This is an optimization exercise on Yosys and OpenROAD, whose aim is small area and a short achievable clock period, not a production implementation.
At most, simulation tests tie the RTL to the original design; equivalence was not proved.
Not every run is shown, and edits may drop behaviour that the tests do not exercise.
The RTL of runs 6 to 16 and 20 to 22 was laid out without a check of its function.

==> run_1/clock_wires.png <==
Scale: 1 px per um.
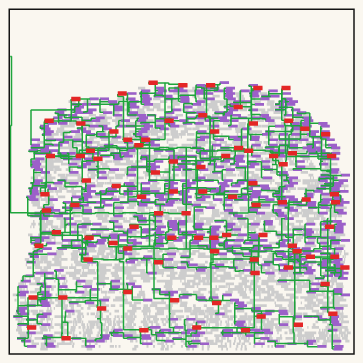
==> run_1/congestion_map.png <==
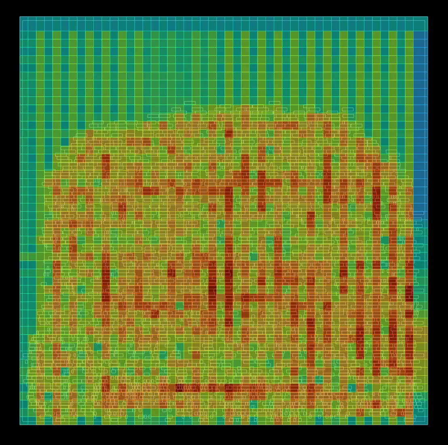
==> run_1/class_map.png <==
Scale: 1.5 px per um. Fill, decap, tap and diode cells in grey.
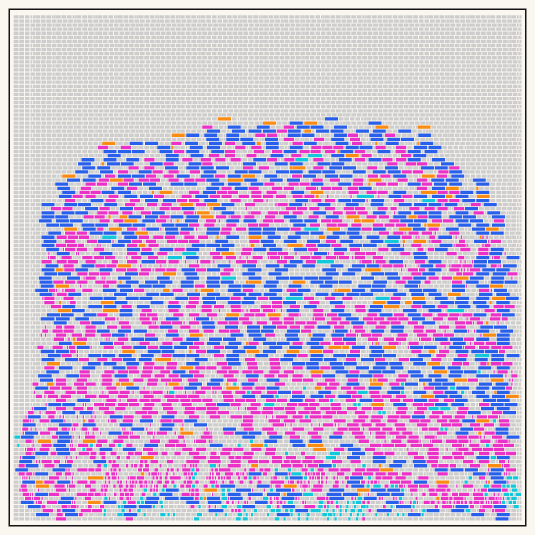
--- flow/design.v ---
module convolution (
    input clk,
    input rst,
    input signed [15:0] x_in,
    output signed [31:0] y_out,
    output signed [31:0] y_out_t
);
  reg [15:0] s0;
  reg [15:0] s1;
  reg [15:0] s2;
  reg [15:0] s3;
  reg [15:0] s4;
  reg [15:0] s5;
  reg [15:0] s6;
  reg [15:0] s7;
  reg [15:0] s8;
  reg [15:0] s9;
  reg [15:0] s10;
  reg [15:0] s11;
  reg [15:0] s12;
  reg [15:0] s13;
  reg [15:0] s14;
  reg [15:0] s15;
  reg [15:0] s16;
  reg [15:0] s17;
  reg [15:0] s18;
  reg [15:0] s19;
  reg [15:0] s20;
  reg [15:0] s21;
  reg [15:0] s22;
  reg [15:0] s23;
  reg [15:0] s24;
  reg [15:0] s25;
  reg [15:0] s26;
  reg [15:0] s27;
  reg [15:0] s28;
  reg [15:0] s29;
  reg [15:0] s30;
  reg [15:0] s31;
  reg [15:0] s32;
  reg [15:0] s33;
  reg [15:0] s34;
  reg [15:0] s35;
  reg [15:0] s36;
  reg [15:0] s37;
  reg [15:0] s38;
  reg [15:0] yt;
  reg [30:0] y;
  reg [30:0] vs, vc, rs, rc;
  reg [3:0] ytsx;    
  reg zr0_0;
  reg zr0_1;
  reg zr1_0;
  reg zr1_1;
  reg zr2_0;
  reg zr2_1;
  reg zr3_0;
  reg zr3_1;
  reg zr4_0;
  reg zr4_1;
  reg zr5_0;
  reg zr5_1;
  reg zr6_0;
  reg zr6_1;
  reg zr7_0;
  reg zr7_1;
  reg zr8_0;
  reg zr8_1;
  reg zr9_0;
  reg zr9_1;
  reg zr10_0;
  reg zr10_1;
  reg zr11_0;
  reg zr11_1;
  reg zr12_0;
  reg zr12_1;
  reg zr13_0;
  reg zr13_1;
  reg zr14_0;
  reg zr14_1;
  reg zr15_0;
  reg zr15_1;
  reg zr16_0;
  reg zr16_1;
  reg zr17_0;
  reg zr17_1;
  reg zr18_0;
  reg zr18_1;
  reg zr19_0;
  reg zr19_1;
  reg zr20_0;
  reg zr20_1;
  reg zr21_0;
  reg zr21_1;
  reg zv0_0;
  reg zv0_1;
  reg zv1_0;
  reg zv1_1;
  reg zv2_0;
  reg zv2_1;
  reg zv3_0;
  reg zv3_1;
  reg zv4_0;
  reg zv4_1;
  reg zv5_0;
  reg zv5_1;
  reg zv6_0;
  reg zv6_1;
  reg zv7_0;
  reg zv7_1;
  reg zv8_0;
  reg zv8_1;
  reg zv9_0;
  reg zv9_1;
  reg zv10_0;
  reg zv10_1;
  reg zv11_0;
  reg zv11_1;
  reg zv12_0;
  reg zv12_1;
  reg zv13_0;
  reg zv13_1;
  reg zv14_0;
  reg zv14_1;
  reg zv15_0;
  reg zv15_1;
  reg zv16_0;
  reg zv16_1;
  reg zv17_0;
  reg zv17_1;
  reg zv18_0;
  reg zv18_1;
  reg zv19_0;
  reg zv19_1;
  reg zv20_0;
  reg zv20_1;
  wire valid = ~&x_in;
  assign y_out = {y[30], y};
  assign y_out_t = {{4{ytsx[0]}}, {4{ytsx[1]}}, {4{ytsx[2]}}, {4{ytsx[3]}}, yt};
  wire n0 = ~s0[0];
  wire n1 = ~s0[1];
  wire n2 = ~s0[2];
  wire n3 = ~s0[0];
  wire n4 = ~s0[3];
  wire n5 = ~s0[1];
  wire n6 = ~s0[4];
  wire n7 = ~s0[2];
  wire n8 = ~s0[5];
  wire n9 = ~s0[3];
  wire n10 = ~s0[6];
  wire n11 = ~s0[4];
  wire n12 = ~s0[7];
  wire n13 = ~s0[5];
  wire n14 = ~s0[8];
  wire n15 = ~s0[6];
  wire n16 = ~s0[9];
  wire n17 = ~s0[7];
  wire n18 = ~s0[10];
  wire n19 = ~s0[8];
  wire n20 = ~s0[11];
  wire n21 = ~s0[9];
  wire n22 = ~s0[12];
  wire n23 = ~s0[10];
  wire n24 = ~s0[13];
  wire n25 = ~s0[11];
  wire n26 = ~s0[14];
  wire n27 = ~s0[12];
  wire n28 = ~s0[13];
  wire n29 = ~s0[14];
  wire n30 = ~s0[15];
  wire n31 = ~(rs[0] ^ rc[0]);
  wire n32 = rs[0] | rc[0];
  wire n33 = y[0] ^ n0;
  wire n34 = y[0] & n0;
  wire n35, n36;
  fa un35 (rs[1], rc[1], y[1], n35, n36);
  wire n37, n38;
  fa un37 (n1, n32, n34, n37, n38);
  wire n39 = ~(rs[2] ^ rc[2]);
  wire n40 = rs[2] | rc[2];
  wire n41, n42;
  fa un41 (y[2], n2, n3, n41, n42);
  wire n43, n44;
  fa un43 (n39, n36, n41, n43, n44);
  wire n45, n46;
  fa un45 (rs[3], rc[3], y[3], n45, n46);
  wire n47, n48;
  fa un47 (n4, n5, n40, n47, n48);
  wire n49, n50;
  fa un49 (n45, n42, n47, n49, n50);
  wire n51, n52;
  fa un51 (rs[4], rc[4], y[4], n51, n52);
  wire n53, n54;
  fa un53 (n6, n7, n46, n53, n54);
  wire n55, n56;
  fa un55 (n51, n48, n53, n55, n56);
  wire n57, n58;
  fa un57 (rs[5], rc[5], y[5], n57, n58);
  wire n59, n60;
  fa un59 (s0[0], n8, n9, n59, n60);
  wire n61, n62;
  fa un61 (n52, n57, n59, n61, n62);
  wire n63 = n54 ^ n61;
  wire n64 = n54 & n61;
  wire n65, n66;
  fa un65 (rs[6], rc[6], y[6], n65, n66);
  wire n67, n68;
  fa un67 (s0[1], n10, n11, n67, n68);
  wire n69, n70;
  fa un69 (n58, n65, n60, n69, n70);
  wire n71, n72;
  fa un71 (n67, n62, n69, n71, n72);
  wire n73, n74;
  fa un73 (rs[7], rc[7], y[7], n73, n74);
  wire n75, n76;
  fa un75 (s0[2], n12, n13, n75, n76);
  wire n77, n78;
  fa un77 (n66, n73, n68, n77, n78);
  wire n79, n80;
  fa un79 (n75, n70, n77, n79, n80);
  wire n81, n82;
  fa un81 (rs[8], rc[8], y[8], n81, n82);
  wire n83, n84;
  fa un83 (s0[3], n14, n15, n83, n84);
  wire n85, n86;
  fa un85 (n74, n81, n76, n85, n86);
  wire n87, n88;
  fa un87 (n83, n78, n85, n87, n88);
  wire n89, n90;
  fa un89 (rs[9], rc[9], y[9], n89, n90);
  wire n91, n92;
  fa un91 (s0[4], n16, n17, n91, n92);
  wire n93, n94;
  fa un93 (n82, n89, n84, n93, n94);
  wire n95, n96;
  fa un95 (n91, n86, n93, n95, n96);
  wire n97, n98;
  fa un97 (rs[10], rc[10], y[10], n97, n98);
  wire n99, n100;
  fa un99 (s0[5], n18, n19, n99, n100);
  wire n101, n102;
  fa un101 (n90, n97, n92, n101, n102);
  wire n103, n104;
  fa un103 (n99, n94, n101, n103, n104);
  wire n105, n106;
  fa un105 (rs[11], rc[11], y[11], n105, n106);
  wire n107, n108;
  fa un107 (s0[6], n20, n21, n107, n108);
  wire n109, n110;
  fa un109 (n98, n105, n100, n109, n110);
  wire n111, n112;
  fa un111 (n107, n102, n109, n111, n112);
  wire n113, n114;
  fa un113 (rs[12], rc[12], y[12], n113, n114);
  wire n115, n116;
  fa un115 (s0[7], n22, n23, n115, n116);
  wire n117, n118;
  fa un117 (n106, n113, n108, n117, n118);
  wire n119, n120;
  fa un119 (n115, n110, n117, n119, n120);
  wire n121, n122;
  fa un121 (rs[13], rc[13], y[13], n121, n122);
  wire n123, n124;
  fa un123 (s0[8], n24, n25, n123, n124);
  wire n125, n126;
  fa un125 (n114, n121, n116, n125, n126);
  wire n127, n128;
  fa un127 (n123, n118, n125, n127, n128);
  wire n129, n130;
  fa un129 (rs[14], rc[14], y[14], n129, n130);
  wire n131, n132;
  fa un131 (s0[9], n26, n27, n131, n132);
  wire n133, n134;
  fa un133 (n122, n129, n124, n133, n134);
  wire n135, n136;
  fa un135 (n131, n126, n133, n135, n136);
  wire n137 = ~(rs[15] ^ rc[15]);
  wire n138 = rs[15] | rc[15];
  wire n139, n140;
  fa un139 (y[15], s0[15], s0[10], n139, n140);
  wire n141, n142;
  fa un141 (n28, n137, n130, n141, n142);
  wire n143, n144;
  fa un143 (n139, n132, n141, n143, n144);
  wire n145 = n134 ^ n143;
  wire n146 = n134 & n143;
  wire n147 = ~(rs[16] ^ rc[16]);
  wire n148 = rs[16] | rc[16];
  wire n149, n150;
  fa un149 (y[16], s0[11], n29, n149, n150);
  wire n151, n152;
  fa un151 (n138, n147, n140, n151, n152);
  wire n153, n154;
  fa un153 (n149, n142, n151, n153, n154);
  wire n155 = n144 ^ n153;
  wire n156 = n144 & n153;
  wire n157, n158;
  fa un157 (rs[17], rc[17], y[17], n157, n158);
  wire n159, n160;
  fa un159 (s0[15], s0[12], n148, n159, n160);
  wire n161, n162;
  fa un161 (n157, n150, n159, n161, n162);
  wire n163, n164;
  fa un163 (n152, n161, n154, n163, n164);
  wire n165 = ~(rs[18] ^ rc[18]);
  wire n166 = rs[18] | rc[18];
  wire n167, n168;
  fa un167 (y[18], s0[13], n165, n167, n168);
  wire n169, n170;
  fa un169 (n158, n160, n167, n169, n170);
  wire n171 = n162 ^ n169;
  wire n172 = n162 & n169;
  wire n173 = ~(rs[19] ^ rc[19]);
  wire n174 = rs[19] | rc[19];
  wire n175, n176;
  fa un175 (y[19], s0[14], n166, n175, n176);
  wire n177, n178;
  fa un177 (n173, n168, n175, n177, n178);
  wire n179 = n170 ^ n177;
  wire n180 = n170 & n177;
  wire n181, n182;
  fa un181 (rs[20], rc[20], y[20], n181, n182);
  wire n183, n184;
  fa un183 (n30, n174, n181, n183, n184);
  wire n185, n186;
  fa un185 (n176, n183, n178, n185, n186);
  wire n187 = ~(rs[21] ^ rc[21]);
  wire n188 = rs[21] | rc[21];
  wire n189, n190;
  fa un189 (y[21], n187, n182, n189, n190);
  wire n191 = n184 ^ n189;
  wire n192 = n184 & n189;
  wire n193 = ~(rs[22] ^ rc[22]);
  wire n194 = rs[22] | rc[22];
  wire n195, n196;
  fa un195 (y[22], n188, n193, n195, n196);
  wire n197 = n195 ^ n190;
  wire n198 = n195 & n190;
  wire n199 = ~(rs[23] ^ rc[23]);
  wire n200 = rs[23] | rc[23];
  wire n201, n202;
  fa un201 (y[23], n194, n199, n201, n202);
  wire n203 = n196 ^ n201;
  wire n204 = n196 & n201;
  wire n205 = ~(rs[24] ^ rc[24]);
  wire n206 = rs[24] | rc[24];
  wire n207, n208;
  fa un207 (y[24], n200, n205, n207, n208);
  wire n209 = n202 ^ n207;
  wire n210 = n202 & n207;
  wire n211 = ~(rs[25] ^ rc[25]);
  wire n212 = rs[25] | rc[25];
  wire n213, n214;
  fa un213 (y[25], n206, n211, n213, n214);
  wire n215 = n208 ^ n213;
  wire n216 = n208 & n213;
  wire n217 = ~(rs[26] ^ rc[26]);
  wire n218 = rs[26] | rc[26];
  wire n219, n220;
  fa un219 (y[26], n212, n217, n219, n220);
  wire n221 = n214 ^ n219;
  wire n222 = n214 & n219;
  wire n223 = ~(rs[27] ^ rc[27]);
  wire n224 = rs[27] | rc[27];
  wire n225, n226;
  fa un225 (y[27], n218, n223, n225, n226);
  wire n227 = n220 ^ n225;
  wire n228 = n220 & n225;
  wire n229 = ~(rs[28] ^ rc[28]);
  wire n230 = rs[28] | rc[28];
  wire n231, n232;
  fa un231 (y[28], n224, n229, n231, n232);
  wire n233 = n226 ^ n231;
  wire n234 = n226 & n231;
  wire n235 = ~(rs[29] ^ rc[29]);
  wire n236 = rs[29] | rc[29];
  wire n237, n238;
  fa un237 (y[29], n230, n235, n237, n238);
  wire n239 = n232 ^ n237;
  wire n240 = n232 & n237;
  wire n241 = ~(rs[30] ^ rc[30]);
  wire n242 = rs[30] | rc[30];
  wire n243, n244;
  fa un243 (y[30], n236, n241, n243, n244);
  wire n245 = n238 ^ n243;
  wire n246 = n238 & n243;
  wire n247, n248;
  fa un247 (s20[0], s28[0], s30[0], n247, n248);
  wire n249 = s33[0] ^ s36[0];
  wire n250 = s33[0] & s36[0];
  wire n251, n252;
  fa un251 (s20[1], s26[0], s28[1], n251, n252);
  wire n253, n254;
  fa un253 (s30[1], s33[1], s36[1], n253, n254);
  wire n255, n256;
  fa un255 (n250, n248, n251, n255, n256);
  wire n257, n258;
  fa un257 (s20[2], s23[0], s26[1], n257, n258);
  wire n259, n260;
  fa un259 (s28[2], s28[0], s30[2], n259, n260);
  wire n261, n262;
  fa un261 (s33[2], s36[2], n252, n261, n262);
  wire n263, n264;
  fa un263 (n254, n257, n259, n263, n264);
  wire n265 = n256 ^ n261;
  wire n266 = n256 & n261;
  wire n267, n268;
  fa un267 (s20[3], s23[1], s26[2], n267, n268);
  wire n269, n270;
  fa un269 (s28[3], s28[1], s30[3], n269, n270);
  wire n271, n272;
  fa un271 (s33[3], s36[3], n258, n271, n272);
  wire n273, n274;
  fa un273 (n260, n267, n269, n273, n274);
  wire n275, n276;
  fa un275 (n262, n264, n271, n275, n276);
  wire n277 = n273 ^ n266;
  wire n278 = n273 & n266;
  wire n279, n280;
  fa un279 (s20[4], s23[2], s26[3], n279, n280);
  wire n281, n282;
  fa un281 (s28[4], s28[2], s30[4], n281, n282);
  wire n283, n284;
  fa un283 (s33[4], s36[4], n268, n283, n284);
  wire n285, n286;
  fa un285 (n270, n279, n281, n285, n286);
  wire n287, n288;
  fa un287 (n272, n274, n283, n287, n288);
  wire n289, n290;
  fa un289 (n285, n276, n278, n289, n290);
  wire n291, n292;
  fa un291 (s20[5], s23[3], s26[4], n291, n292);
  wire n293, n294;
  fa un293 (s28[5], s28[3], s30[5], n293, n294);
  wire n295, n296;
  fa un295 (s33[5], s36[5], s37[0], n295, n296);
  wire n297, n298;
  fa un297 (n280, n282, n291, n297, n298);
  wire n299, n300;
  fa un299 (n293, n295, n284, n299, n300);
  wire n301, n302;
  fa un301 (n286, n297, n299, n301, n302);
  wire n303 = n288 ^ n301;
  wire n304 = n288 & n301;
  wire n305, n306;
  fa un305 (s20[6], s23[4], s26[5], n305, n306);
  wire n307, n308;
  fa un307 (s28[6], s28[4], s30[6], n307, n308);
  wire n309, n310;
  fa un309 (s33[6], s36[6], s37[1], n309, n310);
  wire n311, n312;
  fa un311 (n292, n294, n296, n311, n312);
  wire n313, n314;
  fa un313 (n305, n307, n309, n313, n314);
  wire n315, n316;
  fa un315 (n298, n311, n313, n315, n316);
  wire n317, n318;
  fa un317 (n300, n315, n302, n317, n318);
  wire n319, n320;
  fa un319 (s20[7], s23[5], s26[6], n319, n320);
  wire n321, n322;
  fa un321 (s28[7], s28[5], s30[7], n321, n322);
  wire n323, n324;
  fa un323 (s33[7], s36[7], s37[2], n323, n324);
  wire n325, n326;
  fa un325 (n306, n308, n310, n325, n326);
  wire n327, n328;
  fa un327 (n319, n321, n323, n327, n328);
  wire n329, n330;
  fa un329 (n312, n314, n325, n329, n330);
  wire n331, n332;
  fa un331 (n327, n316, n329, n331, n332);
  wire n333, n334;
  fa un333 (s20[8], s23[6], s26[7], n333, n334);
  wire n335, n336;
  fa un335 (s28[8], s28[6], s30[8], n335, n336);
  wire n337, n338;
  fa un337 (s33[8], s36[8], s37[3], n337, n338);
  wire n339, n340;
  fa un339 (n320, n322, n324, n339, n340);
  wire n341, n342;
  fa un341 (n333, n335, n337, n341, n342);
  wire n343, n344;
  fa un343 (n326, n328, n339, n343, n344);
  wire n345, n346;
  fa un345 (n341, n330, n343, n345, n346);
  wire n347, n348;
  fa un347 (s20[9], s23[7], s26[8], n347, n348);
  wire n349, n350;
  fa un349 (s28[9], s28[7], s30[9], n349, n350);
  wire n351, n352;
  fa un351 (s33[9], s36[9], s37[4], n351, n352);
  wire n353, n354;
  fa un353 (n334, n336, n338, n353, n354);
  wire n355, n356;
  fa un355 (n347, n349, n351, n355, n356);
  wire n357, n358;
  fa un357 (n340, n342, n353, n357, n358);
  wire n359, n360;
  fa un359 (n355, n344, n357, n359, n360);
  wire n361, n362;
  fa un361 (s20[10], s23[8], s26[9], n361, n362);
  wire n363, n364;
  fa un363 (s28[10], s28[8], s30[10], n363, n364);
  wire n365, n366;
  fa un365 (s33[10], s36[10], s37[5], n365, n366);
  wire n367, n368;
  fa un367 (n348, n350, n352, n367, n368);
  wire n369, n370;
  fa un369 (n361, n363, n365, n369, n370);
  wire n371, n372;
  fa un371 (n354, n356, n367, n371, n372);
  wire n373, n374;
  fa un373 (n369, n358, n371, n373, n374);
  wire n375, n376;
  fa un375 (s20[11], s23[9], s26[10], n375, n376);
  wire n377, n378;
  fa un377 (s28[11], s28[9], s30[11], n377, n378);
  wire n379, n380;
  fa un379 (s33[11], s36[11], s37[6], n379, n380);
  wire n381, n382;
  fa un381 (n362, n364, n366, n381, n382);
  wire n383, n384;
  fa un383 (n375, n377, n379, n383, n384);
  wire n385, n386;
  fa un385 (n368, n370, n381, n385, n386);
  wire n387, n388;
  fa un387 (n383, n372, n385, n387, n388);
  wire n389, n390;
  fa un389 (s20[12], s23[10], s26[11], n389, n390);
  wire n391, n392;
  fa un391 (s28[12], s28[10], s30[12], n391, n392);
  wire n393, n394;
  fa un393 (s33[12], s36[12], s37[7], n393, n394);
  wire n395, n396;
  fa un395 (n376, n378, n380, n395, n396);
  wire n397, n398;
  fa un397 (n389, n391, n393, n397, n398);
  wire n399, n400;
  fa un399 (n382, n384, n395, n399, n400);
  wire n401, n402;
  fa un401 (n397, n386, n399, n401, n402);
  wire n403, n404;
  fa un403 (s20[13], s23[11], s26[12], n403, n404);
  wire n405, n406;
  fa un405 (s28[13], s28[11], s30[13], n405, n406);
  wire n407, n408;
  fa un407 (s33[13], s36[13], s37[8], n407, n408);
  wire n409, n410;
  fa un409 (n390, n392, n394, n409, n410);
  wire n411, n412;
  fa un411 (n403, n405, n407, n411, n412);
  wire n413, n414;
  fa un413 (n396, n398, n409, n413, n414);
  wire n415, n416;
  fa un415 (n411, n400, n413, n415, n416);
  wire n417, n418;
  fa un417 (s20[14], s23[12], s26[13], n417, n418);
  wire n419, n420;
  fa un419 (s28[14], s28[12], s30[14], n419, n420);
  wire n421, n422;
  fa un421 (s33[14], s36[14], s37[9], n421, n422);
  wire n423, n424;
  fa un423 (n404, n406, n408, n423, n424);
  wire n425, n426;
  fa un425 (n417, n419, n421, n425, n426);
  wire n427, n428;
  fa un427 (n410, n412, n423, n427, n428);
  wire n429, n430;
  fa un429 (n425, n414, n427, n429, n430);
  wire n431, n432;
  fa un431 (s18[15], s23[13], s26[14], n431, n432);
  wire n433, n434;
  fa un433 (s28[13], s37[10], n418, n433, n434);
  wire n435, n436;
  fa un435 (n420, n422, n431, n435, n436);
  wire n437, n438;
  fa un437 (n424, n426, n433, n437, n438);
  wire n439, n440;
  fa un439 (n435, n428, n437, n439, n440);
  wire n441, n442;
  fa un441 (s23[14], s28[14], s31[15], n441, n442);
  wire n443, n444;
  fa un443 (s32[15], s37[11], s38[15], n443, n444);
  wire n445, n446;
  fa un445 (n432, n441, n443, n445, n446);
  wire n447, n448;
  fa un447 (n434, n436, n445, n447, n448);
  wire n449 = n438 ^ n447;
  wire n450 = n438 & n447;
  wire n451, n452;
  fa un451 (s37[15], s37[12], n442, n451, n452);
  wire n453, n454;
  fa un453 (n444, n446, n451, n453, n454);
  wire n455 = n448 ^ n453;
  wire n456 = n448 & n453;
  wire n457, n458;
  fa un457 (s37[13], n452, n454, n457, n458);
  wire n459 = s37[14] ^ s38[15];
  wire n460 = s37[14] & s38[15];
  wire n461 = ~n249;
  wire n462 = ~n247;
  wire n463 = ~n253;
  wire n464 = ~n255;
  wire n465 = ~n263;
  wire n466 = ~n265;
  wire n467 = ~n275;
  wire n468 = ~n277;
  wire n469 = ~n287;
  wire n470 = ~n289;
  wire n471 = ~n290;
  wire n472 = ~n303;
  wire n473 = ~n304;
  wire n474 = ~n317;
  wire n475 = ~n331;
  wire n476 = ~n318;
  wire n477 = ~n332;
  wire n478 = ~n345;
  wire n479 = ~n346;
  wire n480 = ~n359;
  wire n481 = ~n360;
  wire n482 = ~n373;
  wire n483 = ~n374;
  wire n484 = ~n387;
  wire n485 = ~n388;
  wire n486 = ~n401;
  wire n487 = ~n402;
  wire n488 = ~n415;
  wire n489 = ~n416;
  wire n490 = ~n429;
  wire n491 = ~n430;
  wire n492 = ~n439;
  wire n493 = ~n449;
  wire n494 = ~n440;
  wire n495 = ~n450;
  wire n496 = ~n455;
  wire n497 = ~n456;
  wire n498 = ~n457;
  wire n499 = ~n459;
  wire n500 = ~n458;
  wire n501 = ~n460;
  wire n502 = s18[0] ^ n461;
  wire n503 = s18[0] & n461;
  wire n504 = ~(s18[1] ^ s31[0]);
  wire n505 = s18[1] | s31[0];
  wire n506, n507;
  fa un506 (s32[0], s38[0], n504, n506, n507);
  wire n508, n509;
  fa un508 (n463, n503, n506, n508, n509);
  wire n510, n511;
  fa un510 (s18[2], s31[1], s32[1], n510, n511);
  wire n512, n513;
  fa un512 (s37[0], s38[1], n505, n512, n513);
  wire n514, n515;
  fa un514 (n510, n507, n512, n514, n515);
  wire n516, n517;
  fa un516 (n465, n509, n514, n516, n517);
  wire n518, n519;
  fa un518 (s18[3], s31[2], s32[2], n518, n519);
  wire n520, n521;
  fa un520 (s37[1], s38[2], n511, n520, n521);
  wire n522, n523;
  fa un522 (n518, n513, n520, n522, n523);
  wire n524, n525;
  fa un524 (n515, n522, n467, n524, n525);
  wire n526 = n468 ^ n517;
  wire n527 = n468 & n517;
  wire n528, n529;
  fa un528 (s18[4], s31[3], s32[3], n528, n529);
  wire n530, n531;
  fa un530 (s37[2], s38[3], s38[0], n530, n531);
  wire n532, n533;
  fa un532 (n519, n528, n530, n532, n533);
  wire n534, n535;
  fa un534 (n521, n532, n523, n534, n535);
  wire n536, n537;
  fa un536 (n469, n527, n534, n536, n537);
  wire n538 = n525 ^ n470;
  wire n539 = n525 & n470;
  wire n540, n541;
  fa un540 (s18[5], s31[4], s32[4], n540, n541);
  wire n542, n543;
  fa un542 (s37[3], s38[4], s38[1], n542, n543);
  wire n544, n545;
  fa un544 (n529, n531, n540, n544, n545);
  wire n546, n547;
  fa un546 (n542, n533, n544, n546, n547);
  wire n548, n549;
  fa un548 (n546, n535, n471, n548, n549);
  wire n550, n551;
  fa un550 (n472, n539, n537, n550, n551);
  wire n552, n553;
  fa un552 (s18[6], s31[5], s32[5], n552, n553);
  wire n554, n555;
  fa un554 (s37[4], s38[5], s38[2], n554, n555);
  wire n556, n557;
  fa un556 (n541, n543, n552, n556, n557);
  wire n558, n559;
  fa un558 (n554, n545, n556, n558, n559);
  wire n560, n561;
  fa un560 (n547, n558, n473, n560, n561);
  wire n562, n563;
  fa un562 (n474, n549, n560, n562, n563);
  wire n564, n565;
  fa un564 (s18[7], s31[6], s32[6], n564, n565);
  wire n566, n567;
  fa un566 (s37[5], s38[6], s38[3], n566, n567);
  wire n568, n569;
  fa un568 (n553, n555, n564, n568, n569);
  wire n570, n571;
  fa un570 (n566, n557, n568, n570, n571);
  wire n572, n573;
  fa un572 (n559, n570, n475, n572, n573);
  wire n574, n575;
  fa un574 (n476, n572, n561, n574, n575);
  wire n576, n577;
  fa un576 (s18[8], s31[7], s32[7], n576, n577);
  wire n578, n579;
  fa un578 (s37[6], s38[7], s38[4], n578, n579);
  wire n580, n581;
  fa un580 (n565, n567, n576, n580, n581);
  wire n582, n583;
  fa un582 (n578, n569, n580, n582, n583);
  wire n584, n585;
  fa un584 (n571, n582, n477, n584, n585);
  wire n586, n587;
  fa un586 (n478, n573, n584, n586, n587);
  wire n588, n589;
  fa un588 (s18[9], s31[8], s32[8], n588, n589);
  wire n590, n591;
  fa un590 (s37[7], s38[8], s38[5], n590, n591);
  wire n592, n593;
  fa un592 (n577, n579, n588, n592, n593);
  wire n594, n595;
  fa un594 (n590, n581, n592, n594, n595);
  wire n596, n597;
  fa un596 (n583, n594, n479, n596, n597);
  wire n598, n599;
  fa un598 (n480, n585, n596, n598, n599);
  wire n600, n601;
  fa un600 (s18[10], s31[9], s32[9], n600, n601);
  wire n602, n603;
  fa un602 (s37[8], s38[9], s38[6], n602, n603);
  wire n604, n605;
  fa un604 (n589, n591, n600, n604, n605);
  wire n606, n607;
  fa un606 (n602, n593, n604, n606, n607);
  wire n608, n609;
  fa un608 (n595, n606, n481, n608, n609);
  wire n610, n611;
  fa un610 (n482, n597, n608, n610, n611);
  wire n612, n613;
  fa un612 (s18[11], s31[10], s32[10], n612, n613);
  wire n614, n615;
  fa un614 (s37[9], s38[10], s38[7], n614, n615);
  wire n616, n617;
  fa un616 (n601, n603, n612, n616, n617);
  wire n618, n619;
  fa un618 (n614, n605, n616, n618, n619);
  wire n620, n621;
  fa un620 (n607, n618, n483, n620, n621);
  wire n622, n623;
  fa un622 (n484, n609, n620, n622, n623);
  wire n624, n625;
  fa un624 (s18[12], s31[11], s32[11], n624, n625);
  wire n626, n627;
  fa un626 (s37[10], s38[11], s38[8], n626, n627);
  wire n628, n629;
  fa un628 (n613, n615, n624, n628, n629);
  wire n630, n631;
  fa un630 (n626, n617, n628, n630, n631);
  wire n632, n633;
  fa un632 (n619, n630, n485, n632, n633);
  wire n634, n635;
  fa un634 (n486, n621, n632, n634, n635);
  wire n636, n637;
  fa un636 (s18[13], s31[12], s32[12], n636, n637);
  wire n638, n639;
  fa un638 (s37[11], s38[12], s38[9], n638, n639);
  wire n640, n641;
  fa un640 (n625, n627, n636, n640, n641);
  wire n642, n643;
  fa un642 (n638, n629, n640, n642, n643);
  wire n644, n645;
  fa un644 (n631, n642, n487, n644, n645);
  wire n646, n647;
  fa un646 (n488, n633, n644, n646, n647);
  wire n648, n649;
  fa un648 (s18[14], s31[13], s32[13], n648, n649);
  wire n650, n651;
  fa un650 (s37[12], s38[13], s38[10], n650, n651);
  wire n652, n653;
  fa un652 (n637, n639, n648, n652, n653);
  wire n654, n655;
  fa un654 (n650, n641, n652, n654, n655);
  wire n656, n657;
  fa un656 (n643, n654, n489, n656, n657);
  wire n658, n659;
  fa un658 (n490, n645, n656, n658, n659);
  wire n660, n661;
  fa un660 (s20[15], s28[15], s30[15], n660, n661);
  wire n662, n663;
  fa un662 (s31[14], s32[14], s33[15], n662, n663);
  wire n664, n665;
  fa un664 (s36[15], s37[13], s38[14], n664, n665);
  wire n666, n667;
  fa un666 (s38[11], n649, n651, n666, n667);
  wire n668, n669;
  fa un668 (n660, n662, n664, n668, n669);
  wire n670, n671;
  fa un670 (n653, n666, n668, n670, n671);
  wire n672, n673;
  fa un672 (n655, n670, n491, n672, n673);
  wire n674, n675;
  fa un674 (n492, n657, n672, n674, n675);
  wire n676, n677;
  fa un676 (s26[15], s37[14], s38[12], n676, n677);
  wire n678, n679;
  fa un678 (n661, n663, n665, n678, n679);
  wire n680, n681;
  fa un680 (n676, n667, n669, n680, n681);
  wire n682, n683;
  fa un682 (n678, n671, n680, n682, n683);
  wire n684, n685;
  fa un684 (n493, n682, n494, n684, n685);
  wire n686 = n673 ^ n684;
  wire n687 = n673 & n684;
  wire n688, n689;
  fa un688 (s23[15], s28[15], s38[13], n688, n689);
  wire n690, n691;
  fa un690 (n677, n688, n679, n690, n691);
  wire n692, n693;
  fa un692 (n690, n681, n495, n692, n693);
  wire n694, n695;
  fa un694 (n496, n683, n692, n694, n695);
  wire n696 = n685 ^ n687;
  wire n697 = n685 & n687;
  wire n698, n699;
  fa un698 (s38[14], n689, n691, n698, n699);
  wire n700, n701;
  fa un700 (n497, n698, n498, n700, n701);
  wire n702, n703;
  fa un702 (n693, n700, n695, n702, n703);
  wire n704, n705;
  fa un704 (n499, n699, n500, n704, n705);
  wire n706 = n701 ^ n704;
  wire n707 = n701 & n704;
  wire n708 = ~(s37[15] ^ n501);
  wire n709 = s37[15] | n501;
  wire n710 = n708 ^ n705;
  wire n711 = n708 & n705;
  wire n712, n713;
  fa un712 (s0[0], s4[0], s7[0], n712, n713);
  wire n714, n715;
  fa un714 (s0[1], s4[1], s7[1], n714, n715);
  wire n716, n717;
  fa un716 (s11[0], s17[1], n713, n716, n717);
  wire n718, n719;
  fa un718 (s0[2], s0[0], s0[0], n718, n719);
  wire n720, n721;
  fa un720 (s4[2], s7[2], s9[0], n720, n721);
  wire n722, n723;
  fa un722 (s11[1], s17[2], n715, n722, n723);
  wire n724, n725;
  fa un724 (n718, n720, n717, n724, n725);
  wire n726, n727;
  fa un726 (s0[3], s0[1], s0[1], n726, n727);
  wire n728, n729;
  fa un728 (s4[3], s7[3], s9[1], n728, n729);
  wire n730, n731;
  fa un730 (s11[2], s17[3], n719, n730, n731);
  wire n732, n733;
  fa un732 (n721, n726, n728, n732, n733);
  wire n734, n735;
  fa un734 (n723, n730, n732, n734, n735);
  wire n736, n737;
  fa un736 (s0[4], s0[2], s0[2], n736, n737);
  wire n738, n739;
  fa un738 (s0[0], s4[4], s7[4], n738, n739);
  wire n740, n741;
  fa un740 (s9[2], s11[3], s17[4], n740, n741);
  wire n742, n743;
  fa un742 (n727, n729, n736, n742, n743);
  wire n744, n745;
  fa un744 (n738, n740, n731, n744, n745);
  wire n746, n747;
  fa un746 (n733, n742, n744, n746, n747);
  wire n748, n749;
  fa un748 (s0[5], s0[3], s0[3], n748, n749);
  wire n750, n751;
  fa un750 (s0[1], s4[5], s7[5], n750, n751);
  wire n752, n753;
  fa un752 (s9[3], s11[4], s17[5], n752, n753);
  wire n754, n755;
  fa un754 (n737, n739, n741, n754, n755);
  wire n756, n757;
  fa un756 (n748, n750, n752, n756, n757);
  wire n758, n759;
  fa un758 (n743, n754, n756, n758, n759);
  wire n760 = n745 ^ n758;
  wire n761 = n745 & n758;
  wire n762, n763;
  fa un762 (s0[6], s0[4], s0[4], n762, n763);
  wire n764, n765;
  fa un764 (s0[2], s4[6], s7[6], n764, n765);
  wire n766, n767;
  fa un766 (s9[4], s11[5], s17[6], n766, n767);
  wire n768, n769;
  fa un768 (n749, n751, n753, n768, n769);
  wire n770, n771;
  fa un770 (n762, n764, n766, n770, n771);
  wire n772, n773;
  fa un772 (n755, n757, n768, n772, n773);
  wire n774, n775;
  fa un774 (n770, n759, n772, n774, n775);
  wire n776, n777;
  fa un776 (s0[7], s0[5], s0[5], n776, n777);
  wire n778, n779;
  fa un778 (s0[3], s4[7], s7[7], n778, n779);
  wire n780, n781;
  fa un780 (s9[5], s11[6], s17[7], n780, n781);
  wire n782, n783;
  fa un782 (n763, n765, n767, n782, n783);
  wire n784, n785;
  fa un784 (n776, n778, n780, n784, n785);
  wire n786, n787;
  fa un786 (n769, n771, n782, n786, n787);
  wire n788, n789;
  fa un788 (n784, n773, n786, n788, n789);
  wire n790, n791;
  fa un790 (s0[8], s0[6], s0[6], n790, n791);
  wire n792, n793;
  fa un792 (s0[4], s4[8], s7[8], n792, n793);
  wire n794, n795;
  fa un794 (s9[6], s11[7], s17[8], n794, n795);
  wire n796, n797;
  fa un796 (n777, n779, n781, n796, n797);
  wire n798, n799;
  fa un798 (n790, n792, n794, n798, n799);
  wire n800, n801;
  fa un800 (n783, n785, n796, n800, n801);
  wire n802, n803;
  fa un802 (n798, n787, n800, n802, n803);
  wire n804, n805;
  fa un804 (s0[9], s0[7], s0[7], n804, n805);
  wire n806, n807;
  fa un806 (s0[5], s4[9], s7[9], n806, n807);
  wire n808, n809;
  fa un808 (s9[7], s11[8], s17[9], n808, n809);
  wire n810, n811;
  fa un810 (n791, n793, n795, n810, n811);
  wire n812, n813;
  fa un812 (n804, n806, n808, n812, n813);
  wire n814, n815;
  fa un814 (n797, n799, n810, n814, n815);
  wire n816, n817;
  fa un816 (n812, n801, n814, n816, n817);
  wire n818, n819;
  fa un818 (s0[10], s0[8], s0[8], n818, n819);
  wire n820, n821;
  fa un820 (s0[6], s4[10], s7[10], n820, n821);
  wire n822, n823;
  fa un822 (s9[8], s11[9], s17[10], n822, n823);
  wire n824, n825;
  fa un824 (n805, n807, n809, n824, n825);
  wire n826, n827;
  fa un826 (n818, n820, n822, n826, n827);
  wire n828, n829;
  fa un828 (n811, n813, n824, n828, n829);
  wire n830, n831;
  fa un830 (n826, n815, n828, n830, n831);
  wire n832, n833;
  fa un832 (s0[11], s0[9], s0[9], n832, n833);
  wire n834, n835;
  fa un834 (s0[7], s4[11], s7[11], n834, n835);
  wire n836, n837;
  fa un836 (s9[9], s11[10], s17[11], n836, n837);
  wire n838, n839;
  fa un838 (n819, n821, n823, n838, n839);
  wire n840, n841;
  fa un840 (n832, n834, n836, n840, n841);
  wire n842, n843;
  fa un842 (n825, n827, n838, n842, n843);
  wire n844, n845;
  fa un844 (n840, n829, n842, n844, n845);
  wire n846, n847;
  fa un846 (s0[12], s0[10], s0[10], n846, n847);
  wire n848, n849;
  fa un848 (s0[8], s4[12], s7[12], n848, n849);
  wire n850, n851;
  fa un850 (s9[10], s11[11], s17[12], n850, n851);
  wire n852, n853;
  fa un852 (n833, n835, n837, n852, n853);
  wire n854, n855;
  fa un854 (n846, n848, n850, n854, n855);
  wire n856, n857;
  fa un856 (n839, n841, n852, n856, n857);
  wire n858, n859;
  fa un858 (n854, n843, n856, n858, n859);
  wire n860, n861;
  fa un860 (s0[13], s0[11], s0[11], n860, n861);
  wire n862, n863;
  fa un862 (s0[9], s4[13], s7[13], n862, n863);
  wire n864, n865;
  fa un864 (s9[11], s11[12], s17[13], n864, n865);
  wire n866, n867;
  fa un866 (n847, n849, n851, n866, n867);
  wire n868, n869;
  fa un868 (n860, n862, n864, n868, n869);
  wire n870, n871;
  fa un870 (n853, n855, n866, n870, n871);
  wire n872, n873;
  fa un872 (n868, n857, n870, n872, n873);
  wire n874, n875;
  fa un874 (s0[14], s0[12], s0[12], n874, n875);
  wire n876, n877;
  fa un876 (s0[10], s4[14], s7[14], n876, n877);
  wire n878, n879;
  fa un878 (s9[12], s11[13], s17[14], n878, n879);
  wire n880, n881;
  fa un880 (n861, n863, n865, n880, n881);
  wire n882, n883;
  fa un882 (n874, n876, n878, n882, n883);
  wire n884, n885;
  fa un884 (n867, n869, n880, n884, n885);
  wire n886, n887;
  fa un886 (n882, n871, n884, n886, n887);
  wire n888, n889;
  fa un888 (s0[13], s0[15], s0[13], n888, n889);
  wire n890, n891;
  fa un890 (s0[11], s9[13], s10[15], n890, n891);
  wire n892, n893;
  fa un892 (s11[14], n875, n877, n892, n893);
  wire n894, n895;
  fa un894 (n879, n888, n890, n894, n895);
  wire n896, n897;
  fa un896 (n881, n883, n892, n896, n897);
  wire n898, n899;
  fa un898 (n894, n885, n896, n898, n899);
  wire n900, n901;
  fa un900 (s0[14], s0[14], s0[12], n900, n901);
  wire n902, n903;
  fa un902 (s5[15], s6[15], s9[14], n902, n903);
  wire n904, n905;
  fa un904 (n889, n891, n900, n904, n905);
  wire n906, n907;
  fa un906 (n902, n893, n895, n906, n907);
  wire n908, n909;
  fa un908 (n904, n897, n906, n908, n909);
  wire n910, n911;
  fa un910 (s0[13], s13[15], s15[15], n910, n911);
  wire n912, n913;
  fa un912 (n901, n903, n910, n912, n913);
  wire n914, n915;
  fa un914 (n905, n912, n907, n914, n915);
  wire n916, n917;
  fa un916 (s0[14], n911, n913, n916, n917);
  wire n918 = ~s17[0];
  wire n919 = ~n712;
  wire n920 = ~n714;
  wire n921 = ~n716;
  wire n922 = ~n722;
  wire n923 = ~n724;
  wire n924 = ~n725;
  wire n925 = ~n734;
  wire n926 = ~n735;
  wire n927 = ~n746;
  wire n928 = ~n747;
  wire n929 = ~n760;
  wire n930 = ~n761;
  wire n931 = ~n774;
  wire n932 = ~n775;
  wire n933 = ~n788;
  wire n934 = ~n789;
  wire n935 = ~n802;
  wire n936 = ~n803;
  wire n937 = ~n816;
  wire n938 = ~n817;
  wire n939 = ~n830;
  wire n940 = ~n831;
  wire n941 = ~n844;
  wire n942 = ~n845;
  wire n943 = ~n858;
  wire n944 = ~n859;
  wire n945 = ~n872;
  wire n946 = ~n873;
  wire n947 = ~n886;
  wire n948 = ~n887;
  wire n949 = ~n898;
  wire n950 = ~n899;
  wire n951 = ~n908;
  wire n952 = ~n909;
  wire n953 = ~n914;
  wire n954 = ~n916;
  wire n955 = ~n915;
  wire n956 = ~n917;
  wire n957 = ~s0[15];
  wire n958, n959;
  fa un958 (rs[0], rc[0], vs[0], n958, n959);
  wire n960, n961;
  fa un960 (vc[0], s0[0], s10[0], n960, n961);
  wire n962, n963;
  fa un962 (zr0_0, zr0_1, n918, n962, n963);
  wire n964, n965;
  fa un964 (n958, n960, n919, n964, n965);
  wire n966 = ~(rs[1] ^ rc[1]);
  wire n967 = rs[1] | rc[1];
  wire n968, n969;
  fa un968 (vs[1], vc[1], s0[1], n968, n969);
  wire n970, n971;
  fa un970 (s5[0], s6[0], s10[1], n970, n971);
  wire n972, n973;
  fa un972 (zr1_0, zr1_1, n966, n972, n973);
  wire n974, n975;
  fa un974 (n959, n961, n968, n974, n975);
  wire n976, n977;
  fa un976 (n970, n963, n920, n976, n977);
  wire n978, n979;
  fa un978 (n972, n974, n921, n978, n979);
  wire n980 = n965 ^ n976;
  wire n981 = n965 & n976;
  wire n982, n983;
  fa un982 (rs[2], rc[2], vs[2], n982, n983);
  wire n984, n985;
  fa un984 (vc[2], s0[2], s5[1], n984, n985);
  wire n986, n987;
  fa un986 (s6[1], s10[2], s13[0], n986, n987);
  wire n988, n989;
  fa un988 (s15[0], zr2_0, zr2_1, n988, n989);
  wire n990, n991;
  fa un990 (n967, n969, n971, n990, n991);
  wire n992, n993;
  fa un992 (n982, n984, n986, n992, n993);
  wire n994, n995;
  fa un994 (n988, n973, n975, n994, n995);
  wire n996, n997;
  fa un996 (n990, n992, n922, n996, n997);
  wire n998, n999;
  fa un998 (n977, n981, n994, n998, n999);
  wire n1000, n1001;
  fa un1000 (n923, n979, n996, n1000, n1001);
  wire n1002, n1003;
  fa un1002 (rs[3], rc[3], vs[3], n1002, n1003);
  wire n1004, n1005;
  fa un1004 (vc[3], s0[3], s5[2], n1004, n1005);
  wire n1006, n1007;
  fa un1006 (s6[2], s10[3], s13[1], n1006, n1007);
  wire n1008, n1009;
  fa un1008 (s15[1], zr3_0, zr3_1, n1008, n1009);
  wire n1010, n1011;
  fa un1010 (n983, n985, n987, n1010, n1011);
  wire n1012, n1013;
  fa un1012 (n989, n1002, n1004, n1012, n1013);
  wire n1014, n1015;
  fa un1014 (n1006, n1008, n991, n1014, n1015);
  wire n1016, n1017;
  fa un1016 (n993, n1010, n1012, n1016, n1017);
  wire n1018, n1019;
  fa un1018 (n1014, n995, n924, n1018, n1019);
  wire n1020, n1021;
  fa un1020 (n997, n1016, n925, n1020, n1021);
  wire n1022, n1023;
  fa un1022 (n999, n1018, n1001, n1022, n1023);
  wire n1024, n1025;
  fa un1024 (rs[4], rc[4], vs[4], n1024, n1025);
  wire n1026, n1027;
  fa un1026 (vc[4], s0[4], s5[3], n1026, n1027);
  wire n1028, n1029;
  fa un1028 (s6[3], s10[4], s13[2], n1028, n1029);
  wire n1030, n1031;
  fa un1030 (s15[2], zr4_0, zr4_1, n1030, n1031);
  wire n1032, n1033;
  fa un1032 (n1003, n1005, n1007, n1032, n1033);
  wire n1034, n1035;
  fa un1034 (n1009, n1024, n1026, n1034, n1035);
  wire n1036, n1037;
  fa un1036 (n1028, n1030, n1011, n1036, n1037);
  wire n1038, n1039;
  fa un1038 (n1013, n1032, n1034, n1038, n1039);
  wire n1040, n1041;
  fa un1040 (n1015, n1036, n1017, n1040, n1041);
  wire n1042, n1043;
  fa un1042 (n1038, n926, n1019, n1042, n1043);
  wire n1044, n1045;
  fa un1044 (n1040, n927, n1021, n1044, n1045);
  wire n1046 = n1042 ^ n1023;
  wire n1047 = n1042 & n1023;
  wire n1048, n1049;
  fa un1048 (rs[5], rc[5], vs[5], n1048, n1049);
  wire n1050, n1051;
  fa un1050 (vc[5], s0[0], s0[5], n1050, n1051);
  wire n1052, n1053;
  fa un1052 (s5[4], s6[4], s10[5], n1052, n1053);
  wire n1054, n1055;
  fa un1054 (s13[3], s15[3], zr5_0, n1054, n1055);
  wire n1056, n1057;
  fa un1056 (zr5_1, n1025, n1027, n1056, n1057);
  wire n1058, n1059;
  fa un1058 (n1029, n1031, n1048, n1058, n1059);
  wire n1060, n1061;
  fa un1060 (n1050, n1052, n1054, n1060, n1061);
  wire n1062, n1063;
  fa un1062 (n1033, n1035, n1056, n1062, n1063);
  wire n1064, n1065;
  fa un1064 (n1058, n1060, n1037, n1064, n1065);
  wire n1066, n1067;
  fa un1066 (n1039, n1062, n1064, n1066, n1067);
  wire n1068, n1069;
  fa un1068 (n1041, n928, n929, n1068, n1069);
  wire n1070, n1071;
  fa un1070 (n1043, n1066, n1068, n1070, n1071);
  wire n1072 = n1045 ^ n1047;
  wire n1073 = n1045 & n1047;
  wire n1074, n1075;
  fa un1074 (rs[6], rc[6], vs[6], n1074, n1075);
  wire n1076, n1077;
  fa un1076 (vc[6], s0[1], s0[6], n1076, n1077);
  wire n1078, n1079;
  fa un1078 (s5[5], s6[5], s10[6], n1078, n1079);
  wire n1080, n1081;
  fa un1080 (s13[4], s15[4], zr6_0, n1080, n1081);
  wire n1082, n1083;
  fa un1082 (zr6_1, n1049, n1051, n1082, n1083);
  wire n1084, n1085;
  fa un1084 (n1053, n1055, n1074, n1084, n1085);
  wire n1086, n1087;
  fa un1086 (n1076, n1078, n1080, n1086, n1087);
  wire n1088, n1089;
  fa un1088 (n1057, n1059, n1061, n1088, n1089);
  wire n1090, n1091;
  fa un1090 (n1082, n1084, n1086, n1090, n1091);
  wire n1092, n1093;
  fa un1092 (n1063, n1088, n1090, n1092, n1093);
  wire n1094, n1095;
  fa un1094 (n1065, n930, n1092, n1094, n1095);
  wire n1096, n1097;
  fa un1096 (n931, n1067, n1069, n1096, n1097);
  wire n1098, n1099;
  fa un1098 (n1094, n1071, n1096, n1098, n1099);
  wire n1100, n1101;
  fa un1100 (rs[7], rc[7], vs[7], n1100, n1101);
  wire n1102, n1103;
  fa un1102 (vc[7], s0[2], s0[7], n1102, n1103);
  wire n1104, n1105;
  fa un1104 (s5[6], s6[6], s10[7], n1104, n1105);
  wire n1106, n1107;
  fa un1106 (s13[5], s15[5], zr7_0, n1106, n1107);
  wire n1108, n1109;
  fa un1108 (zr7_1, n1075, n1077, n1108, n1109);
  wire n1110, n1111;
  fa un1110 (n1079, n1081, n1100, n1110, n1111);
  wire n1112, n1113;
  fa un1112 (n1102, n1104, n1106, n1112, n1113);
  wire n1114, n1115;
  fa un1114 (n1083, n1085, n1087, n1114, n1115);
  wire n1116, n1117;
  fa un1116 (n1108, n1110, n1112, n1116, n1117);
  wire n1118, n1119;
  fa un1118 (n1089, n1091, n1114, n1118, n1119);
  wire n1120, n1121;
  fa un1120 (n1116, n1093, n1118, n1120, n1121);
  wire n1122, n1123;
  fa un1122 (n932, n933, n1095, n1122, n1123);
  wire n1124, n1125;
  fa un1124 (n1120, n1097, n1122, n1124, n1125);
  wire n1126, n1127;
  fa un1126 (rs[8], rc[8], vs[8], n1126, n1127);
  wire n1128, n1129;
  fa un1128 (vc[8], s0[3], s0[8], n1128, n1129);
  wire n1130, n1131;
  fa un1130 (s5[7], s6[7], s10[8], n1130, n1131);
  wire n1132, n1133;
  fa un1132 (s13[6], s15[6], zr8_0, n1132, n1133);
  wire n1134, n1135;
  fa un1134 (zr8_1, n1101, n1103, n1134, n1135);
  wire n1136, n1137;
  fa un1136 (n1105, n1107, n1126, n1136, n1137);
  wire n1138, n1139;
  fa un1138 (n1128, n1130, n1132, n1138, n1139);
  wire n1140, n1141;
  fa un1140 (n1109, n1111, n1113, n1140, n1141);
  wire n1142, n1143;
  fa un1142 (n1134, n1136, n1138, n1142, n1143);
  wire n1144, n1145;
  fa un1144 (n1115, n1117, n1140, n1144, n1145);
  wire n1146, n1147;
  fa un1146 (n1142, n1119, n1144, n1146, n1147);
  wire n1148, n1149;
  fa un1148 (n934, n935, n1121, n1148, n1149);
  wire n1150, n1151;
  fa un1150 (n1146, n1123, n1148, n1150, n1151);
  wire n1152, n1153;
  fa un1152 (rs[9], rc[9], vs[9], n1152, n1153);
  wire n1154, n1155;
  fa un1154 (vc[9], s0[4], s0[9], n1154, n1155);
  wire n1156, n1157;
  fa un1156 (s5[8], s6[8], s10[9], n1156, n1157);
  wire n1158, n1159;
  fa un1158 (s13[7], s15[7], zr9_0, n1158, n1159);
  wire n1160, n1161;
  fa un1160 (zr9_1, n1127, n1129, n1160, n1161);
  wire n1162, n1163;
  fa un1162 (n1131, n1133, n1152, n1162, n1163);
  wire n1164, n1165;
  fa un1164 (n1154, n1156, n1158, n1164, n1165);
  wire n1166, n1167;
  fa un1166 (n1135, n1137, n1139, n1166, n1167);
  wire n1168, n1169;
  fa un1168 (n1160, n1162, n1164, n1168, n1169);
  wire n1170, n1171;
  fa un1170 (n1141, n1143, n1166, n1170, n1171);
  wire n1172, n1173;
  fa un1172 (n1168, n1145, n1170, n1172, n1173);
  wire n1174, n1175;
  fa un1174 (n936, n937, n1147, n1174, n1175);
  wire n1176, n1177;
  fa un1176 (n1172, n1149, n1174, n1176, n1177);
  wire n1178, n1179;
  fa un1178 (rs[10], rc[10], vs[10], n1178, n1179);
  wire n1180, n1181;
  fa un1180 (vc[10], s0[5], s0[10], n1180, n1181);
  wire n1182, n1183;
  fa un1182 (s5[9], s6[9], s10[10], n1182, n1183);
  wire n1184, n1185;
  fa un1184 (s13[8], s15[8], zr10_0, n1184, n1185);
  wire n1186, n1187;
  fa un1186 (zr10_1, n1153, n1155, n1186, n1187);
  wire n1188, n1189;
  fa un1188 (n1157, n1159, n1178, n1188, n1189);
  wire n1190, n1191;
  fa un1190 (n1180, n1182, n1184, n1190, n1191);
  wire n1192, n1193;
  fa un1192 (n1161, n1163, n1165, n1192, n1193);
  wire n1194, n1195;
  fa un1194 (n1186, n1188, n1190, n1194, n1195);
  wire n1196, n1197;
  fa un1196 (n1167, n1169, n1192, n1196, n1197);
  wire n1198, n1199;
  fa un1198 (n1194, n1171, n1196, n1198, n1199);
  wire n1200, n1201;
  fa un1200 (n938, n939, n1173, n1200, n1201);
  wire n1202, n1203;
  fa un1202 (n1198, n1175, n1200, n1202, n1203);
  wire n1204, n1205;
  fa un1204 (rs[11], rc[11], vs[11], n1204, n1205);
  wire n1206, n1207;
  fa un1206 (vc[11], s0[6], s0[11], n1206, n1207);
  wire n1208, n1209;
  fa un1208 (s5[10], s6[10], s10[11], n1208, n1209);
  wire n1210, n1211;
  fa un1210 (s13[9], s15[9], zr11_0, n1210, n1211);
  wire n1212, n1213;
  fa un1212 (zr11_1, n1179, n1181, n1212, n1213);
  wire n1214, n1215;
  fa un1214 (n1183, n1185, n1204, n1214, n1215);
  wire n1216, n1217;
  fa un1216 (n1206, n1208, n1210, n1216, n1217);
  wire n1218, n1219;
  fa un1218 (n1187, n1189, n1191, n1218, n1219);
  wire n1220, n1221;
  fa un1220 (n1212, n1214, n1216, n1220, n1221);
  wire n1222, n1223;
  fa un1222 (n1193, n1195, n1218, n1222, n1223);
  wire n1224, n1225;
  fa un1224 (n1220, n1197, n1222, n1224, n1225);
  wire n1226, n1227;
  fa un1226 (n940, n941, n1199, n1226, n1227);
  wire n1228, n1229;
  fa un1228 (n1224, n1201, n1226, n1228, n1229);
  wire n1230, n1231;
  fa un1230 (rs[12], rc[12], vs[12], n1230, n1231);
  wire n1232, n1233;
  fa un1232 (vc[12], s0[7], s0[12], n1232, n1233);
  wire n1234, n1235;
  fa un1234 (s5[11], s6[11], s10[12], n1234, n1235);
  wire n1236, n1237;
  fa un1236 (s13[10], s15[10], zr12_0, n1236, n1237);
  wire n1238, n1239;
  fa un1238 (zr12_1, n1205, n1207, n1238, n1239);
  wire n1240, n1241;
  fa un1240 (n1209, n1211, n1230, n1240, n1241);
  wire n1242, n1243;
  fa un1242 (n1232, n1234, n1236, n1242, n1243);
  wire n1244, n1245;
  fa un1244 (n1213, n1215, n1217, n1244, n1245);
  wire n1246, n1247;
  fa un1246 (n1238, n1240, n1242, n1246, n1247);
  wire n1248, n1249;
  fa un1248 (n1219, n1221, n1244, n1248, n1249);
  wire n1250, n1251;
  fa un1250 (n1246, n1223, n1248, n1250, n1251);
  wire n1252, n1253;
  fa un1252 (n942, n943, n1225, n1252, n1253);
  wire n1254, n1255;
  fa un1254 (n1250, n1227, n1252, n1254, n1255);
  wire n1256, n1257;
  fa un1256 (rs[13], rc[13], vs[13], n1256, n1257);
  wire n1258, n1259;
  fa un1258 (vc[13], s0[8], s0[13], n1258, n1259);
  wire n1260, n1261;
  fa un1260 (s5[12], s6[12], s10[13], n1260, n1261);
  wire n1262, n1263;
  fa un1262 (s13[11], s15[11], zr13_0, n1262, n1263);
  wire n1264, n1265;
  fa un1264 (zr13_1, n1231, n1233, n1264, n1265);
  wire n1266, n1267;
  fa un1266 (n1235, n1237, n1256, n1266, n1267);
  wire n1268, n1269;
  fa un1268 (n1258, n1260, n1262, n1268, n1269);
  wire n1270, n1271;
  fa un1270 (n1239, n1241, n1243, n1270, n1271);
  wire n1272, n1273;
  fa un1272 (n1264, n1266, n1268, n1272, n1273);
  wire n1274, n1275;
  fa un1274 (n1245, n1247, n1270, n1274, n1275);
  wire n1276, n1277;
  fa un1276 (n1272, n1249, n1274, n1276, n1277);
  wire n1278, n1279;
  fa un1278 (n944, n945, n1251, n1278, n1279);
  wire n1280, n1281;
  fa un1280 (n1276, n1253, n1278, n1280, n1281);
  wire n1282, n1283;
  fa un1282 (rs[14], rc[14], vs[14], n1282, n1283);
  wire n1284, n1285;
  fa un1284 (vc[14], s0[9], s0[14], n1284, n1285);
  wire n1286, n1287;
  fa un1286 (s5[13], s6[13], s10[14], n1286, n1287);
  wire n1288, n1289;
  fa un1288 (s13[12], s15[12], zr14_0, n1288, n1289);
  wire n1290, n1291;
  fa un1290 (zr14_1, n1257, n1259, n1290, n1291);
  wire n1292, n1293;
  fa un1292 (n1261, n1263, n1282, n1292, n1293);
  wire n1294, n1295;
  fa un1294 (n1284, n1286, n1288, n1294, n1295);
  wire n1296, n1297;
  fa un1296 (n1265, n1267, n1269, n1296, n1297);
  wire n1298, n1299;
  fa un1298 (n1290, n1292, n1294, n1298, n1299);
  wire n1300, n1301;
  fa un1300 (n1271, n1273, n1296, n1300, n1301);
  wire n1302, n1303;
  fa un1302 (n1298, n1275, n1300, n1302, n1303);
  wire n1304, n1305;
  fa un1304 (n946, n947, n1277, n1304, n1305);
  wire n1306, n1307;
  fa un1306 (n1302, n1279, n1304, n1306, n1307);
  wire n1308, n1309;
  fa un1308 (rs[15], rc[15], vs[15], n1308, n1309);
  wire n1310, n1311;
  fa un1310 (vc[15], s0[15], s0[10], n1310, n1311);
  wire n1312, n1313;
  fa un1312 (s4[15], s5[14], s6[14], n1312, n1313);
  wire n1314, n1315;
  fa un1314 (s7[15], s13[13], s15[13], n1314, n1315);
  wire n1316, n1317;
  fa un1316 (s17[15], zr15_0, zr15_1, n1316, n1317);
  wire n1318, n1319;
  fa un1318 (n1283, n1285, n1287, n1318, n1319);
  wire n1320, n1321;
  fa un1320 (n1289, n1308, n1310, n1320, n1321);
  wire n1322, n1323;
  fa un1322 (n1312, n1314, n1316, n1322, n1323);
  wire n1324, n1325;
  fa un1324 (n1291, n1293, n1295, n1324, n1325);
  wire n1326, n1327;
  fa un1326 (n1318, n1320, n1322, n1326, n1327);
  wire n1328, n1329;
  fa un1328 (n1297, n1299, n1324, n1328, n1329);
  wire n1330, n1331;
  fa un1330 (n1326, n1301, n1328, n1330, n1331);
  wire n1332, n1333;
  fa un1332 (n948, n949, n1303, n1332, n1333);
  wire n1334, n1335;
  fa un1334 (n1330, n1305, n1332, n1334, n1335);
  wire n1336, n1337;
  fa un1336 (rs[16], rc[16], vs[16], n1336, n1337);
  wire n1338, n1339;
  fa un1338 (vc[16], s0[11], s11[15], n1338, n1339);
  wire n1340, n1341;
  fa un1340 (s13[14], s15[14], zr16_0, n1340, n1341);
  wire n1342, n1343;
  fa un1342 (zr16_1, n1309, n1311, n1342, n1343);
  wire n1344, n1345;
  fa un1344 (n1313, n1315, n1317, n1344, n1345);
  wire n1346, n1347;
  fa un1346 (n1336, n1338, n1340, n1346, n1347);
  wire n1348, n1349;
  fa un1348 (n1319, n1321, n1323, n1348, n1349);
  wire n1350, n1351;
  fa un1350 (n1342, n1344, n1346, n1350, n1351);
  wire n1352, n1353;
  fa un1352 (n1325, n1327, n1348, n1352, n1353);
  wire n1354, n1355;
  fa un1354 (n1350, n1329, n1352, n1354, n1355);
  wire n1356, n1357;
  fa un1356 (n950, n951, n1331, n1356, n1357);
  wire n1358, n1359;
  fa un1358 (n1354, n1333, n1356, n1358, n1359);
  wire n1360, n1361;
  fa un1360 (rs[17], rc[17], vs[17], n1360, n1361);
  wire n1362, n1363;
  fa un1362 (vc[17], s0[15], s0[12], n1362, n1363);
  wire n1364, n1365;
  fa un1364 (s0[15], s9[15], zr17_0, n1364, n1365);
  wire n1366, n1367;
  fa un1366 (zr17_1, n1337, n1339, n1366, n1367);
  wire n1368, n1369;
  fa un1368 (n1341, n1360, n1362, n1368, n1369);
  wire n1370, n1371;
  fa un1370 (n1364, n1343, n1345, n1370, n1371);
  wire n1372, n1373;
  fa un1372 (n1347, n1366, n1368, n1372, n1373);
  wire n1374, n1375;
  fa un1374 (n1370, n1349, n1351, n1374, n1375);
  wire n1376, n1377;
  fa un1376 (n1372, n1353, n1374, n1376, n1377);
  wire n1378, n1379;
  fa un1378 (n952, n953, n1355, n1378, n1379);
  wire n1380, n1381;
  fa un1380 (n1376, n1357, n1378, n1380, n1381);
  wire n1382, n1383;
  fa un1382 (rs[18], rc[18], vs[18], n1382, n1383);
  wire n1384, n1385;
  fa un1384 (vc[18], s0[13], zr18_0, n1384, n1385);
  wire n1386, n1387;
  fa un1386 (zr18_1, n1361, n1363, n1386, n1387);
  wire n1388, n1389;
  fa un1388 (n1365, n1382, n1384, n1388, n1389);
  wire n1390, n1391;
  fa un1390 (n1367, n1369, n1386, n1390, n1391);
  wire n1392, n1393;
  fa un1392 (n1388, n1371, n1373, n1392, n1393);
  wire n1394, n1395;
  fa un1394 (n1390, n954, n1375, n1394, n1395);
  wire n1396, n1397;
  fa un1396 (n955, n1392, n1377, n1396, n1397);
  wire n1398, n1399;
  fa un1398 (n1394, n1379, n1396, n1398, n1399);
  wire n1400 = ~(rs[19] ^ rc[19]);
  wire n1401 = rs[19] | rc[19];
  wire n1402, n1403;
  fa un1402 (vs[19], vc[19], s0[14], n1402, n1403);
  wire n1404, n1405;
  fa un1404 (s0[15], zr19_0, zr19_1, n1404, n1405);
  wire n1406, n1407;
  fa un1406 (n1400, n1383, n1385, n1406, n1407);
  wire n1408, n1409;
  fa un1408 (n1402, n1404, n1387, n1408, n1409);
  wire n1410, n1411;
  fa un1410 (n1389, n1406, n1408, n1410, n1411);
  wire n1412, n1413;
  fa un1412 (n1391, n956, n1410, n1412, n1413);
  wire n1414, n1415;
  fa un1414 (n1393, n1395, n1412, n1414, n1415);
  wire n1416 = n1397 ^ n1414;
  wire n1417 = n1397 & n1414;
  wire n1418 = ~(rs[20] ^ rc[20]);
  wire n1419 = rs[20] | rc[20];
  wire n1420, n1421;
  fa un1420 (vs[20], vc[20], zr20_0, n1420, n1421);
  wire n1422, n1423;
  fa un1422 (zr20_1, n957, n1401, n1422, n1423);
  wire n1424, n1425;
  fa un1424 (n1418, n1403, n1405, n1424, n1425);
  wire n1426, n1427;
  fa un1426 (n1420, n1422, n1407, n1426, n1427);
  wire n1428, n1429;
  fa un1428 (n1424, n1409, n1426, n1428, n1429);
  wire n1430, n1431;
  fa un1430 (n1411, n1428, n1413, n1430, n1431);
  wire n1432 = n1415 ^ n1430;
  wire n1433 = n1415 & n1430;
  wire n1434, n1435;
  fa un1434 (rs[21], rc[21], vs[21], n1434, n1435);
  wire n1436, n1437;
  fa un1436 (vc[21], zr21_0, zr21_1, n1436, n1437);
  wire n1438, n1439;
  fa un1438 (n1419, n1421, n1434, n1438, n1439);
  wire n1440, n1441;
  fa un1440 (n1436, n1423, n1425, n1440, n1441);
  wire n1442, n1443;
  fa un1442 (n1438, n1427, n1440, n1442, n1443);
  wire n1444, n1445;
  fa un1444 (n1429, n1442, n1431, n1444, n1445);
  wire n1446, n1447;
  fa un1446 (rs[22], rc[22], vs[22], n1446, n1447);
  wire n1448, n1449;
  fa un1448 (vc[22], n1435, n1437, n1448, n1449);
  wire n1450, n1451;
  fa un1450 (n1446, n1439, n1448, n1450, n1451);
  wire n1452, n1453;
  fa un1452 (n1441, n1450, n1443, n1452, n1453);
  wire n1454 = ~(rs[23] ^ rc[23]);
  wire n1455 = rs[23] | rc[23];
  wire n1456, n1457;
  fa un1456 (vs[23], vc[23], n1454, n1456, n1457);
  wire n1458, n1459;
  fa un1458 (n1447, n1456, n1449, n1458, n1459);
  wire n1460 = n1458 ^ n1451;
  wire n1461 = n1458 & n1451;
  wire n1462 = ~(rs[24] ^ rc[24]);
  wire n1463 = rs[24] | rc[24];
  wire n1464, n1465;
  fa un1464 (vs[24], vc[24], n1455, n1464, n1465);
  wire n1466, n1467;
  fa un1466 (n1462, n1457, n1464, n1466, n1467);
  wire n1468 = n1466 ^ n1459;
  wire n1469 = n1466 & n1459;
  wire n1470 = ~(rs[25] ^ rc[25]);
  wire n1471 = rs[25] | rc[25];
  wire n1472, n1473;
  fa un1472 (vs[25], vc[25], n1463, n1472, n1473);
  wire n1474, n1475;
  fa un1474 (n1470, n1465, n1472, n1474, n1475);
  wire n1476 = n1467 ^ n1474;
  wire n1477 = n1467 & n1474;
  wire n1478 = ~(rs[26] ^ rc[26]);
  wire n1479 = rs[26] | rc[26];
  wire n1480, n1481;
  fa un1480 (vs[26], vc[26], n1471, n1480, n1481);
  wire n1482, n1483;
  fa un1482 (n1478, n1473, n1480, n1482, n1483);
  wire n1484 = n1475 ^ n1482;
  wire n1485 = n1475 & n1482;
  wire n1486 = ~(rs[27] ^ rc[27]);
  wire n1487 = rs[27] | rc[27];
  wire n1488, n1489;
  fa un1488 (vs[27], vc[27], n1479, n1488, n1489);
  wire n1490, n1491;
  fa un1490 (n1486, n1481, n1488, n1490, n1491);
  wire n1492 = n1483 ^ n1490;
  wire n1493 = n1483 & n1490;
  wire n1494 = ~(rs[28] ^ rc[28]);
  wire n1495 = rs[28] | rc[28];
  wire n1496, n1497;
  fa un1496 (vs[28], vc[28], n1487, n1496, n1497);
  wire n1498, n1499;
  fa un1498 (n1494, n1489, n1496, n1498, n1499);
  wire n1500 = n1491 ^ n1498;
  wire n1501 = n1491 & n1498;
  wire n1502 = ~(rs[29] ^ rc[29]);
  wire n1503 = rs[29] | rc[29];
  wire n1504, n1505;
  fa un1504 (vs[29], vc[29], n1495, n1504, n1505);
  wire n1506, n1507;
  fa un1506 (n1502, n1497, n1504, n1506, n1507);
  wire n1508 = n1499 ^ n1506;
  wire n1509 = n1499 & n1506;
  wire n1510 = ~(rs[30] ^ rc[30]);
  wire n1511 = rs[30] | rc[30];
  wire n1512, n1513;
  fa un1512 (vs[30], vc[30], n1503, n1512, n1513);
  wire n1514, n1515;
  fa un1514 (n1510, n1505, n1512, n1514, n1515);
  wire n1516 = n1507 ^ n1514;
  wire n1517 = n1507 & n1514;
  wire n1518, n1519;
  fa un1518 (s14[2], s16[0], s34[0], n1518, n1519);
  wire n1520, n1521;
  fa un1520 (s14[3], s16[1], s34[1], n1520, n1521);
  wire n1522, n1523;
  fa un1522 (s38[3], s38[0], n1519, n1522, n1523);
  wire n1524, n1525;
  fa un1524 (s14[4], s16[2], s34[2], n1524, n1525);
  wire n1526, n1527;
  fa un1526 (s38[4], s38[1], n1521, n1526, n1527);
  wire n1528 = n1524 ^ n1523;
  wire n1529 = n1524 & n1523;
  wire n1530, n1531;
  fa un1530 (s14[5], s16[3], s34[3], n1530, n1531);
  wire n1532, n1533;
  fa un1532 (s38[5], s38[2], n1525, n1532, n1533);
  wire n1534, n1535;
  fa un1534 (n1530, n1527, n1532, n1534, n1535);
  wire n1536, n1537;
  fa un1536 (s14[6], s16[4], s34[4], n1536, n1537);
  wire n1538, n1539;
  fa un1538 (s38[6], s38[3], n1531, n1538, n1539);
  wire n1540, n1541;
  fa un1540 (n1536, n1533, n1538, n1540, n1541);
  wire n1542, n1543;
  fa un1542 (s14[7], s16[5], s34[5], n1542, n1543);
  wire n1544, n1545;
  fa un1544 (s38[7], s38[4], n1537, n1544, n1545);
  wire n1546, n1547;
  fa un1546 (n1542, n1539, n1544, n1546, n1547);
  wire n1548, n1549;
  fa un1548 (s14[8], s16[6], s34[6], n1548, n1549);
  wire n1550, n1551;
  fa un1550 (s38[8], s38[5], n1543, n1550, n1551);
  wire n1552, n1553;
  fa un1552 (n1548, n1545, n1550, n1552, n1553);
  wire n1554, n1555;
  fa un1554 (s14[9], s16[7], s34[7], n1554, n1555);
  wire n1556, n1557;
  fa un1556 (s38[9], s38[6], n1549, n1556, n1557);
  wire n1558, n1559;
  fa un1558 (n1554, n1551, n1556, n1558, n1559);
  wire n1560, n1561;
  fa un1560 (s14[10], s16[8], s34[8], n1560, n1561);
  wire n1562, n1563;
  fa un1562 (s38[10], s38[7], n1555, n1562, n1563);
  wire n1564, n1565;
  fa un1564 (n1560, n1557, n1562, n1564, n1565);
  wire n1566, n1567;
  fa un1566 (s14[11], s16[9], s34[9], n1566, n1567);
  wire n1568, n1569;
  fa un1568 (s38[11], s38[8], n1561, n1568, n1569);
  wire n1570, n1571;
  fa un1570 (n1566, n1563, n1568, n1570, n1571);
  wire n1572, n1573;
  fa un1572 (s14[12], s16[10], s34[10], n1572, n1573);
  wire n1574, n1575;
  fa un1574 (s38[12], s38[9], n1567, n1574, n1575);
  wire n1576, n1577;
  fa un1576 (n1572, n1569, n1574, n1576, n1577);
  wire n1578, n1579;
  fa un1578 (s14[13], s16[11], s34[11], n1578, n1579);
  wire n1580, n1581;
  fa un1580 (s38[13], s38[10], n1573, n1580, n1581);
  wire n1582, n1583;
  fa un1582 (n1578, n1575, n1580, n1582, n1583);
  wire n1584, n1585;
  fa un1584 (s14[14], s16[12], s34[12], n1584, n1585);
  wire n1586, n1587;
  fa un1586 (s38[14], s38[11], n1579, n1586, n1587);
  wire n1588, n1589;
  fa un1588 (n1584, n1581, n1586, n1588, n1589);
  wire n1590, n1591;
  fa un1590 (s16[13], s21[15], s26[15], n1590, n1591);
  wire n1592, n1593;
  fa un1592 (s34[13], s38[12], n1585, n1592, n1593);
  wire n1594, n1595;
  fa un1594 (n1590, n1587, n1592, n1594, n1595);
  wire n1596, n1597;
  fa un1596 (s16[14], s34[14], s38[13], n1596, n1597);
  wire n1598, n1599;
  fa un1598 (n1591, n1596, n1593, n1598, n1599);
  wire n1600, n1601;
  fa un1600 (s19[15], s21[15], s24[15], n1600, n1601);
  wire n1602, n1603;
  fa un1602 (s38[14], n1597, n1600, n1602, n1603);
  wire n1604, n1605;
  fa un1604 (s22[15], s25[15], s27[15], n1604, n1605);
  wire n1606 = n1601 ^ n1604;
  wire n1607 = n1601 & n1604;
  wire n1608 = ~s14[0];
  wire n1609 = ~s38[0];
  wire n1610 = ~s14[1];
  wire n1611 = ~s38[1];
  wire n1612 = ~s38[2];
  wire n1613 = ~n1518;
  wire n1614 = ~n1520;
  wire n1615 = ~n1522;
  wire n1616 = ~n1526;
  wire n1617 = ~n1528;
  wire n1618 = ~n1529;
  wire n1619 = ~n1534;
  wire n1620 = ~n1535;
  wire n1621 = ~n1540;
  wire n1622 = ~n1541;
  wire n1623 = ~n1546;
  wire n1624 = ~n1547;
  wire n1625 = ~n1552;
  wire n1626 = ~n1553;
  wire n1627 = ~n1558;
  wire n1628 = ~n1559;
  wire n1629 = ~n1564;
  wire n1630 = ~n1565;
  wire n1631 = ~n1570;
  wire n1632 = ~n1571;
  wire n1633 = ~n1576;
  wire n1634 = ~n1577;
  wire n1635 = ~n1582;
  wire n1636 = ~n1583;
  wire n1637 = ~n1588;
  wire n1638 = ~n1589;
  wire n1639 = ~n1594;
  wire n1640 = ~n1598;
  wire n1641 = ~n1595;
  wire n1642 = ~n1602;
  wire n1643 = ~n1599;
  wire n1644 = ~n1606;
  wire n1645 = ~n1603;
  wire n1646 = ~n1605;
  wire n1647 = ~n1607;
  wire n1648, n1649;
  fa un1648 (s21[0], s26[0], n1608, n1648, n1649);
  wire n1650 = ~(s21[1] ^ s26[1]);
  wire n1651 = s21[1] | s26[1];
  wire n1652, n1653;
  fa un1652 (n1610, n1611, n1650, n1652, n1653);
  wire n1654, n1655;
  fa un1654 (s19[0], s21[2], s21[0], n1654, n1655);
  wire n1656, n1657;
  fa un1656 (s24[0], s26[2], n1612, n1656, n1657);
  wire n1658, n1659;
  fa un1658 (n1651, n1654, n1613, n1658, n1659);
  wire n1660 = n1656 ^ n1653;
  wire n1661 = n1656 & n1653;
  wire n1662, n1663;
  fa un1662 (s19[1], s21[3], s21[1], n1662, n1663);
  wire n1664, n1665;
  fa un1664 (s22[0], s24[1], s25[0], n1664, n1665);
  wire n1666, n1667;
  fa un1666 (s26[3], s27[0], n1655, n1666, n1667);
  wire n1668, n1669;
  fa un1668 (n1662, n1664, n1657, n1668, n1669);
  wire n1670, n1671;
  fa un1670 (n1614, n1661, n1666, n1670, n1671);
  wire n1672, n1673;
  fa un1672 (n1615, n1659, n1668, n1672, n1673);
  wire n1674, n1675;
  fa un1674 (s19[2], s21[4], s21[2], n1674, n1675);
  wire n1676, n1677;
  fa un1676 (s22[1], s24[2], s25[1], n1676, n1677);
  wire n1678, n1679;
  fa un1678 (s26[4], s27[1], n1663, n1678, n1679);
  wire n1680, n1681;
  fa un1680 (n1665, n1674, n1676, n1680, n1681);
  wire n1682, n1683;
  fa un1682 (n1667, n1678, n1669, n1682, n1683);
  wire n1684, n1685;
  fa un1684 (n1680, n1616, n1617, n1684, n1685);
  wire n1686, n1687;
  fa un1686 (n1671, n1682, n1673, n1686, n1687);
  wire n1688, n1689;
  fa un1688 (s19[3], s21[5], s21[3], n1688, n1689);
  wire n1690, n1691;
  fa un1690 (s22[2], s24[3], s25[2], n1690, n1691);
  wire n1692, n1693;
  fa un1692 (s26[5], s27[2], n1675, n1692, n1693);
  wire n1694, n1695;
  fa un1694 (n1677, n1688, n1690, n1694, n1695);
  wire n1696, n1697;
  fa un1696 (n1679, n1681, n1692, n1696, n1697);
  wire n1698, n1699;
  fa un1698 (n1694, n1618, n1683, n1698, n1699);
  wire n1700, n1701;
  fa un1700 (n1696, n1619, n1685, n1700, n1701);
  wire n1702 = n1698 ^ n1687;
  wire n1703 = n1698 & n1687;
  wire n1704, n1705;
  fa un1704 (s19[4], s21[6], s21[4], n1704, n1705);
  wire n1706, n1707;
  fa un1706 (s22[3], s24[4], s25[3], n1706, n1707);
  wire n1708, n1709;
  fa un1708 (s26[6], s27[3], n1689, n1708, n1709);
  wire n1710, n1711;
  fa un1710 (n1691, n1704, n1706, n1710, n1711);
  wire n1712, n1713;
  fa un1712 (n1693, n1695, n1708, n1712, n1713);
  wire n1714, n1715;
  fa un1714 (n1710, n1697, n1712, n1714, n1715);
  wire n1716, n1717;
  fa un1716 (n1620, n1621, n1699, n1716, n1717);
  wire n1718, n1719;
  fa un1718 (n1714, n1701, n1703, n1718, n1719);
  wire n1720, n1721;
  fa un1720 (s19[5], s21[7], s21[5], n1720, n1721);
  wire n1722, n1723;
  fa un1722 (s22[4], s24[5], s25[4], n1722, n1723);
  wire n1724, n1725;
  fa un1724 (s26[7], s27[4], n1705, n1724, n1725);
  wire n1726, n1727;
  fa un1726 (n1707, n1720, n1722, n1726, n1727);
  wire n1728, n1729;
  fa un1728 (n1709, n1711, n1724, n1728, n1729);
  wire n1730, n1731;
  fa un1730 (n1726, n1713, n1728, n1730, n1731);
  wire n1732, n1733;
  fa un1732 (n1622, n1623, n1715, n1732, n1733);
  wire n1734, n1735;
  fa un1734 (n1730, n1717, n1732, n1734, n1735);
  wire n1736, n1737;
  fa un1736 (s19[6], s21[8], s21[6], n1736, n1737);
  wire n1738, n1739;
  fa un1738 (s22[5], s24[6], s25[5], n1738, n1739);
  wire n1740, n1741;
  fa un1740 (s26[8], s27[5], n1721, n1740, n1741);
  wire n1742, n1743;
  fa un1742 (n1723, n1736, n1738, n1742, n1743);
  wire n1744, n1745;
  fa un1744 (n1725, n1727, n1740, n1744, n1745);
  wire n1746, n1747;
  fa un1746 (n1742, n1729, n1744, n1746, n1747);
  wire n1748, n1749;
  fa un1748 (n1624, n1625, n1731, n1748, n1749);
  wire n1750, n1751;
  fa un1750 (n1746, n1733, n1748, n1750, n1751);
  wire n1752, n1753;
  fa un1752 (s19[7], s21[9], s21[7], n1752, n1753);
  wire n1754, n1755;
  fa un1754 (s22[6], s24[7], s25[6], n1754, n1755);
  wire n1756, n1757;
  fa un1756 (s26[9], s27[6], n1737, n1756, n1757);
  wire n1758, n1759;
  fa un1758 (n1739, n1752, n1754, n1758, n1759);
  wire n1760, n1761;
  fa un1760 (n1741, n1743, n1756, n1760, n1761);
  wire n1762, n1763;
  fa un1762 (n1758, n1745, n1760, n1762, n1763);
  wire n1764, n1765;
  fa un1764 (n1626, n1627, n1747, n1764, n1765);
  wire n1766, n1767;
  fa un1766 (n1762, n1749, n1764, n1766, n1767);
  wire n1768, n1769;
  fa un1768 (s19[8], s21[10], s21[8], n1768, n1769);
  wire n1770, n1771;
  fa un1770 (s22[7], s24[8], s25[7], n1770, n1771);
  wire n1772, n1773;
  fa un1772 (s26[10], s27[7], n1753, n1772, n1773);
  wire n1774, n1775;
  fa un1774 (n1755, n1768, n1770, n1774, n1775);
  wire n1776, n1777;
  fa un1776 (n1757, n1759, n1772, n1776, n1777);
  wire n1778, n1779;
  fa un1778 (n1774, n1761, n1776, n1778, n1779);
  wire n1780, n1781;
  fa un1780 (n1628, n1629, n1763, n1780, n1781);
  wire n1782, n1783;
  fa un1782 (n1778, n1765, n1780, n1782, n1783);
  wire n1784, n1785;
  fa un1784 (s19[9], s21[11], s21[9], n1784, n1785);
  wire n1786, n1787;
  fa un1786 (s22[8], s24[9], s25[8], n1786, n1787);
  wire n1788, n1789;
  fa un1788 (s26[11], s27[8], n1769, n1788, n1789);
  wire n1790, n1791;
  fa un1790 (n1771, n1784, n1786, n1790, n1791);
  wire n1792, n1793;
  fa un1792 (n1773, n1775, n1788, n1792, n1793);
  wire n1794, n1795;
  fa un1794 (n1790, n1777, n1792, n1794, n1795);
  wire n1796, n1797;
  fa un1796 (n1630, n1631, n1779, n1796, n1797);
  wire n1798, n1799;
  fa un1798 (n1794, n1781, n1796, n1798, n1799);
  wire n1800, n1801;
  fa un1800 (s19[10], s21[12], s21[10], n1800, n1801);
  wire n1802, n1803;
  fa un1802 (s22[9], s24[10], s25[9], n1802, n1803);
  wire n1804, n1805;
  fa un1804 (s26[12], s27[9], n1785, n1804, n1805);
  wire n1806, n1807;
  fa un1806 (n1787, n1800, n1802, n1806, n1807);
  wire n1808, n1809;
  fa un1808 (n1789, n1791, n1804, n1808, n1809);
  wire n1810, n1811;
  fa un1810 (n1806, n1793, n1808, n1810, n1811);
  wire n1812, n1813;
  fa un1812 (n1632, n1633, n1795, n1812, n1813);
  wire n1814, n1815;
  fa un1814 (n1810, n1797, n1812, n1814, n1815);
  wire n1816, n1817;
  fa un1816 (s19[11], s21[13], s21[11], n1816, n1817);
  wire n1818, n1819;
  fa un1818 (s22[10], s24[11], s25[10], n1818, n1819);
  wire n1820, n1821;
  fa un1820 (s26[13], s27[10], n1801, n1820, n1821);
  wire n1822, n1823;
  fa un1822 (n1803, n1816, n1818, n1822, n1823);
  wire n1824, n1825;
  fa un1824 (n1805, n1807, n1820, n1824, n1825);
  wire n1826, n1827;
  fa un1826 (n1822, n1809, n1824, n1826, n1827);
  wire n1828, n1829;
  fa un1828 (n1634, n1635, n1811, n1828, n1829);
  wire n1830, n1831;
  fa un1830 (n1826, n1813, n1828, n1830, n1831);
  wire n1832, n1833;
  fa un1832 (s19[12], s21[14], s21[12], n1832, n1833);
  wire n1834, n1835;
  fa un1834 (s22[11], s24[12], s25[11], n1834, n1835);
  wire n1836, n1837;
  fa un1836 (s26[14], s27[11], n1817, n1836, n1837);
  wire n1838, n1839;
  fa un1838 (n1819, n1832, n1834, n1838, n1839);
  wire n1840, n1841;
  fa un1840 (n1821, n1823, n1836, n1840, n1841);
  wire n1842, n1843;
  fa un1842 (n1838, n1825, n1840, n1842, n1843);
  wire n1844, n1845;
  fa un1844 (n1636, n1637, n1827, n1844, n1845);
  wire n1846, n1847;
  fa un1846 (n1842, n1829, n1844, n1846, n1847);
  wire n1848, n1849;
  fa un1848 (s14[15], s19[13], s21[13], n1848, n1849);
  wire n1850, n1851;
  fa un1850 (s22[12], s24[13], s25[12], n1850, n1851);
  wire n1852, n1853;
  fa un1852 (s27[12], s38[15], n1833, n1852, n1853);
  wire n1854, n1855;
  fa un1854 (n1835, n1848, n1850, n1854, n1855);
  wire n1856, n1857;
  fa un1856 (n1837, n1839, n1852, n1856, n1857);
  wire n1858, n1859;
  fa un1858 (n1854, n1841, n1856, n1858, n1859);
  wire n1860, n1861;
  fa un1860 (n1638, n1639, n1843, n1860, n1861);
  wire n1862, n1863;
  fa un1862 (n1858, n1845, n1860, n1862, n1863);
  wire n1864, n1865;
  fa un1864 (s19[14], s21[14], s22[13], n1864, n1865);
  wire n1866, n1867;
  fa un1866 (s24[14], s25[13], s27[13], n1866, n1867);
  wire n1868, n1869;
  fa un1868 (n1849, n1851, n1864, n1868, n1869);
  wire n1870, n1871;
  fa un1870 (n1866, n1853, n1855, n1870, n1871);
  wire n1872, n1873;
  fa un1872 (n1868, n1857, n1870, n1872, n1873);
  wire n1874, n1875;
  fa un1874 (n1640, n1641, n1859, n1874, n1875);
  wire n1876, n1877;
  fa un1876 (n1872, n1861, n1874, n1876, n1877);
  wire n1878, n1879;
  fa un1878 (s16[15], s22[14], s25[14], n1878, n1879);
  wire n1880, n1881;
  fa un1880 (s27[14], s34[15], n1865, n1880, n1881);
  wire n1882, n1883;
  fa un1882 (n1867, n1878, n1869, n1882, n1883);
  wire n1884, n1885;
  fa un1884 (n1880, n1642, n1871, n1884, n1885);
  wire n1886, n1887;
  fa un1886 (n1643, n1882, n1873, n1886, n1887);
  wire n1888, n1889;
  fa un1888 (n1884, n1875, n1886, n1888, n1889);
  wire n1890, n1891;
  fa un1890 (s38[15], n1879, n1881, n1890, n1891);
  wire n1892, n1893;
  fa un1892 (n1644, n1645, n1890, n1892, n1893);
  wire n1894, n1895;
  fa un1894 (n1883, n1885, n1892, n1894, n1895);
  wire n1896 = n1887 ^ n1894;
  wire n1897 = n1887 & n1894;
  wire n1898, n1899;
  fa un1898 (n1646, n1647, n1891, n1898, n1899);
  wire n1900, n1901;
  fa un1900 (n1893, n1898, n1895, n1900, n1901);
  wire n1902, n1903;
  fa un1902 (s8[3], s9[0], s11[0], n1902, n1903);
  wire n1904 = s12[0] ^ s14[0];
  wire n1905 = s12[0] & s14[0];
  wire n1906, n1907;
  fa un1906 (s8[4], s9[1], s11[1], n1906, n1907);
  wire n1908, n1909;
  fa un1908 (s12[1], s14[1], n1905, n1908, n1909);
  wire n1910 = n1903 ^ n1906;
  wire n1911 = n1903 & n1906;
  wire n1912, n1913;
  fa un1912 (s8[5], s9[2], s11[2], n1912, n1913);
  wire n1914, n1915;
  fa un1914 (s12[2], s14[2], n1907, n1914, n1915);
  wire n1916, n1917;
  fa un1916 (n1912, n1909, n1911, n1916, n1917);
  wire n1918, n1919;
  fa un1918 (s8[6], s9[3], s11[3], n1918, n1919);
  wire n1920, n1921;
  fa un1920 (s12[3], s14[3], n1913, n1920, n1921);
  wire n1922, n1923;
  fa un1922 (n1918, n1915, n1920, n1922, n1923);
  wire n1924, n1925;
  fa un1924 (s8[7], s9[4], s11[4], n1924, n1925);
  wire n1926, n1927;
  fa un1926 (s12[4], s14[4], n1919, n1926, n1927);
  wire n1928, n1929;
  fa un1928 (n1924, n1921, n1926, n1928, n1929);
  wire n1930, n1931;
  fa un1930 (s8[8], s9[5], s11[5], n1930, n1931);
  wire n1932, n1933;
  fa un1932 (s12[5], s14[5], n1925, n1932, n1933);
  wire n1934, n1935;
  fa un1934 (n1930, n1927, n1932, n1934, n1935);
  wire n1936, n1937;
  fa un1936 (s8[9], s9[6], s11[6], n1936, n1937);
  wire n1938, n1939;
  fa un1938 (s12[6], s14[6], n1931, n1938, n1939);
  wire n1940, n1941;
  fa un1940 (n1936, n1933, n1938, n1940, n1941);
  wire n1942, n1943;
  fa un1942 (s8[10], s9[7], s11[7], n1942, n1943);
  wire n1944, n1945;
  fa un1944 (s12[7], s14[7], n1937, n1944, n1945);
  wire n1946, n1947;
  fa un1946 (n1942, n1939, n1944, n1946, n1947);
  wire n1948, n1949;
  fa un1948 (s8[11], s9[8], s11[8], n1948, n1949);
  wire n1950, n1951;
  fa un1950 (s12[8], s14[8], n1943, n1950, n1951);
  wire n1952, n1953;
  fa un1952 (n1948, n1945, n1950, n1952, n1953);
  wire n1954, n1955;
  fa un1954 (s8[12], s9[9], s11[9], n1954, n1955);
  wire n1956, n1957;
  fa un1956 (s12[9], s14[9], n1949, n1956, n1957);
  wire n1958, n1959;
  fa un1958 (n1954, n1951, n1956, n1958, n1959);
  wire n1960, n1961;
  fa un1960 (s8[13], s9[10], s11[10], n1960, n1961);
  wire n1962, n1963;
  fa un1962 (s12[10], s14[10], n1955, n1962, n1963);
  wire n1964, n1965;
  fa un1964 (n1960, n1957, n1962, n1964, n1965);
  wire n1966, n1967;
  fa un1966 (s8[14], s9[11], s11[11], n1966, n1967);
  wire n1968, n1969;
  fa un1968 (s12[11], s14[11], n1961, n1968, n1969);
  wire n1970, n1971;
  fa un1970 (n1966, n1963, n1968, n1970, n1971);
  wire n1972, n1973;
  fa un1972 (s1[15], s9[12], s11[12], n1972, n1973);
  wire n1974, n1975;
  fa un1974 (s12[12], s14[12], n1967, n1974, n1975);
  wire n1976, n1977;
  fa un1976 (n1972, n1969, n1974, n1976, n1977);
  wire n1978, n1979;
  fa un1978 (s9[13], s11[13], s12[13], n1978, n1979);
  wire n1980, n1981;
  fa un1980 (s14[13], n1973, n1978, n1980, n1981);
  wire n1982 = n1975 ^ n1980;
  wire n1983 = n1975 & n1980;
  wire n1984, n1985;
  fa un1984 (s2[15], s9[14], s11[14], n1984, n1985);
  wire n1986, n1987;
  fa un1986 (s12[14], s14[14], n1979, n1986, n1987);
  wire n1988, n1989;
  fa un1988 (n1984, n1981, n1986, n1988, n1989);
  wire n1990, n1991;
  fa un1990 (s0[15], n1985, n1987, n1990, n1991);
  wire n1992 = ~s8[0];
  wire n1993 = ~s8[1];
  wire n1994 = ~s8[2];
  wire n1995 = ~n1904;
  wire n1996 = ~n1902;
  wire n1997 = ~n1908;
  wire n1998 = ~n1910;
  wire n1999 = ~n1914;
  wire n2000 = ~n1916;
  wire n2001 = ~n1917;
  wire n2002 = ~n1922;
  wire n2003 = ~n1923;
  wire n2004 = ~n1928;
  wire n2005 = ~n1929;
  wire n2006 = ~n1934;
  wire n2007 = ~n1935;
  wire n2008 = ~n1940;
  wire n2009 = ~n1941;
  wire n2010 = ~n1946;
  wire n2011 = ~n1947;
  wire n2012 = ~n1952;
  wire n2013 = ~n1953;
  wire n2014 = ~n1958;
  wire n2015 = ~n1959;
  wire n2016 = ~n1964;
  wire n2017 = ~n1965;
  wire n2018 = ~n1970;
  wire n2019 = ~n1971;
  wire n2020 = ~n1976;
  wire n2021 = ~n1982;
  wire n2022 = ~n1977;
  wire n2023 = ~n1983;
  wire n2024 = ~n1988;
  wire n2025 = ~n1990;
  wire n2026 = ~n1989;
  wire n2027 = ~n1991;
  wire n2028 = ~(vs[0] ^ vc[0]);
  wire n2029 = vs[0] | vc[0];
  wire n2030, n2031;
  fa un2030 (s1[0], zv0_0, zv0_1, n2030, n2031);
  wire n2032 = n1992 ^ n2028;
  wire n2033 = n1992 & n2028;
  wire n2034, n2035;
  fa un2034 (vs[1], vc[1], s1[1], n2034, n2035);
  wire n2036, n2037;
  fa un2036 (zv1_0, zv1_1, n1993, n2036, n2037);
  wire n2038, n2039;
  fa un2038 (n2029, n2031, n2033, n2038, n2039);
  wire n2040 = n2034 ^ n2036;
  wire n2041 = n2034 & n2036;
  wire n2042, n2043;
  fa un2042 (vs[2], vc[2], s1[2], n2042, n2043);
  wire n2044, n2045;
  fa un2044 (s2[0], zv2_0, zv2_1, n2044, n2045);
  wire n2046, n2047;
  fa un2046 (n1994, n2035, n2042, n2046, n2047);
  wire n2048, n2049;
  fa un2048 (n2044, n2037, n2041, n2048, n2049);
  wire n2050 = n2039 ^ n2046;
  wire n2051 = n2039 & n2046;
  wire n2052 = ~(vs[3] ^ vc[3]);
  wire n2053 = vs[3] | vc[3];
  wire n2054, n2055;
  fa un2054 (s0[0], s1[3], s2[1], n2054, n2055);
  wire n2056, n2057;
  fa un2056 (zv3_0, zv3_1, n2052, n2056, n2057);
  wire n2058, n2059;
  fa un2058 (n1995, n2043, n2045, n2058, n2059);
  wire n2060, n2061;
  fa un2060 (n2054, n1996, n2056, n2060, n2061);
  wire n2062, n2063;
  fa un2062 (n2047, n2058, n2051, n2062, n2063);
  wire n2064 = n2060 ^ n2049;
  wire n2065 = n2060 & n2049;
  wire n2066, n2067;
  fa un2066 (vs[4], vc[4], s0[1], n2066, n2067);
  wire n2068, n2069;
  fa un2068 (s1[4], s2[2], zv4_0, n2068, n2069);
  wire n2070, n2071;
  fa un2070 (zv4_1, n2053, n2055, n2070, n2071);
  wire n2072, n2073;
  fa un2072 (n2066, n2068, n2057, n2072, n2073);
  wire n2074, n2075;
  fa un2074 (n1997, n2059, n1998, n2074, n2075);
  wire n2076, n2077;
  fa un2076 (n2070, n2061, n2072, n2076, n2077);
  wire n2078, n2079;
  fa un2078 (n2074, n2065, n2063, n2078, n2079);
  wire n2080, n2081;
  fa un2080 (vs[5], vc[5], s0[2], n2080, n2081);
  wire n2082, n2083;
  fa un2082 (s1[5], s2[3], zv5_0, n2082, n2083);
  wire n2084, n2085;
  fa un2084 (zv5_1, n2067, n2069, n2084, n2085);
  wire n2086, n2087;
  fa un2086 (n2080, n2082, n2071, n2086, n2087);
  wire n2088, n2089;
  fa un2088 (n2084, n1999, n2073, n2088, n2089);
  wire n2090, n2091;
  fa un2090 (n2000, n2075, n2086, n2090, n2091);
  wire n2092, n2093;
  fa un2092 (n2077, n2088, n2090, n2092, n2093);
  wire n2094, n2095;
  fa un2094 (vs[6], vc[6], s0[3], n2094, n2095);
  wire n2096, n2097;
  fa un2096 (s1[6], s2[4], zv6_0, n2096, n2097);
  wire n2098, n2099;
  fa un2098 (zv6_1, n2081, n2083, n2098, n2099);
  wire n2100, n2101;
  fa un2100 (n2094, n2096, n2085, n2100, n2101);
  wire n2102, n2103;
  fa un2102 (n2098, n2001, n2087, n2102, n2103);
  wire n2104, n2105;
  fa un2104 (n2100, n2002, n2089, n2104, n2105);
  wire n2106, n2107;
  fa un2106 (n2091, n2102, n2104, n2106, n2107);
  wire n2108, n2109;
  fa un2108 (vs[7], vc[7], s0[4], n2108, n2109);
  wire n2110, n2111;
  fa un2110 (s1[7], s2[5], zv7_0, n2110, n2111);
  wire n2112, n2113;
  fa un2112 (zv7_1, n2095, n2097, n2112, n2113);
  wire n2114, n2115;
  fa un2114 (n2108, n2110, n2099, n2114, n2115);
  wire n2116, n2117;
  fa un2116 (n2112, n2101, n2114, n2116, n2117);
  wire n2118, n2119;
  fa un2118 (n2003, n2004, n2103, n2118, n2119);
  wire n2120, n2121;
  fa un2120 (n2116, n2105, n2118, n2120, n2121);
  wire n2122, n2123;
  fa un2122 (vs[8], vc[8], s0[5], n2122, n2123);
  wire n2124, n2125;
  fa un2124 (s1[8], s2[6], zv8_0, n2124, n2125);
  wire n2126, n2127;
  fa un2126 (zv8_1, n2109, n2111, n2126, n2127);
  wire n2128, n2129;
  fa un2128 (n2122, n2124, n2113, n2128, n2129);
  wire n2130, n2131;
  fa un2130 (n2126, n2115, n2128, n2130, n2131);
  wire n2132, n2133;
  fa un2132 (n2005, n2006, n2117, n2132, n2133);
  wire n2134, n2135;
  fa un2134 (n2130, n2119, n2132, n2134, n2135);
  wire n2136, n2137;
  fa un2136 (vs[9], vc[9], s0[6], n2136, n2137);
  wire n2138, n2139;
  fa un2138 (s1[9], s2[7], zv9_0, n2138, n2139);
  wire n2140, n2141;
  fa un2140 (zv9_1, n2123, n2125, n2140, n2141);
  wire n2142, n2143;
  fa un2142 (n2136, n2138, n2127, n2142, n2143);
  wire n2144, n2145;
  fa un2144 (n2140, n2129, n2142, n2144, n2145);
  wire n2146, n2147;
  fa un2146 (n2007, n2008, n2131, n2146, n2147);
  wire n2148, n2149;
  fa un2148 (n2144, n2133, n2146, n2148, n2149);
  wire n2150, n2151;
  fa un2150 (vs[10], vc[10], s0[7], n2150, n2151);
  wire n2152, n2153;
  fa un2152 (s1[10], s2[8], zv10_0, n2152, n2153);
  wire n2154, n2155;
  fa un2154 (zv10_1, n2137, n2139, n2154, n2155);
  wire n2156, n2157;
  fa un2156 (n2150, n2152, n2141, n2156, n2157);
  wire n2158, n2159;
  fa un2158 (n2154, n2143, n2156, n2158, n2159);
  wire n2160, n2161;
  fa un2160 (n2009, n2010, n2145, n2160, n2161);
  wire n2162, n2163;
  fa un2162 (n2158, n2147, n2160, n2162, n2163);
  wire n2164, n2165;
  fa un2164 (vs[11], vc[11], s0[8], n2164, n2165);
  wire n2166, n2167;
  fa un2166 (s1[11], s2[9], zv11_0, n2166, n2167);
  wire n2168, n2169;
  fa un2168 (zv11_1, n2151, n2153, n2168, n2169);
  wire n2170, n2171;
  fa un2170 (n2164, n2166, n2155, n2170, n2171);
  wire n2172, n2173;
  fa un2172 (n2168, n2157, n2170, n2172, n2173);
  wire n2174, n2175;
  fa un2174 (n2011, n2012, n2159, n2174, n2175);
  wire n2176, n2177;
  fa un2176 (n2172, n2161, n2174, n2176, n2177);
  wire n2178, n2179;
  fa un2178 (vs[12], vc[12], s0[9], n2178, n2179);
  wire n2180, n2181;
  fa un2180 (s1[12], s2[10], zv12_0, n2180, n2181);
  wire n2182, n2183;
  fa un2182 (zv12_1, n2165, n2167, n2182, n2183);
  wire n2184, n2185;
  fa un2184 (n2178, n2180, n2169, n2184, n2185);
  wire n2186, n2187;
  fa un2186 (n2182, n2171, n2184, n2186, n2187);
  wire n2188, n2189;
  fa un2188 (n2013, n2014, n2173, n2188, n2189);
  wire n2190, n2191;
  fa un2190 (n2186, n2175, n2188, n2190, n2191);
  wire n2192, n2193;
  fa un2192 (vs[13], vc[13], s0[10], n2192, n2193);
  wire n2194, n2195;
  fa un2194 (s1[13], s2[11], zv13_0, n2194, n2195);
  wire n2196, n2197;
  fa un2196 (zv13_1, n2179, n2181, n2196, n2197);
  wire n2198, n2199;
  fa un2198 (n2192, n2194, n2183, n2198, n2199);
  wire n2200, n2201;
  fa un2200 (n2196, n2185, n2198, n2200, n2201);
  wire n2202, n2203;
  fa un2202 (n2015, n2016, n2187, n2202, n2203);
  wire n2204, n2205;
  fa un2204 (n2200, n2189, n2202, n2204, n2205);
  wire n2206, n2207;
  fa un2206 (vs[14], vc[14], s0[11], n2206, n2207);
  wire n2208, n2209;
  fa un2208 (s1[14], s2[12], zv14_0, n2208, n2209);
  wire n2210, n2211;
  fa un2210 (zv14_1, n2193, n2195, n2210, n2211);
  wire n2212, n2213;
  fa un2212 (n2206, n2208, n2197, n2212, n2213);
  wire n2214, n2215;
  fa un2214 (n2210, n2199, n2212, n2214, n2215);
  wire n2216, n2217;
  fa un2216 (n2017, n2018, n2201, n2216, n2217);
  wire n2218, n2219;
  fa un2218 (n2214, n2203, n2216, n2218, n2219);
  wire n2220, n2221;
  fa un2220 (vs[15], vc[15], s0[12], n2220, n2221);
  wire n2222, n2223;
  fa un2222 (s2[13], s8[15], zv15_0, n2222, n2223);
  wire n2224, n2225;
  fa un2224 (zv15_1, n2207, n2209, n2224, n2225);
  wire n2226, n2227;
  fa un2226 (n2220, n2222, n2211, n2226, n2227);
  wire n2228, n2229;
  fa un2228 (n2224, n2213, n2226, n2228, n2229);
  wire n2230, n2231;
  fa un2230 (n2019, n2020, n2215, n2230, n2231);
  wire n2232, n2233;
  fa un2232 (n2228, n2217, n2230, n2232, n2233);
  wire n2234, n2235;
  fa un2234 (vs[16], vc[16], s0[13], n2234, n2235);
  wire n2236, n2237;
  fa un2236 (s2[14], zv16_0, zv16_1, n2236, n2237);
  wire n2238, n2239;
  fa un2238 (n2221, n2223, n2234, n2238, n2239);
  wire n2240, n2241;
  fa un2240 (n2236, n2225, n2238, n2240, n2241);
  wire n2242, n2243;
  fa un2242 (n2227, n2021, n2022, n2242, n2243);
  wire n2244, n2245;
  fa un2244 (n2240, n2229, n2242, n2244, n2245);
  wire n2246 = n2231 ^ n2244;
  wire n2247 = n2231 & n2244;
  wire n2248, n2249;
  fa un2248 (vs[17], vc[17], s0[14], n2248, n2249);
  wire n2250, n2251;
  fa un2250 (zv17_0, zv17_1, n2235, n2250, n2251);
  wire n2252, n2253;
  fa un2252 (n2237, n2248, n2239, n2252, n2253);
  wire n2254, n2255;
  fa un2254 (n2250, n2023, n2241, n2254, n2255);
  wire n2256, n2257;
  fa un2256 (n2252, n2024, n2243, n2256, n2257);
  wire n2258, n2259;
  fa un2258 (n2254, n2245, n2256, n2258, n2259);
  wire n2260, n2261;
  fa un2260 (vs[18], vc[18], s9[15], n2260, n2261);
  wire n2262, n2263;
  fa un2262 (s11[15], s12[15], s14[15], n2262, n2263);
  wire n2264, n2265;
  fa un2264 (zv18_0, zv18_1, n2249, n2264, n2265);
  wire n2266, n2267;
  fa un2266 (n2260, n2262, n2251, n2266, n2267);
  wire n2268, n2269;
  fa un2268 (n2264, n2266, n2253, n2268, n2269);
  wire n2270, n2271;
  fa un2270 (n2025, n2026, n2255, n2270, n2271);
  wire n2272, n2273;
  fa un2272 (n2268, n2257, n2270, n2272, n2273);
  wire n2274 = ~(vs[19] ^ vc[19]);
  wire n2275 = vs[19] | vc[19];
  wire n2276, n2277;
  fa un2276 (zv19_0, zv19_1, n2274, n2276, n2277);
  wire n2278, n2279;
  fa un2278 (n2261, n2263, n2276, n2278, n2279);
  wire n2280, n2281;
  fa un2280 (n2265, n2278, n2267, n2280, n2281);
  wire n2282, n2283;
  fa un2282 (n2027, n2280, n2269, n2282, n2283);
  wire n2284 = n2271 ^ n2282;
  wire n2285 = n2271 & n2282;
  wire n2286, n2287;
  fa un2286 (vs[20], vc[20], zv20_0, n2286, n2287);
  wire n2288, n2289;
  fa un2288 (zv20_1, n2275, n2286, n2288, n2289);
  wire n2290, n2291;
  fa un2290 (n2277, n2288, n2279, n2290, n2291);
  wire n2292, n2293;
  fa un2292 (n2290, n2281, n2283, n2292, n2293);
  wire n2294, n2295;
  fa un2294 (vs[21], vc[21], n2287, n2294, n2295);
  wire n2296, n2297;
  fa un2296 (n2289, n2294, n2291, n2296, n2297);
  wire n2298 = ~(vs[22] ^ vc[22]);
  wire n2299 = vs[22] | vc[22];
  wire n2300 = n2298 ^ n2295;
  wire n2301 = n2298 & n2295;
  wire n2302 = ~(vs[23] ^ vc[23]);
  wire n2303 = vs[23] | vc[23];
  wire n2304 = n2299 ^ n2302;
  wire n2305 = n2299 & n2302;
  wire n2306 = ~(vs[24] ^ vc[24]);
  wire n2307 = vs[24] | vc[24];
  wire n2308 = n2303 ^ n2306;
  wire n2309 = n2303 & n2306;
  wire n2310 = ~(vs[25] ^ vc[25]);
  wire n2311 = vs[25] | vc[25];
  wire n2312 = n2307 ^ n2310;
  wire n2313 = n2307 & n2310;
  wire n2314 = ~(vs[26] ^ vc[26]);
  wire n2315 = vs[26] | vc[26];
  wire n2316 = n2311 ^ n2314;
  wire n2317 = n2311 & n2314;
  wire n2318 = ~(vs[27] ^ vc[27]);
  wire n2319 = vs[27] | vc[27];
  wire n2320 = n2315 ^ n2318;
  wire n2321 = n2315 & n2318;
  wire n2322 = ~(vs[28] ^ vc[28]);
  wire n2323 = vs[28] | vc[28];
  wire n2324 = n2319 ^ n2322;
  wire n2325 = n2319 & n2322;
  wire n2326 = ~(vs[29] ^ vc[29]);
  wire n2327 = vs[29] | vc[29];
  wire n2328 = n2323 ^ n2326;
  wire n2329 = n2323 & n2326;
  wire n2330 = ~(vs[30] ^ vc[30]);
  wire n2331 = vs[30] | vc[30];
  wire n2332 = n2327 ^ n2330;
  wire n2333 = n2327 & n2330;
  wire [30:0] y_next = {n240, n234, n228, n222, n216, n210, n204, n203, n197, n191, n180, n172, n171, n156, n146, n136, n128, n120, n112, n104, n96, n88, n80, n72, n64, n56, n50, n44, n38, n35, n31} + {n245, n239, n233, n227, n221, n215, n209, n198, n192, n186, n185, n179, n164, n163, n155, n145, n135, n127, n119, n111, n103, n95, n87, n79, n71, n63, n55, n49, n43, n37, n33};
  always @(posedge clk, posedge rst) begin
    if (rst) begin
      s0 <= 16'd0;
      s1 <= 16'd0;
      s2 <= 16'd0;
      s3 <= 16'd0;
      s4 <= 16'd0;
      s5 <= 16'd0;
      s6 <= 16'd0;
      s7 <= 16'd0;
      s8 <= 16'd0;
      s9 <= 16'd0;
      s10 <= 16'd0;
      s11 <= 16'd0;
      s12 <= 16'd0;
      s13 <= 16'd0;
      s14 <= 16'd0;
      s15 <= 16'd0;
      s16 <= 16'd0;
      s17 <= 16'd0;
      s18 <= 16'd0;
      s19 <= 16'd0;
      s20 <= 16'd0;
      s21 <= 16'd0;
      s22 <= 16'd0;
      s23 <= 16'd0;
      s24 <= 16'd0;
      s25 <= 16'd0;
      s26 <= 16'd0;
      s27 <= 16'd0;
      s28 <= 16'd0;
      s29 <= 16'd0;
      s30 <= 16'd0;
      s31 <= 16'd0;
      s32 <= 16'd0;
      s33 <= 16'd0;
      s34 <= 16'd0;
      s35 <= 16'd0;
      s36 <= 16'd0;
      s37 <= 16'd0;
      s38 <= 16'd0;
      yt <= 16'd0;
      ytsx <= 4'd0;
      y <= 31'd0;
      vs <= 31'd0;
      vc <= 31'd0;
      rs <= 31'd0;
      rc <= 31'd0;
      zr0_0 <= 1'b1;
      zr0_1 <= 1'b1;
      zr1_0 <= 1'b1;
      zr1_1 <= 1'b0;
      zr2_0 <= 1'b1;
      zr2_1 <= 1'b0;
      zr3_0 <= 1'b0;
      zr3_1 <= 1'b1;
      zr4_0 <= 1'b1;
      zr4_1 <= 1'b0;
      zr5_0 <= 1'b1;
      zr5_1 <= 1'b0;
      zr6_0 <= 1'b1;
      zr6_1 <= 1'b0;
      zr7_0 <= 1'b1;
      zr7_1 <= 1'b0;
      zr8_0 <= 1'b0;
      zr8_1 <= 1'b1;
      zr9_0 <= 1'b1;
      zr9_1 <= 1'b0;
      zr10_0 <= 1'b1;
      zr10_1 <= 1'b0;
      zr11_0 <= 1'b1;
      zr11_1 <= 1'b0;
      zr12_0 <= 1'b1;
      zr12_1 <= 1'b0;
      zr13_0 <= 1'b1;
      zr13_1 <= 1'b0;
      zr14_0 <= 1'b1;
      zr14_1 <= 1'b0;
      zr15_0 <= 1'b1;
      zr15_1 <= 1'b0;
      zr16_0 <= 1'b0;
      zr16_1 <= 1'b1;
      zr17_0 <= 1'b0;
      zr17_1 <= 1'b1;
      zr18_0 <= 1'b0;
      zr18_1 <= 1'b1;
      zr19_0 <= 1'b1;
      zr19_1 <= 1'b0;
      zr20_0 <= 1'b0;
      zr20_1 <= 1'b1;
      zr21_0 <= 1'b1;
      zr21_1 <= 1'b0;
      zv0_0 <= 1'b1;
      zv0_1 <= 1'b1;
      zv1_0 <= 1'b0;
      zv1_1 <= 1'b1;
      zv2_0 <= 1'b0;
      zv2_1 <= 1'b1;
      zv3_0 <= 1'b0;
      zv3_1 <= 1'b1;
      zv4_0 <= 1'b0;
      zv4_1 <= 1'b1;
      zv5_0 <= 1'b0;
      zv5_1 <= 1'b1;
      zv6_0 <= 1'b0;
      zv6_1 <= 1'b1;
      zv7_0 <= 1'b0;
      zv7_1 <= 1'b1;
      zv8_0 <= 1'b0;
      zv8_1 <= 1'b1;
      zv9_0 <= 1'b0;
      zv9_1 <= 1'b1;
      zv10_0 <= 1'b0;
      zv10_1 <= 1'b1;
      zv11_0 <= 1'b0;
      zv11_1 <= 1'b1;
      zv12_0 <= 1'b0;
      zv12_1 <= 1'b1;
      zv13_0 <= 1'b0;
      zv13_1 <= 1'b1;
      zv14_0 <= 1'b0;
      zv14_1 <= 1'b1;
      zv15_0 <= 1'b0;
      zv15_1 <= 1'b1;
      zv16_0 <= 1'b0;
      zv16_1 <= 1'b1;
      zv17_0 <= 1'b0;
      zv17_1 <= 1'b1;
      zv18_0 <= 1'b0;
      zv18_1 <= 1'b1;
      zv19_0 <= 1'b0;
      zv19_1 <= 1'b1;
      zv20_0 <= 1'b1;
      zv20_1 <= 1'b0;
    end else begin
      s0 <= valid ? x_in : 16'd0;
      s1 <= s0;
      s2 <= s1;
      s3 <= s2;
      s4 <= s3;
      s5 <= s4;
      s6 <= s5;
      s7 <= s6;
      s8 <= s7;
      s9 <= s8;
      s10 <= s9;
      s11 <= s10;
      s12 <= s11;
      s13 <= s12;
      s14 <= s13;
      s15 <= s14;
      s16 <= s15;
      s17 <= s16;
      s18 <= s17;
      s19 <= s18;
      s20 <= s19;
      s21 <= s20;
      s22 <= s21;
      s23 <= s22;
      s24 <= s23;
      s25 <= s24;
      s26 <= s25;
      s27 <= s26;
      s28 <= s27;
      s29 <= s28;
      s30 <= s29;
      s31 <= s30;
      s32 <= s31;
      s33 <= s32;
      s34 <= s33;
      s35 <= s34;
      s36 <= s35;
      s37 <= s36;
      s38 <= s37;
      if (valid) yt <= s0;
      if (valid) ytsx <= {4{s0[15]}};
      y <= y_next;
      vs <= {n2329, n2325, n2321, n2317, n2313, n2309, n2305, n2304, n2300, n2296, n2285, n2284, n2259, n2247, n2233, n2219, n2205, n2191, n2177, n2163, n2149, n2135, n2121, n2107, n2093, n2079, n2076, n2064, n2050, n2040, n2030};
      vc <= {n2332, n2328, n2324, n2320, n2316, n2312, n2308, n2301, n2297, n2293, n2292, n2273, n2272, n2258, n2246, n2232, n2218, n2204, n2190, n2176, n2162, n2148, n2134, n2120, n2106, n2092, n2078, n2062, n2048, n2038, n2032};
      rs <= {n1509, n1501, n1493, n1485, n1477, n1476, n1468, n1460, n1452, n1433, n1417, n1416, n1381, n1359, n1335, n1307, n1281, n1255, n1229, n1203, n1177, n1151, n1125, n1099, n1073, n1070, n1044, n1020, n998, n980, n962};
      rc <= {n1516, n1508, n1500, n1492, n1484, n1469, n1461, n1453, n1445, n1444, n1432, n1399, n1398, n1380, n1358, n1334, n1306, n1280, n1254, n1228, n1202, n1176, n1150, n1124, n1098, n1072, n1046, n1022, n1000, n978, n964};
      zr0_0 <= n462;
      zr0_1 <= n502;
      zr1_0 <= n464;
      zr1_1 <= n508;
      zr2_0 <= n466;
      zr2_1 <= n516;
      zr3_0 <= n526;
      zr3_1 <= n524;
      zr4_0 <= n538;
      zr4_1 <= n536;
      zr5_0 <= n548;
      zr5_1 <= n550;
      zr6_0 <= n551;
      zr6_1 <= n562;
      zr7_0 <= n563;
      zr7_1 <= n574;
      zr8_0 <= n586;
      zr8_1 <= n575;
      zr9_0 <= n587;
      zr9_1 <= n598;
      zr10_0 <= n599;
      zr10_1 <= n610;
      zr11_0 <= n611;
      zr11_1 <= n622;
      zr12_0 <= n623;
      zr12_1 <= n634;
      zr13_0 <= n635;
      zr13_1 <= n646;
      zr14_0 <= n647;
      zr14_1 <= n658;
      zr15_0 <= n659;
      zr15_1 <= n674;
      zr16_0 <= n686;
      zr16_1 <= n675;
      zr17_0 <= n694;
      zr17_1 <= n696;
      zr18_0 <= n697;
      zr18_1 <= n702;
      zr19_0 <= n706;
      zr19_1 <= n703;
      zr20_0 <= n707;
      zr20_1 <= n710;
      zr21_0 <= n709;
      zr21_1 <= n711;
      zv0_0 <= n1609;
      zv0_1 <= n1648;
      zv1_0 <= n1649;
      zv1_1 <= n1652;
      zv2_0 <= n1660;
      zv2_1 <= n1658;
      zv3_0 <= n1670;
      zv3_1 <= n1672;
      zv4_0 <= n1684;
      zv4_1 <= n1686;
      zv5_0 <= n1700;
      zv5_1 <= n1702;
      zv6_0 <= n1716;
      zv6_1 <= n1718;
      zv7_0 <= n1719;
      zv7_1 <= n1734;
      zv8_0 <= n1735;
      zv8_1 <= n1750;
      zv9_0 <= n1751;
      zv9_1 <= n1766;
      zv10_0 <= n1767;
      zv10_1 <= n1782;
      zv11_0 <= n1783;
      zv11_1 <= n1798;
      zv12_0 <= n1799;
      zv12_1 <= n1814;
      zv13_0 <= n1815;
      zv13_1 <= n1830;
      zv14_0 <= n1831;
      zv14_1 <= n1846;
      zv15_0 <= n1847;
      zv15_1 <= n1862;
      zv16_0 <= n1863;
      zv16_1 <= n1876;
      zv17_0 <= n1877;
      zv17_1 <= n1888;
      zv18_0 <= n1896;
      zv18_1 <= n1889;
      zv19_0 <= n1897;
      zv19_1 <= n1900;
      zv20_0 <= n1899;
      zv20_1 <= n1901;
    end
  end
endmodule
module fa (input a, input b, input c, output s, output co);
  assign s = a ^ b ^ c;
  assign co = (a & b) | (a & c) | (b & c);
endmodule
--- flow/flow/run.sh ---
#!/bin/bash
# Standard ORFS layout, with repair_timing asked to keep a larger setup margin
# than the clock period needs, so that it works on the paths that set the
# achieved period.  Constraints (constraint.sdc) are unchanged.
set -euo pipefail
export SETUP_SLACK_MARGIN=11.0
bash standard.sh finish > standard_finish.log 2>&1
--- flow/standard.sh ---
#!/bin/bash
# synth_recipe.tcl (not shown) runs the flow's synth.tcl, then flattens the netlist and writes it again
# the make line also repeats each setting of config.mk as NAME=value (left out here)
make -C /OpenROAD-flow-scripts/flow DESIGN_CONFIG=/design/flow/config.mk WORK_HOME=/design/flow/orfs CLKGATE_MAP_FILE= SYNTH_SCRIPT=/design/flow/synth_recipe.tcl "${@:-finish}"
--- flow/config.mk ---
export PLATFORM = sky130hd
export DESIGN_NAME = convolution
export DESIGN_NICKNAME = convolution
export VERILOG_FILES = /design/flow/design.v
export SDC_FILE = /design/flow/constraint.sdc
export NUM_CORES = 4
export LEC_CHECK = 0
export CAP_MARGIN = 20
export CORE_MARGIN = 2
export CORE_UTILIZATION = 40
export SLEW_MARGIN = 20
export SYNTH_HIERARCHICAL = 1
--- flow/constraint.sdc ---
create_clock -name core_clock -period 15.0 [get_ports {clk}]
set_input_delay 3.0000 -clock core_clock [delete_from_list [all_inputs] [get_ports {clk}]]
set_output_delay 3.0000 -clock core_clock [all_outputs]
set_load 0.01 [all_outputs]
==> results.cfg, run 1 <==
[outcome]
status = finished clean

[worst_setup_path]
critPathBufInv = 2
cp-startpoint = ytsx[0]
critPathCaptureType = output pin
worstRegToRegCells = 12
cp_top_family = flip-flops
cp_data_required_time_ps = 12000

[synth]
synth_seq_cells = 881
ys_seq_area_share_pct = 48.0
synth_area_leaders = dfrtp_1 45%, fa_1 42%, ha_1 3.4%
yosys_warnings = 7
ys_types = 63
synth_top_area_share_pct = 45.4
async_reset_ff_share_pct = 100

[clock_tree]
cts_tree = yes
clock-root-buffer = clkbuf_16
cts_max_path_buffers = 3
cts_buffers = 90
h-tree-depth = 3
clock_latency_ps = 660

[final_layout]
layout.nets = 3945
multi_input_area_um2 = 23000
inverters = 303
largest_class = multi-input combinational cells
signal_buffers = 193
fill_cells = 9793
area_growth_pct = 15.2
buf_share_pct = 3.56
multi_input_area_share_pct = 43.3

[timing]
finalMaxSlewViolations = 0
setup_viol = 0
hold_violations = 0
min_period_ps = 4350
fin_ws_ps = 10650
fmax_mhz = 230
hold_ws_ps = 334
clock-skew-final_ps = 24.7
min_period_over_period_pct = 29.0

[worst_hold_path]
holdCritPathClass = reg2reg
holdPathStages = 0

[routing]
drt_first_pass_iters = 4
drtIter0Drc = 1240
met2WireLength_um = 51800
top_layer_used = met4
antenna_left = 0

[place]
place_ws_ps = 8240
hpwl_um = 76700

[die]
die_w_um = 343
die-area_um2 = 118000
taps = 1512
pin_count = 82
start_util_pct = 40.3

[grt]
grt_use_met3_pct = 2.86
grt_pass1_wl_um = 158000
grt_pass1_vias = 25615
-- clock_wires.png (at the start) --
- red: clock-net drivers (count 90)
- purple: flip-flops (count 881)
- green: clock wires (length 11500 um)
- routed clock nets: 91

-- congestion_map.png (at the start) --
routed len/inst: 22.3 um
met2 Use GR: 30.4%
Global Route Usage Sum: 18.1%
Top Usage Layer GRT: met2

-- class_map.png (at the start) --
- cyan: remaining buffers and delay cells (cells 193)
- orange: clock drivers and dummy loads (cells 166)
- magenta: remaining logic cells (cells 1670)
- blue: registers (cells 881)

## run 1: stage by stage
stage / area [um^2] / util [%]
2_1_floorplan: 46100 / -
3_3_place_gp: 48700 / 42.6
3_5_place_dp: 48700 / 42.6
4_1_cts: 52500 / 45.9
5_1_grt: 53100 / 46.5
6_report: 53100 / 46.5
## run 1: logic make-up after synthesis
logic type / count (synthesis) / share of synthesized area [%]
flip-flops: 881 / 48.0
XOR/XNOR: 31 / 0.590
adder cells (fa/ha/maj): 1091 / 45.4
AND/OR/NAND/NOR: 127 / 1.42
buffers and inverters: 335 / 2.91
AO/OA/AOI/OAI: 117 / 1.67
multiplexers: 1 / 0.0217
## run 1: repair_timing
| action | CTS | global route |
|---|---|---|
| endpoints found under the hold margin | 0 | 0 |
| setup endpoints to repair | 889 | 378 |
| pin swaps | 9 | 26 |
| setup buffers | 63 | 25 |
| resized for setup | 367 | 86 |
| cloned | 8 | 2 |
==> run_1/m1.png <==
Scale: 1.5 px per um.
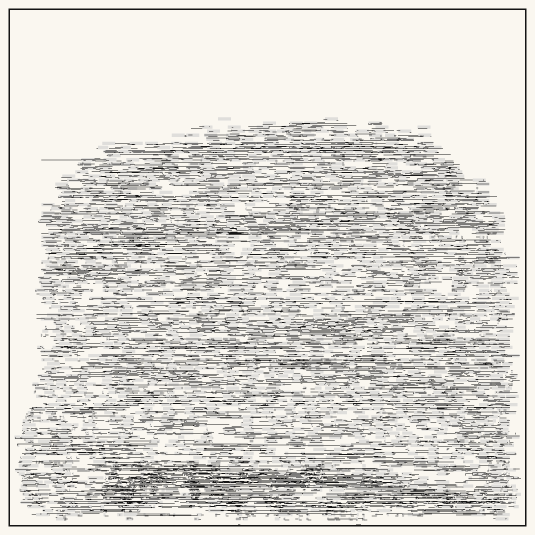

==> inputs of run 2 (changes only) <==
--- a/flow/config.mk
+++ b/flow/config.mk
@@ -10,2 +10,4 @@
 export CORE_UTILIZATION = 40
+export CTS_CLUSTER_DIAMETER = 100
+export CTS_CLUSTER_SIZE = 30
 export SLEW_MARGIN = 20
==> run_2/m1.png <==
Scale: 1.5 px per um.
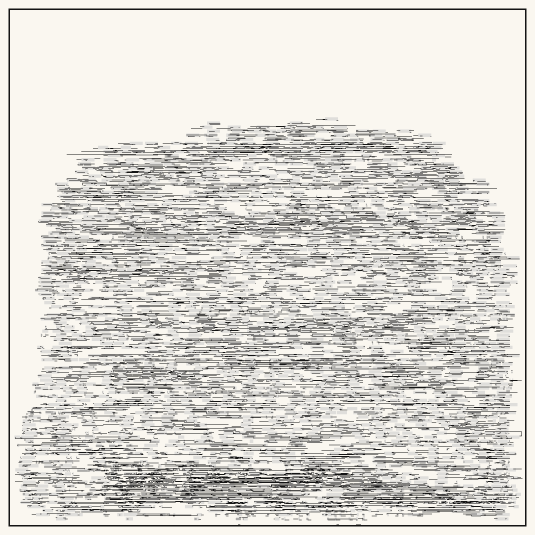
- share of all routed wire: 42%
- wire length on this layer: 40.5 mm
- nets with wire on the layer: 3680
- main direction: horizontal

==> run_2/layers.png <==
Scale: 1 px per um. Only two layers are drawn.
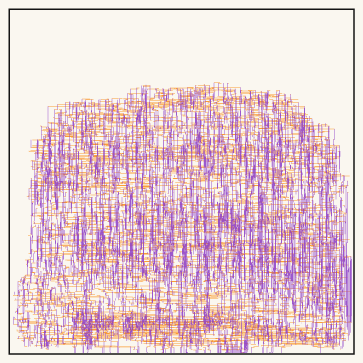
- purple: M2 (wire length 51.4 mm)
- orange: M1 (wire length 40.5 mm)

==> run 2 against run 1 <==
Still clean on timing, DRC and antenna. Sequential cell count stayed put. First-iteration DRC count is 12% lower. Routed wire length down 1.5%. Die area is the same. Maximum frequency is 0.71% higher. Clock-buffer cell count decreased by 74. Highest routed layer unchanged.
==> results.cfg, run 2 <==
[final_layout]
design_area_um2 = 51300
post-route-util_pct = 44.9
layout.nets = 3891
fill_cells = 9957
area_growth_pct = 11.4

[place]
place_ws_ps = 8240
hpwl_um = 76700
post_dp_cell_area_um2 = 48700

[grt]
grt_use_met3_pct = 2.11
grt_pass1_vias = 25042
grt_pass1_wl_um = 155000
busiest_layer = met2
grt_usage_pct = 17.8

[synth]
yosys_warnings = 7
ys_seq_area_share_pct = 48.0
synth_edf_count = 0
ys_types = 63
synth_top_area_share_pct = 45.4
synth_area_leaders = dfrtp_1 45%, fa_1 42%, ha_1 3.4%

[outcome]
status = finished clean

[routing]
drt_first_pass_iters = 4
wl_per_cell_um = 22.5
antenna_left = 0
drtIter0Drc = 1093
top_layer_used = met4
met2WireLength_um = 51400

[worst_hold_path]
holdCritPathClass = reg2reg

[timing]
hold_violations = 0
min_period_ps = 4320
finalMaxSlewViolations = 0
min_period_over_period_pct = 28.8
fin_ws_ps = 10680
setup_viol = 0
clock-skew-final_ps = 32.5

[clock_tree]
clock_latency_ps = 630
cts_buffers = 38
cts_resized = 389
h-tree-depth = 2
clock-root-buffer = clkbuf_16
cts_tree = yes
postCtsSetupRepairBufs = 69
cts_max_path_buffers = 3

[die]
die-area_um2 = 118000
start_util_pct = 40.3
die_w_um = 343
pin_count = 82

[worst_setup_path]
critPathBufInv = 2
critPathCaptureType = output pin
cp_data_required_time_ps = 12000
run 2: cells by family after synthesis:
logic type	share of synthesized area (%)
fa+ha+maj	45.4
flops	48.0
buf+inv	2.91
simple gates	1.42
compound gates	1.67
xor+xnor	0.590
mux	0.0217
run 2: path summary, 6_finish.rpt:
kind / startpoint / endpoint / depth (start not counted)
max: ytsx[0] / y_out_t[30] / 2
min: s29[9] / s30[9] / 0
max reg2reg: s0[6] / rc[13] / 8
min reg2reg: s29[9] / s30[9] / 0
max in group asynchronous: rst / zv18_1 / 5
min in group asynchronous: rst / s3[2] / 2
run 2: final cells by class:
type                       instances  area (um^2)  share of cell area, %
clock buffer                      55         1090                   2.12
clock inverter                     9          134                  0.261
inverter                         302         1140                   2.22
timing repair buffer             191         1860                   3.63
tap                             1512         1890                   3.69
multi-input combinational       1367        23000                   44.9
timing repair inverter             1         5.00                0.00976
sequential                       881        22200                   43.2
==> run_2/class_map.png <==
Scale: 1.5 px per um. Fill, decap, tap and diode cells in grey.
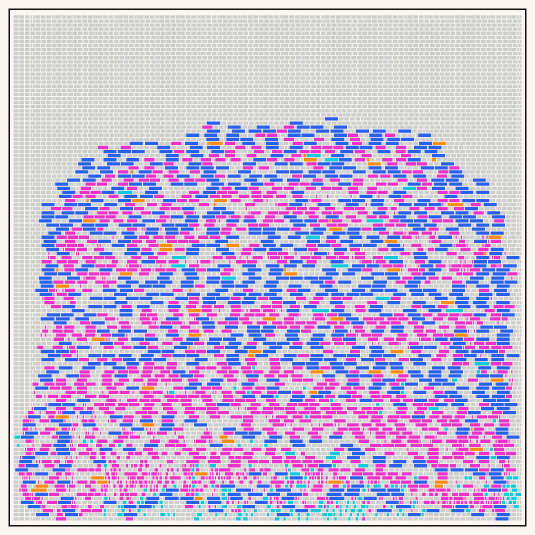

==> inputs of run 3 (changes only) <==
--- a/flow/config.mk
+++ b/flow/config.mk
@@ -9,5 +9,5 @@
 export CORE_MARGIN = 2
-export CORE_UTILIZATION = 40
-export CTS_CLUSTER_DIAMETER = 100
-export CTS_CLUSTER_SIZE = 30
+export CORE_UTILIZATION = 60
+export CTS_CLUSTER_DIAMETER = 80
+export CTS_CLUSTER_SIZE = 24
 export SLEW_MARGIN = 20
==> run_3/class_map.png <==
Scale: 1.5 px per um. Fill, decap, tap and diode cells in grey.
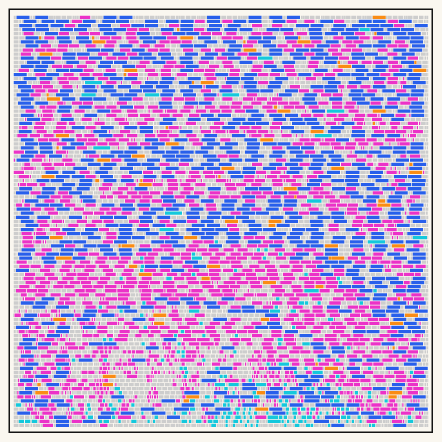
- cyan: remaining buffers and delay cells (cells 222)
- magenta: remaining logic cells (cells 1669)
- blue: registers (cells 881)
- orange: clock drivers and dummy loads (cells 85)

==> run_3/clock_wires.png <==
Scale: 1.5 px per um.
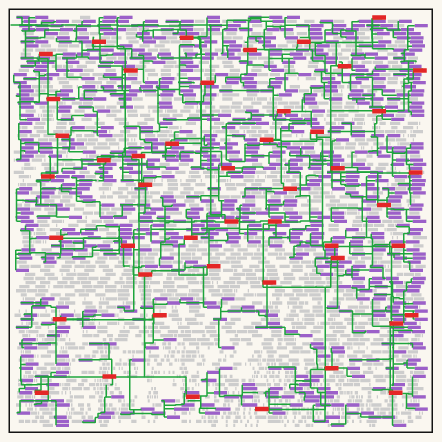
- red: clock-net drivers (count 47)
- purple: flip-flops (count 881)
- green: clock wires (length 9670 um)
- routed clock nets: 48

==> run 3 against run 2 <==
Clock-buffer cell count grew 13. Global-route usage rose by 9.4 points. Critical path type unchanged. Core utilization rose by 23 points.
==> results.cfg, run 3 <==
[outcome]
status = finished clean

[clock_tree]
cts_buffers = 47
clock-root-buffer = clkbuf_16
clock_latency_ps = 630
h-tree-depth = 2

[worst_setup_path]
r2r-end = y[30]
reg2reg_from = y[3]
cp.depth = 2
worstRegToRegCells = 12
cp-startpoint = ytsx[0]

[final_layout]
ff_latch_area_um2 = 22200
signal_buffers = 222
post-route-util_pct = 67.6

[routing]
drt_first_pass_iters = 4

[die]
die_w_um = 281
pin_count = 82

[timing]
hold_violations = 0
finalMaxSlewViolations = 0
min_period_ps = 4340

[synth]
synth_edf_count = 0
synth_top_area_share_pct = 45.4

[grt]
grt_pass1_wl_um = 154000
run 3: what timing repair did:
| action | 4_1_cts | 5_1_grt |
|---|---|---|
| pin swaps | 10 | 33 |
| setup buffers | 81 | 38 |
| gates cloned | 9 | 2 |
| setup endpoints to repair | 815 | 465 |
| resized for setup | 368 | 107 |
| endpoints found under the hold margin | 0 | 0 |
run 3: per-module statistics from Yosys (local to each module, per instance):
module / flip-flops and latches / copies in the design
convolution: 881 / 1
fa: 0 / 964
run 3: metrics by stage:
step | hold slack [ps] | setup TNS, ps
2_1_floorplan | 331 | -64360
3_3_place_gp | 332 | 0
3_5_place_dp | 335 | 0
4_1_cts | 354 | 0
5_1_grt | 363 | 0
6_report | 353 | 0
run 3: logic make-up after synthesis:
kind of cell,Yosys count,synth area share [%]
simple gates,127,1.42
flops,881,48.0
mux,1,0.0217
xor+xnor,31,0.590
buf+inv,335,2.91
compound gates,117,1.67
fa+ha+maj,1091,45.4
run 3: per-layer routing:
layer	track usage, %	vias up	wire (um)	part of all wire [%]
li1	-	8383	-	-
met1	37.2	11416	38200	39
met2	47.5	253	53300	55
met3	2.53	121	2160	2.2
met4	7.84	0	3100	3.2
met5	0	-	0	0
==> run_3/m1.png <==
Scale: 1.5 px per um.
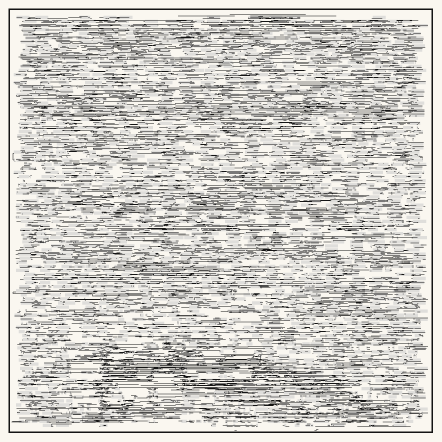

==> inputs of run 4 (changes only) <==
--- a/flow/flow/run.sh
+++ b/flow/flow/run.sh
@@ -5,3 +5,3 @@
 set -euo pipefail
-export SETUP_SLACK_MARGIN=11.0
+export SETUP_SLACK_MARGIN=10.8
 bash standard.sh finish > standard_finish.log 2>&1
--- a/flow/config.mk
+++ b/flow/config.mk
@@ -9,5 +9,5 @@
 export CORE_MARGIN = 2
-export CORE_UTILIZATION = 60
+export CORE_UTILIZATION = 40
 export CTS_CLUSTER_DIAMETER = 80
-export CTS_CLUSTER_SIZE = 24
+export CTS_CLUSTER_SIZE = 28
 export SLEW_MARGIN = 20
==> run_4/m1.png <==
Scale: 1.5 px per um.
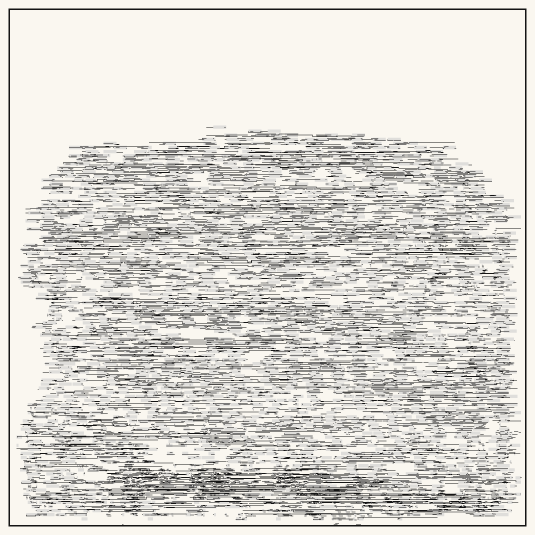
- share of all routed wire: 42%
- nets with wire on the layer: 3645

==> run 4 against run 3 <==
Hold slack lost 1.9 ps. Sequential cell count is the same. First-iteration DRC count grew 15%. Worst setup slack gained 6.5 ps. Register-to-register slack is essentially flat. Routed wire length shrank 1.7%.
==> results.cfg, run 4 <==
[synth]
async_reset_ff_share_pct = 100
synth-compound-area-share_pct = 1.67
synth_area_leaders = dfrtp_1 45%, fa_1 42%, ha_1 3.4%
synth_top_area_share_pct = 45.4
synth_top_family_by_area = adder cells
synth_edf_count = 0

[final_layout]
layout.nets = 3865
post-route-util_pct = 44.5
ff_latch_area_um2 = 22200
signal_buffers = 161

[routing]
antenna_left = 0

[worst_hold_path]
holdCritPathClass = reg2reg

[die]
pin_count = 82

[place]
post_dp_cell_area_um2 = 48700
place_ws_ps = 9000

[grt]
grt_pass1_vias = 24508
grt_usage_pct = 17.6

[timing]
setup_tns_ps = 0
clock-skew-final_ps = 28.9
finalMaxSlewViolations = 0
setup_viol = 0

[worst_setup_path]
critPathBufInv = 2
r2r-end = y[23]
critPathCaptureType = output pin

[clock_tree]
clock-root-buffer = clkbuf_16
h-tree-depth = 2
cts_tree = yes

[outcome]
status = finished clean
==> run_4/class_map.png <==
Scale: 1.5 px per um. Fill, decap, tap and diode cells in grey.
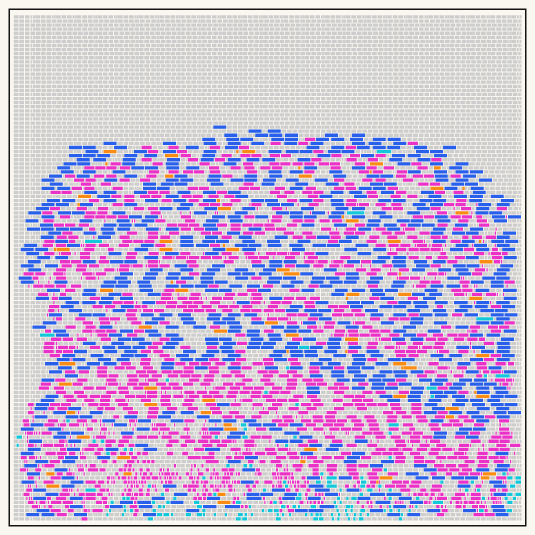
- orange: clock drivers and dummy loads (cells 77)
- cyan: remaining buffers and delay cells (cells 161)
- magenta: remaining logic cells (cells 1670)
- blue: registers (cells 881)

==> run 4: modules after synthesis (local to each module, per instance) <==
module / area (um^2) / flops+latches / times used
fa: 20.0 / 0 / 964
convolution: 26700 / 881 / 1
==> run 4: worst max path at each step <==
stage / start / endpoint / cells after the start / slack (ps)
2_1_floorplan: rst / rc[0] / 1 / -80
3_3_place_gp: rst / s19[10] / 4 / 9090
3_5_place_dp: rst / s38[9] / 4 / 9000
4_1_cts: ytsx[0] / y_out_t[18] / 2 / 10630
5_1_grt: ytsx[0] / y_out_t[18] / 2 / 10620
6_report: ytsx[0] / y_out_t[18] / 2 / 10670
==> run 4: layer usage <==
metal / vias up / global-route usage, % / wire [um]
met5: - / 0 / 0
met4: 0 / 3.30 / 1680
met3: 84 / 2.11 / 2790
met2: 270 / 29.8 / 50300
met1: 11359 / 24.8 / 40300
li1: 8236 / - / -
==> run 4: what timing repair did <==
action | 4_1_cts | 5_1_grt
pin swaps | 0 | 7
gates resized for setup | 327 | 29
endpoints found under the setup margin | 939 | 77
buffers inserted | 43 | 22
cloned | 4 | 0
==> run_4/clock_wires.png <==
Scale: 1 px per um.
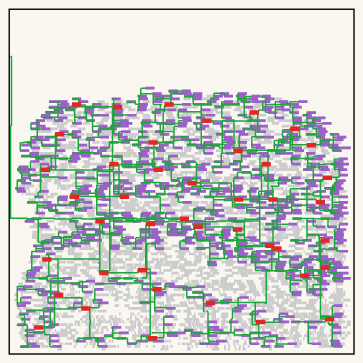

==> inputs of run 5 (changes only) <==
--- a/flow/config.mk
+++ b/flow/config.mk
@@ -9,5 +9,5 @@
 export CORE_MARGIN = 2
-export CORE_UTILIZATION = 40
-export CTS_CLUSTER_DIAMETER = 80
-export CTS_CLUSTER_SIZE = 28
+export CORE_UTILIZATION = 55
+export CTS_CLUSTER_DIAMETER = 60
+export CTS_CLUSTER_SIZE = 30
 export SLEW_MARGIN = 20
==> run_5/clock_wires.png <==
Scale: 1 px per um.
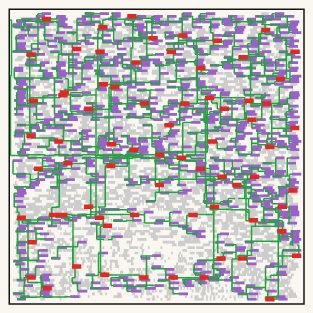
- green: clock wires (length 10800 um)
- red: clock-net drivers (count 72)
- purple: flip-flops (count 881)
- routed clock nets: 73
- flops lie: widely spread

==> run 5 against run 4 <==
Worst setup slack improved by 14 ps. Clock skew increased by 11 ps. Critical path depth unchanged. Non-clock buffer count decreased by 3. Register-to-register slack got worse by 30 ps. Routed wire length increased by 3.5%. Synthesized cell count unchanged. Cell count decreased by 8.9%. Die area decreased by 27%. Area after synthesis unchanged. Highest routed layer unchanged.
==> results.cfg, run 5 <==
[die]
start_util_pct = 55.3
die_w_um = 293

[synth]
yosys_warnings = 7
synth_top_family_by_area = adder cells
synthXorXnorAreaFrac_pct = 0.590
synth_seq_cells = 881

[worst_setup_path]
cp.depth = 2
cp-startpoint = ytsx[0]
r2r-end = y[18]

[outcome]
status = finished clean

[place]
hpwl_um = 77700
post_dp_cell_area_um2 = 48100

[timing]
hold_violations = 0
clock-skew-final_ps = 40.2
min_period_ps = 4320

[final_layout]
area_growth_pct = 11.6
signal_buffers = 158
multi_input_comb_cells = 1367
layout.nets = 3892
nClkBuffers = 86
flops_and_latches = 881

[grt]
use_met1_pct = 34.5
busiest_layer = met2
use_met2_pct = 43.4
grt_usage_pct = 25.3
grt_pass1_vias = 24833

[routing]
drtIter0Drc = 1035

[clock_tree]
h-tree-depth = 3
cts_tree = yes
==> run_5/congestion_map.png <==
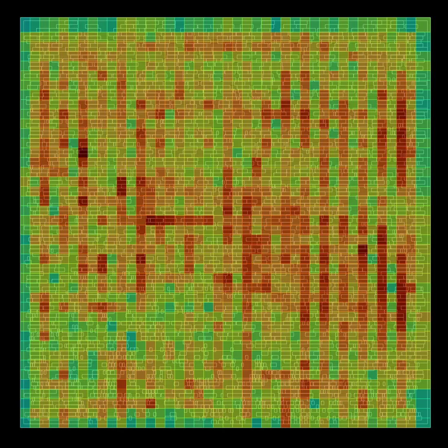
global-route met3 utilization: 2.84%
routed len/inst: 25.1 um

## run 5: cell types whose count changed in the layout (fill, tap and decap cells not counted), sizes merged
cell / before / now
bufinv: 2 / 1
buf: 141 / 135
clkinvlp: 3 / 6
clkbuf: 64 / 89
clkinv: 4 / 16
inv: 307 / 326
diode: 1 / 0
## run 5: how the worst min path moves through the flow
| stage | from | end | slack (ps) | cells after the start |
|---|---|---|---|---|
| 5_1_grt | s35[10] | s36[10] | 350 | 0 |
| 2_1_floorplan | s29[0] | s30[0] | 330 | 0 |
| 4_1_cts | s35[10] | s36[10] | 350 | 0 |
| 3_5_place_dp | s29[3] | s30[3] | 330 | 0 |
| 3_3_place_gp | s29[14] | s30[14] | 330 | 0 |
| 6_report | s35[10] | s36[10] | 350 | 0 |
## run 5: repair_timing
item,in CTS,in global routing
cloned,7,3
buffers inserted,40,16
pin swaps,2,13
resized for setup,321,25
endpoints found under the setup margin,853,158
## run 5: per-module statistics from Yosys (local to each module, per instance)
module	copies in the design	area (um^2)	flip-flops and latches
convolution	1	26700	881
fa	964	20.0	0
## run 5: metal layers
metal  routed length (um)  up-vias
met5                    0        -
met4                 3350        0
met3                 2290      131
met2                53800      245
met1                39000    11367
li1                     -     8347
==> run_5/class_map.png <==
Scale: 1.5 px per um. Fill, decap, tap and diode cells in grey.
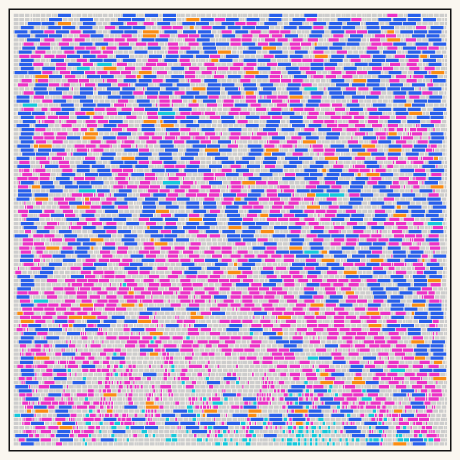

--- run 6: outline of the changes from run 5 ---
flow/design.v: 2748 -> 2583 lines; modules unchanged: 1
  convolution: edited, 2744 -> 2579 lines
--- a/flow/flow/run.sh
+++ b/flow/flow/run.sh
@@ -4,4 +4,4 @@
 # achieved period.  Constraints (constraint.sdc) are unchanged.
 set -euo pipefail
-export SETUP_SLACK_MARGIN=10.8
+export SETUP_SLACK_MARGIN=11.0
 bash standard.sh finish > standard_finish.log 2>&1
--- a/flow/config.mk
+++ b/flow/config.mk
@@ -8,7 +8,5 @@
 export CAP_MARGIN = 20
 export CORE_MARGIN = 2
-export CORE_UTILIZATION = 55
-export CTS_CLUSTER_DIAMETER = 60
-export CTS_CLUSTER_SIZE = 30
+export CORE_UTILIZATION = 40
 export SLEW_MARGIN = 20
 export SYNTH_HIERARCHICAL = 1
==> run_6/class_map.png <==
Scale: 1.5 px per um. Fill, decap, tap and diode cells in grey.
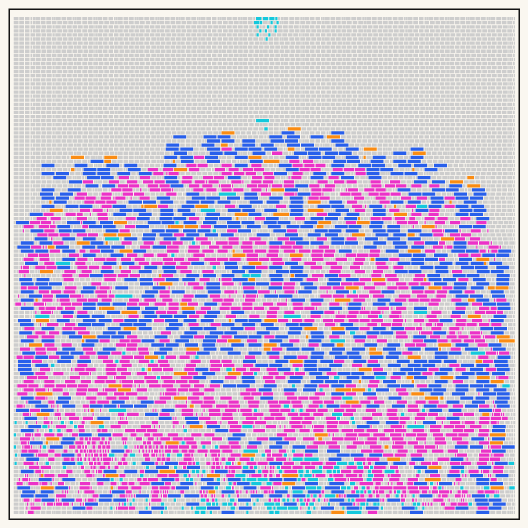
- magenta: remaining logic cells (cells 1583)
- orange: clock drivers and dummy loads (cells 158)
- blue: registers (cells 855)
- cyan: remaining buffers and delay cells (cells 248)

==> run_6/layers.png <==
Scale: 1 px per um. Only two layers are drawn.
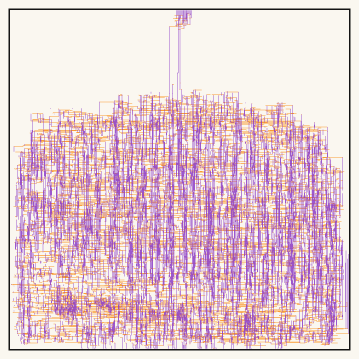
- orange: M1 (wire length 39.7 mm)
- purple: M2 (wire length 53.3 mm)

==> run 6 against run 5 <==
Maximum frequency shrank 3.5%. Cell count grew 10%. Routed wire length grew 1.4%. Register-to-register slack lost 70 ps. Critical path depth is the same. Clock-buffer cell count grew 38. Synthesized cell count shrank 4.5%. Non-clock buffer count grew 90. Critical endpoint is now y_out_t[21].
==> results.cfg, run 6 <==
[final_layout]
clkCellAreaFrac_pct = 5.73
largest_class = multi-input combinational cells
post-route-util_pct = 47.8
fill_cells = 9254
seq_area_share_pct = 40.5
multi_input_area_share_pct = 43.6
ff_latch_area_um2 = 21500

[die]
die-area_um2 = 115000
pin_count = 82
taps = 1488

[synth]
yosys_warnings = 7
synth_area_leaders = dfrtp_1 46%, fa_1 43%, ha_1 3.4%
ys_seq_area_share_pct = 47.7
synth_top_area_share_pct = 46.4
synth_edf_count = 0
synth_seq_cells = 855

[timing]
hold_ws_ps = 341
min_period_over_period_pct = 29.8
fin_ws_ps = 10530
clock-skew-final_ps = 18.1

[grt]
grt_use_met3_pct = 2.85

[routing]
wl_met3_um = 3230
met2WireLength_um = 53300

[worst_setup_path]
critPathCaptureType = output pin

[outcome]
status = finished clean

[clock_tree]
clock-root-buffer = clkbuf_16
-- run 6: worst register-to-register path, stage by stage (launching register included) --
cell and delay [ps]:
dfrtp_1 400, buf_12 130, buf_8 130, buf_6 120
fa_2 530, fa_2 430, fa_1 530, fa_2 460
fa_2 360, fa_2 540, fa_2 430
-- run 6: logic make-up (layout without fill, tap and decap cells) --
kind of cell / count (synthesis) / count (layout) / share of synthesized area, %
simple gates: 98 / 98 / 1.09
fa+ha+maj: 1087 / 1087 / 46.5
buf+inv: 289 / 666 / 2.56
flops: 855 / 855 / 47.7
compound gates: 104 / 104 / 1.49
xor+xnor: 34 / 34 / 0.664
-- run 6: path summary, 6_finish.rpt --
kind | start | to | slack, ps | depth (start not counted)
max in group asynchronous | rst | s22[11] | 11040 | 5
hold / removal | s24[9] | s25[9] | 340 | 0
min in group asynchronous | rst | y[7] | 2870 | 2
setup / recovery | yt[15] | y_out_t[21] | 10530 | 2
setup reg to reg | s0[6] | rc[7] | 10790 | 10
hold reg to reg | s24[9] | s25[9] | 340 | 0
-- run 6: modules after synthesis (local to each module, per instance) --
module | area, um^2 | times used
convolution | 25600 | 1
fa | 20.0 | 964
==> run_6/clock_wires.png <==
Scale: 1 px per um.
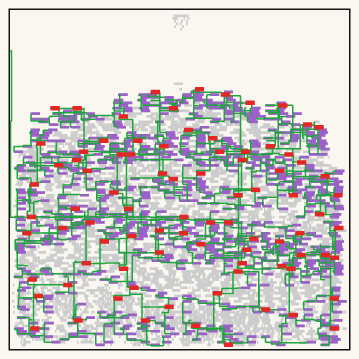

==> run 7: a larger rewrite; changed files in full <==
removed: flow/flow/run.sh
removed: flow/standard.sh
==> flow/design.v <==
module convolution (
    input clk,
    input rst,
    input signed [15:0] x_in,
    output reg signed [31:0] y_out,
    output reg signed [31:0] y_out_t
);
    parameter FILTER_LENGTH = 39;
    reg [16*FILTER_LENGTH-1:0] x_buffer;
    reg signed [31:0] accumulator;
    integer i;
    localparam [16*FILTER_LENGTH-1:0] H_LUT = {
        16'h01B, 16'h023, 16'h033, 16'h04C, 16'h072, 16'h0A4,
        16'h0E5, 16'h135, 16'h191, 16'h1FA, 16'h26B, 16'h2E1,
        16'h359, 16'h3CD, 16'h439, 16'h499, 16'h4E9, 16'h524,
        16'h549, 16'h555, 16'h549, 16'h524, 16'h4E9, 16'h499,
        16'h439, 16'h3CD, 16'h359, 16'h2E1, 16'h26B, 16'h1FA,
        16'h191, 16'h135, 16'h0E5, 16'h0A4, 16'h072, 16'h04C,
        16'h033, 16'h023, 16'h01B
    };
    always @(*) begin
        accumulator = 0;
        for (i = 0; i < FILTER_LENGTH; i = i + 1) begin
            accumulator = accumulator + ($signed(x_buffer[16*i +: 16]) * $signed(H_LUT[16*i +: 16]));
        end
    end
    always @(posedge clk, posedge rst) begin
        if (rst == 1) begin
            y_out <= 0;
            y_out_t <= 0;
            x_buffer <= 0;
        end else begin
            if (x_in != 16'hFFFF) begin
                x_buffer <= {x_buffer[16*(FILTER_LENGTH-1)-1:0], x_in};
                y_out_t <= $signed(x_buffer[15:0]);
            end else begin
                x_buffer <= {x_buffer[16*(FILTER_LENGTH-1)-1:0], 16'h0000};
            end
            y_out <= accumulator;
        end
    end
endmodule
==> flow/run.sh <==
#!/bin/bash
# synth_recipe.tcl (not shown) runs the flow's synth.tcl, then flattens the netlist and writes it again
# the make line also repeats each setting of config.mk as NAME=value (left out here)
make -C /OpenROAD-flow-scripts/flow DESIGN_CONFIG=/design/flow/config.mk WORK_HOME=/design/flow/orfs CLKGATE_MAP_FILE= SYNTH_SCRIPT=/design/flow/synth_recipe.tcl finish
==> flow/config.mk <==
export PLATFORM = sky130hd
export DESIGN_NAME = convolution
export DESIGN_NICKNAME = convolution
export VERILOG_FILES = /design/flow/design.v
export SDC_FILE = /design/flow/constraint.sdc
export NUM_CORES = 4
export LEC_CHECK = 0
export CAP_MARGIN = 20
export CORE_MARGIN = 2
export CORE_UTILIZATION = 40
export SLEW_MARGIN = 20
==> run_7/clock_wires.png <==
Scale: 1 px per um.
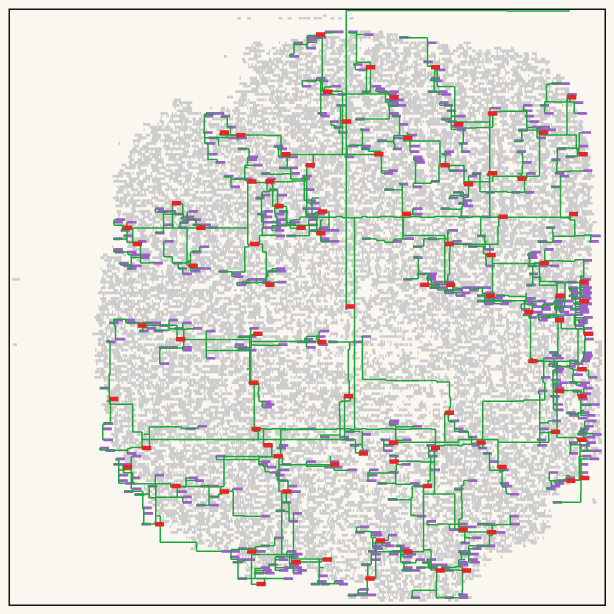
- green: clock wires (length 14700 um)
- red: clock-net drivers (count 94)
- purple: flip-flops (count 672)
- flops lie: widely spread
- routed clock nets: 95

==> run_7/layers.png <==
Scale: 1 px per um. Only two layers are drawn.
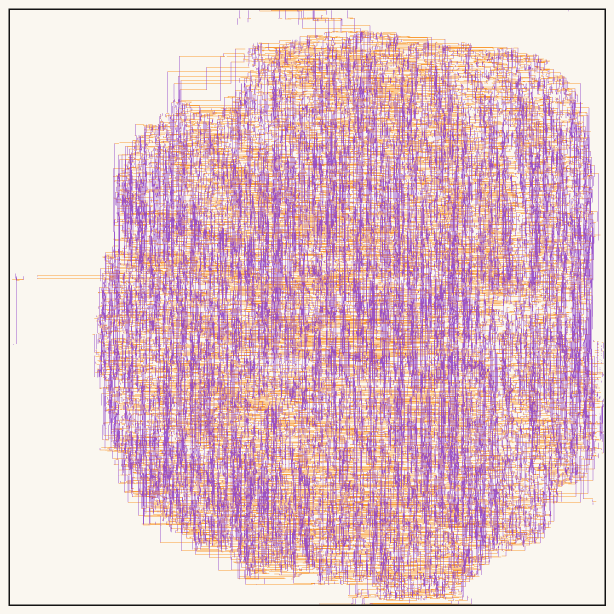
- purple: M2 (wire length 187 mm)
- orange: M1 (wire length 176 mm)

==> run 7 against run 6 <==
Critical path type is now reg2reg. Critical endpoint is now y_out[30]. Sequential cell count is 183 lower. Worst setup slack got worse by 9700 ps. Global-route usage grew 4.9 points. Synthesized cell count rose to 5.0 times the previous value. Cell count rose to 4.0 times the previous value. Largest cell class unchanged. Clock-buffer cell count shrank 10. Still clean on timing, DRC and antenna. Die area rose to 3.1 times the previous value. Hold slack gained 98 ps. Core utilization is 4.6 points lower. Via count rose to 4.1 times the previous value. Non-clock buffer count is 137 lower. Final area grew to 2.8 times the previous value.
==> results.cfg, run 7 <==
[final_layout]
buf_share_pct = 0.710
signal_buffers = 111
multi_input_area_share_pct = 70.2
layout.nets = 18363
nClkBuffers = 114
seq_area_share_pct = 11.2
multi_input_comb_cells = 7056
largest_class = multi-input combinational cells

[synth]
synth_seq_cells = 672
synth_area_leaders = fa_1 47%, ha_1 22%, inv_1 13%
ys_seq_area_share_pct = 12.1
ys_types = 72
synth_edf_count = 0
async_reset_ff_share_pct = 100

[grt]
grt_use_met3_pct = 3.39
busiest_layer = met2
grt_pass1_wl_um = 607000

[place]
place_ws_ps = 1030

[outcome]
status = finished clean

[routing]
wl_per_cell_um = 23.1
wl_met3_um = 20600

[die]
pin_count = 82
die-area_um2 = 353000

[worst_hold_path]
holdCritPathClass = reg2reg

[clock_tree]
clock-root-buffer = clkbuf_16
postCtsSetupRepairBufs = 0
cts_max_path_buffers = 3
cts_tree = yes
cts_resized = 0

[worst_setup_path]
cp_data_required_time_ps = 15660
worstRegToRegCells = 45

[timing]
min_period_ps = 14160
fmax_mhz = 70.6
fin_ws_ps = 839
==> run 7: cell count changes after synthesis, moves of 69 or more <==
| cell | change |
|---|---|
| fa_1 | +2308 |
| a21oi_1 | +114 |
| dfrtp_1 | -160 |
| ha_1 | +2336 |
| nor2_1 | +119 |
| inv_1 | +4420 |
| nand2_1 | +69 |
| xnor2_1 | +189 |
| xor2_1 | +90 |
==> run 7: path summary, 6_finish.rpt <==
path,start,endpoint,slack (ps)
setup / recovery,x_buffer[147],y_out[30],840
hold / removal,x_buffer[551],x_buffer[567],440
setup reg to reg,x_buffer[147],y_out[30],840
hold reg to reg,x_buffer[551],x_buffer[567],440
max in group asynchronous,rst,x_buffer[318],9390
min in group asynchronous,rst,x_buffer[617],2680
==> run 7: cells by family after synthesis <==
group           count (synthesis)  share of synthesized area, %
compound gates                495                          2.30
xor+xnor                      314                          1.98
fa+ha+maj                    5731                          69.0
buf+inv                      4704                          12.7
flops                         672                          12.1
mux                            26                         0.201
simple gates                  490                          1.71
==> run_7/congestion_map.png <==
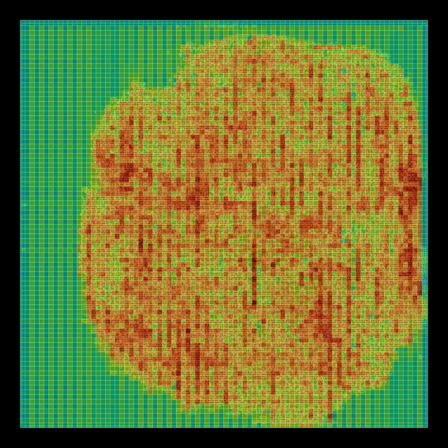

## Run 8: large edit since run 7, in outline
flow/design.v: 42 -> 2328 lines; modules unchanged: 0
  convolution: edited, 42 -> 2324 lines
  fa: new, 4 lines
==> module fa as of run 8 <==
module fa (input a, input b, input c, output s, output co);
  assign s = a ^ b ^ c;
  assign co = (a & b) | (a & c) | (b & c);
endmodule
--- a/flow/config.mk
+++ b/flow/config.mk
@@ -10,2 +10,3 @@
 export CORE_UTILIZATION = 40
 export SLEW_MARGIN = 20
+export SYNTH_HIERARCHICAL = 1
==> run_8/congestion_map.png <==
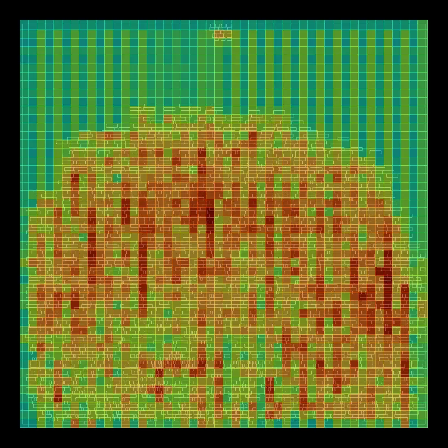
Global Route Usage Sum: 20.6%
met2 Use GR: 34.3%
global-route met3 utilization: 3.13%

==> run 8 against run 7 <==
Largest cell class unchanged. Via count is 76% lower. Global-route usage down 3.2 points. Still clean. Routed wire length is 74% lower. Critical endpoint is now y[30]. Clock skew fell by 25 ps.
==> results.cfg, run 8 <==
[outcome]
status = finished clean

[place]
post_dp_cell_area_um2 = 45600
hpwl_um = 87400

[synth]
synth-compound-area-share_pct = 1.56
synth_seq_cells = 811
ys_seq_area_share_pct = 47.1
yosys_warnings = 7
ys_types = 50
synth_top_family_by_area = adder cells
synth_simple_gate_area_share_pct = 1.36
synth_edf_count = 0
async_reset_ff_share_pct = 100
synth.area.mux_share_pct = 0.0464

[grt]
busiest_layer = met2
grt_pass1_wl_um = 162000

[final_layout]
multi_input_area_um2 = 21800
fill_cells = 9124
ff_latch_area_um2 = 20300
design_area_um2 = 48600
layout.nets = 3612

[timing]
setup_tns_ps = 0
fin_ws_ps = 9820
fmax_mhz = 193
setup_viol = 0
hold_ws_ps = 343
finalMaxSlewViolations = 0
min_period_over_period_pct = 34.5
clock-skew-final_ps = 31.3

[clock_tree]
postCtsSetupRepairBufs = 0
cts_max_path_buffers = 3
h-tree-depth = 3
clock-root-buffer = clkbuf_16
clock_latency_ps = 670

[routing]
wl_per_cell_um = 26.3
met1_length_um = 44100
drtIter0Drc = 1349

[die]
start_util_pct = 40.3
die-area_um2 = 110000

[worst_setup_path]
cp_top_family = adder cells
critPathBufInv = 1
cp_data_required_time_ps = 15530

[worst_hold_path]
holdCritPathClass = reg2reg
==> run_8/clock_wires.png <==
Scale: 1 px per um.
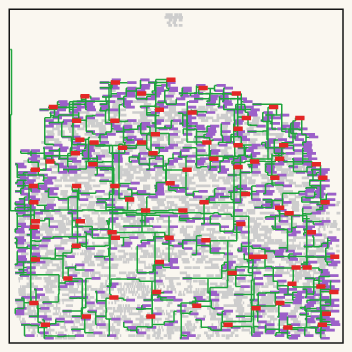
- green: clock wires (length 10600 um)
- purple: flip-flops (count 811)
- red: clock-net drivers (count 84)
- routed clock nets: 85
- flops lie: widely spread

## run 8: cell count changes after synthesis, sizes merged, moves of 111 or more
| cell | delta |
|---|---|
| dfrtp | +139 |
| ha | -2338 |
| nor2 | -111 |
| inv | -4439 |
| a21oi | -114 |
| fa | -2340 |
| xnor2 | -185 |
## run 8: worst paths after layout
check	from	endpoint	slack [ps]	cells after the start
max reg2reg	s0[14]	y[30]	9820	13
max	s0[14]	y[30]	9820	13
min	s20[11]	s21[11]	340	0
min reg2reg	s20[11]	s21[11]	340	0
max in group asynchronous	rst	s8[1]	9880	4
min in group asynchronous	rst	vc[30]	2870	2
## run 8: final cells by class
class	instances	share of cell area, %
clock buffer	119	5.08
clock inverter	33	1.00
inverter	240	1.86
multi-input combinational	1311	44.7
sequential	811	41.7
tap	1403	3.61
timing repair buffer	93	1.98
## run 8: Yosys stat by module, one instance, submodules excluded
module,times used,flops+latches,cells inside,cell area (um^2)
convolution,1,811,1460,24500
fa,932,0,1,20.0
==> run_8/layers.png <==
Scale: 1 px per um. Only two layers are drawn.
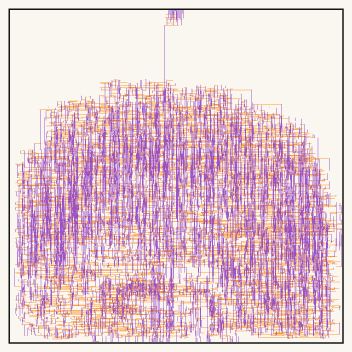

==> inputs of run 9 (changes only) <==
==> flow/flow/run.sh (new file) <==
#!/bin/bash
# Standard ORFS layout, with repair_timing asked to keep a larger setup margin
# than the clock period needs, so that it works on the paths that set the
# achieved period.  Constraints (constraint.sdc) are unchanged.
set -euo pipefail
export SETUP_SLACK_MARGIN=10.5
bash standard.sh finish > standard_finish.log 2>&1
==> flow/standard.sh (new file) <==
#!/bin/bash
# synth_recipe.tcl (not shown) runs the flow's synth.tcl, then flattens the netlist and writes it again
# the make line also repeats each setting of config.mk as NAME=value (left out here)
make -C /OpenROAD-flow-scripts/flow DESIGN_CONFIG=/design/flow/config.mk WORK_HOME=/design/flow/orfs CLKGATE_MAP_FILE= SYNTH_SCRIPT=/design/flow/synth_recipe.tcl "${@:-finish}"
removed: flow/run.sh
==> run_9/layers.png <==
Scale: 1 px per um. Only two layers are drawn.
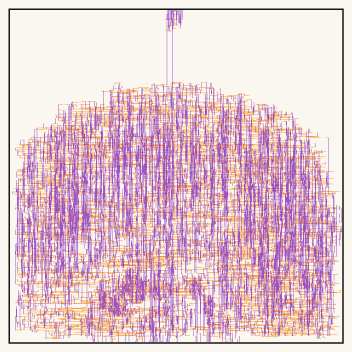
- purple: M2 (wire length 55.6 mm)
- orange: M1 (wire length 44.7 mm)

==> run_9/congestion_map.png <==
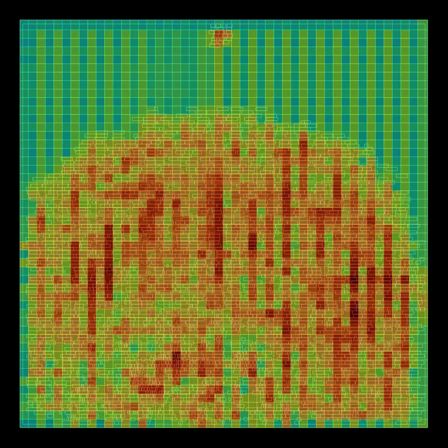
global-route met3 utilization: 4.13%
routed len/inst: 26.6 um

==> run 9 against run 8 <==
Still clean on timing, DRC and antenna. Routed wire length up 4.2%. Maximum frequency is 11% higher. Global-route usage grew 0.55 points. Sequential cell count is the same. Critical path type unchanged. Critical endpoint is now uc[18].
==> results.cfg, run 9 <==
[synth]
ys_seq_area_share_pct = 47.1
ys_types = 50
synth_top_area_share_pct = 47.1
async_reset_ff_share_pct = 100
yosys_warnings = 7

[grt]
grt_pass1_vias = 24303
use_met1_pct = 28.4
grt_pass1_wl_um = 166000

[final_layout]
design_area_um2 = 51000
inverters = 241
post-route-util_pct = 47.6
seq_area_share_pct = 40.1
nClkBuffers = 130
flops_and_latches = 811
ff_latch_area_um2 = 20400
buf_share_pct = 4.22
layout.nets = 3743

[outcome]
status = finished clean

[timing]
setup_viol = 0
finalMaxSlewViolations = 0

[place]
hpwl_um = 86800
place_ws_ps = 9040

[clock_tree]
clock_latency_ps = 650
cts_tree = yes

[die]
pin_count = 82
start_util_pct = 40.3

[worst_setup_path]
cp_top_family = adder cells
reg2reg_slack_ps = 10330

[routing]
drt_first_pass_iters = 6
run 9: cell count changes in the layout (fill, tap and decap cells not counted), sizes merged:
cell	delta
bufinv	-6
clkbuf	+11
dlygate4sd2	+47
clkdlybuf4s50	-64
buf	+145
clkinvlp	+5
inv	-1
bufbuf	+1
clkinv	-9
run 9: cell families after synthesis:
kind of cell               synth area share (%)
adders and majority gates                  46.8
DFF                                        47.1
buffers and inverters                      2.50
and+or+nand+nor                            1.36
AOI/OAI and AO/OA                          1.56
xor gates and xnor gates                  0.670
muxes                                    0.0464
run 9: repair_timing:
action | in CTS | in global routing
setup buffers | 92 | 37
setup endpoints to repair | 676 | 340
resized for setup | 417 | 163
pin swaps | 80 | 90
gates cloned | 5 | 0
run 9: path summary, 6_finish.rpt:
| check | from | depth (start not counted) | end |
|---|---|---|---|
| max | s0[15] | 9 | uc[18] |
| min | s31[9] | 0 | s32[9] |
| max reg2reg | s0[15] | 9 | uc[18] |
| min reg2reg | s31[9] | 0 | s32[9] |
| max in group asynchronous | rst | 4 | s0[5] |
| min in group asynchronous | rst | 2 | yt[3] |
==> run_9/m1.png <==
Scale: 1.5 px per um.
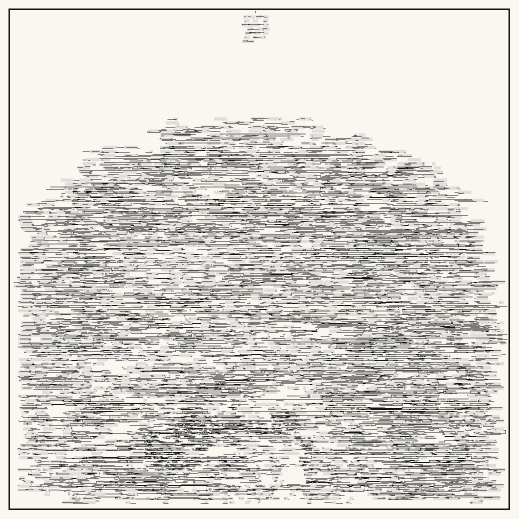

==> inputs of run 10 (changes only) <==
--- a/flow/flow/run.sh
+++ b/flow/flow/run.sh
@@ -5,3 +5,3 @@
 set -euo pipefail
-export SETUP_SLACK_MARGIN=10.5
+export SETUP_SLACK_MARGIN=11.0
 bash standard.sh finish > standard_finish.log 2>&1
==> run_10/m1.png <==
Scale: 1.5 px per um.
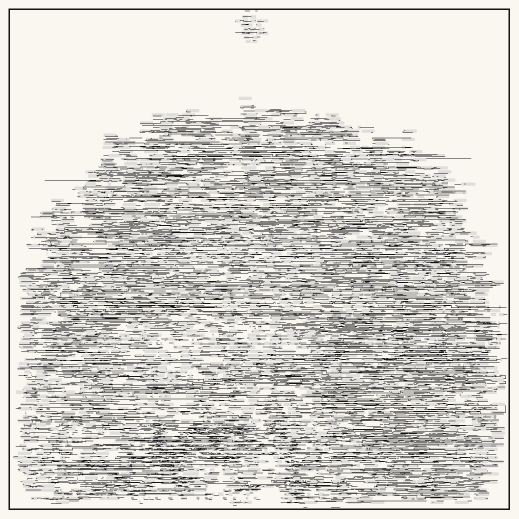
- main direction: horizontal
- longest straight run: 74.5 um
- wire length on this layer: 46.4 mm
- nets with wire on the layer: 3573

==> run 10 against run 9 <==
Sequential share of layout area shrank 1.1 points. Clock-buffer cell count shrank 9. Critical path type unchanged. Die area is the same. Area after synthesis is the same. Critical path depth grew 1.
==> results.cfg, run 10 <==
[clock_tree]
clock-root-buffer = clkbuf_16
clock_latency_ps = 670
cts_buffers = 85
h-tree-depth = 3

[worst_setup_path]
crit_end = uc[18]
reg2reg_slack_ps = 10310
worstRegToRegCells = 10
r2r-end = uc[18]
critPathCaptureType = register
critPathBufInv = 1

[outcome]
status = finished clean

[final_layout]
layout.nets = 3812
area_growth_pct = 21.8
post-route-util_pct = 49.1

[die]
start_util_pct = 40.3
die_w_um = 332
die-area_um2 = 110000

[synth]
synth_area_leaders = dfrtp_1 47%, fa_1 43%, ha_1 3.5%
synth_edf_count = 0
ys_seq_area_share_pct = 47.1
yosys_warnings = 7
synth-compound-area-share_pct = 1.56
synth-adder-area-share_pct = 46.8

[routing]
drtIter0Drc = 1311
wl_met3_um = 4320
wl_per_cell_um = 26.7
met2WireLength_um = 56900
drt_first_pass_iters = 5

[timing]
setup_viol = 0
clock-skew-final_ps = 34.4
setup_tns_ps = 0
min_period_over_period_pct = 31.3
hold_violations = 0
finalMaxSlewViolations = 0

[worst_hold_path]
hold_end = s32[12]
holdCritPathClass = reg2reg

[grt]
grt_pass1_vias = 24986
busiest_layer = met2

[place]
post_dp_cell_area_um2 = 45600
==> run_10/class_map.png <==
Scale: 1.5 px per um. Fill, decap, tap and diode cells in grey.
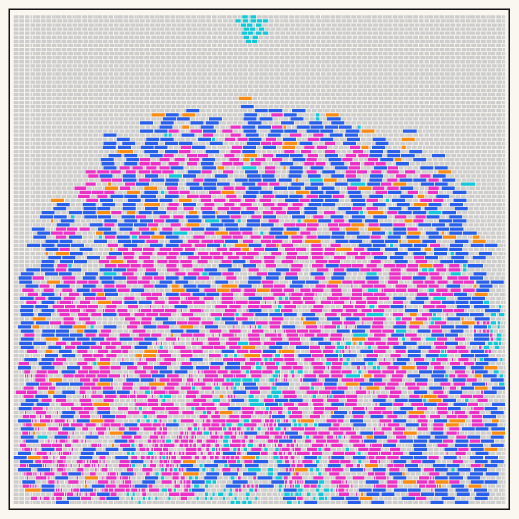
- magenta: remaining logic cells (cells 1552)
- cyan: remaining buffers and delay cells (cells 291)
- blue: registers (cells 811)
- orange: clock drivers and dummy loads (cells 156)

-- run 10: cell counts after synthesis --
Identical to the previous run, type by type.
-- run 10: cell type report --
type                       count  area [um^2]
inverter                     240          927
clock inverter                35          531
timing repair inverter         1         5.00
timing repair buffer         291         2910
tap                         1403         1760
sequential                   811        20500
multi-input combinational   1311        23400
fill                        8737        54500
clock buffer                 121         2520
-- run 10: repair_timing --
item,in CTS,in global routing
gates resized for setup,824,218
hold buffers,0,0
setup buffers,145,43
cloned,6,6
endpoints found under the setup margin,929,665
pin swaps,146,135
-- run 10: per-stage QoR --
| stage | worst slack, ps |
|---|---|
| after global placement | 9150 |
| after CTS | 10280 |
| after global routing | 10220 |
| after floorplan | 865 |
| after detailed placement | 9070 |
| final | 10310 |
==> run_10/clock_wires.png <==
Scale: 1 px per um.
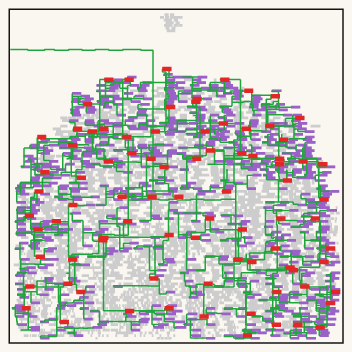

==> inputs of run 11 (changes only) <==
--- a/flow/flow/run.sh
+++ b/flow/flow/run.sh
@@ -5,3 +5,3 @@
 set -euo pipefail
-export SETUP_SLACK_MARGIN=11.0
+export SETUP_SLACK_MARGIN=11.5
 bash standard.sh finish > standard_finish.log 2>&1
==> run_11/clock_wires.png <==
Scale: 1 px per um.
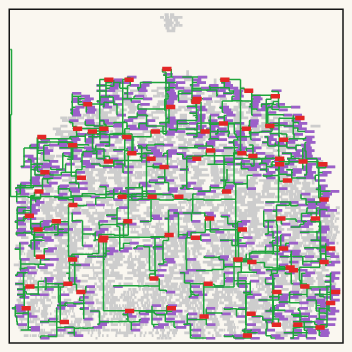
- green: clock wires (length 10700 um)
- purple: flip-flops (count 811)
- red: clock-net drivers (count 85)
- flops lie: widely spread
- routed clock nets: 86

==> run_11/m1.png <==
Scale: 1.5 px per um.
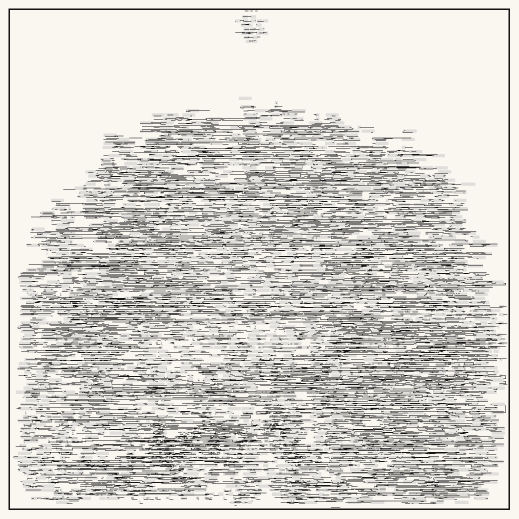
- wire length on this layer: 45.8 mm
- nets with wire on the layer: 3592

==> run 11 against run 10 <==
Still clean. Die area unchanged. Maximum frequency about the same. Critical path depth unchanged. Register-to-register slack about the same. Worst setup slack better by 0.70 ps. Sequential cell count unchanged. Largest cell class unchanged.
==> results.cfg, run 11 <==
[routing]
top_layer_used = met4
drtIter0Drc = 1228
met1_length_um = 45800

[final_layout]
layout.nets = 3850

[worst_setup_path]
cp.depth = 10
cp_top_family = adder cells
critPathBufInv = 1
reg2reg_slack_ps = 10310
critPathCaptureType = register

[clock_tree]
cts_resized = 958
cts_buffers = 85
postCtsSetupRepairBufs = 158

[synth]
ys_types = 50
async_reset_ff_share_pct = 100
synth_top_area_share_pct = 47.1
synth_area_leaders = dfrtp_1 47%, fa_1 43%, ha_1 3.5%
ys_seq_area_share_pct = 47.1
synth_edf_count = 0

[timing]
setup_tns_ps = 0
fin_ws_ps = 10310
min_period_ps = 4690
fmax_mhz = 213

[grt]
use_met2_pct = 35.8
use_met1_pct = 29.3

[worst_hold_path]
holdCritPathClass = reg2reg
hold_end = s32[12]
min_from = s31[12]

[die]
start_util_pct = 40.3
die_w_um = 332

[place]
place_ws_ps = 9070

[outcome]
status = finished clean
## run 11: cell counts after synthesis
Identical to the previous run, type by type.
## run 11: per-stage QoR
step                      utilization (%)  hold WS (ps)  cell area [um^2]
after floorplan                         -           331             43200
after global placement               42.6           331             45600
after detailed placement             42.6           335             45600
after CTS                            48.7           341             52100
after global routing                 49.9           347             53400
final                                49.9           327             53400
## run 11: final cells by class
type / instances / area, um^2
inverter: 240 / 931
timing repair inverter: 1 / 5.00
clock inverter: 35 / 531
fill: 8648 / 53600
multi-input combinational: 1311 / 23700
timing repair buffer: 329 / 3470
clock buffer: 121 / 2520
tap: 1403 / 1760
sequential: 811 / 20500
## run 11: cell families (layout without fill, tap and decap cells)
| family | Yosys count | count (layout) | synth area share (%) |
|---|---|---|---|
| XOR/XNOR | 33 | 33 | 0.670 |
| AND/OR/NAND/NOR | 121 | 121 | 1.36 |
| AO/OA/AOI/OAI | 102 | 102 | 1.56 |
| adder cells (fa/ha/maj) | 1053 | 1053 | 46.8 |
| flip-flops | 811 | 811 | 47.1 |
| buffers and inverters | 270 | 726 | 2.50 |
| multiplexers | 2 | 2 | 0.0464 |
==> run_11/layers.png <==
Scale: 1 px per um. Only two layers are drawn.
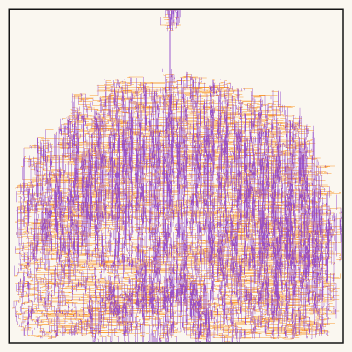

## Run 12: large edit since run 11, in outline
flow/design.v: 2328 -> 2851 lines; modules unchanged: 1
  convolution: edited, 2324 -> 2847 lines
==> flow/run.sh (new file) <==
#!/bin/bash
# synth_recipe.tcl (not shown) runs the flow's synth.tcl, then flattens the netlist and writes it again
# the make line also repeats each setting of config.mk as NAME=value (left out here)
make -C /OpenROAD-flow-scripts/flow DESIGN_CONFIG=/design/flow/config.mk WORK_HOME=/design/flow/orfs CLKGATE_MAP_FILE= SYNTH_SCRIPT=/design/flow/synth_recipe.tcl finish
removed: flow/flow/run.sh
removed: flow/standard.sh
==> run_12/layers.png <==
Scale: 1 px per um. Only two layers are drawn.
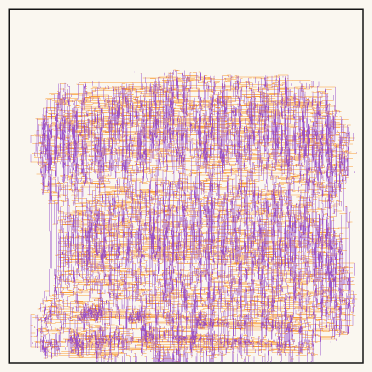
- orange: M1 (wire length 43.9 mm)
- purple: M2 (wire length 53.8 mm)

==> run 12 against run 11 <==
Still clean on timing, DRC and antenna. Non-clock buffer count is 240 lower. Core utilization is 4.8 points lower. Final area is 1.5% higher. Critical path type is now in2async.
==> results.cfg, run 12 <==
[worst_setup_path]
critPathCaptureType = async pin
reg2reg_from = s0[14]
cp-startpoint = rst
reg2reg_slack_ps = 9560
crit_end = s10[4]
cp_data_required_time_ps = 15680
cp.depth = 5
critPathBufInv = 5
worstRegToRegCells = 14

[timing]
clock-skew-final_ps = 22.3
setup_viol = 0
hold_ws_ps = 341
fmax_mhz = 183

[outcome]
status = finished clean

[worst_hold_path]
holdCritPathClass = reg2reg
holdPathStages = 0
hold_end = s7[8]
min_from = s6[8]

[clock_tree]
cts_tree = yes
cts_max_path_buffers = 3
h-tree-depth = 3

[final_layout]
layout.nets = 4150
area_growth_pct = 11.9
fill_cells = 10349

[routing]
wl_per_cell_um = 22.9
drt_first_pass_iters = 5

[grt]
grt_pass1_vias = 27337
busiest_layer = met2
grt_use_met3_pct = 2.97
grt_usage_pct = 18.1

[synth]
async_reset_ff_share_pct = 100
synth_edf_count = 0
synth_seq_cells = 823

[die]
die_w_um = 352

[place]
post_dp_cell_area_um2 = 51200
place_ws_ps = 8340
==> run_12/clock_wires.png <==
Scale: 1 px per um.
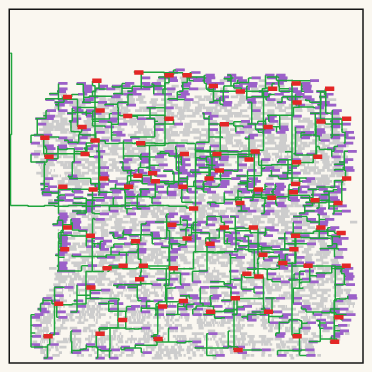
- green: clock wires (length 11200 um)
- red: clock-net drivers (count 88)
- purple: flip-flops (count 823)
- routed clock nets: 89
- flops lie: widely spread

## run 12: cell types whose count changed in the layout (fill, tap and decap cells not counted), sizes merged, moves of 10 or more
cell	before	now
buf	316	8
a211oi	2	13
a21oi	33	44
xnor2	27	39
clkdlybuf4s50	0	81
inv	236	208
dfrtp	811	800
fa	933	1142
a21o	10	26
o21ai	35	49
dfstp	0	23
xor2	6	16
## run 12: final cells by class
class	count	area share, %
Timing Repair Buffer	89	1.68
Clock buffer	127	4.74
Tap cell	1612	3.72
Inverter	207	1.44
Clock inverter	35	0.812
Sequential cell	823	38.0
Multi-Input combinational cell	1654	49.6
## run 12: Yosys stat by module (local to each module, per instance)
module | cell area (um^2) | flops+latches
convolution | 25700 | 823
fa | 20.0 | 0
## run 12: logic make-up after synthesis
logic type	Yosys count	synth area share, %
adder cells (fa/ha/maj)	1269	50.4
flip-flops	823	42.5
buffers and inverters	243	2.02
AO/OA/AOI/OAI	181	2.47
AND/OR/NAND/NOR	147	1.53
XOR/XNOR	55	0.993
multiplexers	2	0.0413
## run 12: metal layers
metal,part of all wire [%],routed length [um]
met5,0,0
met4,2.3,2430
met3,3.7,3860
met2,52,53800
met1,42,43900
==> run_12/congestion_map.png <==
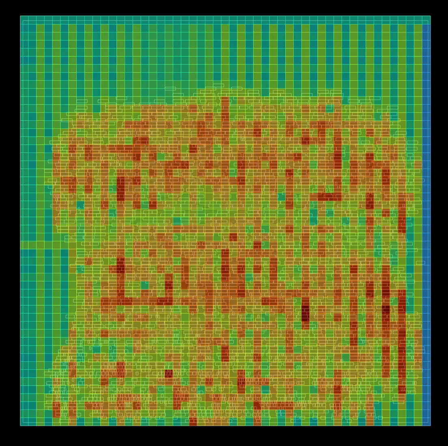

--- run 13: outline of the changes from run 12 ---
flow/design.v: 2851 -> 2608 lines; modules unchanged: 1
  convolution: edited, 2847 -> 2604 lines
==> flow/flow/run.sh (new file) <==
#!/bin/bash
# Standard ORFS layout, with repair_timing asked to keep a larger setup margin
# than the clock period needs, so that it works on the paths that set the
# achieved period.  Constraints (constraint.sdc) are unchanged.
set -euo pipefail
export SETUP_SLACK_MARGIN=10.8
bash standard.sh finish > standard_finish.log 2>&1
==> flow/standard.sh (new file) <==
#!/bin/bash
# synth_recipe.tcl (not shown) runs the flow's synth.tcl, then flattens the netlist and writes it again
# the make line also repeats each setting of config.mk as NAME=value (left out here)
make -C /OpenROAD-flow-scripts/flow DESIGN_CONFIG=/design/flow/config.mk WORK_HOME=/design/flow/orfs CLKGATE_MAP_FILE= SYNTH_SCRIPT=/design/flow/synth_recipe.tcl "${@:-finish}"
--- a/flow/config.mk
+++ b/flow/config.mk
@@ -9,4 +9,6 @@
 export CORE_MARGIN = 2
 export CORE_UTILIZATION = 40
+export CTS_CLUSTER_DIAMETER = 80
+export CTS_CLUSTER_SIZE = 28
 export SLEW_MARGIN = 20
 export SYNTH_HIERARCHICAL = 1
removed: flow/run.sh
==> run_13/congestion_map.png <==
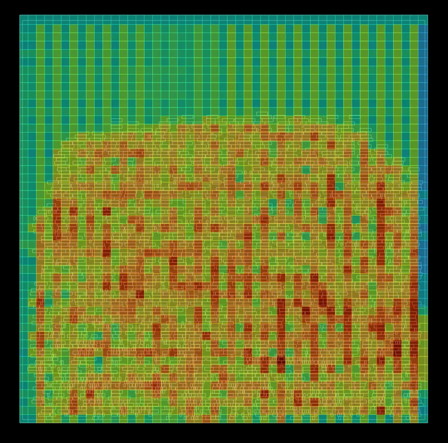
met1 GRT Util: 26.1%
routed len/inst: 22.5 um
Global Route Usage Sum: 18.1%
global-route met3 utilization: 2.21%

==> run_13/layers.png <==
Scale: 1 px per um. Only two layers are drawn.
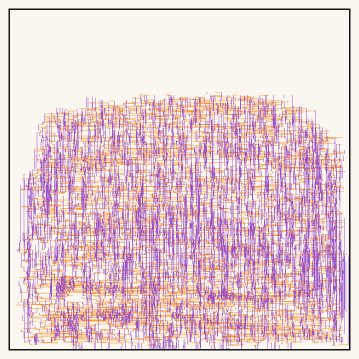
- orange: M1 (wire length 42.3 mm)
- purple: M2 (wire length 49.3 mm)

==> run 13 against run 12 <==
Critical path depth decreased by 3. Sequential cell count increased by 24. Die area shrank 7.3%. Cell count decreased by 5.0%.
==> results.cfg, run 13 <==
[die]
pin_count = 82
die-area_um2 = 115000
die_w_um = 339

[synth]
synth_seq_cells = 847
ys_types = 64
synth_area_leaders = dfrtp_1 45%, fa_1 41%, ha_1 3.8%
synthXorXnorAreaFrac_pct = 1.05
synth_edf_count = 0
yosys_warnings = 7
synth_top_family_by_area = adder cells
synth_top_area_share_pct = 44.6

[clock_tree]
cts_max_path_buffers = 3
cts_buffers = 40
cts_tree = yes
cts_resized = 374
clock_latency_ps = 640

[place]
place_ws_ps = 8670

[timing]
min_period_ps = 4350
hold_violations = 0
fin_ws_ps = 10650
fmax_mhz = 230

[final_layout]
multi_input_area_um2 = 22800
post-route-util_pct = 45.2
inverters = 294
layout.nets = 3864
multi_input_comb_cells = 1433
fill_cells = 9589

[routing]
antenna_left = 0
drtIter0Drc = 1238

[grt]
grt_pass1_vias = 24505

[outcome]
status = finished clean

[worst_setup_path]
cp_top_family = flip-flops
reg2reg_slack_ps = 10840
critPathCaptureType = output pin
-- run 13: through the flow --
stage          cells  hold WS [ps]
4_1_cts         4291           351
5_1_grt         4321           356
2_1_floorplan   2609           331
6_report        4321           349
3_3_place_gp    4160           331
3_5_place_dp    4160           335
-- run 13: path summary, 6_finish.rpt --
path                        start  depth (start not counted)     endpoint
setup / recovery              ytn                          2  y_out_t[26]
hold / removal             s3[11]                          0       s4[11]
setup reg to reg            s0[2]                         13        v[21]
hold reg to reg            s3[11]                          0       s4[11]
max in group asynchronous     rst                          5       zr18_1
min in group asynchronous     rst                          3        s0[1]
-- run 13: metal layers --
metal  share of wire [%]  GRT usage [%]  wire, um
met3                 3.3           2.21      3230
met2                  51           29.4     49300
met1                  44           26.1     42300
met5                   0              0         0
met4                 2.4           4.20      2320
==> run_13/m1.png <==
Scale: 1.5 px per um.
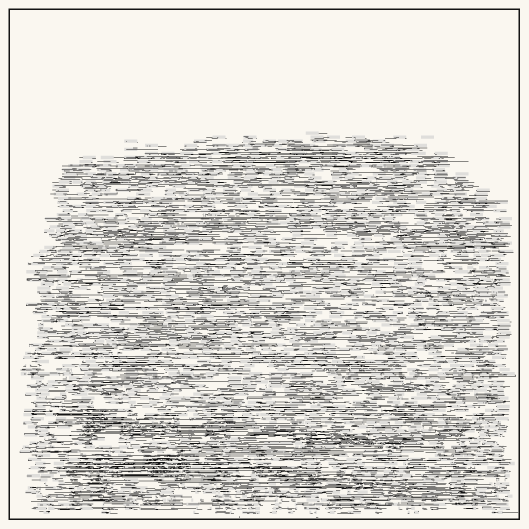

==> inputs of run 14 (changes only) <==
--- a/flow/config.mk
+++ b/flow/config.mk
@@ -9,3 +9,3 @@
 export CORE_MARGIN = 2
-export CORE_UTILIZATION = 40
+export CORE_UTILIZATION = 30
 export CTS_CLUSTER_DIAMETER = 80
==> run_14/m1.png <==
Scale: 1 px per um.
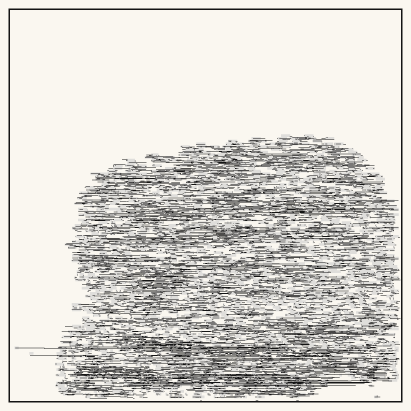
- share of all routed wire: 44%
- longest straight run: 86.5 um
- main direction: horizontal
- wire length on this layer: 42.8 mm
- nets with wire on the layer: 3671

==> run 14 against run 13 <==
Critical path depth unchanged. Routed wire length down 0.34%. Non-clock buffer count grew 19. Global-route usage is 4.7 points lower. Area after synthesis unchanged. First-iteration DRC count rose by 5.2%. Sequential cell count unchanged. Sequential share of layout area down 0.73 points. Critical endpoint is now y_out_t[29].
==> results.cfg, run 14 <==
[worst_setup_path]
cp.depth = 2
cp_top_family = flip-flops
critPathBufInv = 2
cp_data_required_time_ps = 12000

[final_layout]
fill_cells = 14078
layout.nets = 3885
finalNonFillerCells = 4783
ff_latch_area_um2 = 21300
area_growth_pct = 13.6

[synth]
synth-compound-area-share_pct = 2.74
ys_types = 64
synth_area_leaders = dfrtp_1 45%, fa_1 41%, ha_1 3.8%
synth-adder-area-share_pct = 44.3
synthXorXnorAreaFrac_pct = 1.05
synth_seq_cells = 847
async_reset_ff_share_pct = 100
ys_seq_area_share_pct = 47.3

[die]
start_util_pct = 30.3
die_w_um = 391

[timing]
clock-skew-final_ps = 42.1
min_period_over_period_pct = 29.0
hold_violations = 0

[worst_hold_path]
min_from = s35[8]

[routing]
drtIter0Drc = 1302

[clock_tree]
h-tree-depth = 2

[outcome]
status = finished clean

[grt]
busiest_layer = met2
==> run_14/class_map.png <==
Scale: 1 px per um. Fill, decap, tap and diode cells in grey.
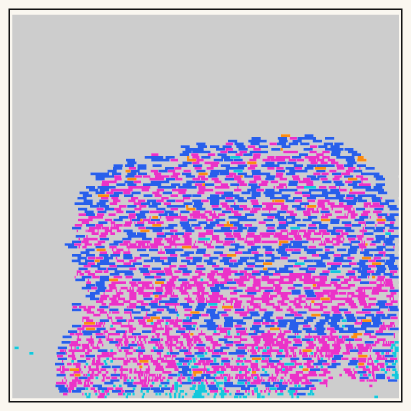
- magenta: remaining logic cells (cells 1728)
- blue: registers (cells 847)
- cyan: remaining buffers and delay cells (cells 204)
- orange: clock drivers and dummy loads (cells 74)

run 14: changes by cell type in the layout (fill, tap and decap cells not counted), sizes merged:
cell	delta
clkbuf	-3
bufinv	+1
buf	+19
clkinvlp	+7
bufbuf	-2
clkinv	-2
run 14: repair_timing:
action	4_1_cts	5_1_grt
pin swaps	9	31
hold buffers	0	0
cloned	4	2
setup buffers	66	37
gates resized for setup	382	99
hold endpoints to repair	0	0
endpoints found under the setup margin	842	355
run 14: area by class of cell:
class	count	area share, %
Clock inverter	19	0.473
Tap cell	1930	4.73
Clock buffer	55	2.15
Multi-Input combinational cell	1433	44.9
Inverter	294	2.21
Timing Repair Buffer	204	3.76
Timing Repair inverter	1	0.00981
Sequential cell	847	41.7
run 14: stage by stage:
| stage | hold WS, ps | area, um^2 | setup slack [ps] |
|---|---|---|---|
| after floorplan | 331 | 44900 | 400 |
| after global placement | 332 | 48100 | 8560 |
| after detailed placement | 335 | 48100 | 8510 |
| after CTS | 329 | 50200 | 10600 |
| after global routing | 335 | 51000 | 10590 |
| final | 322 | 51000 | 10640 |
==> run_14/clock_wires.png <==
Scale: 1 px per um.
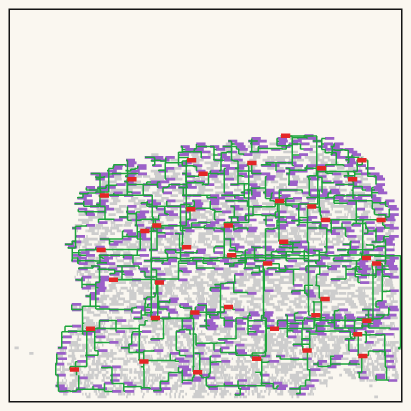

==> inputs of run 15 (changes only) <==
--- a/flow/flow/run.sh
+++ b/flow/flow/run.sh
@@ -5,3 +5,3 @@
 set -euo pipefail
-export SETUP_SLACK_MARGIN=10.8
+export SETUP_SLACK_MARGIN=10.6
 bash standard.sh finish > standard_finish.log 2>&1
--- a/flow/config.mk
+++ b/flow/config.mk
@@ -9,3 +9,3 @@
 export CORE_MARGIN = 2
-export CORE_UTILIZATION = 30
+export CORE_UTILIZATION = 40
 export CTS_CLUSTER_DIAMETER = 80
==> run_15/clock_wires.png <==
Scale: 1 px per um.
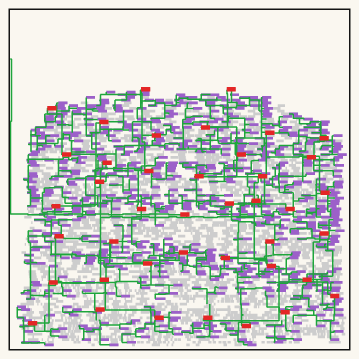
- green: clock wires (length 9880 um)
- red: clock-net drivers (count 41)
- purple: flip-flops (count 847)
- routed clock nets: 42

==> run 15 against run 14 <==
Area after synthesis unchanged. Worst setup slack worse by 17 ps. Critical path depth unchanged. Critical endpoint unchanged.
==> results.cfg, run 15 <==
[die]
die_w_um = 339
die-area_um2 = 115000

[clock_tree]
cts_buffers = 41
postCtsHoldBufs = 0
cts_max_path_buffers = 3
postCtsSetupRepairBufs = 36

[worst_setup_path]
worstRegToRegCells = 14
cp_data_required_time_ps = 12000
critPathCaptureType = output pin

[synth]
synth_area_leaders = dfrtp_1 45%, fa_1 41%, ha_1 3.8%
synth_top_family_by_area = adder cells
synth_top_area_share_pct = 44.6
ys_seq_area_share_pct = 47.3
synth_simple_gate_area_share_pct = 1.59
synth_edf_count = 0

[timing]
min_period_ps = 4370
finalMaxSlewViolations = 0
clock-skew-final_ps = 29.0
hold_violations = 0
fmax_mhz = 229
setup_viol = 0

[grt]
grt_pass1_wl_um = 156000
grt_pass1_vias = 24182
grt_usage_pct = 18.0

[place]
hpwl_um = 77000

[final_layout]
layout.nets = 3832
finalNonFillerCells = 4291

[routing]
antenna_left = 0

[outcome]
status = finished clean
==> run_15/m1.png <==
Scale: 1.5 px per um.
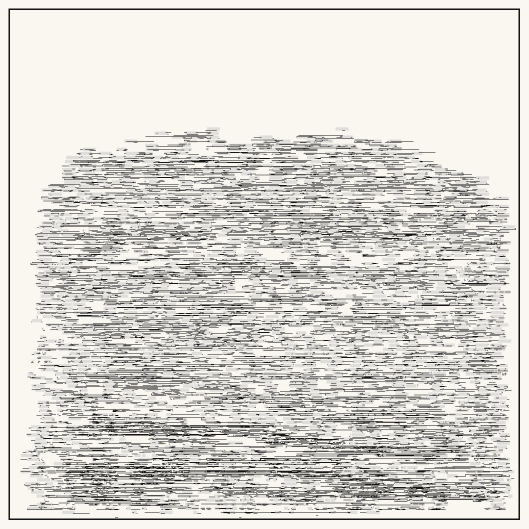
- share of all routed wire: 44%
- wire length on this layer: 42.4 mm
- longest straight run: 86.5 um
- main direction: horizontal
- nets with wire on the layer: 3652

==> run 15: worst paths after layout <==
kind / start / to / slack (ps)
worst max-delay path: ytn / y_out_t[29] / 10630
worst min-delay path: s12[13] / s13[13] / 350
worst max register to register: s0[3] / y[29] / 10710
worst min register to register: s12[13] / s13[13] / 350
max in group asynchronous: rst / s26[13] / 10660
min in group asynchronous: rst / rc[2] / 2960
==> run 15: routing by layer <==
metal	global-route usage [%]	part of all wire, %
met1	26.2	44
met2	29.8	52
met3	2.06	2.9
met4	3.42	1.7
met5	0	0
==> run 15: final cells by class <==
class | instances | area [um^2] | share of cell area [%]
Sequential cell | 847 | 21300 | 42.7
Antenna cell | 1 | 2.50 | 0.00502
Clock buffer | 56 | 1100 | 2.21
Timing Repair Buffer | 150 | 1510 | 3.04
Tap cell | 1488 | 1860 | 3.74
Clock inverter | 20 | 357 | 0.716
Inverter | 294 | 1120 | 2.24
Multi-Input combinational cell | 1433 | 22600 | 45.3
Timing Repair inverter | 2 | 12.5 | 0.0251
==> run 15: Yosys stat by module (local to each module, per instance) <==
module,area [um^2],cells,copies in the design
fa,20.0,1,907
convolution,26700,1702,1
==> run_15/layers.png <==
Scale: 1 px per um. Only two layers are drawn.
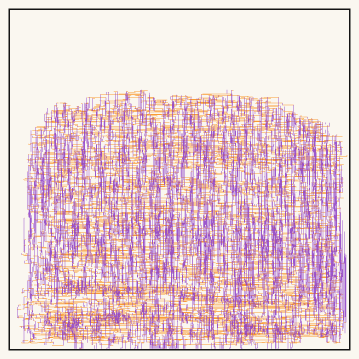

==> inputs of run 16 (changes only) <==
==> flow/run.sh (new file) <==
#!/bin/bash
# synth_recipe.tcl (not shown) runs the flow's synth.tcl, then flattens the netlist and writes it again
# the make line also repeats each setting of config.mk as NAME=value (left out here)
make -C /OpenROAD-flow-scripts/flow DESIGN_CONFIG=/design/flow/config.mk WORK_HOME=/design/flow/orfs CLKGATE_MAP_FILE= SYNTH_SCRIPT=/design/flow/synth_recipe.tcl finish
removed: flow/flow/run.sh
removed: flow/standard.sh
==> run_16/layers.png <==
Scale: 1 px per um. Only two layers are drawn.
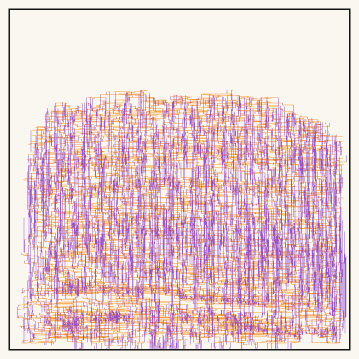
- purple: M2 (wire length 48.8 mm)
- orange: M1 (wire length 41.1 mm)

==> run 16 against run 15 <==
Critical path type is now in2async. Cell count down 1.3%. Global-route usage is 0.30 points lower. Via count shrank 1.1%. Register-to-register slack got worse by 920 ps. Synthesized cell count unchanged. Final area decreased by 1.7%. Sequential cell count unchanged.
==> results.cfg, run 16 <==
[routing]
drtIter0Drc = 1354
wl_per_cell_um = 22.3
met2WireLength_um = 48800
wl_met3_um = 3160
met1_length_um = 41100

[worst_setup_path]
cp_data_required_time_ps = 15670
r2r-end = v[23]
cp-startpoint = rst
reg2reg_slack_ps = 9790
worstRegToRegCells = 11

[clock_tree]
postCtsSetupRepairBufs = 0
clock-root-buffer = clkbuf_16
cts_resized = 0
clock_latency_ps = 650
h-tree-depth = 2
cts_tree = yes
cts_buffers = 41

[final_layout]
layout.nets = 3777
design_area_um2 = 49000
finalNonFillerCells = 4235
diodes = 0

[timing]
clock-skew-final_ps = 27.8
hold_violations = 0
setup_tns_ps = 0
fmax_mhz = 168
finalMaxSlewViolations = 0
min_period_over_period_pct = 39.7
min_period_ps = 5960
setup_viol = 0
hold_ws_ps = 351

[die]
pin_count = 82
die_w_um = 339

[worst_hold_path]
min_from = s12[13]
holdCritPathClass = reg2reg

[synth]
async_reset_ff_share_pct = 100
yosys_warnings = 7
synth_edf_count = 0
synth_seq_cells = 847
synth_top_area_share_pct = 44.6

[grt]
grt_pass1_wl_um = 153000

[place]
post_dp_cell_area_um2 = 47500

[outcome]
status = finished clean
==> run_16/clock_wires.png <==
Scale: 1 px per um.
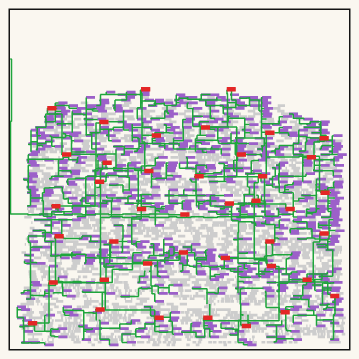
- green: clock wires (length 9970 um)
- purple: flip-flops (count 847)
- red: clock-net drivers (count 41)
- routed clock nets: 42

==> run 16: cell counts after synthesis <==
Identical to the previous run, type by type.
==> run 16: cells by family (layout without fill, tap and decap cells) <==
kind of cell / after synthesis / in the layout / synth area share [%]
fa+ha+maj: 1045 / 1045 / 44.3
flops: 847 / 847 / 47.3
buf+inv: 329 / 467 / 2.93
compound gates: 185 / 185 / 2.74
simple gates: 147 / 147 / 1.59
xor+xnor: 54 / 54 / 1.05
mux: 2 / 2 / 0.0446
==> run 16: worst max-delay path, delay by kind of cell <==
family | cells | cell delay (ps)
buffers and inverters | 5 | 3510
==> run 16: routing by layer <==
metal	up-vias	GRT usage, %
li1	8270	-
met1	11207	25.8
met2	320	29.3
met3	73	2.02
met4	0	3.26
met5	-	0
==> run 16: area by class of cell <==
type | count | area [um^2]
clock buffer | 56 | 1100
sequential | 847 | 21300
clock inverter | 20 | 357
inverter | 294 | 1110
timing repair buffer | 97 | 960
multi-input combinational | 1433 | 22300
fill | 9642 | 62000
tap | 1488 | 1860
==> run 16: Yosys stat by module, one instance, submodules excluded <==
module	area [um^2]	copies in the design	cells	flip-flops and latches
fa	20.0	907	1	0
convolution	26700	1	1702	847
==> run_16/congestion_map.png <==
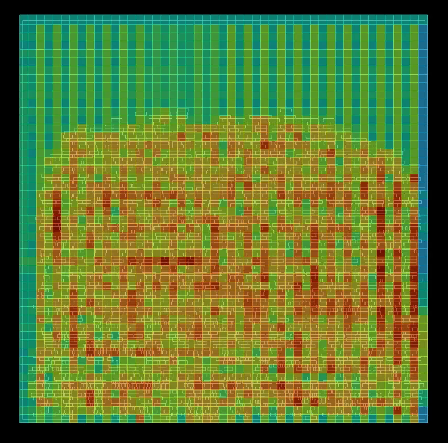

==> inputs of run 17 (changes only) <==
--- a/flow/design.v
+++ b/flow/design.v
@@ -50,3 +50,3 @@
   reg [30:0] rs, rc;
-  reg ytn;    
+  reg ytc1, ytc2;    
   reg zr0_0;
@@ -141,3 +141,3 @@
   assign y_out = {y[30], y};
-  assign y_out_t = {{8{~ytn}}, {8{yt[15]}}, yt};
+  assign y_out_t = {{5{ytc2}}, {6{ytc1}}, {5{yt[15]}}, yt};
   wire n0 = ~s0[0];
@@ -2374,3 +2374,4 @@
       yt <= 16'd0;
-      ytn <= 1'b1;
+      ytc1 <= 1'b0;
+      ytc2 <= 1'b0;
       y <= 31'd0;
@@ -2508,3 +2509,4 @@
       if (valid) yt <= s0;
-      if (valid) ytn <= ~s0[15];
+      ytc1 <= valid ? s0[15] : yt[15];
+      ytc2 <= valid ? s0[15] : ytc1;
       y <= y_next;
==> flow/flow/run.sh (new file) <==
#!/bin/bash
# Standard ORFS layout, with repair_timing asked to keep a larger setup margin
# than the clock period needs, so that it works on the paths that set the
# achieved period.  Constraints (constraint.sdc) are unchanged.
set -euo pipefail
export SETUP_SLACK_MARGIN=11.0
bash standard.sh finish > standard_finish.log 2>&1
==> flow/standard.sh (new file) <==
#!/bin/bash
# synth_recipe.tcl (not shown) runs the flow's synth.tcl, then flattens the netlist and writes it again
# the make line also repeats each setting of config.mk as NAME=value (left out here)
make -C /OpenROAD-flow-scripts/flow DESIGN_CONFIG=/design/flow/config.mk WORK_HOME=/design/flow/orfs CLKGATE_MAP_FILE= SYNTH_SCRIPT=/design/flow/synth_recipe.tcl "${@:-finish}"
removed: flow/run.sh
==> run_17/congestion_map.png <==
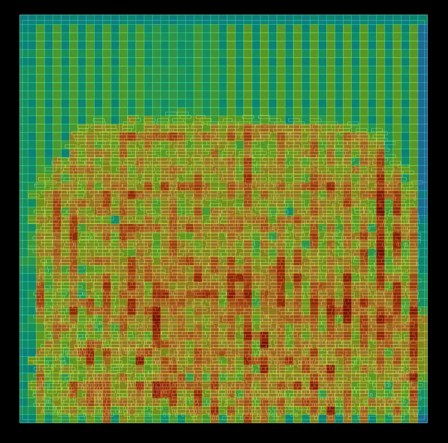
met2 Use GR: 30.6%
routed len/inst: 22.7 um
post-layout util: 46.4%
global-route met3 utilization: 2.18%

==> run_17/class_map.png <==
Scale: 1.5 px per um. Fill, decap, tap and diode cells in grey.
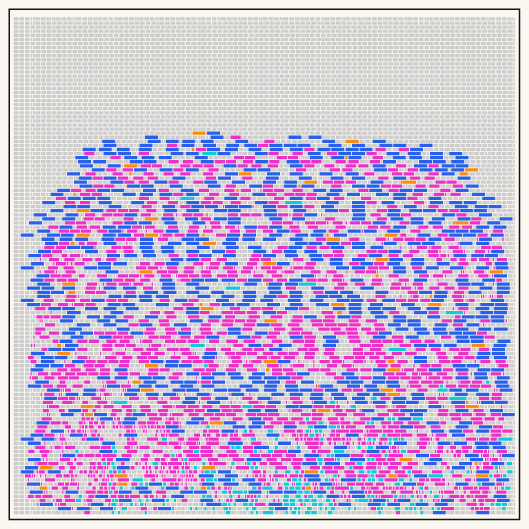
- magenta: remaining logic cells (cells 1727)
- blue: registers (cells 848)
- cyan: remaining buffers and delay cells (cells 252)
- orange: clock drivers and dummy loads (cells 73)

==> run 17 against run 16 <==
Maximum frequency rose by 37%. Via count increased by 4.2%. Still clean on timing, DRC and antenna. Routed wire length is 5.1% higher. Critical path depth is 3 lower. Hold slack gained 1.4 ps. Die area barely moved. Global-route usage up 0.65 points. Largest cell class unchanged.
==> results.cfg, run 17 <==
[die]
die_w_um = 339
die-area_um2 = 115000
pin_count = 82

[synth]
synth_seq_cells = 848
synth_simple_gate_area_share_pct = 1.60
synth-adder-area-share_pct = 44.3
ys_seq_area_share_pct = 47.4
synth.area.mux_share_pct = 0.0223
synth_area_leaders = dfrtp_1 45%, fa_1 40%, ha_1 3.8%
synth_top_family_by_area = adder cells
yosys_warnings = 7

[timing]
min_period_over_period_pct = 29.0
hold_ws_ps = 352
clock-skew-final_ps = 40.3
finalMaxSlewViolations = 0
fmax_mhz = 230
hold_violations = 0

[clock_tree]
h-tree-depth = 2
cts_max_path_buffers = 3
cts_buffers = 40
cts_resized = 529
clock_latency_ps = 640
postCtsHoldBufs = 0

[final_layout]
fill_cells = 9534
layout.nets = 3932

[worst_hold_path]
holdCritPathClass = reg2reg
holdPathStages = 0

[worst_setup_path]
cp_data_required_time_ps = 12000

[grt]
grt_pass1_wl_um = 159000
busiest_layer = met2
use_met1_pct = 26.2

[routing]
wl_met3_um = 2700
met2WireLength_um = 51600
met1_length_um = 42900
top_layer_used = met4

[outcome]
status = finished clean
[run 17: cell types whose count changed after synthesis, sizes merged]
cell and change:
dfrtp +2, buf +1, dfstp -1, inv -1, mux2i -1, nand2 +1, o21ai +1
[run 17: metrics by stage]
stage          instances  instance area, um^2
6_report            4388                51500
3_5_place_dp        4153                47500
2_1_floorplan       2611                44900
3_3_place_gp        4153                47500
4_1_cts             4332                50600
5_1_grt             4388                51500
[run 17: worst paths after layout]
| check | endpoint | slack (ps) | startpoint |
|---|---|---|---|
| max in group asynchronous | zv12_0 | 11090 | rst |
| max reg2reg | rc[7] | 10780 | s0[1] |
| min reg2reg | s30[10] | 350 | s29[10] |
| min in group asynchronous | rc[10] | 2940 | rst |
| min | s30[10] | 350 | s29[10] |
| max | y_out_t[17] | 10650 | yt[15] |
[run 17: layout make-up]
type	count	area, um^2	area share [%]
clock buffers	58	1130	2.20
clock inverters	15	181	0.352
inverters	293	1130	2.19
multi-input cells	1434	23400	45.5
flip-flops and latches	848	21300	41.4
well taps	1488	1860	3.62
repair buffers	252	2450	4.76
[run 17: critical path, cell delays in order (launching register included)]
cell,delay [ps]
dfrtp_2,460
buf_6,140
buf_6,110
==> run_17/m1.png <==
Scale: 1.5 px per um.
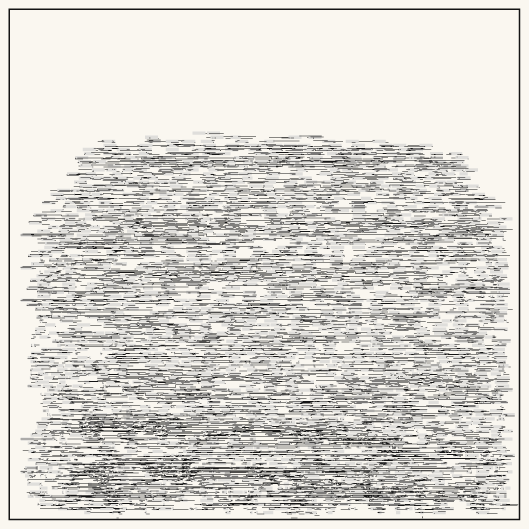

==> inputs of run 18 (changes only) <==
--- a/flow/flow/run.sh
+++ b/flow/flow/run.sh
@@ -5,3 +5,3 @@
 set -euo pipefail
-export SETUP_SLACK_MARGIN=11.0
+export SETUP_SLACK_MARGIN=10.8
 bash standard.sh finish > standard_finish.log 2>&1
==> run_18/m1.png <==
Scale: 1.5 px per um.
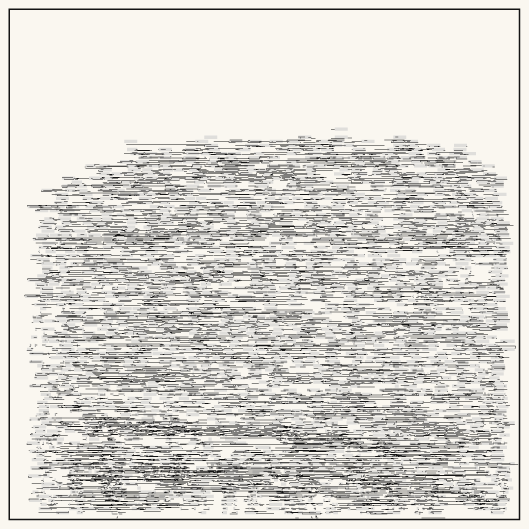
- longest straight run: 70.4 um
- main direction: horizontal
- share of all routed wire: 43%

==> run 18 against run 17 <==
Critical path depth did not move. Area after synthesis did not move. Largest cell class unchanged. Synthesized cell count did not move. First-iteration DRC count fell by 2.3%. Highest routed layer unchanged. Sequential cell count did not move.
==> results.cfg, run 18 <==
[worst_setup_path]
cp.depth = 2
r2r-end = rc[7]
crit_top_cell = buf_6

[final_layout]
inverters = 293
flops_and_latches = 848
fill_cells = 9618
ff_latch_area_um2 = 21300
largest_class = multi-input combinational cells
buf_share_pct = 3.60
seq_area_share_pct = 42.3

[die]
start_util_pct = 40.5
die-area_um2 = 115000
die_w_um = 339

[synth]
synth_area_leaders = dfrtp_1 45%, fa_1 40%, ha_1 3.8%
async_reset_ff_share_pct = 100

[grt]
use_met1_pct = 25.9
grt_pass1_wl_um = 156000
grt_pass1_vias = 24681

[clock_tree]
clock_latency_ps = 640
cts_resized = 389
clock-root-buffer = clkbuf_16

[timing]
hold_violations = 0
fin_ws_ps = 10690

[outcome]
status = finished clean

[worst_hold_path]
holdCritPathClass = reg2reg

[place]
hpwl_um = 77500
==> run_18/congestion_map.png <==
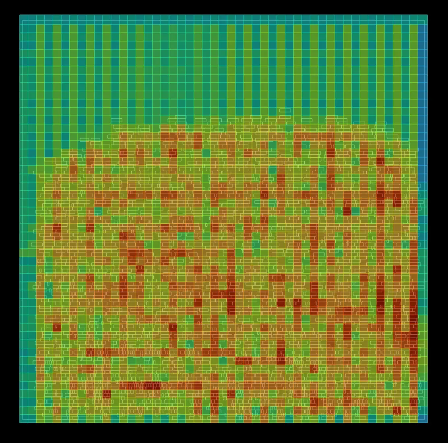
global-route met3 utilization: 2.67%
met2 Use GR: 30.0%
post-layout util: 45.4%
routed len/inst: 22.5 um

[run 18: cell counts after synthesis]
No cell type changed its count.
[run 18: cells by family (layout without fill, tap and decap cells)]
logic type               Yosys count  count (layout)  share of synthesized area, %
AO/OA/AOI/OAI                    186             186                          2.75
XOR/XNOR                          54              54                          1.05
adder cells (fa/ha/maj)         1045            1045                          44.3
buffers and inverters            329             561                          2.94
flip-flops                       848             848                          47.4
multiplexers                       1               1                        0.0223
AND/OR/NAND/NOR                  148             148                          1.60
[run 18: Yosys stat by module, one instance, submodules excluded]
| module | cell area [um^2] | cells inside | flops+latches |
|---|---|---|---|
| fa | 20.0 | 1 | 0 |
| convolution | 26800 | 1704 | 848 |
[run 18: worst min-delay path by stage]
stage                     startpoint  endpoint  slack, ps  depth (start not counted)
after CTS                     s12[4]    s13[4]        330                          0
after global placement       s29[11]   s30[11]        330                          0
after floorplan               s12[0]    s13[0]        330                          0
after detailed placement      s12[3]    s13[3]        330                          0
after global routing          s12[4]    s13[4]        350                          0
final                         s12[4]    s13[4]        340                          0
==> run_18/layers.png <==
Scale: 1 px per um. Only two layers are drawn.
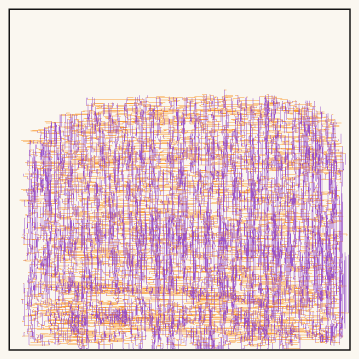

==> inputs of run 19 (changes only) <==
--- a/flow/config.mk
+++ b/flow/config.mk
@@ -10,4 +10,4 @@
 export CORE_UTILIZATION = 40
-export CTS_CLUSTER_DIAMETER = 80
-export CTS_CLUSTER_SIZE = 28
+export CTS_CLUSTER_DIAMETER = 60
+export CTS_CLUSTER_SIZE = 40
 export SLEW_MARGIN = 20
==> run_19/layers.png <==
Scale: 1 px per um. Only two layers are drawn.
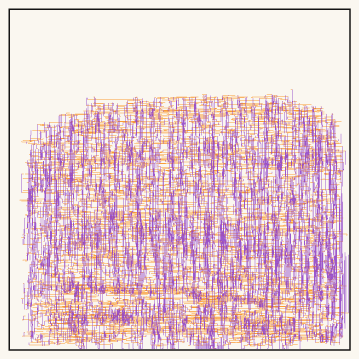
- purple: M2 (wire length 50.3 mm)
- orange: M1 (wire length 42.3 mm)

==> run_19/m1.png <==
Scale: 1.5 px per um.
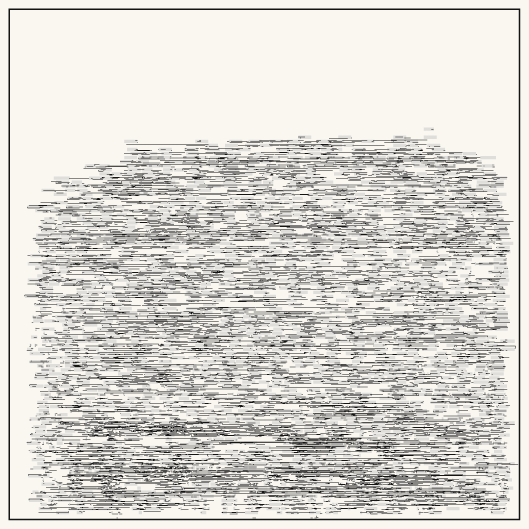
- wire length on this layer: 42.3 mm
- share of all routed wire: 43%
- longest straight run: 63.5 um

==> run 19 against run 18 <==
Clock skew up 7.5 ps. Final area up 1.5%. Critical path depth unchanged. Area after synthesis unchanged. Sequential share of layout area down 0.64 points. Register-to-register slack worse by 40 ps. Maximum frequency about the same. Highest routed layer unchanged. Via count up 0.68%. Die area unchanged. Non-clock buffer count up 11.
==> results.cfg, run 19 <==
[timing]
setup_tns_ps = 0
clock-skew-final_ps = 38.1
min_period_ps = 4310
fmax_mhz = 232
hold_violations = 0
setup_viol = 0
hold_ws_ps = 343

[synth]
ys_types = 64
synth_top_area_share_pct = 44.7
synth_edf_count = 0
synth_seq_cells = 848
async_reset_ff_share_pct = 100
yosys_warnings = 7

[grt]
grt_pass1_vias = 24960
grt_pass1_wl_um = 157000
grt_use_met3_pct = 2.86
use_met2_pct = 30.1
busiest_layer = met2
grt_usage_pct = 18.3

[worst_setup_path]
slowest_delay_ps = 430
worstRegToRegCells = 9
worst_path_max_delay_cell = dfrtp_2
crit_end = y_out_t[17]
cp-startpoint = yt[15]
cp_top_family = flip-flops
cp.depth = 2
critPathBufInv = 2
cp_data_required_time_ps = 12000
path_cells = buf_6 -> buf_6
critPathCaptureType = output pin
reg2reg_slack_ps = 10740

[clock_tree]
cts_buffers = 54
postCtsHoldBufs = 0
postCtsSetupRepairBufs = 65
cts_tree = yes
cts_resized = 386
clock-root-buffer = clkbuf_16

[routing]
drtIter0Drc = 1144
wl_per_cell_um = 22.5
antenna_left = 0

[final_layout]
layout.nets = 3896
post-route-util_pct = 46.1
diodes = 0
finalNonFillerCells = 4366
area_growth_pct = 13.9
fill_cells = 9526
ff_latch_area_um2 = 21300

[place]
hpwl_um = 77500
place_ws_ps = 8540
post_dp_cell_area_um2 = 47500

[die]
die-area_um2 = 115000
die_w_um = 339
pin_count = 82

[outcome]
status = finished clean

[worst_hold_path]
hold_end = s36[15]
holdCritPathClass = reg2reg
holdPathStages = 0
min_from = s35[15]
==> run 19: cell count changes in the layout (fill, tap and decap cells not counted), sizes merged <==
cell      previous run  this run
clkinv               5        18
buf                171       181
inv                301       311
bufinv               1         3
clkbuf              57        55
bufbuf               3         4
clkinvlp             6         7
==> run 19: layout make-up <==
class	count	share of cell area, %
multi-input combinational	1434	44.8
timing repair buffer	202	3.74
clock inverter	46	1.32
tap	1488	3.64
inverter	293	2.17
clock buffer	55	2.69
sequential	848	41.7
==> run 19: metal layers <==
layer  vias up  part of all wire (%)
li1       8542                     -
met1     11514                    43
met2       294                    51
met3       113                   3.5
met4         0                   2.4
met5         -                     0
==> run 19: logic make-up (layout without fill, tap and decap cells) <==
kind of cell	after synthesis	after routing	share of synthesized area (%)
xor gates and xnor gates	54	54	1.05
DFF	848	848	47.4
AOI/OAI and AO/OA	186	186	2.75
adders and majority gates	1045	1045	44.3
buffers and inverters	329	596	2.94
muxes	1	1	0.0223
and+or+nand+nor	148	148	1.60
==> run_19/clock_wires.png <==
Scale: 1 px per um.
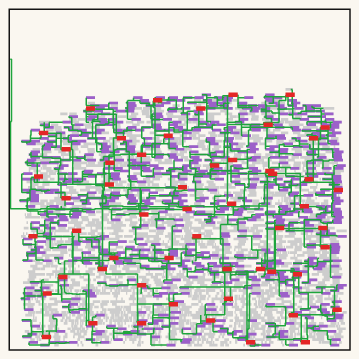

--- run 20: outline of the changes from run 19 ---
flow/design.v: 2610 -> 2590 lines; modules unchanged: 1
  convolution: edited, 2606 -> 2586 lines
--- a/flow/config.mk
+++ b/flow/config.mk
@@ -9,6 +9,6 @@
 export CORE_MARGIN = 2
 export CORE_UTILIZATION = 40
-export CTS_CLUSTER_DIAMETER = 60
-export CTS_CLUSTER_SIZE = 40
+export CTS_CLUSTER_DIAMETER = 80
+export CTS_CLUSTER_SIZE = 28
 export SLEW_MARGIN = 20
 export SYNTH_HIERARCHICAL = 1
==> run_20/clock_wires.png <==
Scale: 1 px per um.
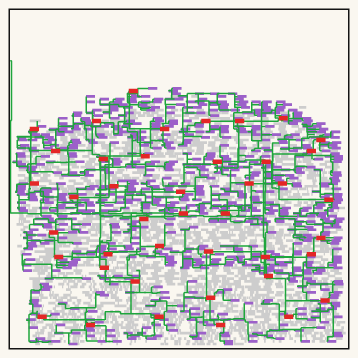
- green: clock wires (length 9610 um)
- red: clock-net drivers (count 42)
- purple: flip-flops (count 848)
- routed clock nets: 43

==> run 20 against run 19 <==
Sequential share of layout area up 0.78 points. Cell count down 1.1%. Hold slack improved by 14 ps. Clock-buffer cell count is 5 higher. Via count is 0.81% lower. Final area fell by 1.8%. Area after synthesis is 0.64% lower. Die area decreased by 0.64%. Critical path type unchanged.
==> results.cfg, run 20 <==
[clock_tree]
cts_buffers = 42
clock-root-buffer = clkbuf_16
h-tree-depth = 2

[worst_setup_path]
reg2reg_from = s0[5]
r2r-end = v[23]
critPathBufInv = 2
critPathCaptureType = output pin
worstRegToRegCells = 14
cp-startpoint = yt[15]
cp_top_family = flip-flops
crit_top_cell = buf_6
cp.depth = 2
crit_end = y_out_t[15]
cp_data_required_time_ps = 12000
slowest_delay_ps = 430

[worst_hold_path]
holdCritPathClass = reg2reg

[place]
dp.cells = 4128
place_ws_ps = 8710

[synth]
ys_types = 62
synth_edf_count = 0
synth.area.mux_share_pct = 0.0224
yosys_warnings = 7
synthXorXnorAreaFrac_pct = 1.06
synth_seq_cells = 848
synth_simple_gate_area_share_pct = 1.64
ys_seq_area_share_pct = 47.6
synth_top_family_by_area = adder cells
synth-compound-area-share_pct = 2.80

[timing]
finalMaxSlewViolations = 0
setup_viol = 0
min_period_ps = 4300
hold_ws_ps = 357
fmax_mhz = 232
clock-skew-final_ps = 36.1
setup_tns_ps = 0

[final_layout]
layout.nets = 3850
post-route-util_pct = 45.4
area_growth_pct = 12.5
diodes = 0

[routing]
drt_first_pass_iters = 5
drtIter0Drc = 1272
wl_per_cell_um = 22.5

[die]
start_util_pct = 40.3
die_w_um = 338
die-area_um2 = 114000

[grt]
grt_pass1_wl_um = 152000

[outcome]
status = finished clean
==> run_20/m1.png <==
Scale: 1.5 px per um.
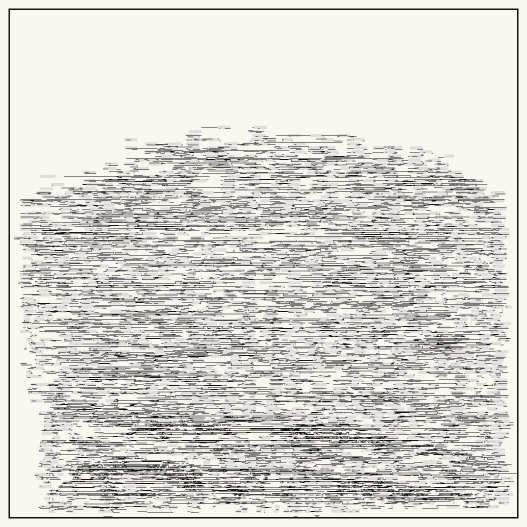
- longest straight run: 74.1 um
- main direction: horizontal
- share of all routed wire: 43%
- nets with wire on the layer: 3648

## run 20: cell count changes in the layout (fill, tap and decap cells not counted), sizes merged, moves of 5 or more
cell,delta
dfstp,-5
ha,+6
fa,-16
dfrtp,+5
inv,-31
clkbuf,+7
clkinv,-12
## run 20: layer usage
layer / global-route usage [%] / up-vias / part of all wire, %
met4: 3.04 / 0 / 1.4
met2: 31.0 / 284 / 52
met3: 2.33 / 72 / 3.0
li1: - / 8450 / -
met1: 25.5 / 11491 / 43
met5: 0 / - / 0
## run 20: repair_timing
item	in CTS	in global routing
gates cloned	2	2
buffers inserted	80	29
setup endpoints to repair	822	346
resized for setup	413	96
pin swaps	22	40
## run 20: how the worst min path moves through the flow
stage,startpoint,to,slack (ps),depth (start not counted)
after floorplan,s23[0],s24[0],330,0
after CTS,s3[0],s4[0],360,0
final,s3[0],s4[0],360,0
after global routing,s3[11],s4[11],360,0
after detailed placement,s3[0],s4[0],330,0
after global placement,s3[0],s4[0],330,0
## run 20: final cells by class
class,instances,area [um^2]
repair buffers,204,1830
well taps,1488,1860
clock buffers,60,1150
multi-input cells,1426,22800
inverters,275,1050
flip-flops and latches,848,21300
fillers,9537,60400
clock inverters,17,259
==> run_20/congestion_map.png <==
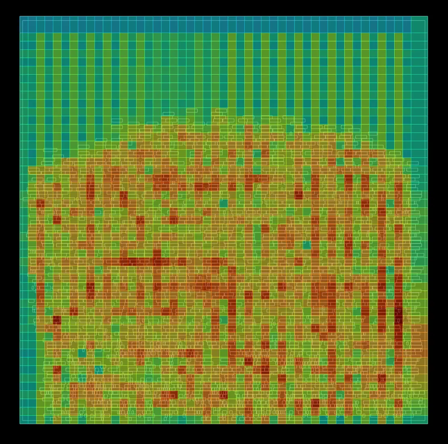

==> inputs of run 21 (changes only) <==
--- a/flow/config.mk
+++ b/flow/config.mk
@@ -7,2 +7,3 @@
 export LEC_CHECK = 0
+export ABC_AREA = 1
 export CAP_MARGIN = 20
==> run_21/congestion_map.png <==
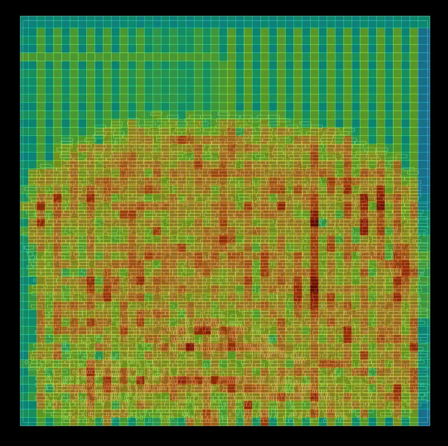
Global Route Usage Sum: 18.7%
post-layout util: 44.9%
met1 GRT Util: 28.6%
routed len/inst: 21.7 um

==> run_21/m1.png <==
Scale: 1.5 px per um.
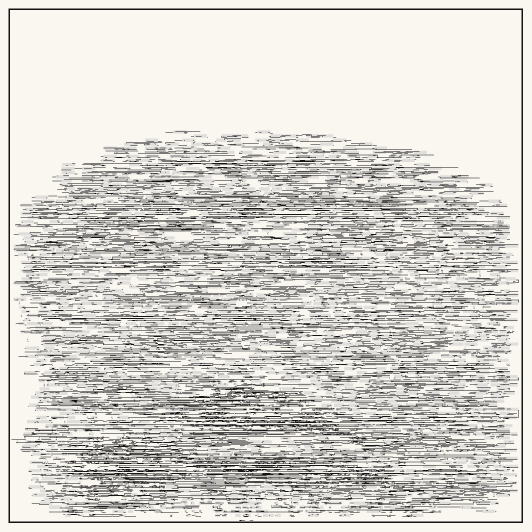
- wire length on this layer: 47.6 mm
- longest straight run: 85.6 um
- main direction: horizontal
- nets with wire on the layer: 4000
- share of all routed wire: 47%

==> run 21 against run 20 <==
Die area rose by 1.7%. Largest cell class unchanged. Synthesized cell count rose by 14%. Hold slack got worse by 6.5 ps. Sequential cell count did not move. Register-to-register slack improved by 160 ps. Core utilization fell by 0.51 points. Still clean. Sequential share of layout area fell by 0.30 points. Critical endpoint is now y_out_t[21]. Critical path depth did not move.
==> results.cfg, run 21 <==
[outcome]
status = finished clean

[die]
start_util_pct = 40.3
pin_count = 82

[worst_setup_path]
cp_data_required_time_ps = 12000
reg2reg_from = s0[5]
worstRegToRegCells = 8
r2r-end = rc[13]

[synth]
async_reset_ff_share_pct = 100
ys_types = 24
yosys_warnings = 7
synth_area_leaders = dfrtp_1 44%, fa_1 39%, ha_1 3.9%

[clock_tree]
postCtsHoldBufs = 0
cts_tree = yes
h-tree-depth = 2
cts_resized = 320
cts_max_path_buffers = 3

[final_layout]
buf_share_pct = 3.52
fill_cells = 10068
multi_input_area_share_pct = 44.5
multi_input_comb_cells = 1656
seq_area_share_pct = 42.2
nClkBuffers = 59
clkCellAreaFrac_pct = 2.91
diodes = 0

[grt]
grt_pass1_wl_um = 160000
-- run 21: cell count changes in the layout (fill, tap and decap cells not counted), sizes merged, moves of 27 or more --
cell	change
xnor2	-34
nor2	+52
inv	+156
a21o	-27
nand2	+295
nand3	+44
-- run 21: stage by stage --
stage / util (%)
6_report: 44.9
5_1_grt: 44.9
4_1_cts: 44.3
3_5_place_dp: 42.7
3_3_place_gp: 42.7
2_1_floorplan: -
-- run 21: per-layer routing --
metal,vias up,global-route usage (%),wire (um)
met5,-,0,0
met4,0,3.27,1450
met3,73,2.14,3310
met2,296,29.3,49400
met1,11993,28.6,47600
li1,9291,-,-
-- run 21: cells by family after synthesis --
family	count (synthesis)	synth area share, %
AO/OA/AOI/OAI	72	0.832
XOR/XNOR	33	0.636
adder cells (fa/ha/maj)	1035	43.3
buffers and inverters	451	3.88
flip-flops	848	46.8
AND/OR/NAND/NOR	516	4.57
-- run 21: critical path, cell delays in order (launching register included) --
cell,delay [ps]
dfrtp_1,440
buf_6,150
buf_6,110
==> run_21/class_map.png <==
Scale: 1.5 px per um. Fill, decap, tap and diode cells in grey.
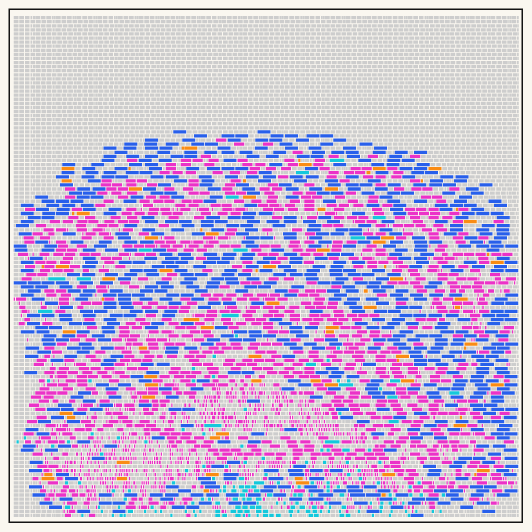

==> inputs of run 22 (changes only) <==
--- a/flow/config.mk
+++ b/flow/config.mk
@@ -7,3 +7,2 @@
 export LEC_CHECK = 0
-export ABC_AREA = 1
 export CAP_MARGIN = 20
@@ -13,2 +12,3 @@
 export CTS_CLUSTER_SIZE = 28
+export PLACE_DENSITY = 0.75
 export SLEW_MARGIN = 20
==> run_22/class_map.png <==
Scale: 1.5 px per um. Fill, decap, tap and diode cells in grey.
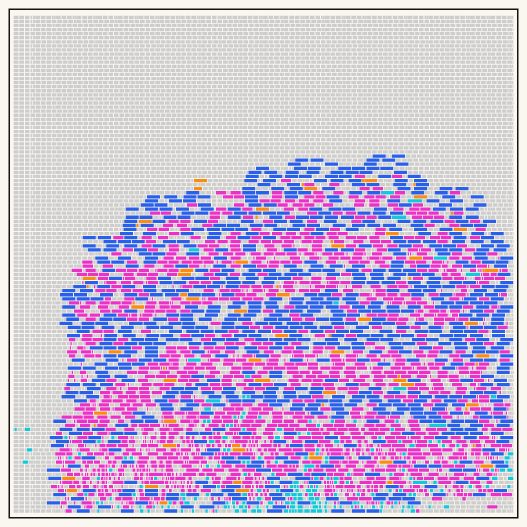
- blue: registers (cells 848)
- cyan: remaining buffers and delay cells (cells 211)
- magenta: remaining logic cells (cells 1701)
- orange: clock drivers and dummy loads (cells 70)

==> run 22 against run 21 <==
Core utilization up 0.45 points. Final area down 0.77%. Sequential share of layout area up 0.33 points. Non-clock buffer count up 28. Critical path depth unchanged. Global-route usage down 1.2 points. Area after synthesis down 1.7%. Maximum frequency up 0.30%. Hold slack worse by 5.1 ps. Critical endpoint is now y_out_t[18]. Largest cell class unchanged.
==> results.cfg, run 22 <==
[final_layout]
nClkBuffers = 60
multi_input_area_share_pct = 45.4
clkCellAreaFrac_pct = 2.50
largest_class = multi-input combinational cells
area_growth_pct = 12.4
design_area_um2 = 50200
layout.nets = 3854
diodes = 0

[worst_hold_path]
holdPathStages = 0
hold_end = s24[8]

[clock_tree]
h-tree-depth = 2
postCtsSetupRepairBufs = 82
cts_resized = 403
clock-root-buffer = clkbuf_16

[synth]
ys_types = 62
synth_edf_count = 0
ys_seq_area_share_pct = 47.6
synth_top_area_share_pct = 45.2
synth_area_leaders = dfrtp_1 45%, fa_1 40%, ha_1 4.0%

[routing]
wl_met3_um = 4090
drt_first_pass_iters = 5
met2WireLength_um = 49000
drtIter0Drc = 1556
met1_length_um = 39100

[die]
die_w_um = 338
start_util_pct = 40.3

[grt]
grt_usage_pct = 17.5

[worst_setup_path]
worst_path_max_delay_cell = dfrtp_2
critPathBufInv = 2
cp.depth = 2
cp-startpoint = yt[15]
critPathCaptureType = output pin

[timing]
hold_violations = 0
setup_viol = 0
finalMaxSlewViolations = 0
hold_ws_ps = 345

[outcome]
status = finished clean

[place]
hpwl_um = 73900
place_ws_ps = 8790
==> run_22/congestion_map.png <==
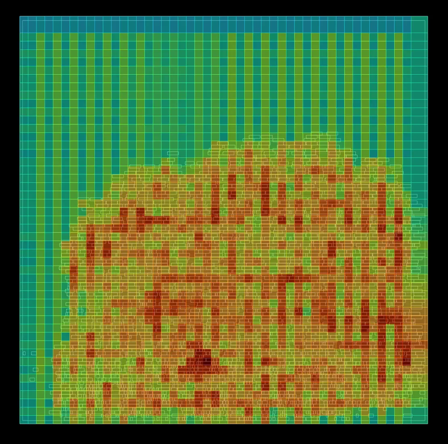
routed len/inst: 21.9 um
post-layout util: 45.3%

## run 22: changes by cell type in the layout (fill, tap and decap cells not counted), sizes merged, moves of 10 or more
| cell | before | now |
|---|---|---|
| nand2 | 355 | 60 |
| inv | 436 | 274 |
| nor2 | 80 | 28 |
| nand3 | 48 | 4 |
| xnor2 | 5 | 39 |
| buf | 159 | 188 |
| a21o | 1 | 28 |
| o21ai | 24 | 49 |
| nor2b | 0 | 22 |
| xor2 | 28 | 15 |
| a31oi | 0 | 12 |
| a21oi | 41 | 51 |
## run 22: kinds of logic after synthesis
group	share of synthesized area (%)
buf+inv	2.81
compound gates	2.80
flops	47.6
xor+xnor	1.06
simple gates	1.64
mux	0.0224
fa+ha+maj	44.0
## run 22: metal layers
metal,track usage [%],vias up
met4,4.37,0
li1,-,8462
met3,2.76,130
met2,29.3,416
met1,24.0,11632
met5,0,-
## run 22: Yosys stat by module, one instance, submodules excluded
module,copies in the design,cells inside
convolution,1,1694
fa,891,1
==> run_22/m1.png <==
Scale: 1.5 px per um.
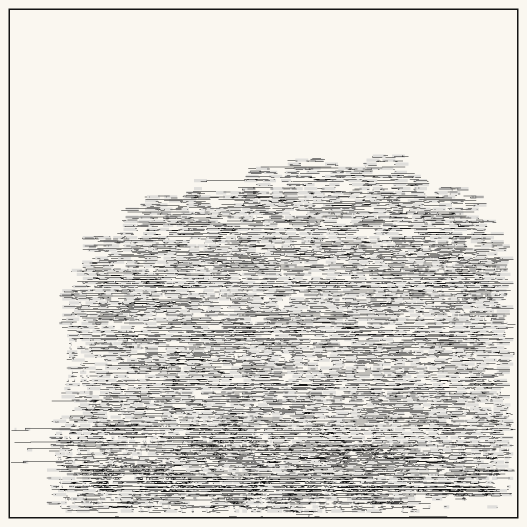

==> inputs of run 23 (changes only) <==
--- a/flow/design.v
+++ b/flow/design.v
@@ -50,3 +50,3 @@
   reg [30:0] rs, rc;
-  reg ytc1, ytc2;    
+  reg ytc1, ytc2, ytc3;    
   reg zr0_0;
@@ -140,4 +140,5 @@
   wire valid = ~&x_in;
+  wire [15:0] xg = valid ? x_in : 16'd0;    
   assign y_out = {y[30], y};
-  assign y_out_t = {{5{ytc2}}, {6{ytc1}}, {5{yt[15]}}, yt};
+  assign y_out_t = {{5{ytc3}}, {5{ytc2}}, {4{ytc1}}, {2{yt[15]}}, yt};
   wire n0 = ~s0[0];
@@ -2356,2 +2357,3 @@
       ytc2 <= 1'b0;
+      ytc3 <= 1'b0;
       y <= 31'd0;
@@ -2449,3 +2451,3 @@
     end else begin
-      s0 <= valid ? x_in : 16'd0;
+      s0 <= xg;
       s1 <= s0;
@@ -2491,2 +2493,3 @@
       ytc2 <= valid ? s0[15] : ytc1;
+      ytc3 <= valid ? s0[15] : ytc2;
       y <= y_next;
--- a/flow/config.mk
+++ b/flow/config.mk
@@ -7,3 +7,3 @@
 export LEC_CHECK = 0
-export CAP_MARGIN = 20
+export CAP_MARGIN = 5
 export CORE_MARGIN = 2
@@ -12,4 +12,3 @@
 export CTS_CLUSTER_SIZE = 28
-export PLACE_DENSITY = 0.75
-export SLEW_MARGIN = 20
+export SLEW_MARGIN = 5
 export SYNTH_HIERARCHICAL = 1
==> run_23/m1.png <==
Scale: 1.5 px per um.
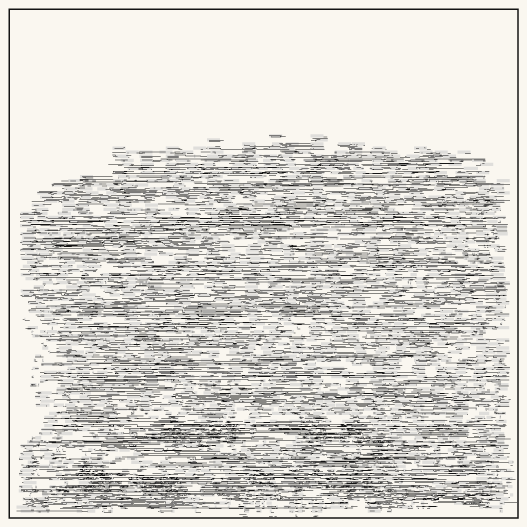
- nets with wire on the layer: 3613
- wire length on this layer: 42.4 mm
- main direction: horizontal
- longest straight run: 123 um
- share of all routed wire: 44%

==> run_23/clock_wires.png <==
Scale: 1 px per um.
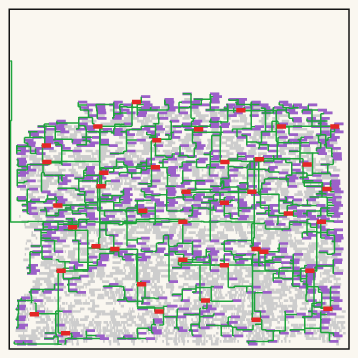
- red: clock-net drivers (count 40)
- green: clock wires (length 9590 um)
- purple: flip-flops (count 849)
- routed clock nets: 41

==> run 23 against run 22 <==
Still clean on timing, DRC and antenna. Core utilization rose by 0.089 points. Sequential share of layout area barely moved. Sequential cell count is 1 higher. Routed wire length is 2.5% higher. Area after synthesis about the same. Register-to-register slack improved by 50 ps.
==> results.cfg, run 23 <==
[timing]
clock-skew-final_ps = 32.4

[worst_setup_path]
crit_top_cell = buf_6
slowest_delay_ps = 430
cp_top_family = flip-flops
critPathBufInv = 2

[final_layout]
multi_input_comb_cells = 1429
ff_latch_area_um2 = 21400
nClkBuffers = 54
finalNonFillerCells = 4324
inverters = 275
seq_area_share_pct = 42.5
multi_input_area_um2 = 22800
flops_and_latches = 849
layout.nets = 3859

[grt]
grt_usage_pct = 17.9

[place]
place_ws_ps = 9280
hpwl_um = 78000

[synth]
async_reset_ff_share_pct = 100
synth_seq_cells = 849
ys_types = 62
synth_edf_count = 0

[routing]
drt_first_pass_iters = 7

[clock_tree]
postCtsHoldBufs = 0
postCtsSetupRepairBufs = 83
cts_resized = 407
h-tree-depth = 2
clock-root-buffer = clkbuf_16

[outcome]
status = finished clean

[die]
pin_count = 82
run 23: changes by cell type in the layout (fill, tap and decap cells not counted), moves of 5 or more:
cell,before,now
nand2_1,57,62
buf_4,101,106
fa_2,37,45
fa_1,856,848
run 23: path summary, 6_finish.rpt:
check	slack, ps	endpoint	start	depth (start not counted)
worst max register to register	10780	v[24]	s0[10]	11
worst min-delay path	350	s36[8]	s35[8]	0
max in group asynchronous	11040	zr16_1	rst	4
min in group asynchronous	2920	y[7]	rst	3
worst min register to register	350	s36[8]	s35[8]	0
worst max-delay path	10710	y_out[31]	y[30]	2
run 23: logic make-up (layout without fill, tap and decap cells):
kind of cell             Yosys count  after routing  share of synthesized area [%]
adder cells (fa/ha/maj)         1035           1035                           44.0
flip-flops                       849            849                           47.7
buffers and inverters            311            558                           2.81
AO/OA/AOI/OAI                    182            182                           2.77
AND/OR/NAND/NOR                  157            157                           1.69
XOR/XNOR                          54             54                           1.06
multiplexers                       1              1                         0.0224
run 23: layer usage:
layer  vias up  track usage, %  share of wire (%)
met4         0            3.84                2.2
met2       256            29.9                 51
met5         -               0                  0
li1       8468               -                  -
met1     11494            25.3                 44
met3       100            2.17                2.7
==> run_23/class_map.png <==
Scale: 1.5 px per um. Fill, decap, tap and diode cells in grey.
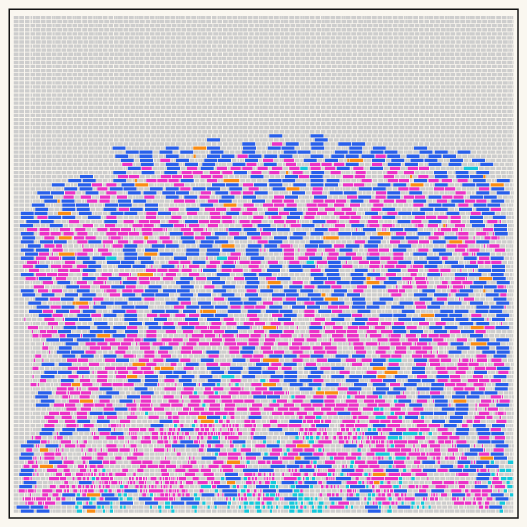

==> inputs of run 24 (changes only) <==
--- a/flow/flow/run.sh
+++ b/flow/flow/run.sh
@@ -5,3 +5,3 @@
 set -euo pipefail
-export SETUP_SLACK_MARGIN=10.8
+export SETUP_SLACK_MARGIN=10.7
 bash standard.sh finish > standard_finish.log 2>&1
==> run_24/class_map.png <==
Scale: 1.5 px per um. Fill, decap, tap and diode cells in grey.
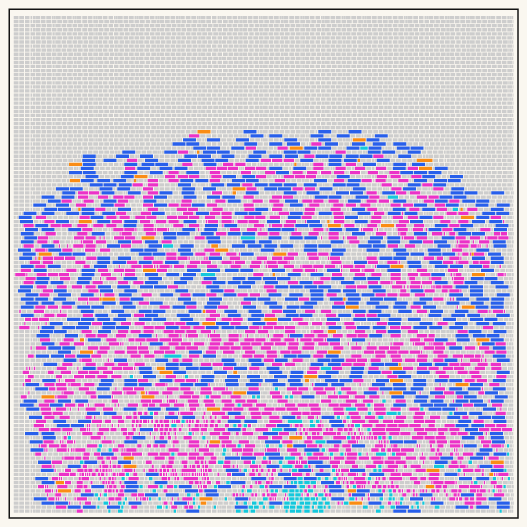
- blue: registers (cells 849)
- orange: clock drivers and dummy loads (cells 76)
- magenta: remaining logic cells (cells 1705)
- cyan: remaining buffers and delay cells (cells 206)

==> run 24 against run 23 <==
Still clean. Critical path depth increased by 1. Maximum frequency decreased by 2.5%. First-iteration DRC count decreased by 3.9%. Clock skew increased by 8.7 ps. Synthesized cell count unchanged. Worst setup slack got worse by 110 ps. Final area about the same. Via count increased by 0.23%. Area after synthesis unchanged. Clock-buffer cell count increased by 4. Largest cell class unchanged.
==> results.cfg, run 24 <==
[final_layout]
multi_input_area_um2 = 22700
ff_latch_area_um2 = 21400
clkCellAreaFrac_pct = 2.77
post-route-util_pct = 45.4
diodes = 0
largest_class = multi-input combinational cells
seq_area_share_pct = 42.5
fill_cells = 9576
nClkBuffers = 58
layout.nets = 3857

[timing]
min_period_ps = 4400
fmax_mhz = 227
fin_ws_ps = 10600
hold_ws_ps = 330
setup_tns_ps = 0
clock-skew-final_ps = 41.1
finalMaxSlewViolations = 0
min_period_over_period_pct = 29.3

[clock_tree]
cts_tree = yes
cts_buffers = 42
cts_max_path_buffers = 3
clock-root-buffer = clkbuf_16

[worst_hold_path]
holdCritPathClass = reg2reg

[synth]
yosys_warnings = 7
async_reset_ff_share_pct = 100
synth_edf_count = 0
synth-compound-area-share_pct = 2.77
synth-adder-area-share_pct = 44.0

[place]
place_ws_ps = 8510
hpwl_um = 77700
post_dp_cell_area_um2 = 47200

[die]
die-area_um2 = 114000
pin_count = 82
taps = 1488
start_util_pct = 40.4
die_w_um = 338

[worst_setup_path]
cp_data_required_time_ps = 12000
critPathBufInv = 3
cp_top_family = flip-flops
slowest_delay_ps = 420

[grt]
grt_pass1_wl_um = 154000
grt_usage_pct = 18.0
grt_pass1_vias = 24508
use_met1_pct = 25.7
grt_use_met3_pct = 2.36

[outcome]
status = finished clean

[routing]
drtIter0Drc = 1139
==> run_24/m1.png <==
Scale: 1.5 px per um.
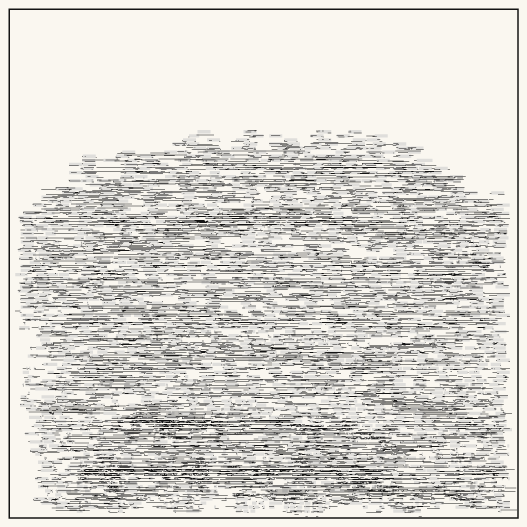
- longest straight run: 66.8 um
- share of all routed wire: 43%
- nets with wire on the layer: 3648
- wire length on this layer: 41.8 mm

## run 24: cell count changes in the layout (fill, tap and decap cells not counted), moves of 9 or more
cell and change:
fa_2 -25, clkdlybuf4s15_1 +9, buf_4 -13, buf_2 -11
fa_1 +25
## run 24: cell families after synthesis
family	Yosys count
adder cells (fa/ha/maj)	1035
flip-flops	849
buffers and inverters	311
AO/OA/AOI/OAI	182
AND/OR/NAND/NOR	157
XOR/XNOR	54
multiplexers	1
## run 24: worst paths after layout
path / slack (ps) / from / cells past startpoint / endpoint
max in group asynchronous: 10880 / rst / 5 / s20[7]
worst max register to register: 10690 / s0[5] / 12 / v[22]
worst max-delay path: 10600 / ytc1 / 3 / y_out_t[20]
worst min-delay path: 330 / s23[13] / 0 / s24[13]
worst min register to register: 330 / s23[13] / 0 / s24[13]
min in group asynchronous: 2910 / rst / 3 / s0[2]
## run 24: repair_timing
action                                  4_1_cts  5_1_grt
pin swaps                                     5       41
hold buffers                                  0        0
buffers inserted                             83       30
resized for setup                           317      121
gates cloned                                  3        0
endpoints found under the setup margin      573      265
## run 24: routing by layer
metal / part of all wire, % / wire [um]
met1: 43 / 41800
met2: 52 / 50100
met3: 3.1 / 3040
met4: 2.1 / 2010
met5: 0 / 0
==> run_24/congestion_map.png <==
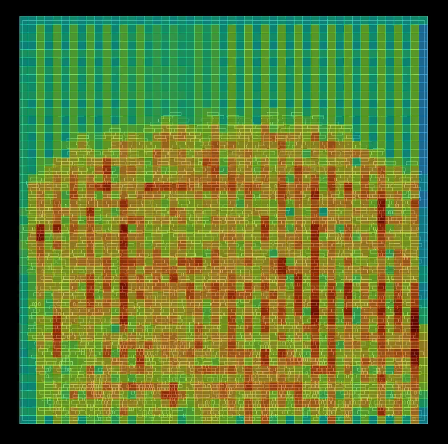

==> inputs of run 25 (changes only) <==
--- a/flow/flow/run.sh
+++ b/flow/flow/run.sh
@@ -5,3 +5,3 @@
 set -euo pipefail
-export SETUP_SLACK_MARGIN=10.7
+export SETUP_SLACK_MARGIN=10.9
 bash standard.sh finish > standard_finish.log 2>&1
==> run_25/congestion_map.png <==
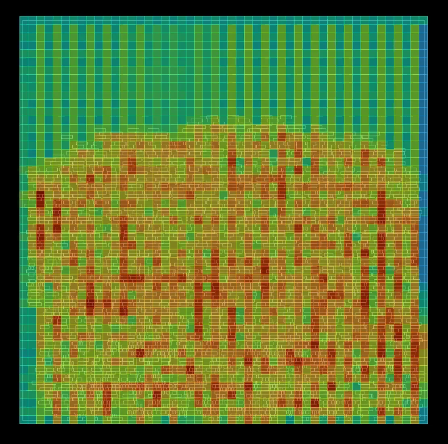
met2 Use GR: 30.3%
met1 GRT Util: 26.4%

==> run_25/m1.png <==
Scale: 1.5 px per um.
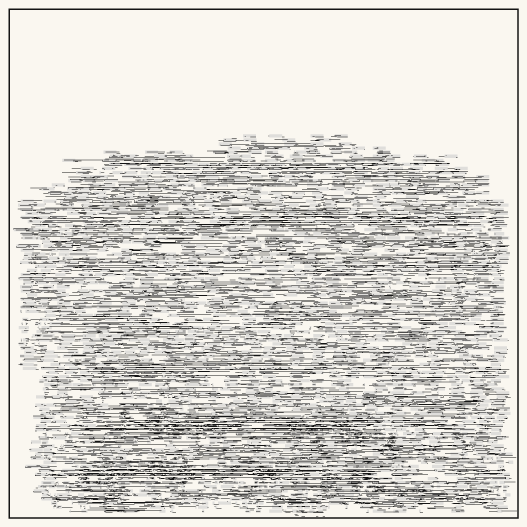
- main direction: horizontal
- nets with wire on the layer: 3701

==> run 25 against run 24 <==
Clock-buffer cell count grew 2. Via count increased by 0.55%. Synthesized cell count unchanged. Global-route usage is 0.21 points higher. Final area grew 1.8%. Non-clock buffer count is 54 higher. Die area is the same. Maximum frequency increased by 1.8%. First-iteration DRC count fell by 0.18%. Core utilization increased by 0.83 points. Cell count grew 1.2%. Highest routed layer unchanged.
==> results.cfg, run 25 <==
[final_layout]
post-route-util_pct = 46.2
finalNonFillerCells = 4375
multi_input_area_um2 = 23100
ff_latch_area_um2 = 21400
area_growth_pct = 14.5
fill_cells = 9475
layout.nets = 3909

[worst_setup_path]
cp.depth = 2
reg2reg_slack_ps = 10750
cp-startpoint = ytc2
r2r-end = v[24]
critPathCaptureType = output pin
slowest_delay_ps = 430
reg2reg_from = s0[13]

[place]
hpwl_um = 78000
dp.cells = 4133
post_dp_cell_area_um2 = 47200

[timing]
min_period_over_period_pct = 28.8
hold_ws_ps = 344
hold_violations = 0
clock-skew-final_ps = 27.2
finalMaxSlewViolations = 0

[worst_hold_path]
holdCritPathClass = reg2reg
holdPathStages = 0
hold_end = s36[14]
min_from = s35[14]

[clock_tree]
cts_buffers = 41
h-tree-depth = 2
cts_tree = yes
clock_latency_ps = 630
postCtsHoldBufs = 0

[routing]
drt_first_pass_iters = 5
antenna_left = 0

[die]
pin_count = 82
die-area_um2 = 114000

[outcome]
status = finished clean

[synth]
async_reset_ff_share_pct = 100
synth_edf_count = 0
synth_seq_cells = 849
synth_area_leaders = dfrtp_1 45%, fa_1 40%, ha_1 4.0%
synth_top_area_share_pct = 45.3
==> run 25: changes by cell type in the layout (fill, tap and decap cells not counted), moves of 9 or more <==
cell             change
fa_1                -65
fa_2                +65
buf_4               +38
buf_6               +15
ha_4                +12
buf_2               +10
clkdlybuf4s15_1      -9
==> run 25: cells by family after synthesis <==
logic type                 Yosys count  share of synthesized area, %
AOI/OAI and AO/OA                  182                          2.77
xor gates and xnor gates            54                          1.06
adders and majority gates         1035                          44.0
buffers and inverters              311                          2.81
DFF                                849                          47.7
muxes                                1                        0.0224
and+or+nand+nor                    157                          1.69
==> run 25: area by class of cell <==
| type | instances | share of cell area, % |
|---|---|---|
| multi-input combinational | 1429 | 45.1 |
| sequential | 849 | 41.7 |
| clock buffer | 60 | 2.21 |
| inverter | 275 | 2.05 |
| tap | 1488 | 3.64 |
| clock inverter | 14 | 0.389 |
| timing repair buffer | 260 | 4.83 |
==> run 25: metal layers <==
layer	global-route usage (%)	wire, um	vias up
met2	30.3	51100	270
met4	3.81	1950	0
met5	0	0	-
met1	26.4	43500	11532
met3	1.84	2590	99
li1	-	-	8577
==> run 25: modules after synthesis (local to each module, per instance) <==
module,copies in the design,cell area [um^2]
fa,891,20.0
convolution,1,26800
==> run_25/layers.png <==
Scale: 1 px per um. Only two layers are drawn.
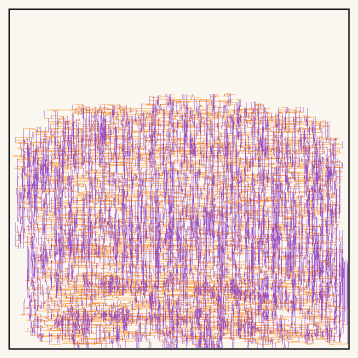

==> inputs of run 26 (changes only) <==
--- a/flow/flow/run.sh
+++ b/flow/flow/run.sh
@@ -5,3 +5,3 @@
 set -euo pipefail
-export SETUP_SLACK_MARGIN=10.9
+export SETUP_SLACK_MARGIN=10.8
 bash standard.sh finish > standard_finish.log 2>&1
--- a/flow/config.mk
+++ b/flow/config.mk
@@ -7,3 +7,3 @@
 export LEC_CHECK = 0
-export CAP_MARGIN = 5
+export CAP_MARGIN = 20
 export CORE_MARGIN = 2
@@ -12,3 +12,3 @@
 export CTS_CLUSTER_SIZE = 28
-export SLEW_MARGIN = 5
+export SLEW_MARGIN = 20
 export SYNTH_HIERARCHICAL = 1
==> run_26/layers.png <==
Scale: 1 px per um. Only two layers are drawn.
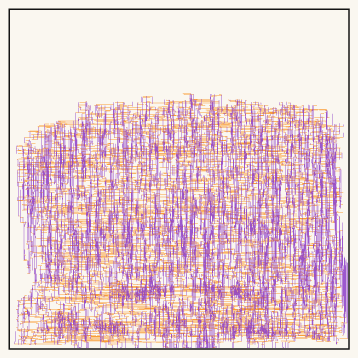
- orange: M1 (wire length 42.4 mm)
- purple: M2 (wire length 49.9 mm)

==> run 26 against run 25 <==
Area after synthesis is the same. Sequential share of layout area grew 0.74 points. Hold slack gained 1.8 ps. Still clean on timing, DRC and antenna. Core utilization shrank 0.79 points. Critical path type unchanged. Final area shrank 1.7%. Cell count shrank 1.2%. Via count shrank 0.78%. Clock skew grew 5.1 ps. Highest routed layer unchanged.
==> results.cfg, run 26 <==
[outcome]
status = finished clean

[die]
start_util_pct = 40.4
taps = 1488
die_w_um = 338

[place]
post_dp_cell_area_um2 = 47300
place_ws_ps = 9280

[timing]
min_period_ps = 4290
hold_ws_ps = 345
setup_tns_ps = 0
hold_violations = 0

[worst_setup_path]
reg2reg_from = s0[10]
cp-startpoint = y[30]
critPathCaptureType = output pin
crit_end = y_out[31]

[synth]
synth_top_area_share_pct = 45.3
synth_area_leaders = dfrtp_1 45%, fa_1 40%, ha_1 4.0%
synth_seq_cells = 849
async_reset_ff_share_pct = 100
yosys_warnings = 7

[clock_tree]
cts_max_path_buffers = 3
h-tree-depth = 2
clock_latency_ps = 640

[worst_hold_path]
hold_end = s36[8]
holdCritPathClass = reg2reg
holdPathStages = 0

[final_layout]
finalNonFillerCells = 4324
diodes = 0
multi_input_area_share_pct = 45.4
signal_buffers = 211
seq_area_share_pct = 42.5
fill_cells = 9511

[routing]
drt_first_pass_iters = 7
antenna_left = 0
==> run_26/congestion_map.png <==
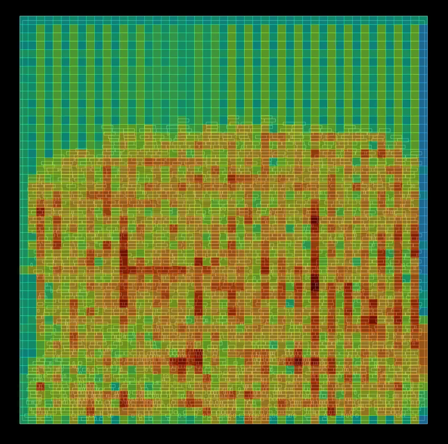
routed len/inst: 22.5 um
met2 Use GR: 29.9%
Global Route Usage Sum: 17.9%
met1 GRT Util: 25.3%
post-layout util: 45.4%

## run 26: cell counts after synthesis
Identical to the previous run, type by type.
## run 26: per-layer routing
layer / part of all wire (%) / wire [um] / global-route usage [%]
met3: 2.7 / 2660 / 2.17
met5: 0 / 0 / 0
met4: 2.2 / 2130 / 3.84
met1: 44 / 42400 / 25.3
met2: 51 / 49900 / 29.9
## run 26: cell families (layout without fill, tap and decap cells)
group | after synthesis | in the layout | share of synthesized area, %
mux | 1 | 1 | 0.0224
simple gates | 157 | 157 | 1.69
fa+ha+maj | 1035 | 1035 | 44.0
flops | 849 | 849 | 47.7
xor+xnor | 54 | 54 | 1.06
buf+inv | 311 | 558 | 2.81
compound gates | 182 | 182 | 2.77
## run 26: Yosys stat by module (local to each module, per instance)
module	cell area, um^2	cells
fa	20.0	1
convolution	26800	1698
## run 26: worst max-delay path, cell delays in order, from the launching register on
cell and delay [ps]:
dfrtp_2 430, buf_6 130, buf_6 110
## run 26: repair_timing
action | in CTS | in global routing
setup buffers | 83 | 35
endpoints found under the setup margin | 517 | 458
resized for setup | 407 | 100
pin swaps | 26 | 65
endpoints found under the hold margin | 0 | 0
cloned | 0 | 2
==> inputs of run 27 (changes only) <==
--- a/flow/config.mk
+++ b/flow/config.mk
@@ -12,2 +12,3 @@
 export CTS_CLUSTER_SIZE = 28
+export GPL_ROUTABILITY_DRIVEN = 0
 export SLEW_MARGIN = 20
==> run 27 against run 26 <==
Largest cell class unchanged. First-iteration DRC count stayed put. Worst setup slack stayed put.
==> results.cfg, run 27 <==
[final_layout]
multi_input_comb_cells = 1429
seq_area_share_pct = 42.5
clkCellAreaFrac_pct = 2.72
ff_latch_area_um2 = 21400
post-route-util_pct = 45.4
largest_class = multi-input combinational cells
area_growth_pct = 12.5
design_area_um2 = 50300
multi_input_area_um2 = 22800
buf_share_pct = 3.64
signal_buffers = 211

[worst_setup_path]
critPathCaptureType = output pin
reg2reg_slack_ps = 10780
cp_top_family = flip-flops
slowest_delay_ps = 430
cp_data_required_time_ps = 12000
path_cells = buf_6 -> buf_6

[die]
pin_count = 82
die_w_um = 338
taps = 1488

[place]
hpwl_um = 78000
place_ws_ps = 9280

[timing]
setup_viol = 0
fin_ws_ps = 10710
min_period_over_period_pct = 28.6
fmax_mhz = 233
setup_tns_ps = 0
clock-skew-final_ps = 32.4
hold_violations = 0

[synth]
synthXorXnorAreaFrac_pct = 1.06
ys_seq_area_share_pct = 47.7
synth_top_area_share_pct = 45.3
synth.area.mux_share_pct = 0.0224
async_reset_ff_share_pct = 100
synth_seq_cells = 849
synth_simple_gate_area_share_pct = 1.69

[routing]
drt_first_pass_iters = 7
met1_length_um = 42400
drtIter0Drc = 1185

[grt]
grt_pass1_wl_um = 153000

[clock_tree]
postCtsHoldBufs = 0
postCtsSetupRepairBufs = 83
cts_buffers = 40

[outcome]
status = finished clean
[run 27: cell counts in the layout (fill, tap and decap cells not counted)]
No cell type changed its count.
[run 27: path summary, 6_finish.rpt]
kind / startpoint / to / cells after the start
max: y[30] / y_out[31] / 2
min: s35[8] / s36[8] / 0
max reg2reg: s0[10] / v[24] / 11
min reg2reg: s35[8] / s36[8] / 0
max in group asynchronous: rst / zr16_1 / 4
min in group asynchronous: rst / y[7] / 3
[run 27: per-stage QoR]
stage | hold slack [ps] | cells
floorplan | 331 | 2589
global placement | 332 | 4132
detailed placement | 335 | 4132
CTS | 345 | 4287
global route | 360 | 4324
finish | 345 | 4324
[run 27: layer usage]
| metal | global-route usage [%] | vias to the layer above |
|---|---|---|
| met3 | 2.17 | 100 |
| met5 | 0 | - |
| met1 | 25.3 | 11494 |
| met4 | 3.84 | 0 |
| li1 | - | 8468 |
| met2 | 29.9 | 256 |
==> inputs of run 28 (changes only) <==
--- a/flow/config.mk
+++ b/flow/config.mk
@@ -12,3 +12,3 @@
 export CTS_CLUSTER_SIZE = 28
-export GPL_ROUTABILITY_DRIVEN = 0
+export PLACE_DENSITY = 0.5
 export SLEW_MARGIN = 20
==> run_28/layers.png <==
Scale: 1 px per um. Only two layers are drawn.
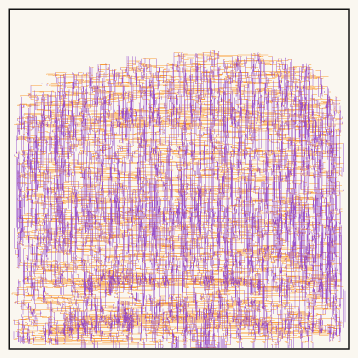
- orange: M1 (wire length 44.3 mm)
- purple: M2 (wire length 55.1 mm)

==> run_28/class_map.png <==
Scale: 1.5 px per um. Fill, decap, tap and diode cells in grey.
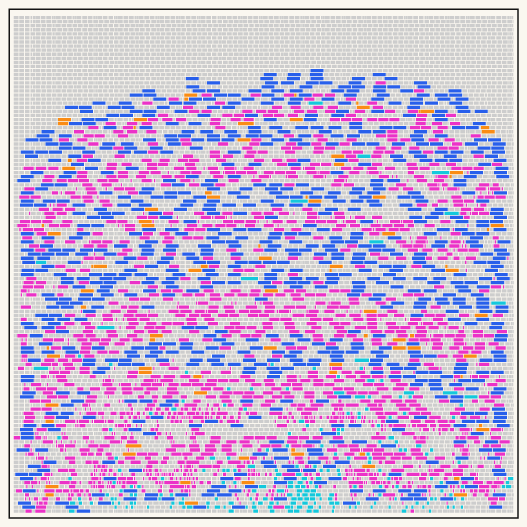
- magenta: remaining logic cells (cells 1705)
- blue: registers (cells 849)
- cyan: remaining buffers and delay cells (cells 223)
- orange: clock drivers and dummy loads (cells 86)

==> run 28 against run 27 <==
Area after synthesis stayed put. Hold slack better by 1.2 ps. Largest cell class unchanged. First-iteration DRC count is 14% lower. Still clean on timing, DRC and antenna. Highest routed layer unchanged. Clock-buffer cell count is 8 higher. Sequential share of layout area is 0.53 points lower. Critical path type unchanged. Worst setup slack worse by 20 ps. Clock skew is 1.8 ps higher. Maximum frequency is 0.45% lower. Critical path depth stayed put. Via count is 1.2% lower.
==> results.cfg, run 28 <==
[outcome]
status = finished clean

[final_layout]
diodes = 0
multi_input_comb_cells = 1429
signal_buffers = 223
seq_area_share_pct = 42.0
layout.nets = 3878
finalNonFillerCells = 4351
nClkBuffers = 62
inverters = 276

[synth]
synth_simple_gate_area_share_pct = 1.69
ys_types = 62
yosys_warnings = 7
synth_edf_count = 0
synth-adder-area-share_pct = 44.0
synth_top_family_by_area = adder cells
ys_seq_area_share_pct = 47.7

[worst_setup_path]
worstRegToRegCells = 12
reg2reg_slack_ps = 10770
cp_data_required_time_ps = 12000

[place]
place_ws_ps = 8290

[clock_tree]
cts_tree = yes
postCtsHoldBufs = 0

[grt]
grt_pass1_wl_um = 161000
grt_pass1_vias = 24493

[timing]
hold_ws_ps = 347
setup_tns_ps = 0

[die]
taps = 1488
pin_count = 82

[routing]
antenna_left = 0
-- run 28: metal layers --
| layer | global-route usage (%) | part of all wire (%) | vias up |
|---|---|---|---|
| met1 | 26.7 | 43 | 11290 |
| met3 | 1.87 | 2.0 | 83 |
| met5 | 0 | 0 | - |
| met4 | 3.82 | 1.8 | 0 |
| met2 | 32.9 | 53 | 195 |
| li1 | - | - | 8510 |
-- run 28: worst max-delay path by stage --
stage                      from   endpoint  depth (start not counted)
after floorplan             rst      rc[0]                          1
after CTS                 y[30]  y_out[30]                          2
final                     y[30]  y_out[30]                          2
after global placement      rst     s22[3]                          5
after detailed placement    rst     s23[3]                          5
after global routing      y[30]  y_out[30]                          2
-- run 28: per-module statistics from Yosys, one instance, submodules excluded --
module / cells / times used / flops+latches / area, um^2
fa: 1 / 891 / 0 / 20.0
convolution: 1698 / 1 / 849 / 26800
-- run 28: worst max-delay path, stage by stage, from the launching register on --
cell and delay (ps):
dfrtp_2 420, buf_6 130, buf_6 110
-- run 28: what timing repair did --
item                                    in CTS  in global routing
resized for setup                          423                113
cloned                                       5                  2
pin swaps                                   16                 65
buffers inserted                            75                 47
endpoints found under the setup margin     734                187
==> inputs of run 29 (changes only) <==
--- a/flow/config.mk
+++ b/flow/config.mk
@@ -7,2 +7,3 @@
 export LEC_CHECK = 0
+export ABC_CLOCK_PERIOD_IN_PS = 3000
 export CAP_MARGIN = 20
@@ -12,3 +13,2 @@
 export CTS_CLUSTER_SIZE = 28
-export PLACE_DENSITY = 0.5
 export SLEW_MARGIN = 20
==> run 29 against run 28 <==
Clock skew decreased by 1.8 ps. Global-route usage is 1.3 points lower. Highest routed layer unchanged. Maximum frequency grew 0.46%. Critical endpoint is now y_out[31]. Register-to-register slack hardly changed. Area after synthesis unchanged. Die area is the same.
==> results.cfg, run 29 <==
[outcome]
status = finished clean

[synth]
synth_top_area_share_pct = 45.3
synth_edf_count = 0
yosys_warnings = 7
synth_seq_cells = 849
ys_seq_area_share_pct = 47.7
async_reset_ff_share_pct = 100
synth_top_family_by_area = adder cells
synth_simple_gate_area_share_pct = 1.69

[timing]
fmax_mhz = 233
setup_tns_ps = 0
finalMaxSlewViolations = 0
setup_viol = 0

[worst_setup_path]
cp.depth = 2
worstRegToRegCells = 11
reg2reg_from = s0[10]
slowest_delay_ps = 430
crit_top_cell = buf_6
critPathCaptureType = output pin

[final_layout]
post-route-util_pct = 45.4
flops_and_latches = 849
nClkBuffers = 54
signal_buffers = 211
largest_class = multi-input combinational cells
inverters = 275
layout.nets = 3859
clkCellAreaFrac_pct = 2.72
multi_input_comb_cells = 1429
fill_cells = 9511

[clock_tree]
cts_max_path_buffers = 3
cts_tree = yes
clock_latency_ps = 640

[routing]
drtIter0Drc = 1185
wl_per_cell_um = 22.5

[die]
die_w_um = 338
pin_count = 82

[worst_hold_path]
hold_end = s36[8]
min_from = s35[8]

[place]
hpwl_um = 78000
post_dp_cell_area_um2 = 47300

[grt]
grt_pass1_vias = 24625

[power]
run 29: per-module statistics from Yosys, one instance, submodules excluded:
module / cell area, um^2 / times used
convolution: 26800 / 1
fa: 20.0 / 891
run 29: worst reg2reg max path, cell delays in order, from the launching register on:
cell,delay (ps)
dfrtp_4,570
fa_2,500
fa_1,460
fa_1,480
fa_1,500
ha_2,320
a21o_4,240
a21o_1,180
a21o_1,190
a21oi_2,180
a31oi_4,90
o311a_1,390
run 29: cells by family after synthesis:
group / Yosys count
AO/OA/AOI/OAI: 182
XOR/XNOR: 54
adder cells (fa/ha/maj): 1035
buffers and inverters: 311
flip-flops: 849
multiplexers: 1
AND/OR/NAND/NOR: 157
run 29: per-layer routing:
layer  GRT usage, %  vias up  wire, um
met5              0        -         0
met4           3.84        0      2130
met3           2.17      100      2660
met2           29.9      256     49900
met1           25.3    11494     42400
li1               -     8468         -
run 29: what timing repair did:
action	in CTS	in global routing
pin swaps	26	65
cloned	0	2
hold buffers	0	0
setup endpoints to repair	517	458
endpoints found under the hold margin	0	0
setup buffers	83	35
gates resized for setup	407	100
==> inputs of run 30 (changes only) <==
--- a/flow/config.mk
+++ b/flow/config.mk
@@ -7,3 +7,3 @@
 export LEC_CHECK = 0
-export ABC_CLOCK_PERIOD_IN_PS = 3000
+export ABC_CLOCK_PERIOD_IN_PS = 1000
 export CAP_MARGIN = 20
==> run 30 against run 29 <==
Via count is the same. Die area is the same. Cell count is the same. Routed wire length is the same. Still clean. Critical endpoint unchanged. Largest cell class unchanged.
==> results.cfg, run 30 <==
[worst_hold_path]
holdCritPathClass = reg2reg
min_from = s35[8]

[routing]
drt_first_pass_iters = 7
wl_per_cell_um = 22.5

[final_layout]
area_growth_pct = 12.5
finalNonFillerCells = 4324
diodes = 0
layout.nets = 3859
multi_input_area_um2 = 22800
ff_latch_area_um2 = 21400
fill_cells = 9511

[worst_setup_path]
reg2reg_from = s0[10]
critPathCaptureType = output pin
cp-startpoint = y[30]
r2r-end = v[24]
crit_end = y_out[31]
worstRegToRegCells = 11
cp_data_required_time_ps = 12000

[timing]
min_period_ps = 4290
finalMaxSlewViolations = 0
setup_viol = 0
fmax_mhz = 233
hold_violations = 0

[synth]
synth_top_family_by_area = adder cells
yosys_warnings = 7
synthXorXnorAreaFrac_pct = 1.06
synth_simple_gate_area_share_pct = 1.69
async_reset_ff_share_pct = 100
synth-adder-area-share_pct = 44.0
synth_edf_count = 0
ys_seq_area_share_pct = 47.7
synth_area_leaders = dfrtp_1 45%, fa_1 40%, ha_1 4.0%
synth_seq_cells = 849

[grt]
grt_pass1_vias = 24625
grt_usage_pct = 17.9

[clock_tree]
cts_buffers = 40
cts_tree = yes
postCtsHoldBufs = 0
clock-root-buffer = clkbuf_16
cts_max_path_buffers = 3

[outcome]
status = finished clean

[die]
start_util_pct = 40.4
pin_count = 82

[place]
hpwl_um = 78000
dp.cells = 4132
==> run 30: layout make-up <==
cell class                      instances  area share, %
Sequential cell                       849           42.5
Inverter                              275           2.08
Tap cell                             1488           3.70
Clock buffer                           54           2.10
Timing Repair Buffer                  211           3.64
Clock inverter                         18          0.625
Multi-Input combinational cell       1429           45.4
==> run 30: what timing repair did <==
action | 4_1_cts | 5_1_grt
pin swaps | 26 | 65
resized for setup | 407 | 100
cloned | 0 | 2
buffers inserted | 83 | 35
endpoints found under the setup margin | 517 | 458
hold endpoints to repair | 0 | 0
==> run 30: stage by stage <==
step / cell area [um^2] / setup slack, ps / hold slack [ps] / util, %
floorplan: 44700 / 367 / 331 / -
global placement: 47300 / 9370 / 332 / 42.7
detailed placement: 47300 / 9280 / 335 / 42.7
CTS: 49500 / 10560 / 345 / 44.8
global route: 50300 / 10650 / 360 / 45.4
finish: 50300 / 10710 / 345 / 45.4
==> run 30: worst max-delay path, stage by stage (launching register included) <==
cell     delay (ps)
dfrtp_2         430
buf_6           130
buf_6           110
==> run 30: routing by layer <==
layer  track usage [%]  wire length, um  vias up
li1                  -                -     8468
met1              25.3            42400    11494
met2              29.9            49900      256
met3              2.17             2660      100
met4              3.84             2130        0
met5                 0                0        -

==> what the ideal ports hide <==
No port has a modelled driver above. Below, the same layouts with a new extraction and two added sets of constraints. Step 1 assumes that a clkbuf_16 drives the clock port and a buf_2 every other input. Step 2 also shifts input and output timing later by t, the mid clock arrival at the registers, as if the neighbouring blocks saw the same clock. Three values: ideal ports, drivers, drivers and shift; two values: the first two.
run	t, ns	setup slack, ns	hold WS [ns]	latest minus earliest clock arrival (ns)	slew at the worst register clock pin (ns)
run 1	0.720	10.645 / 10.579 / 10.420	0.334 / 0.334 / 0.334	0.031 / 0.031	0.07 / 0.07
run 2	0.681	10.676 / 10.610 / 10.436	0.344 / 0.344 / 0.344	0.037 / 0.037	0.12 / 0.12
run 3	0.690	10.662 / 10.594 / 10.381	0.353 / 0.353 / 0.353	0.027 / 0.027	0.10 / 0.10
run 4	0.682	10.668 / 10.603 / 10.244	0.351 / 0.351 / 0.351	0.028 / 0.029	0.11 / 0.11
run 5	0.686	10.682 / 10.621 / 10.310	0.345 / 0.345 / 0.345	0.043 / 0.043	0.09 / 0.09
run 6	0.694	10.525 / 10.458 / 10.380	0.341 / 0.341 / 0.341	0.024 / 0.024	0.07 / 0.07
run 7	0.851	0.839 / 0.839 / 0.839	0.440 / 0.440 / 0.440	0.056 / 0.056	0.08 / 0.08
run 8	0.717	9.820 / 9.820 / 9.209	0.343 / 0.343 / 0.343	0.034 / 0.034	0.07 / 0.07
run 9	0.705	10.335 / 10.335 / 10.013	0.336 / 0.336 / 0.336	0.024 / 0.024	0.07 / 0.07
run 10	0.720	10.310 / 10.303 / 10.310	0.332 / 0.332 / 0.332	0.037 / 0.036	0.07 / 0.07
run 11	0.718	10.311 / 10.293 / 10.311	0.327 / 0.327 / 0.327	0.035 / 0.035	0.07 / 0.07
run 12	0.714	9.529 / 9.560 / 8.856	0.341 / 0.341 / 0.341	0.025 / 0.025	0.07 / 0.07
run 13	0.681	10.652 / 10.588 / 10.271	0.349 / 0.349 / 0.349	0.041 / 0.041	0.12 / 0.12
run 14	0.689	10.644 / 10.580 / 10.227	0.322 / 0.322 / 0.322	0.045 / 0.045	0.11 / 0.11
run 15	0.695	10.627 / 10.562 / 9.989	0.352 / 0.352 / 0.352	0.031 / 0.031	0.11 / 0.11
run 16	0.695	9.044 / 9.072 / 8.377	0.351 / 0.351 / 0.351	0.032 / 0.032	0.11 / 0.11
run 17	0.682	10.649 / 10.584 / 10.438	0.352 / 0.352 / 0.352	0.044 / 0.044	0.11 / 0.11
run 18	0.690	10.687 / 10.621 / 10.347	0.340 / 0.340 / 0.340	0.035 / 0.034	0.11 / 0.11
run 19	0.716	10.687 / 10.621 / 10.314	0.343 / 0.343 / 0.343	0.041 / 0.041	0.11 / 0.11
run 20	0.687	10.698 / 10.633 / 10.294	0.357 / 0.357 / 0.357	0.041 / 0.040	0.11 / 0.11
run 21	0.696	10.679 / 10.609 / 10.182	0.350 / 0.350 / 0.350	0.035 / 0.034	0.11 / 0.11
run 22	0.679	10.692 / 10.626 / 10.310	0.345 / 0.345 / 0.345	0.034 / 0.033	0.11 / 0.11
run 23	0.692	10.711 / 10.644 / 10.373	0.345 / 0.345 / 0.345	0.047 / 0.047	0.11 / 0.11
run 24	0.694	10.600 / 10.533 / 10.227	0.330 / 0.330 / 0.330	0.041 / 0.041	0.11 / 0.11
run 25	0.687	10.679 / 10.612 / 10.300	0.344 / 0.344 / 0.344	0.030 / 0.030	0.11 / 0.11
run 26	0.692	10.711 / 10.644 / 10.373	0.345 / 0.345 / 0.345	0.047 / 0.047	0.11 / 0.11
run 27	0.692	10.711 / 10.644 / 10.373	0.345 / 0.345 / 0.345	0.047 / 0.047	0.11 / 0.11
run 28	0.703	10.691 / 10.624 / 10.219	0.347 / 0.347 / 0.347	0.036 / 0.037	0.11 / 0.11
run 29	0.692	10.711 / 10.644 / 10.373	0.345 / 0.345 / 0.345	0.047 / 0.047	0.11 / 0.11
run 30	0.692	10.711 / 10.644 / 10.373	0.345 / 0.345 / 0.345	0.047 / 0.047	0.11 / 0.11
After both steps setup and hold are still met in every run listed. For run 12, which loses most, drivers alone change the setup slack by +0.031 ns; drivers and shift together by -0.673 ns. The worst setup slack also covers recovery checks on asynchronous resets.
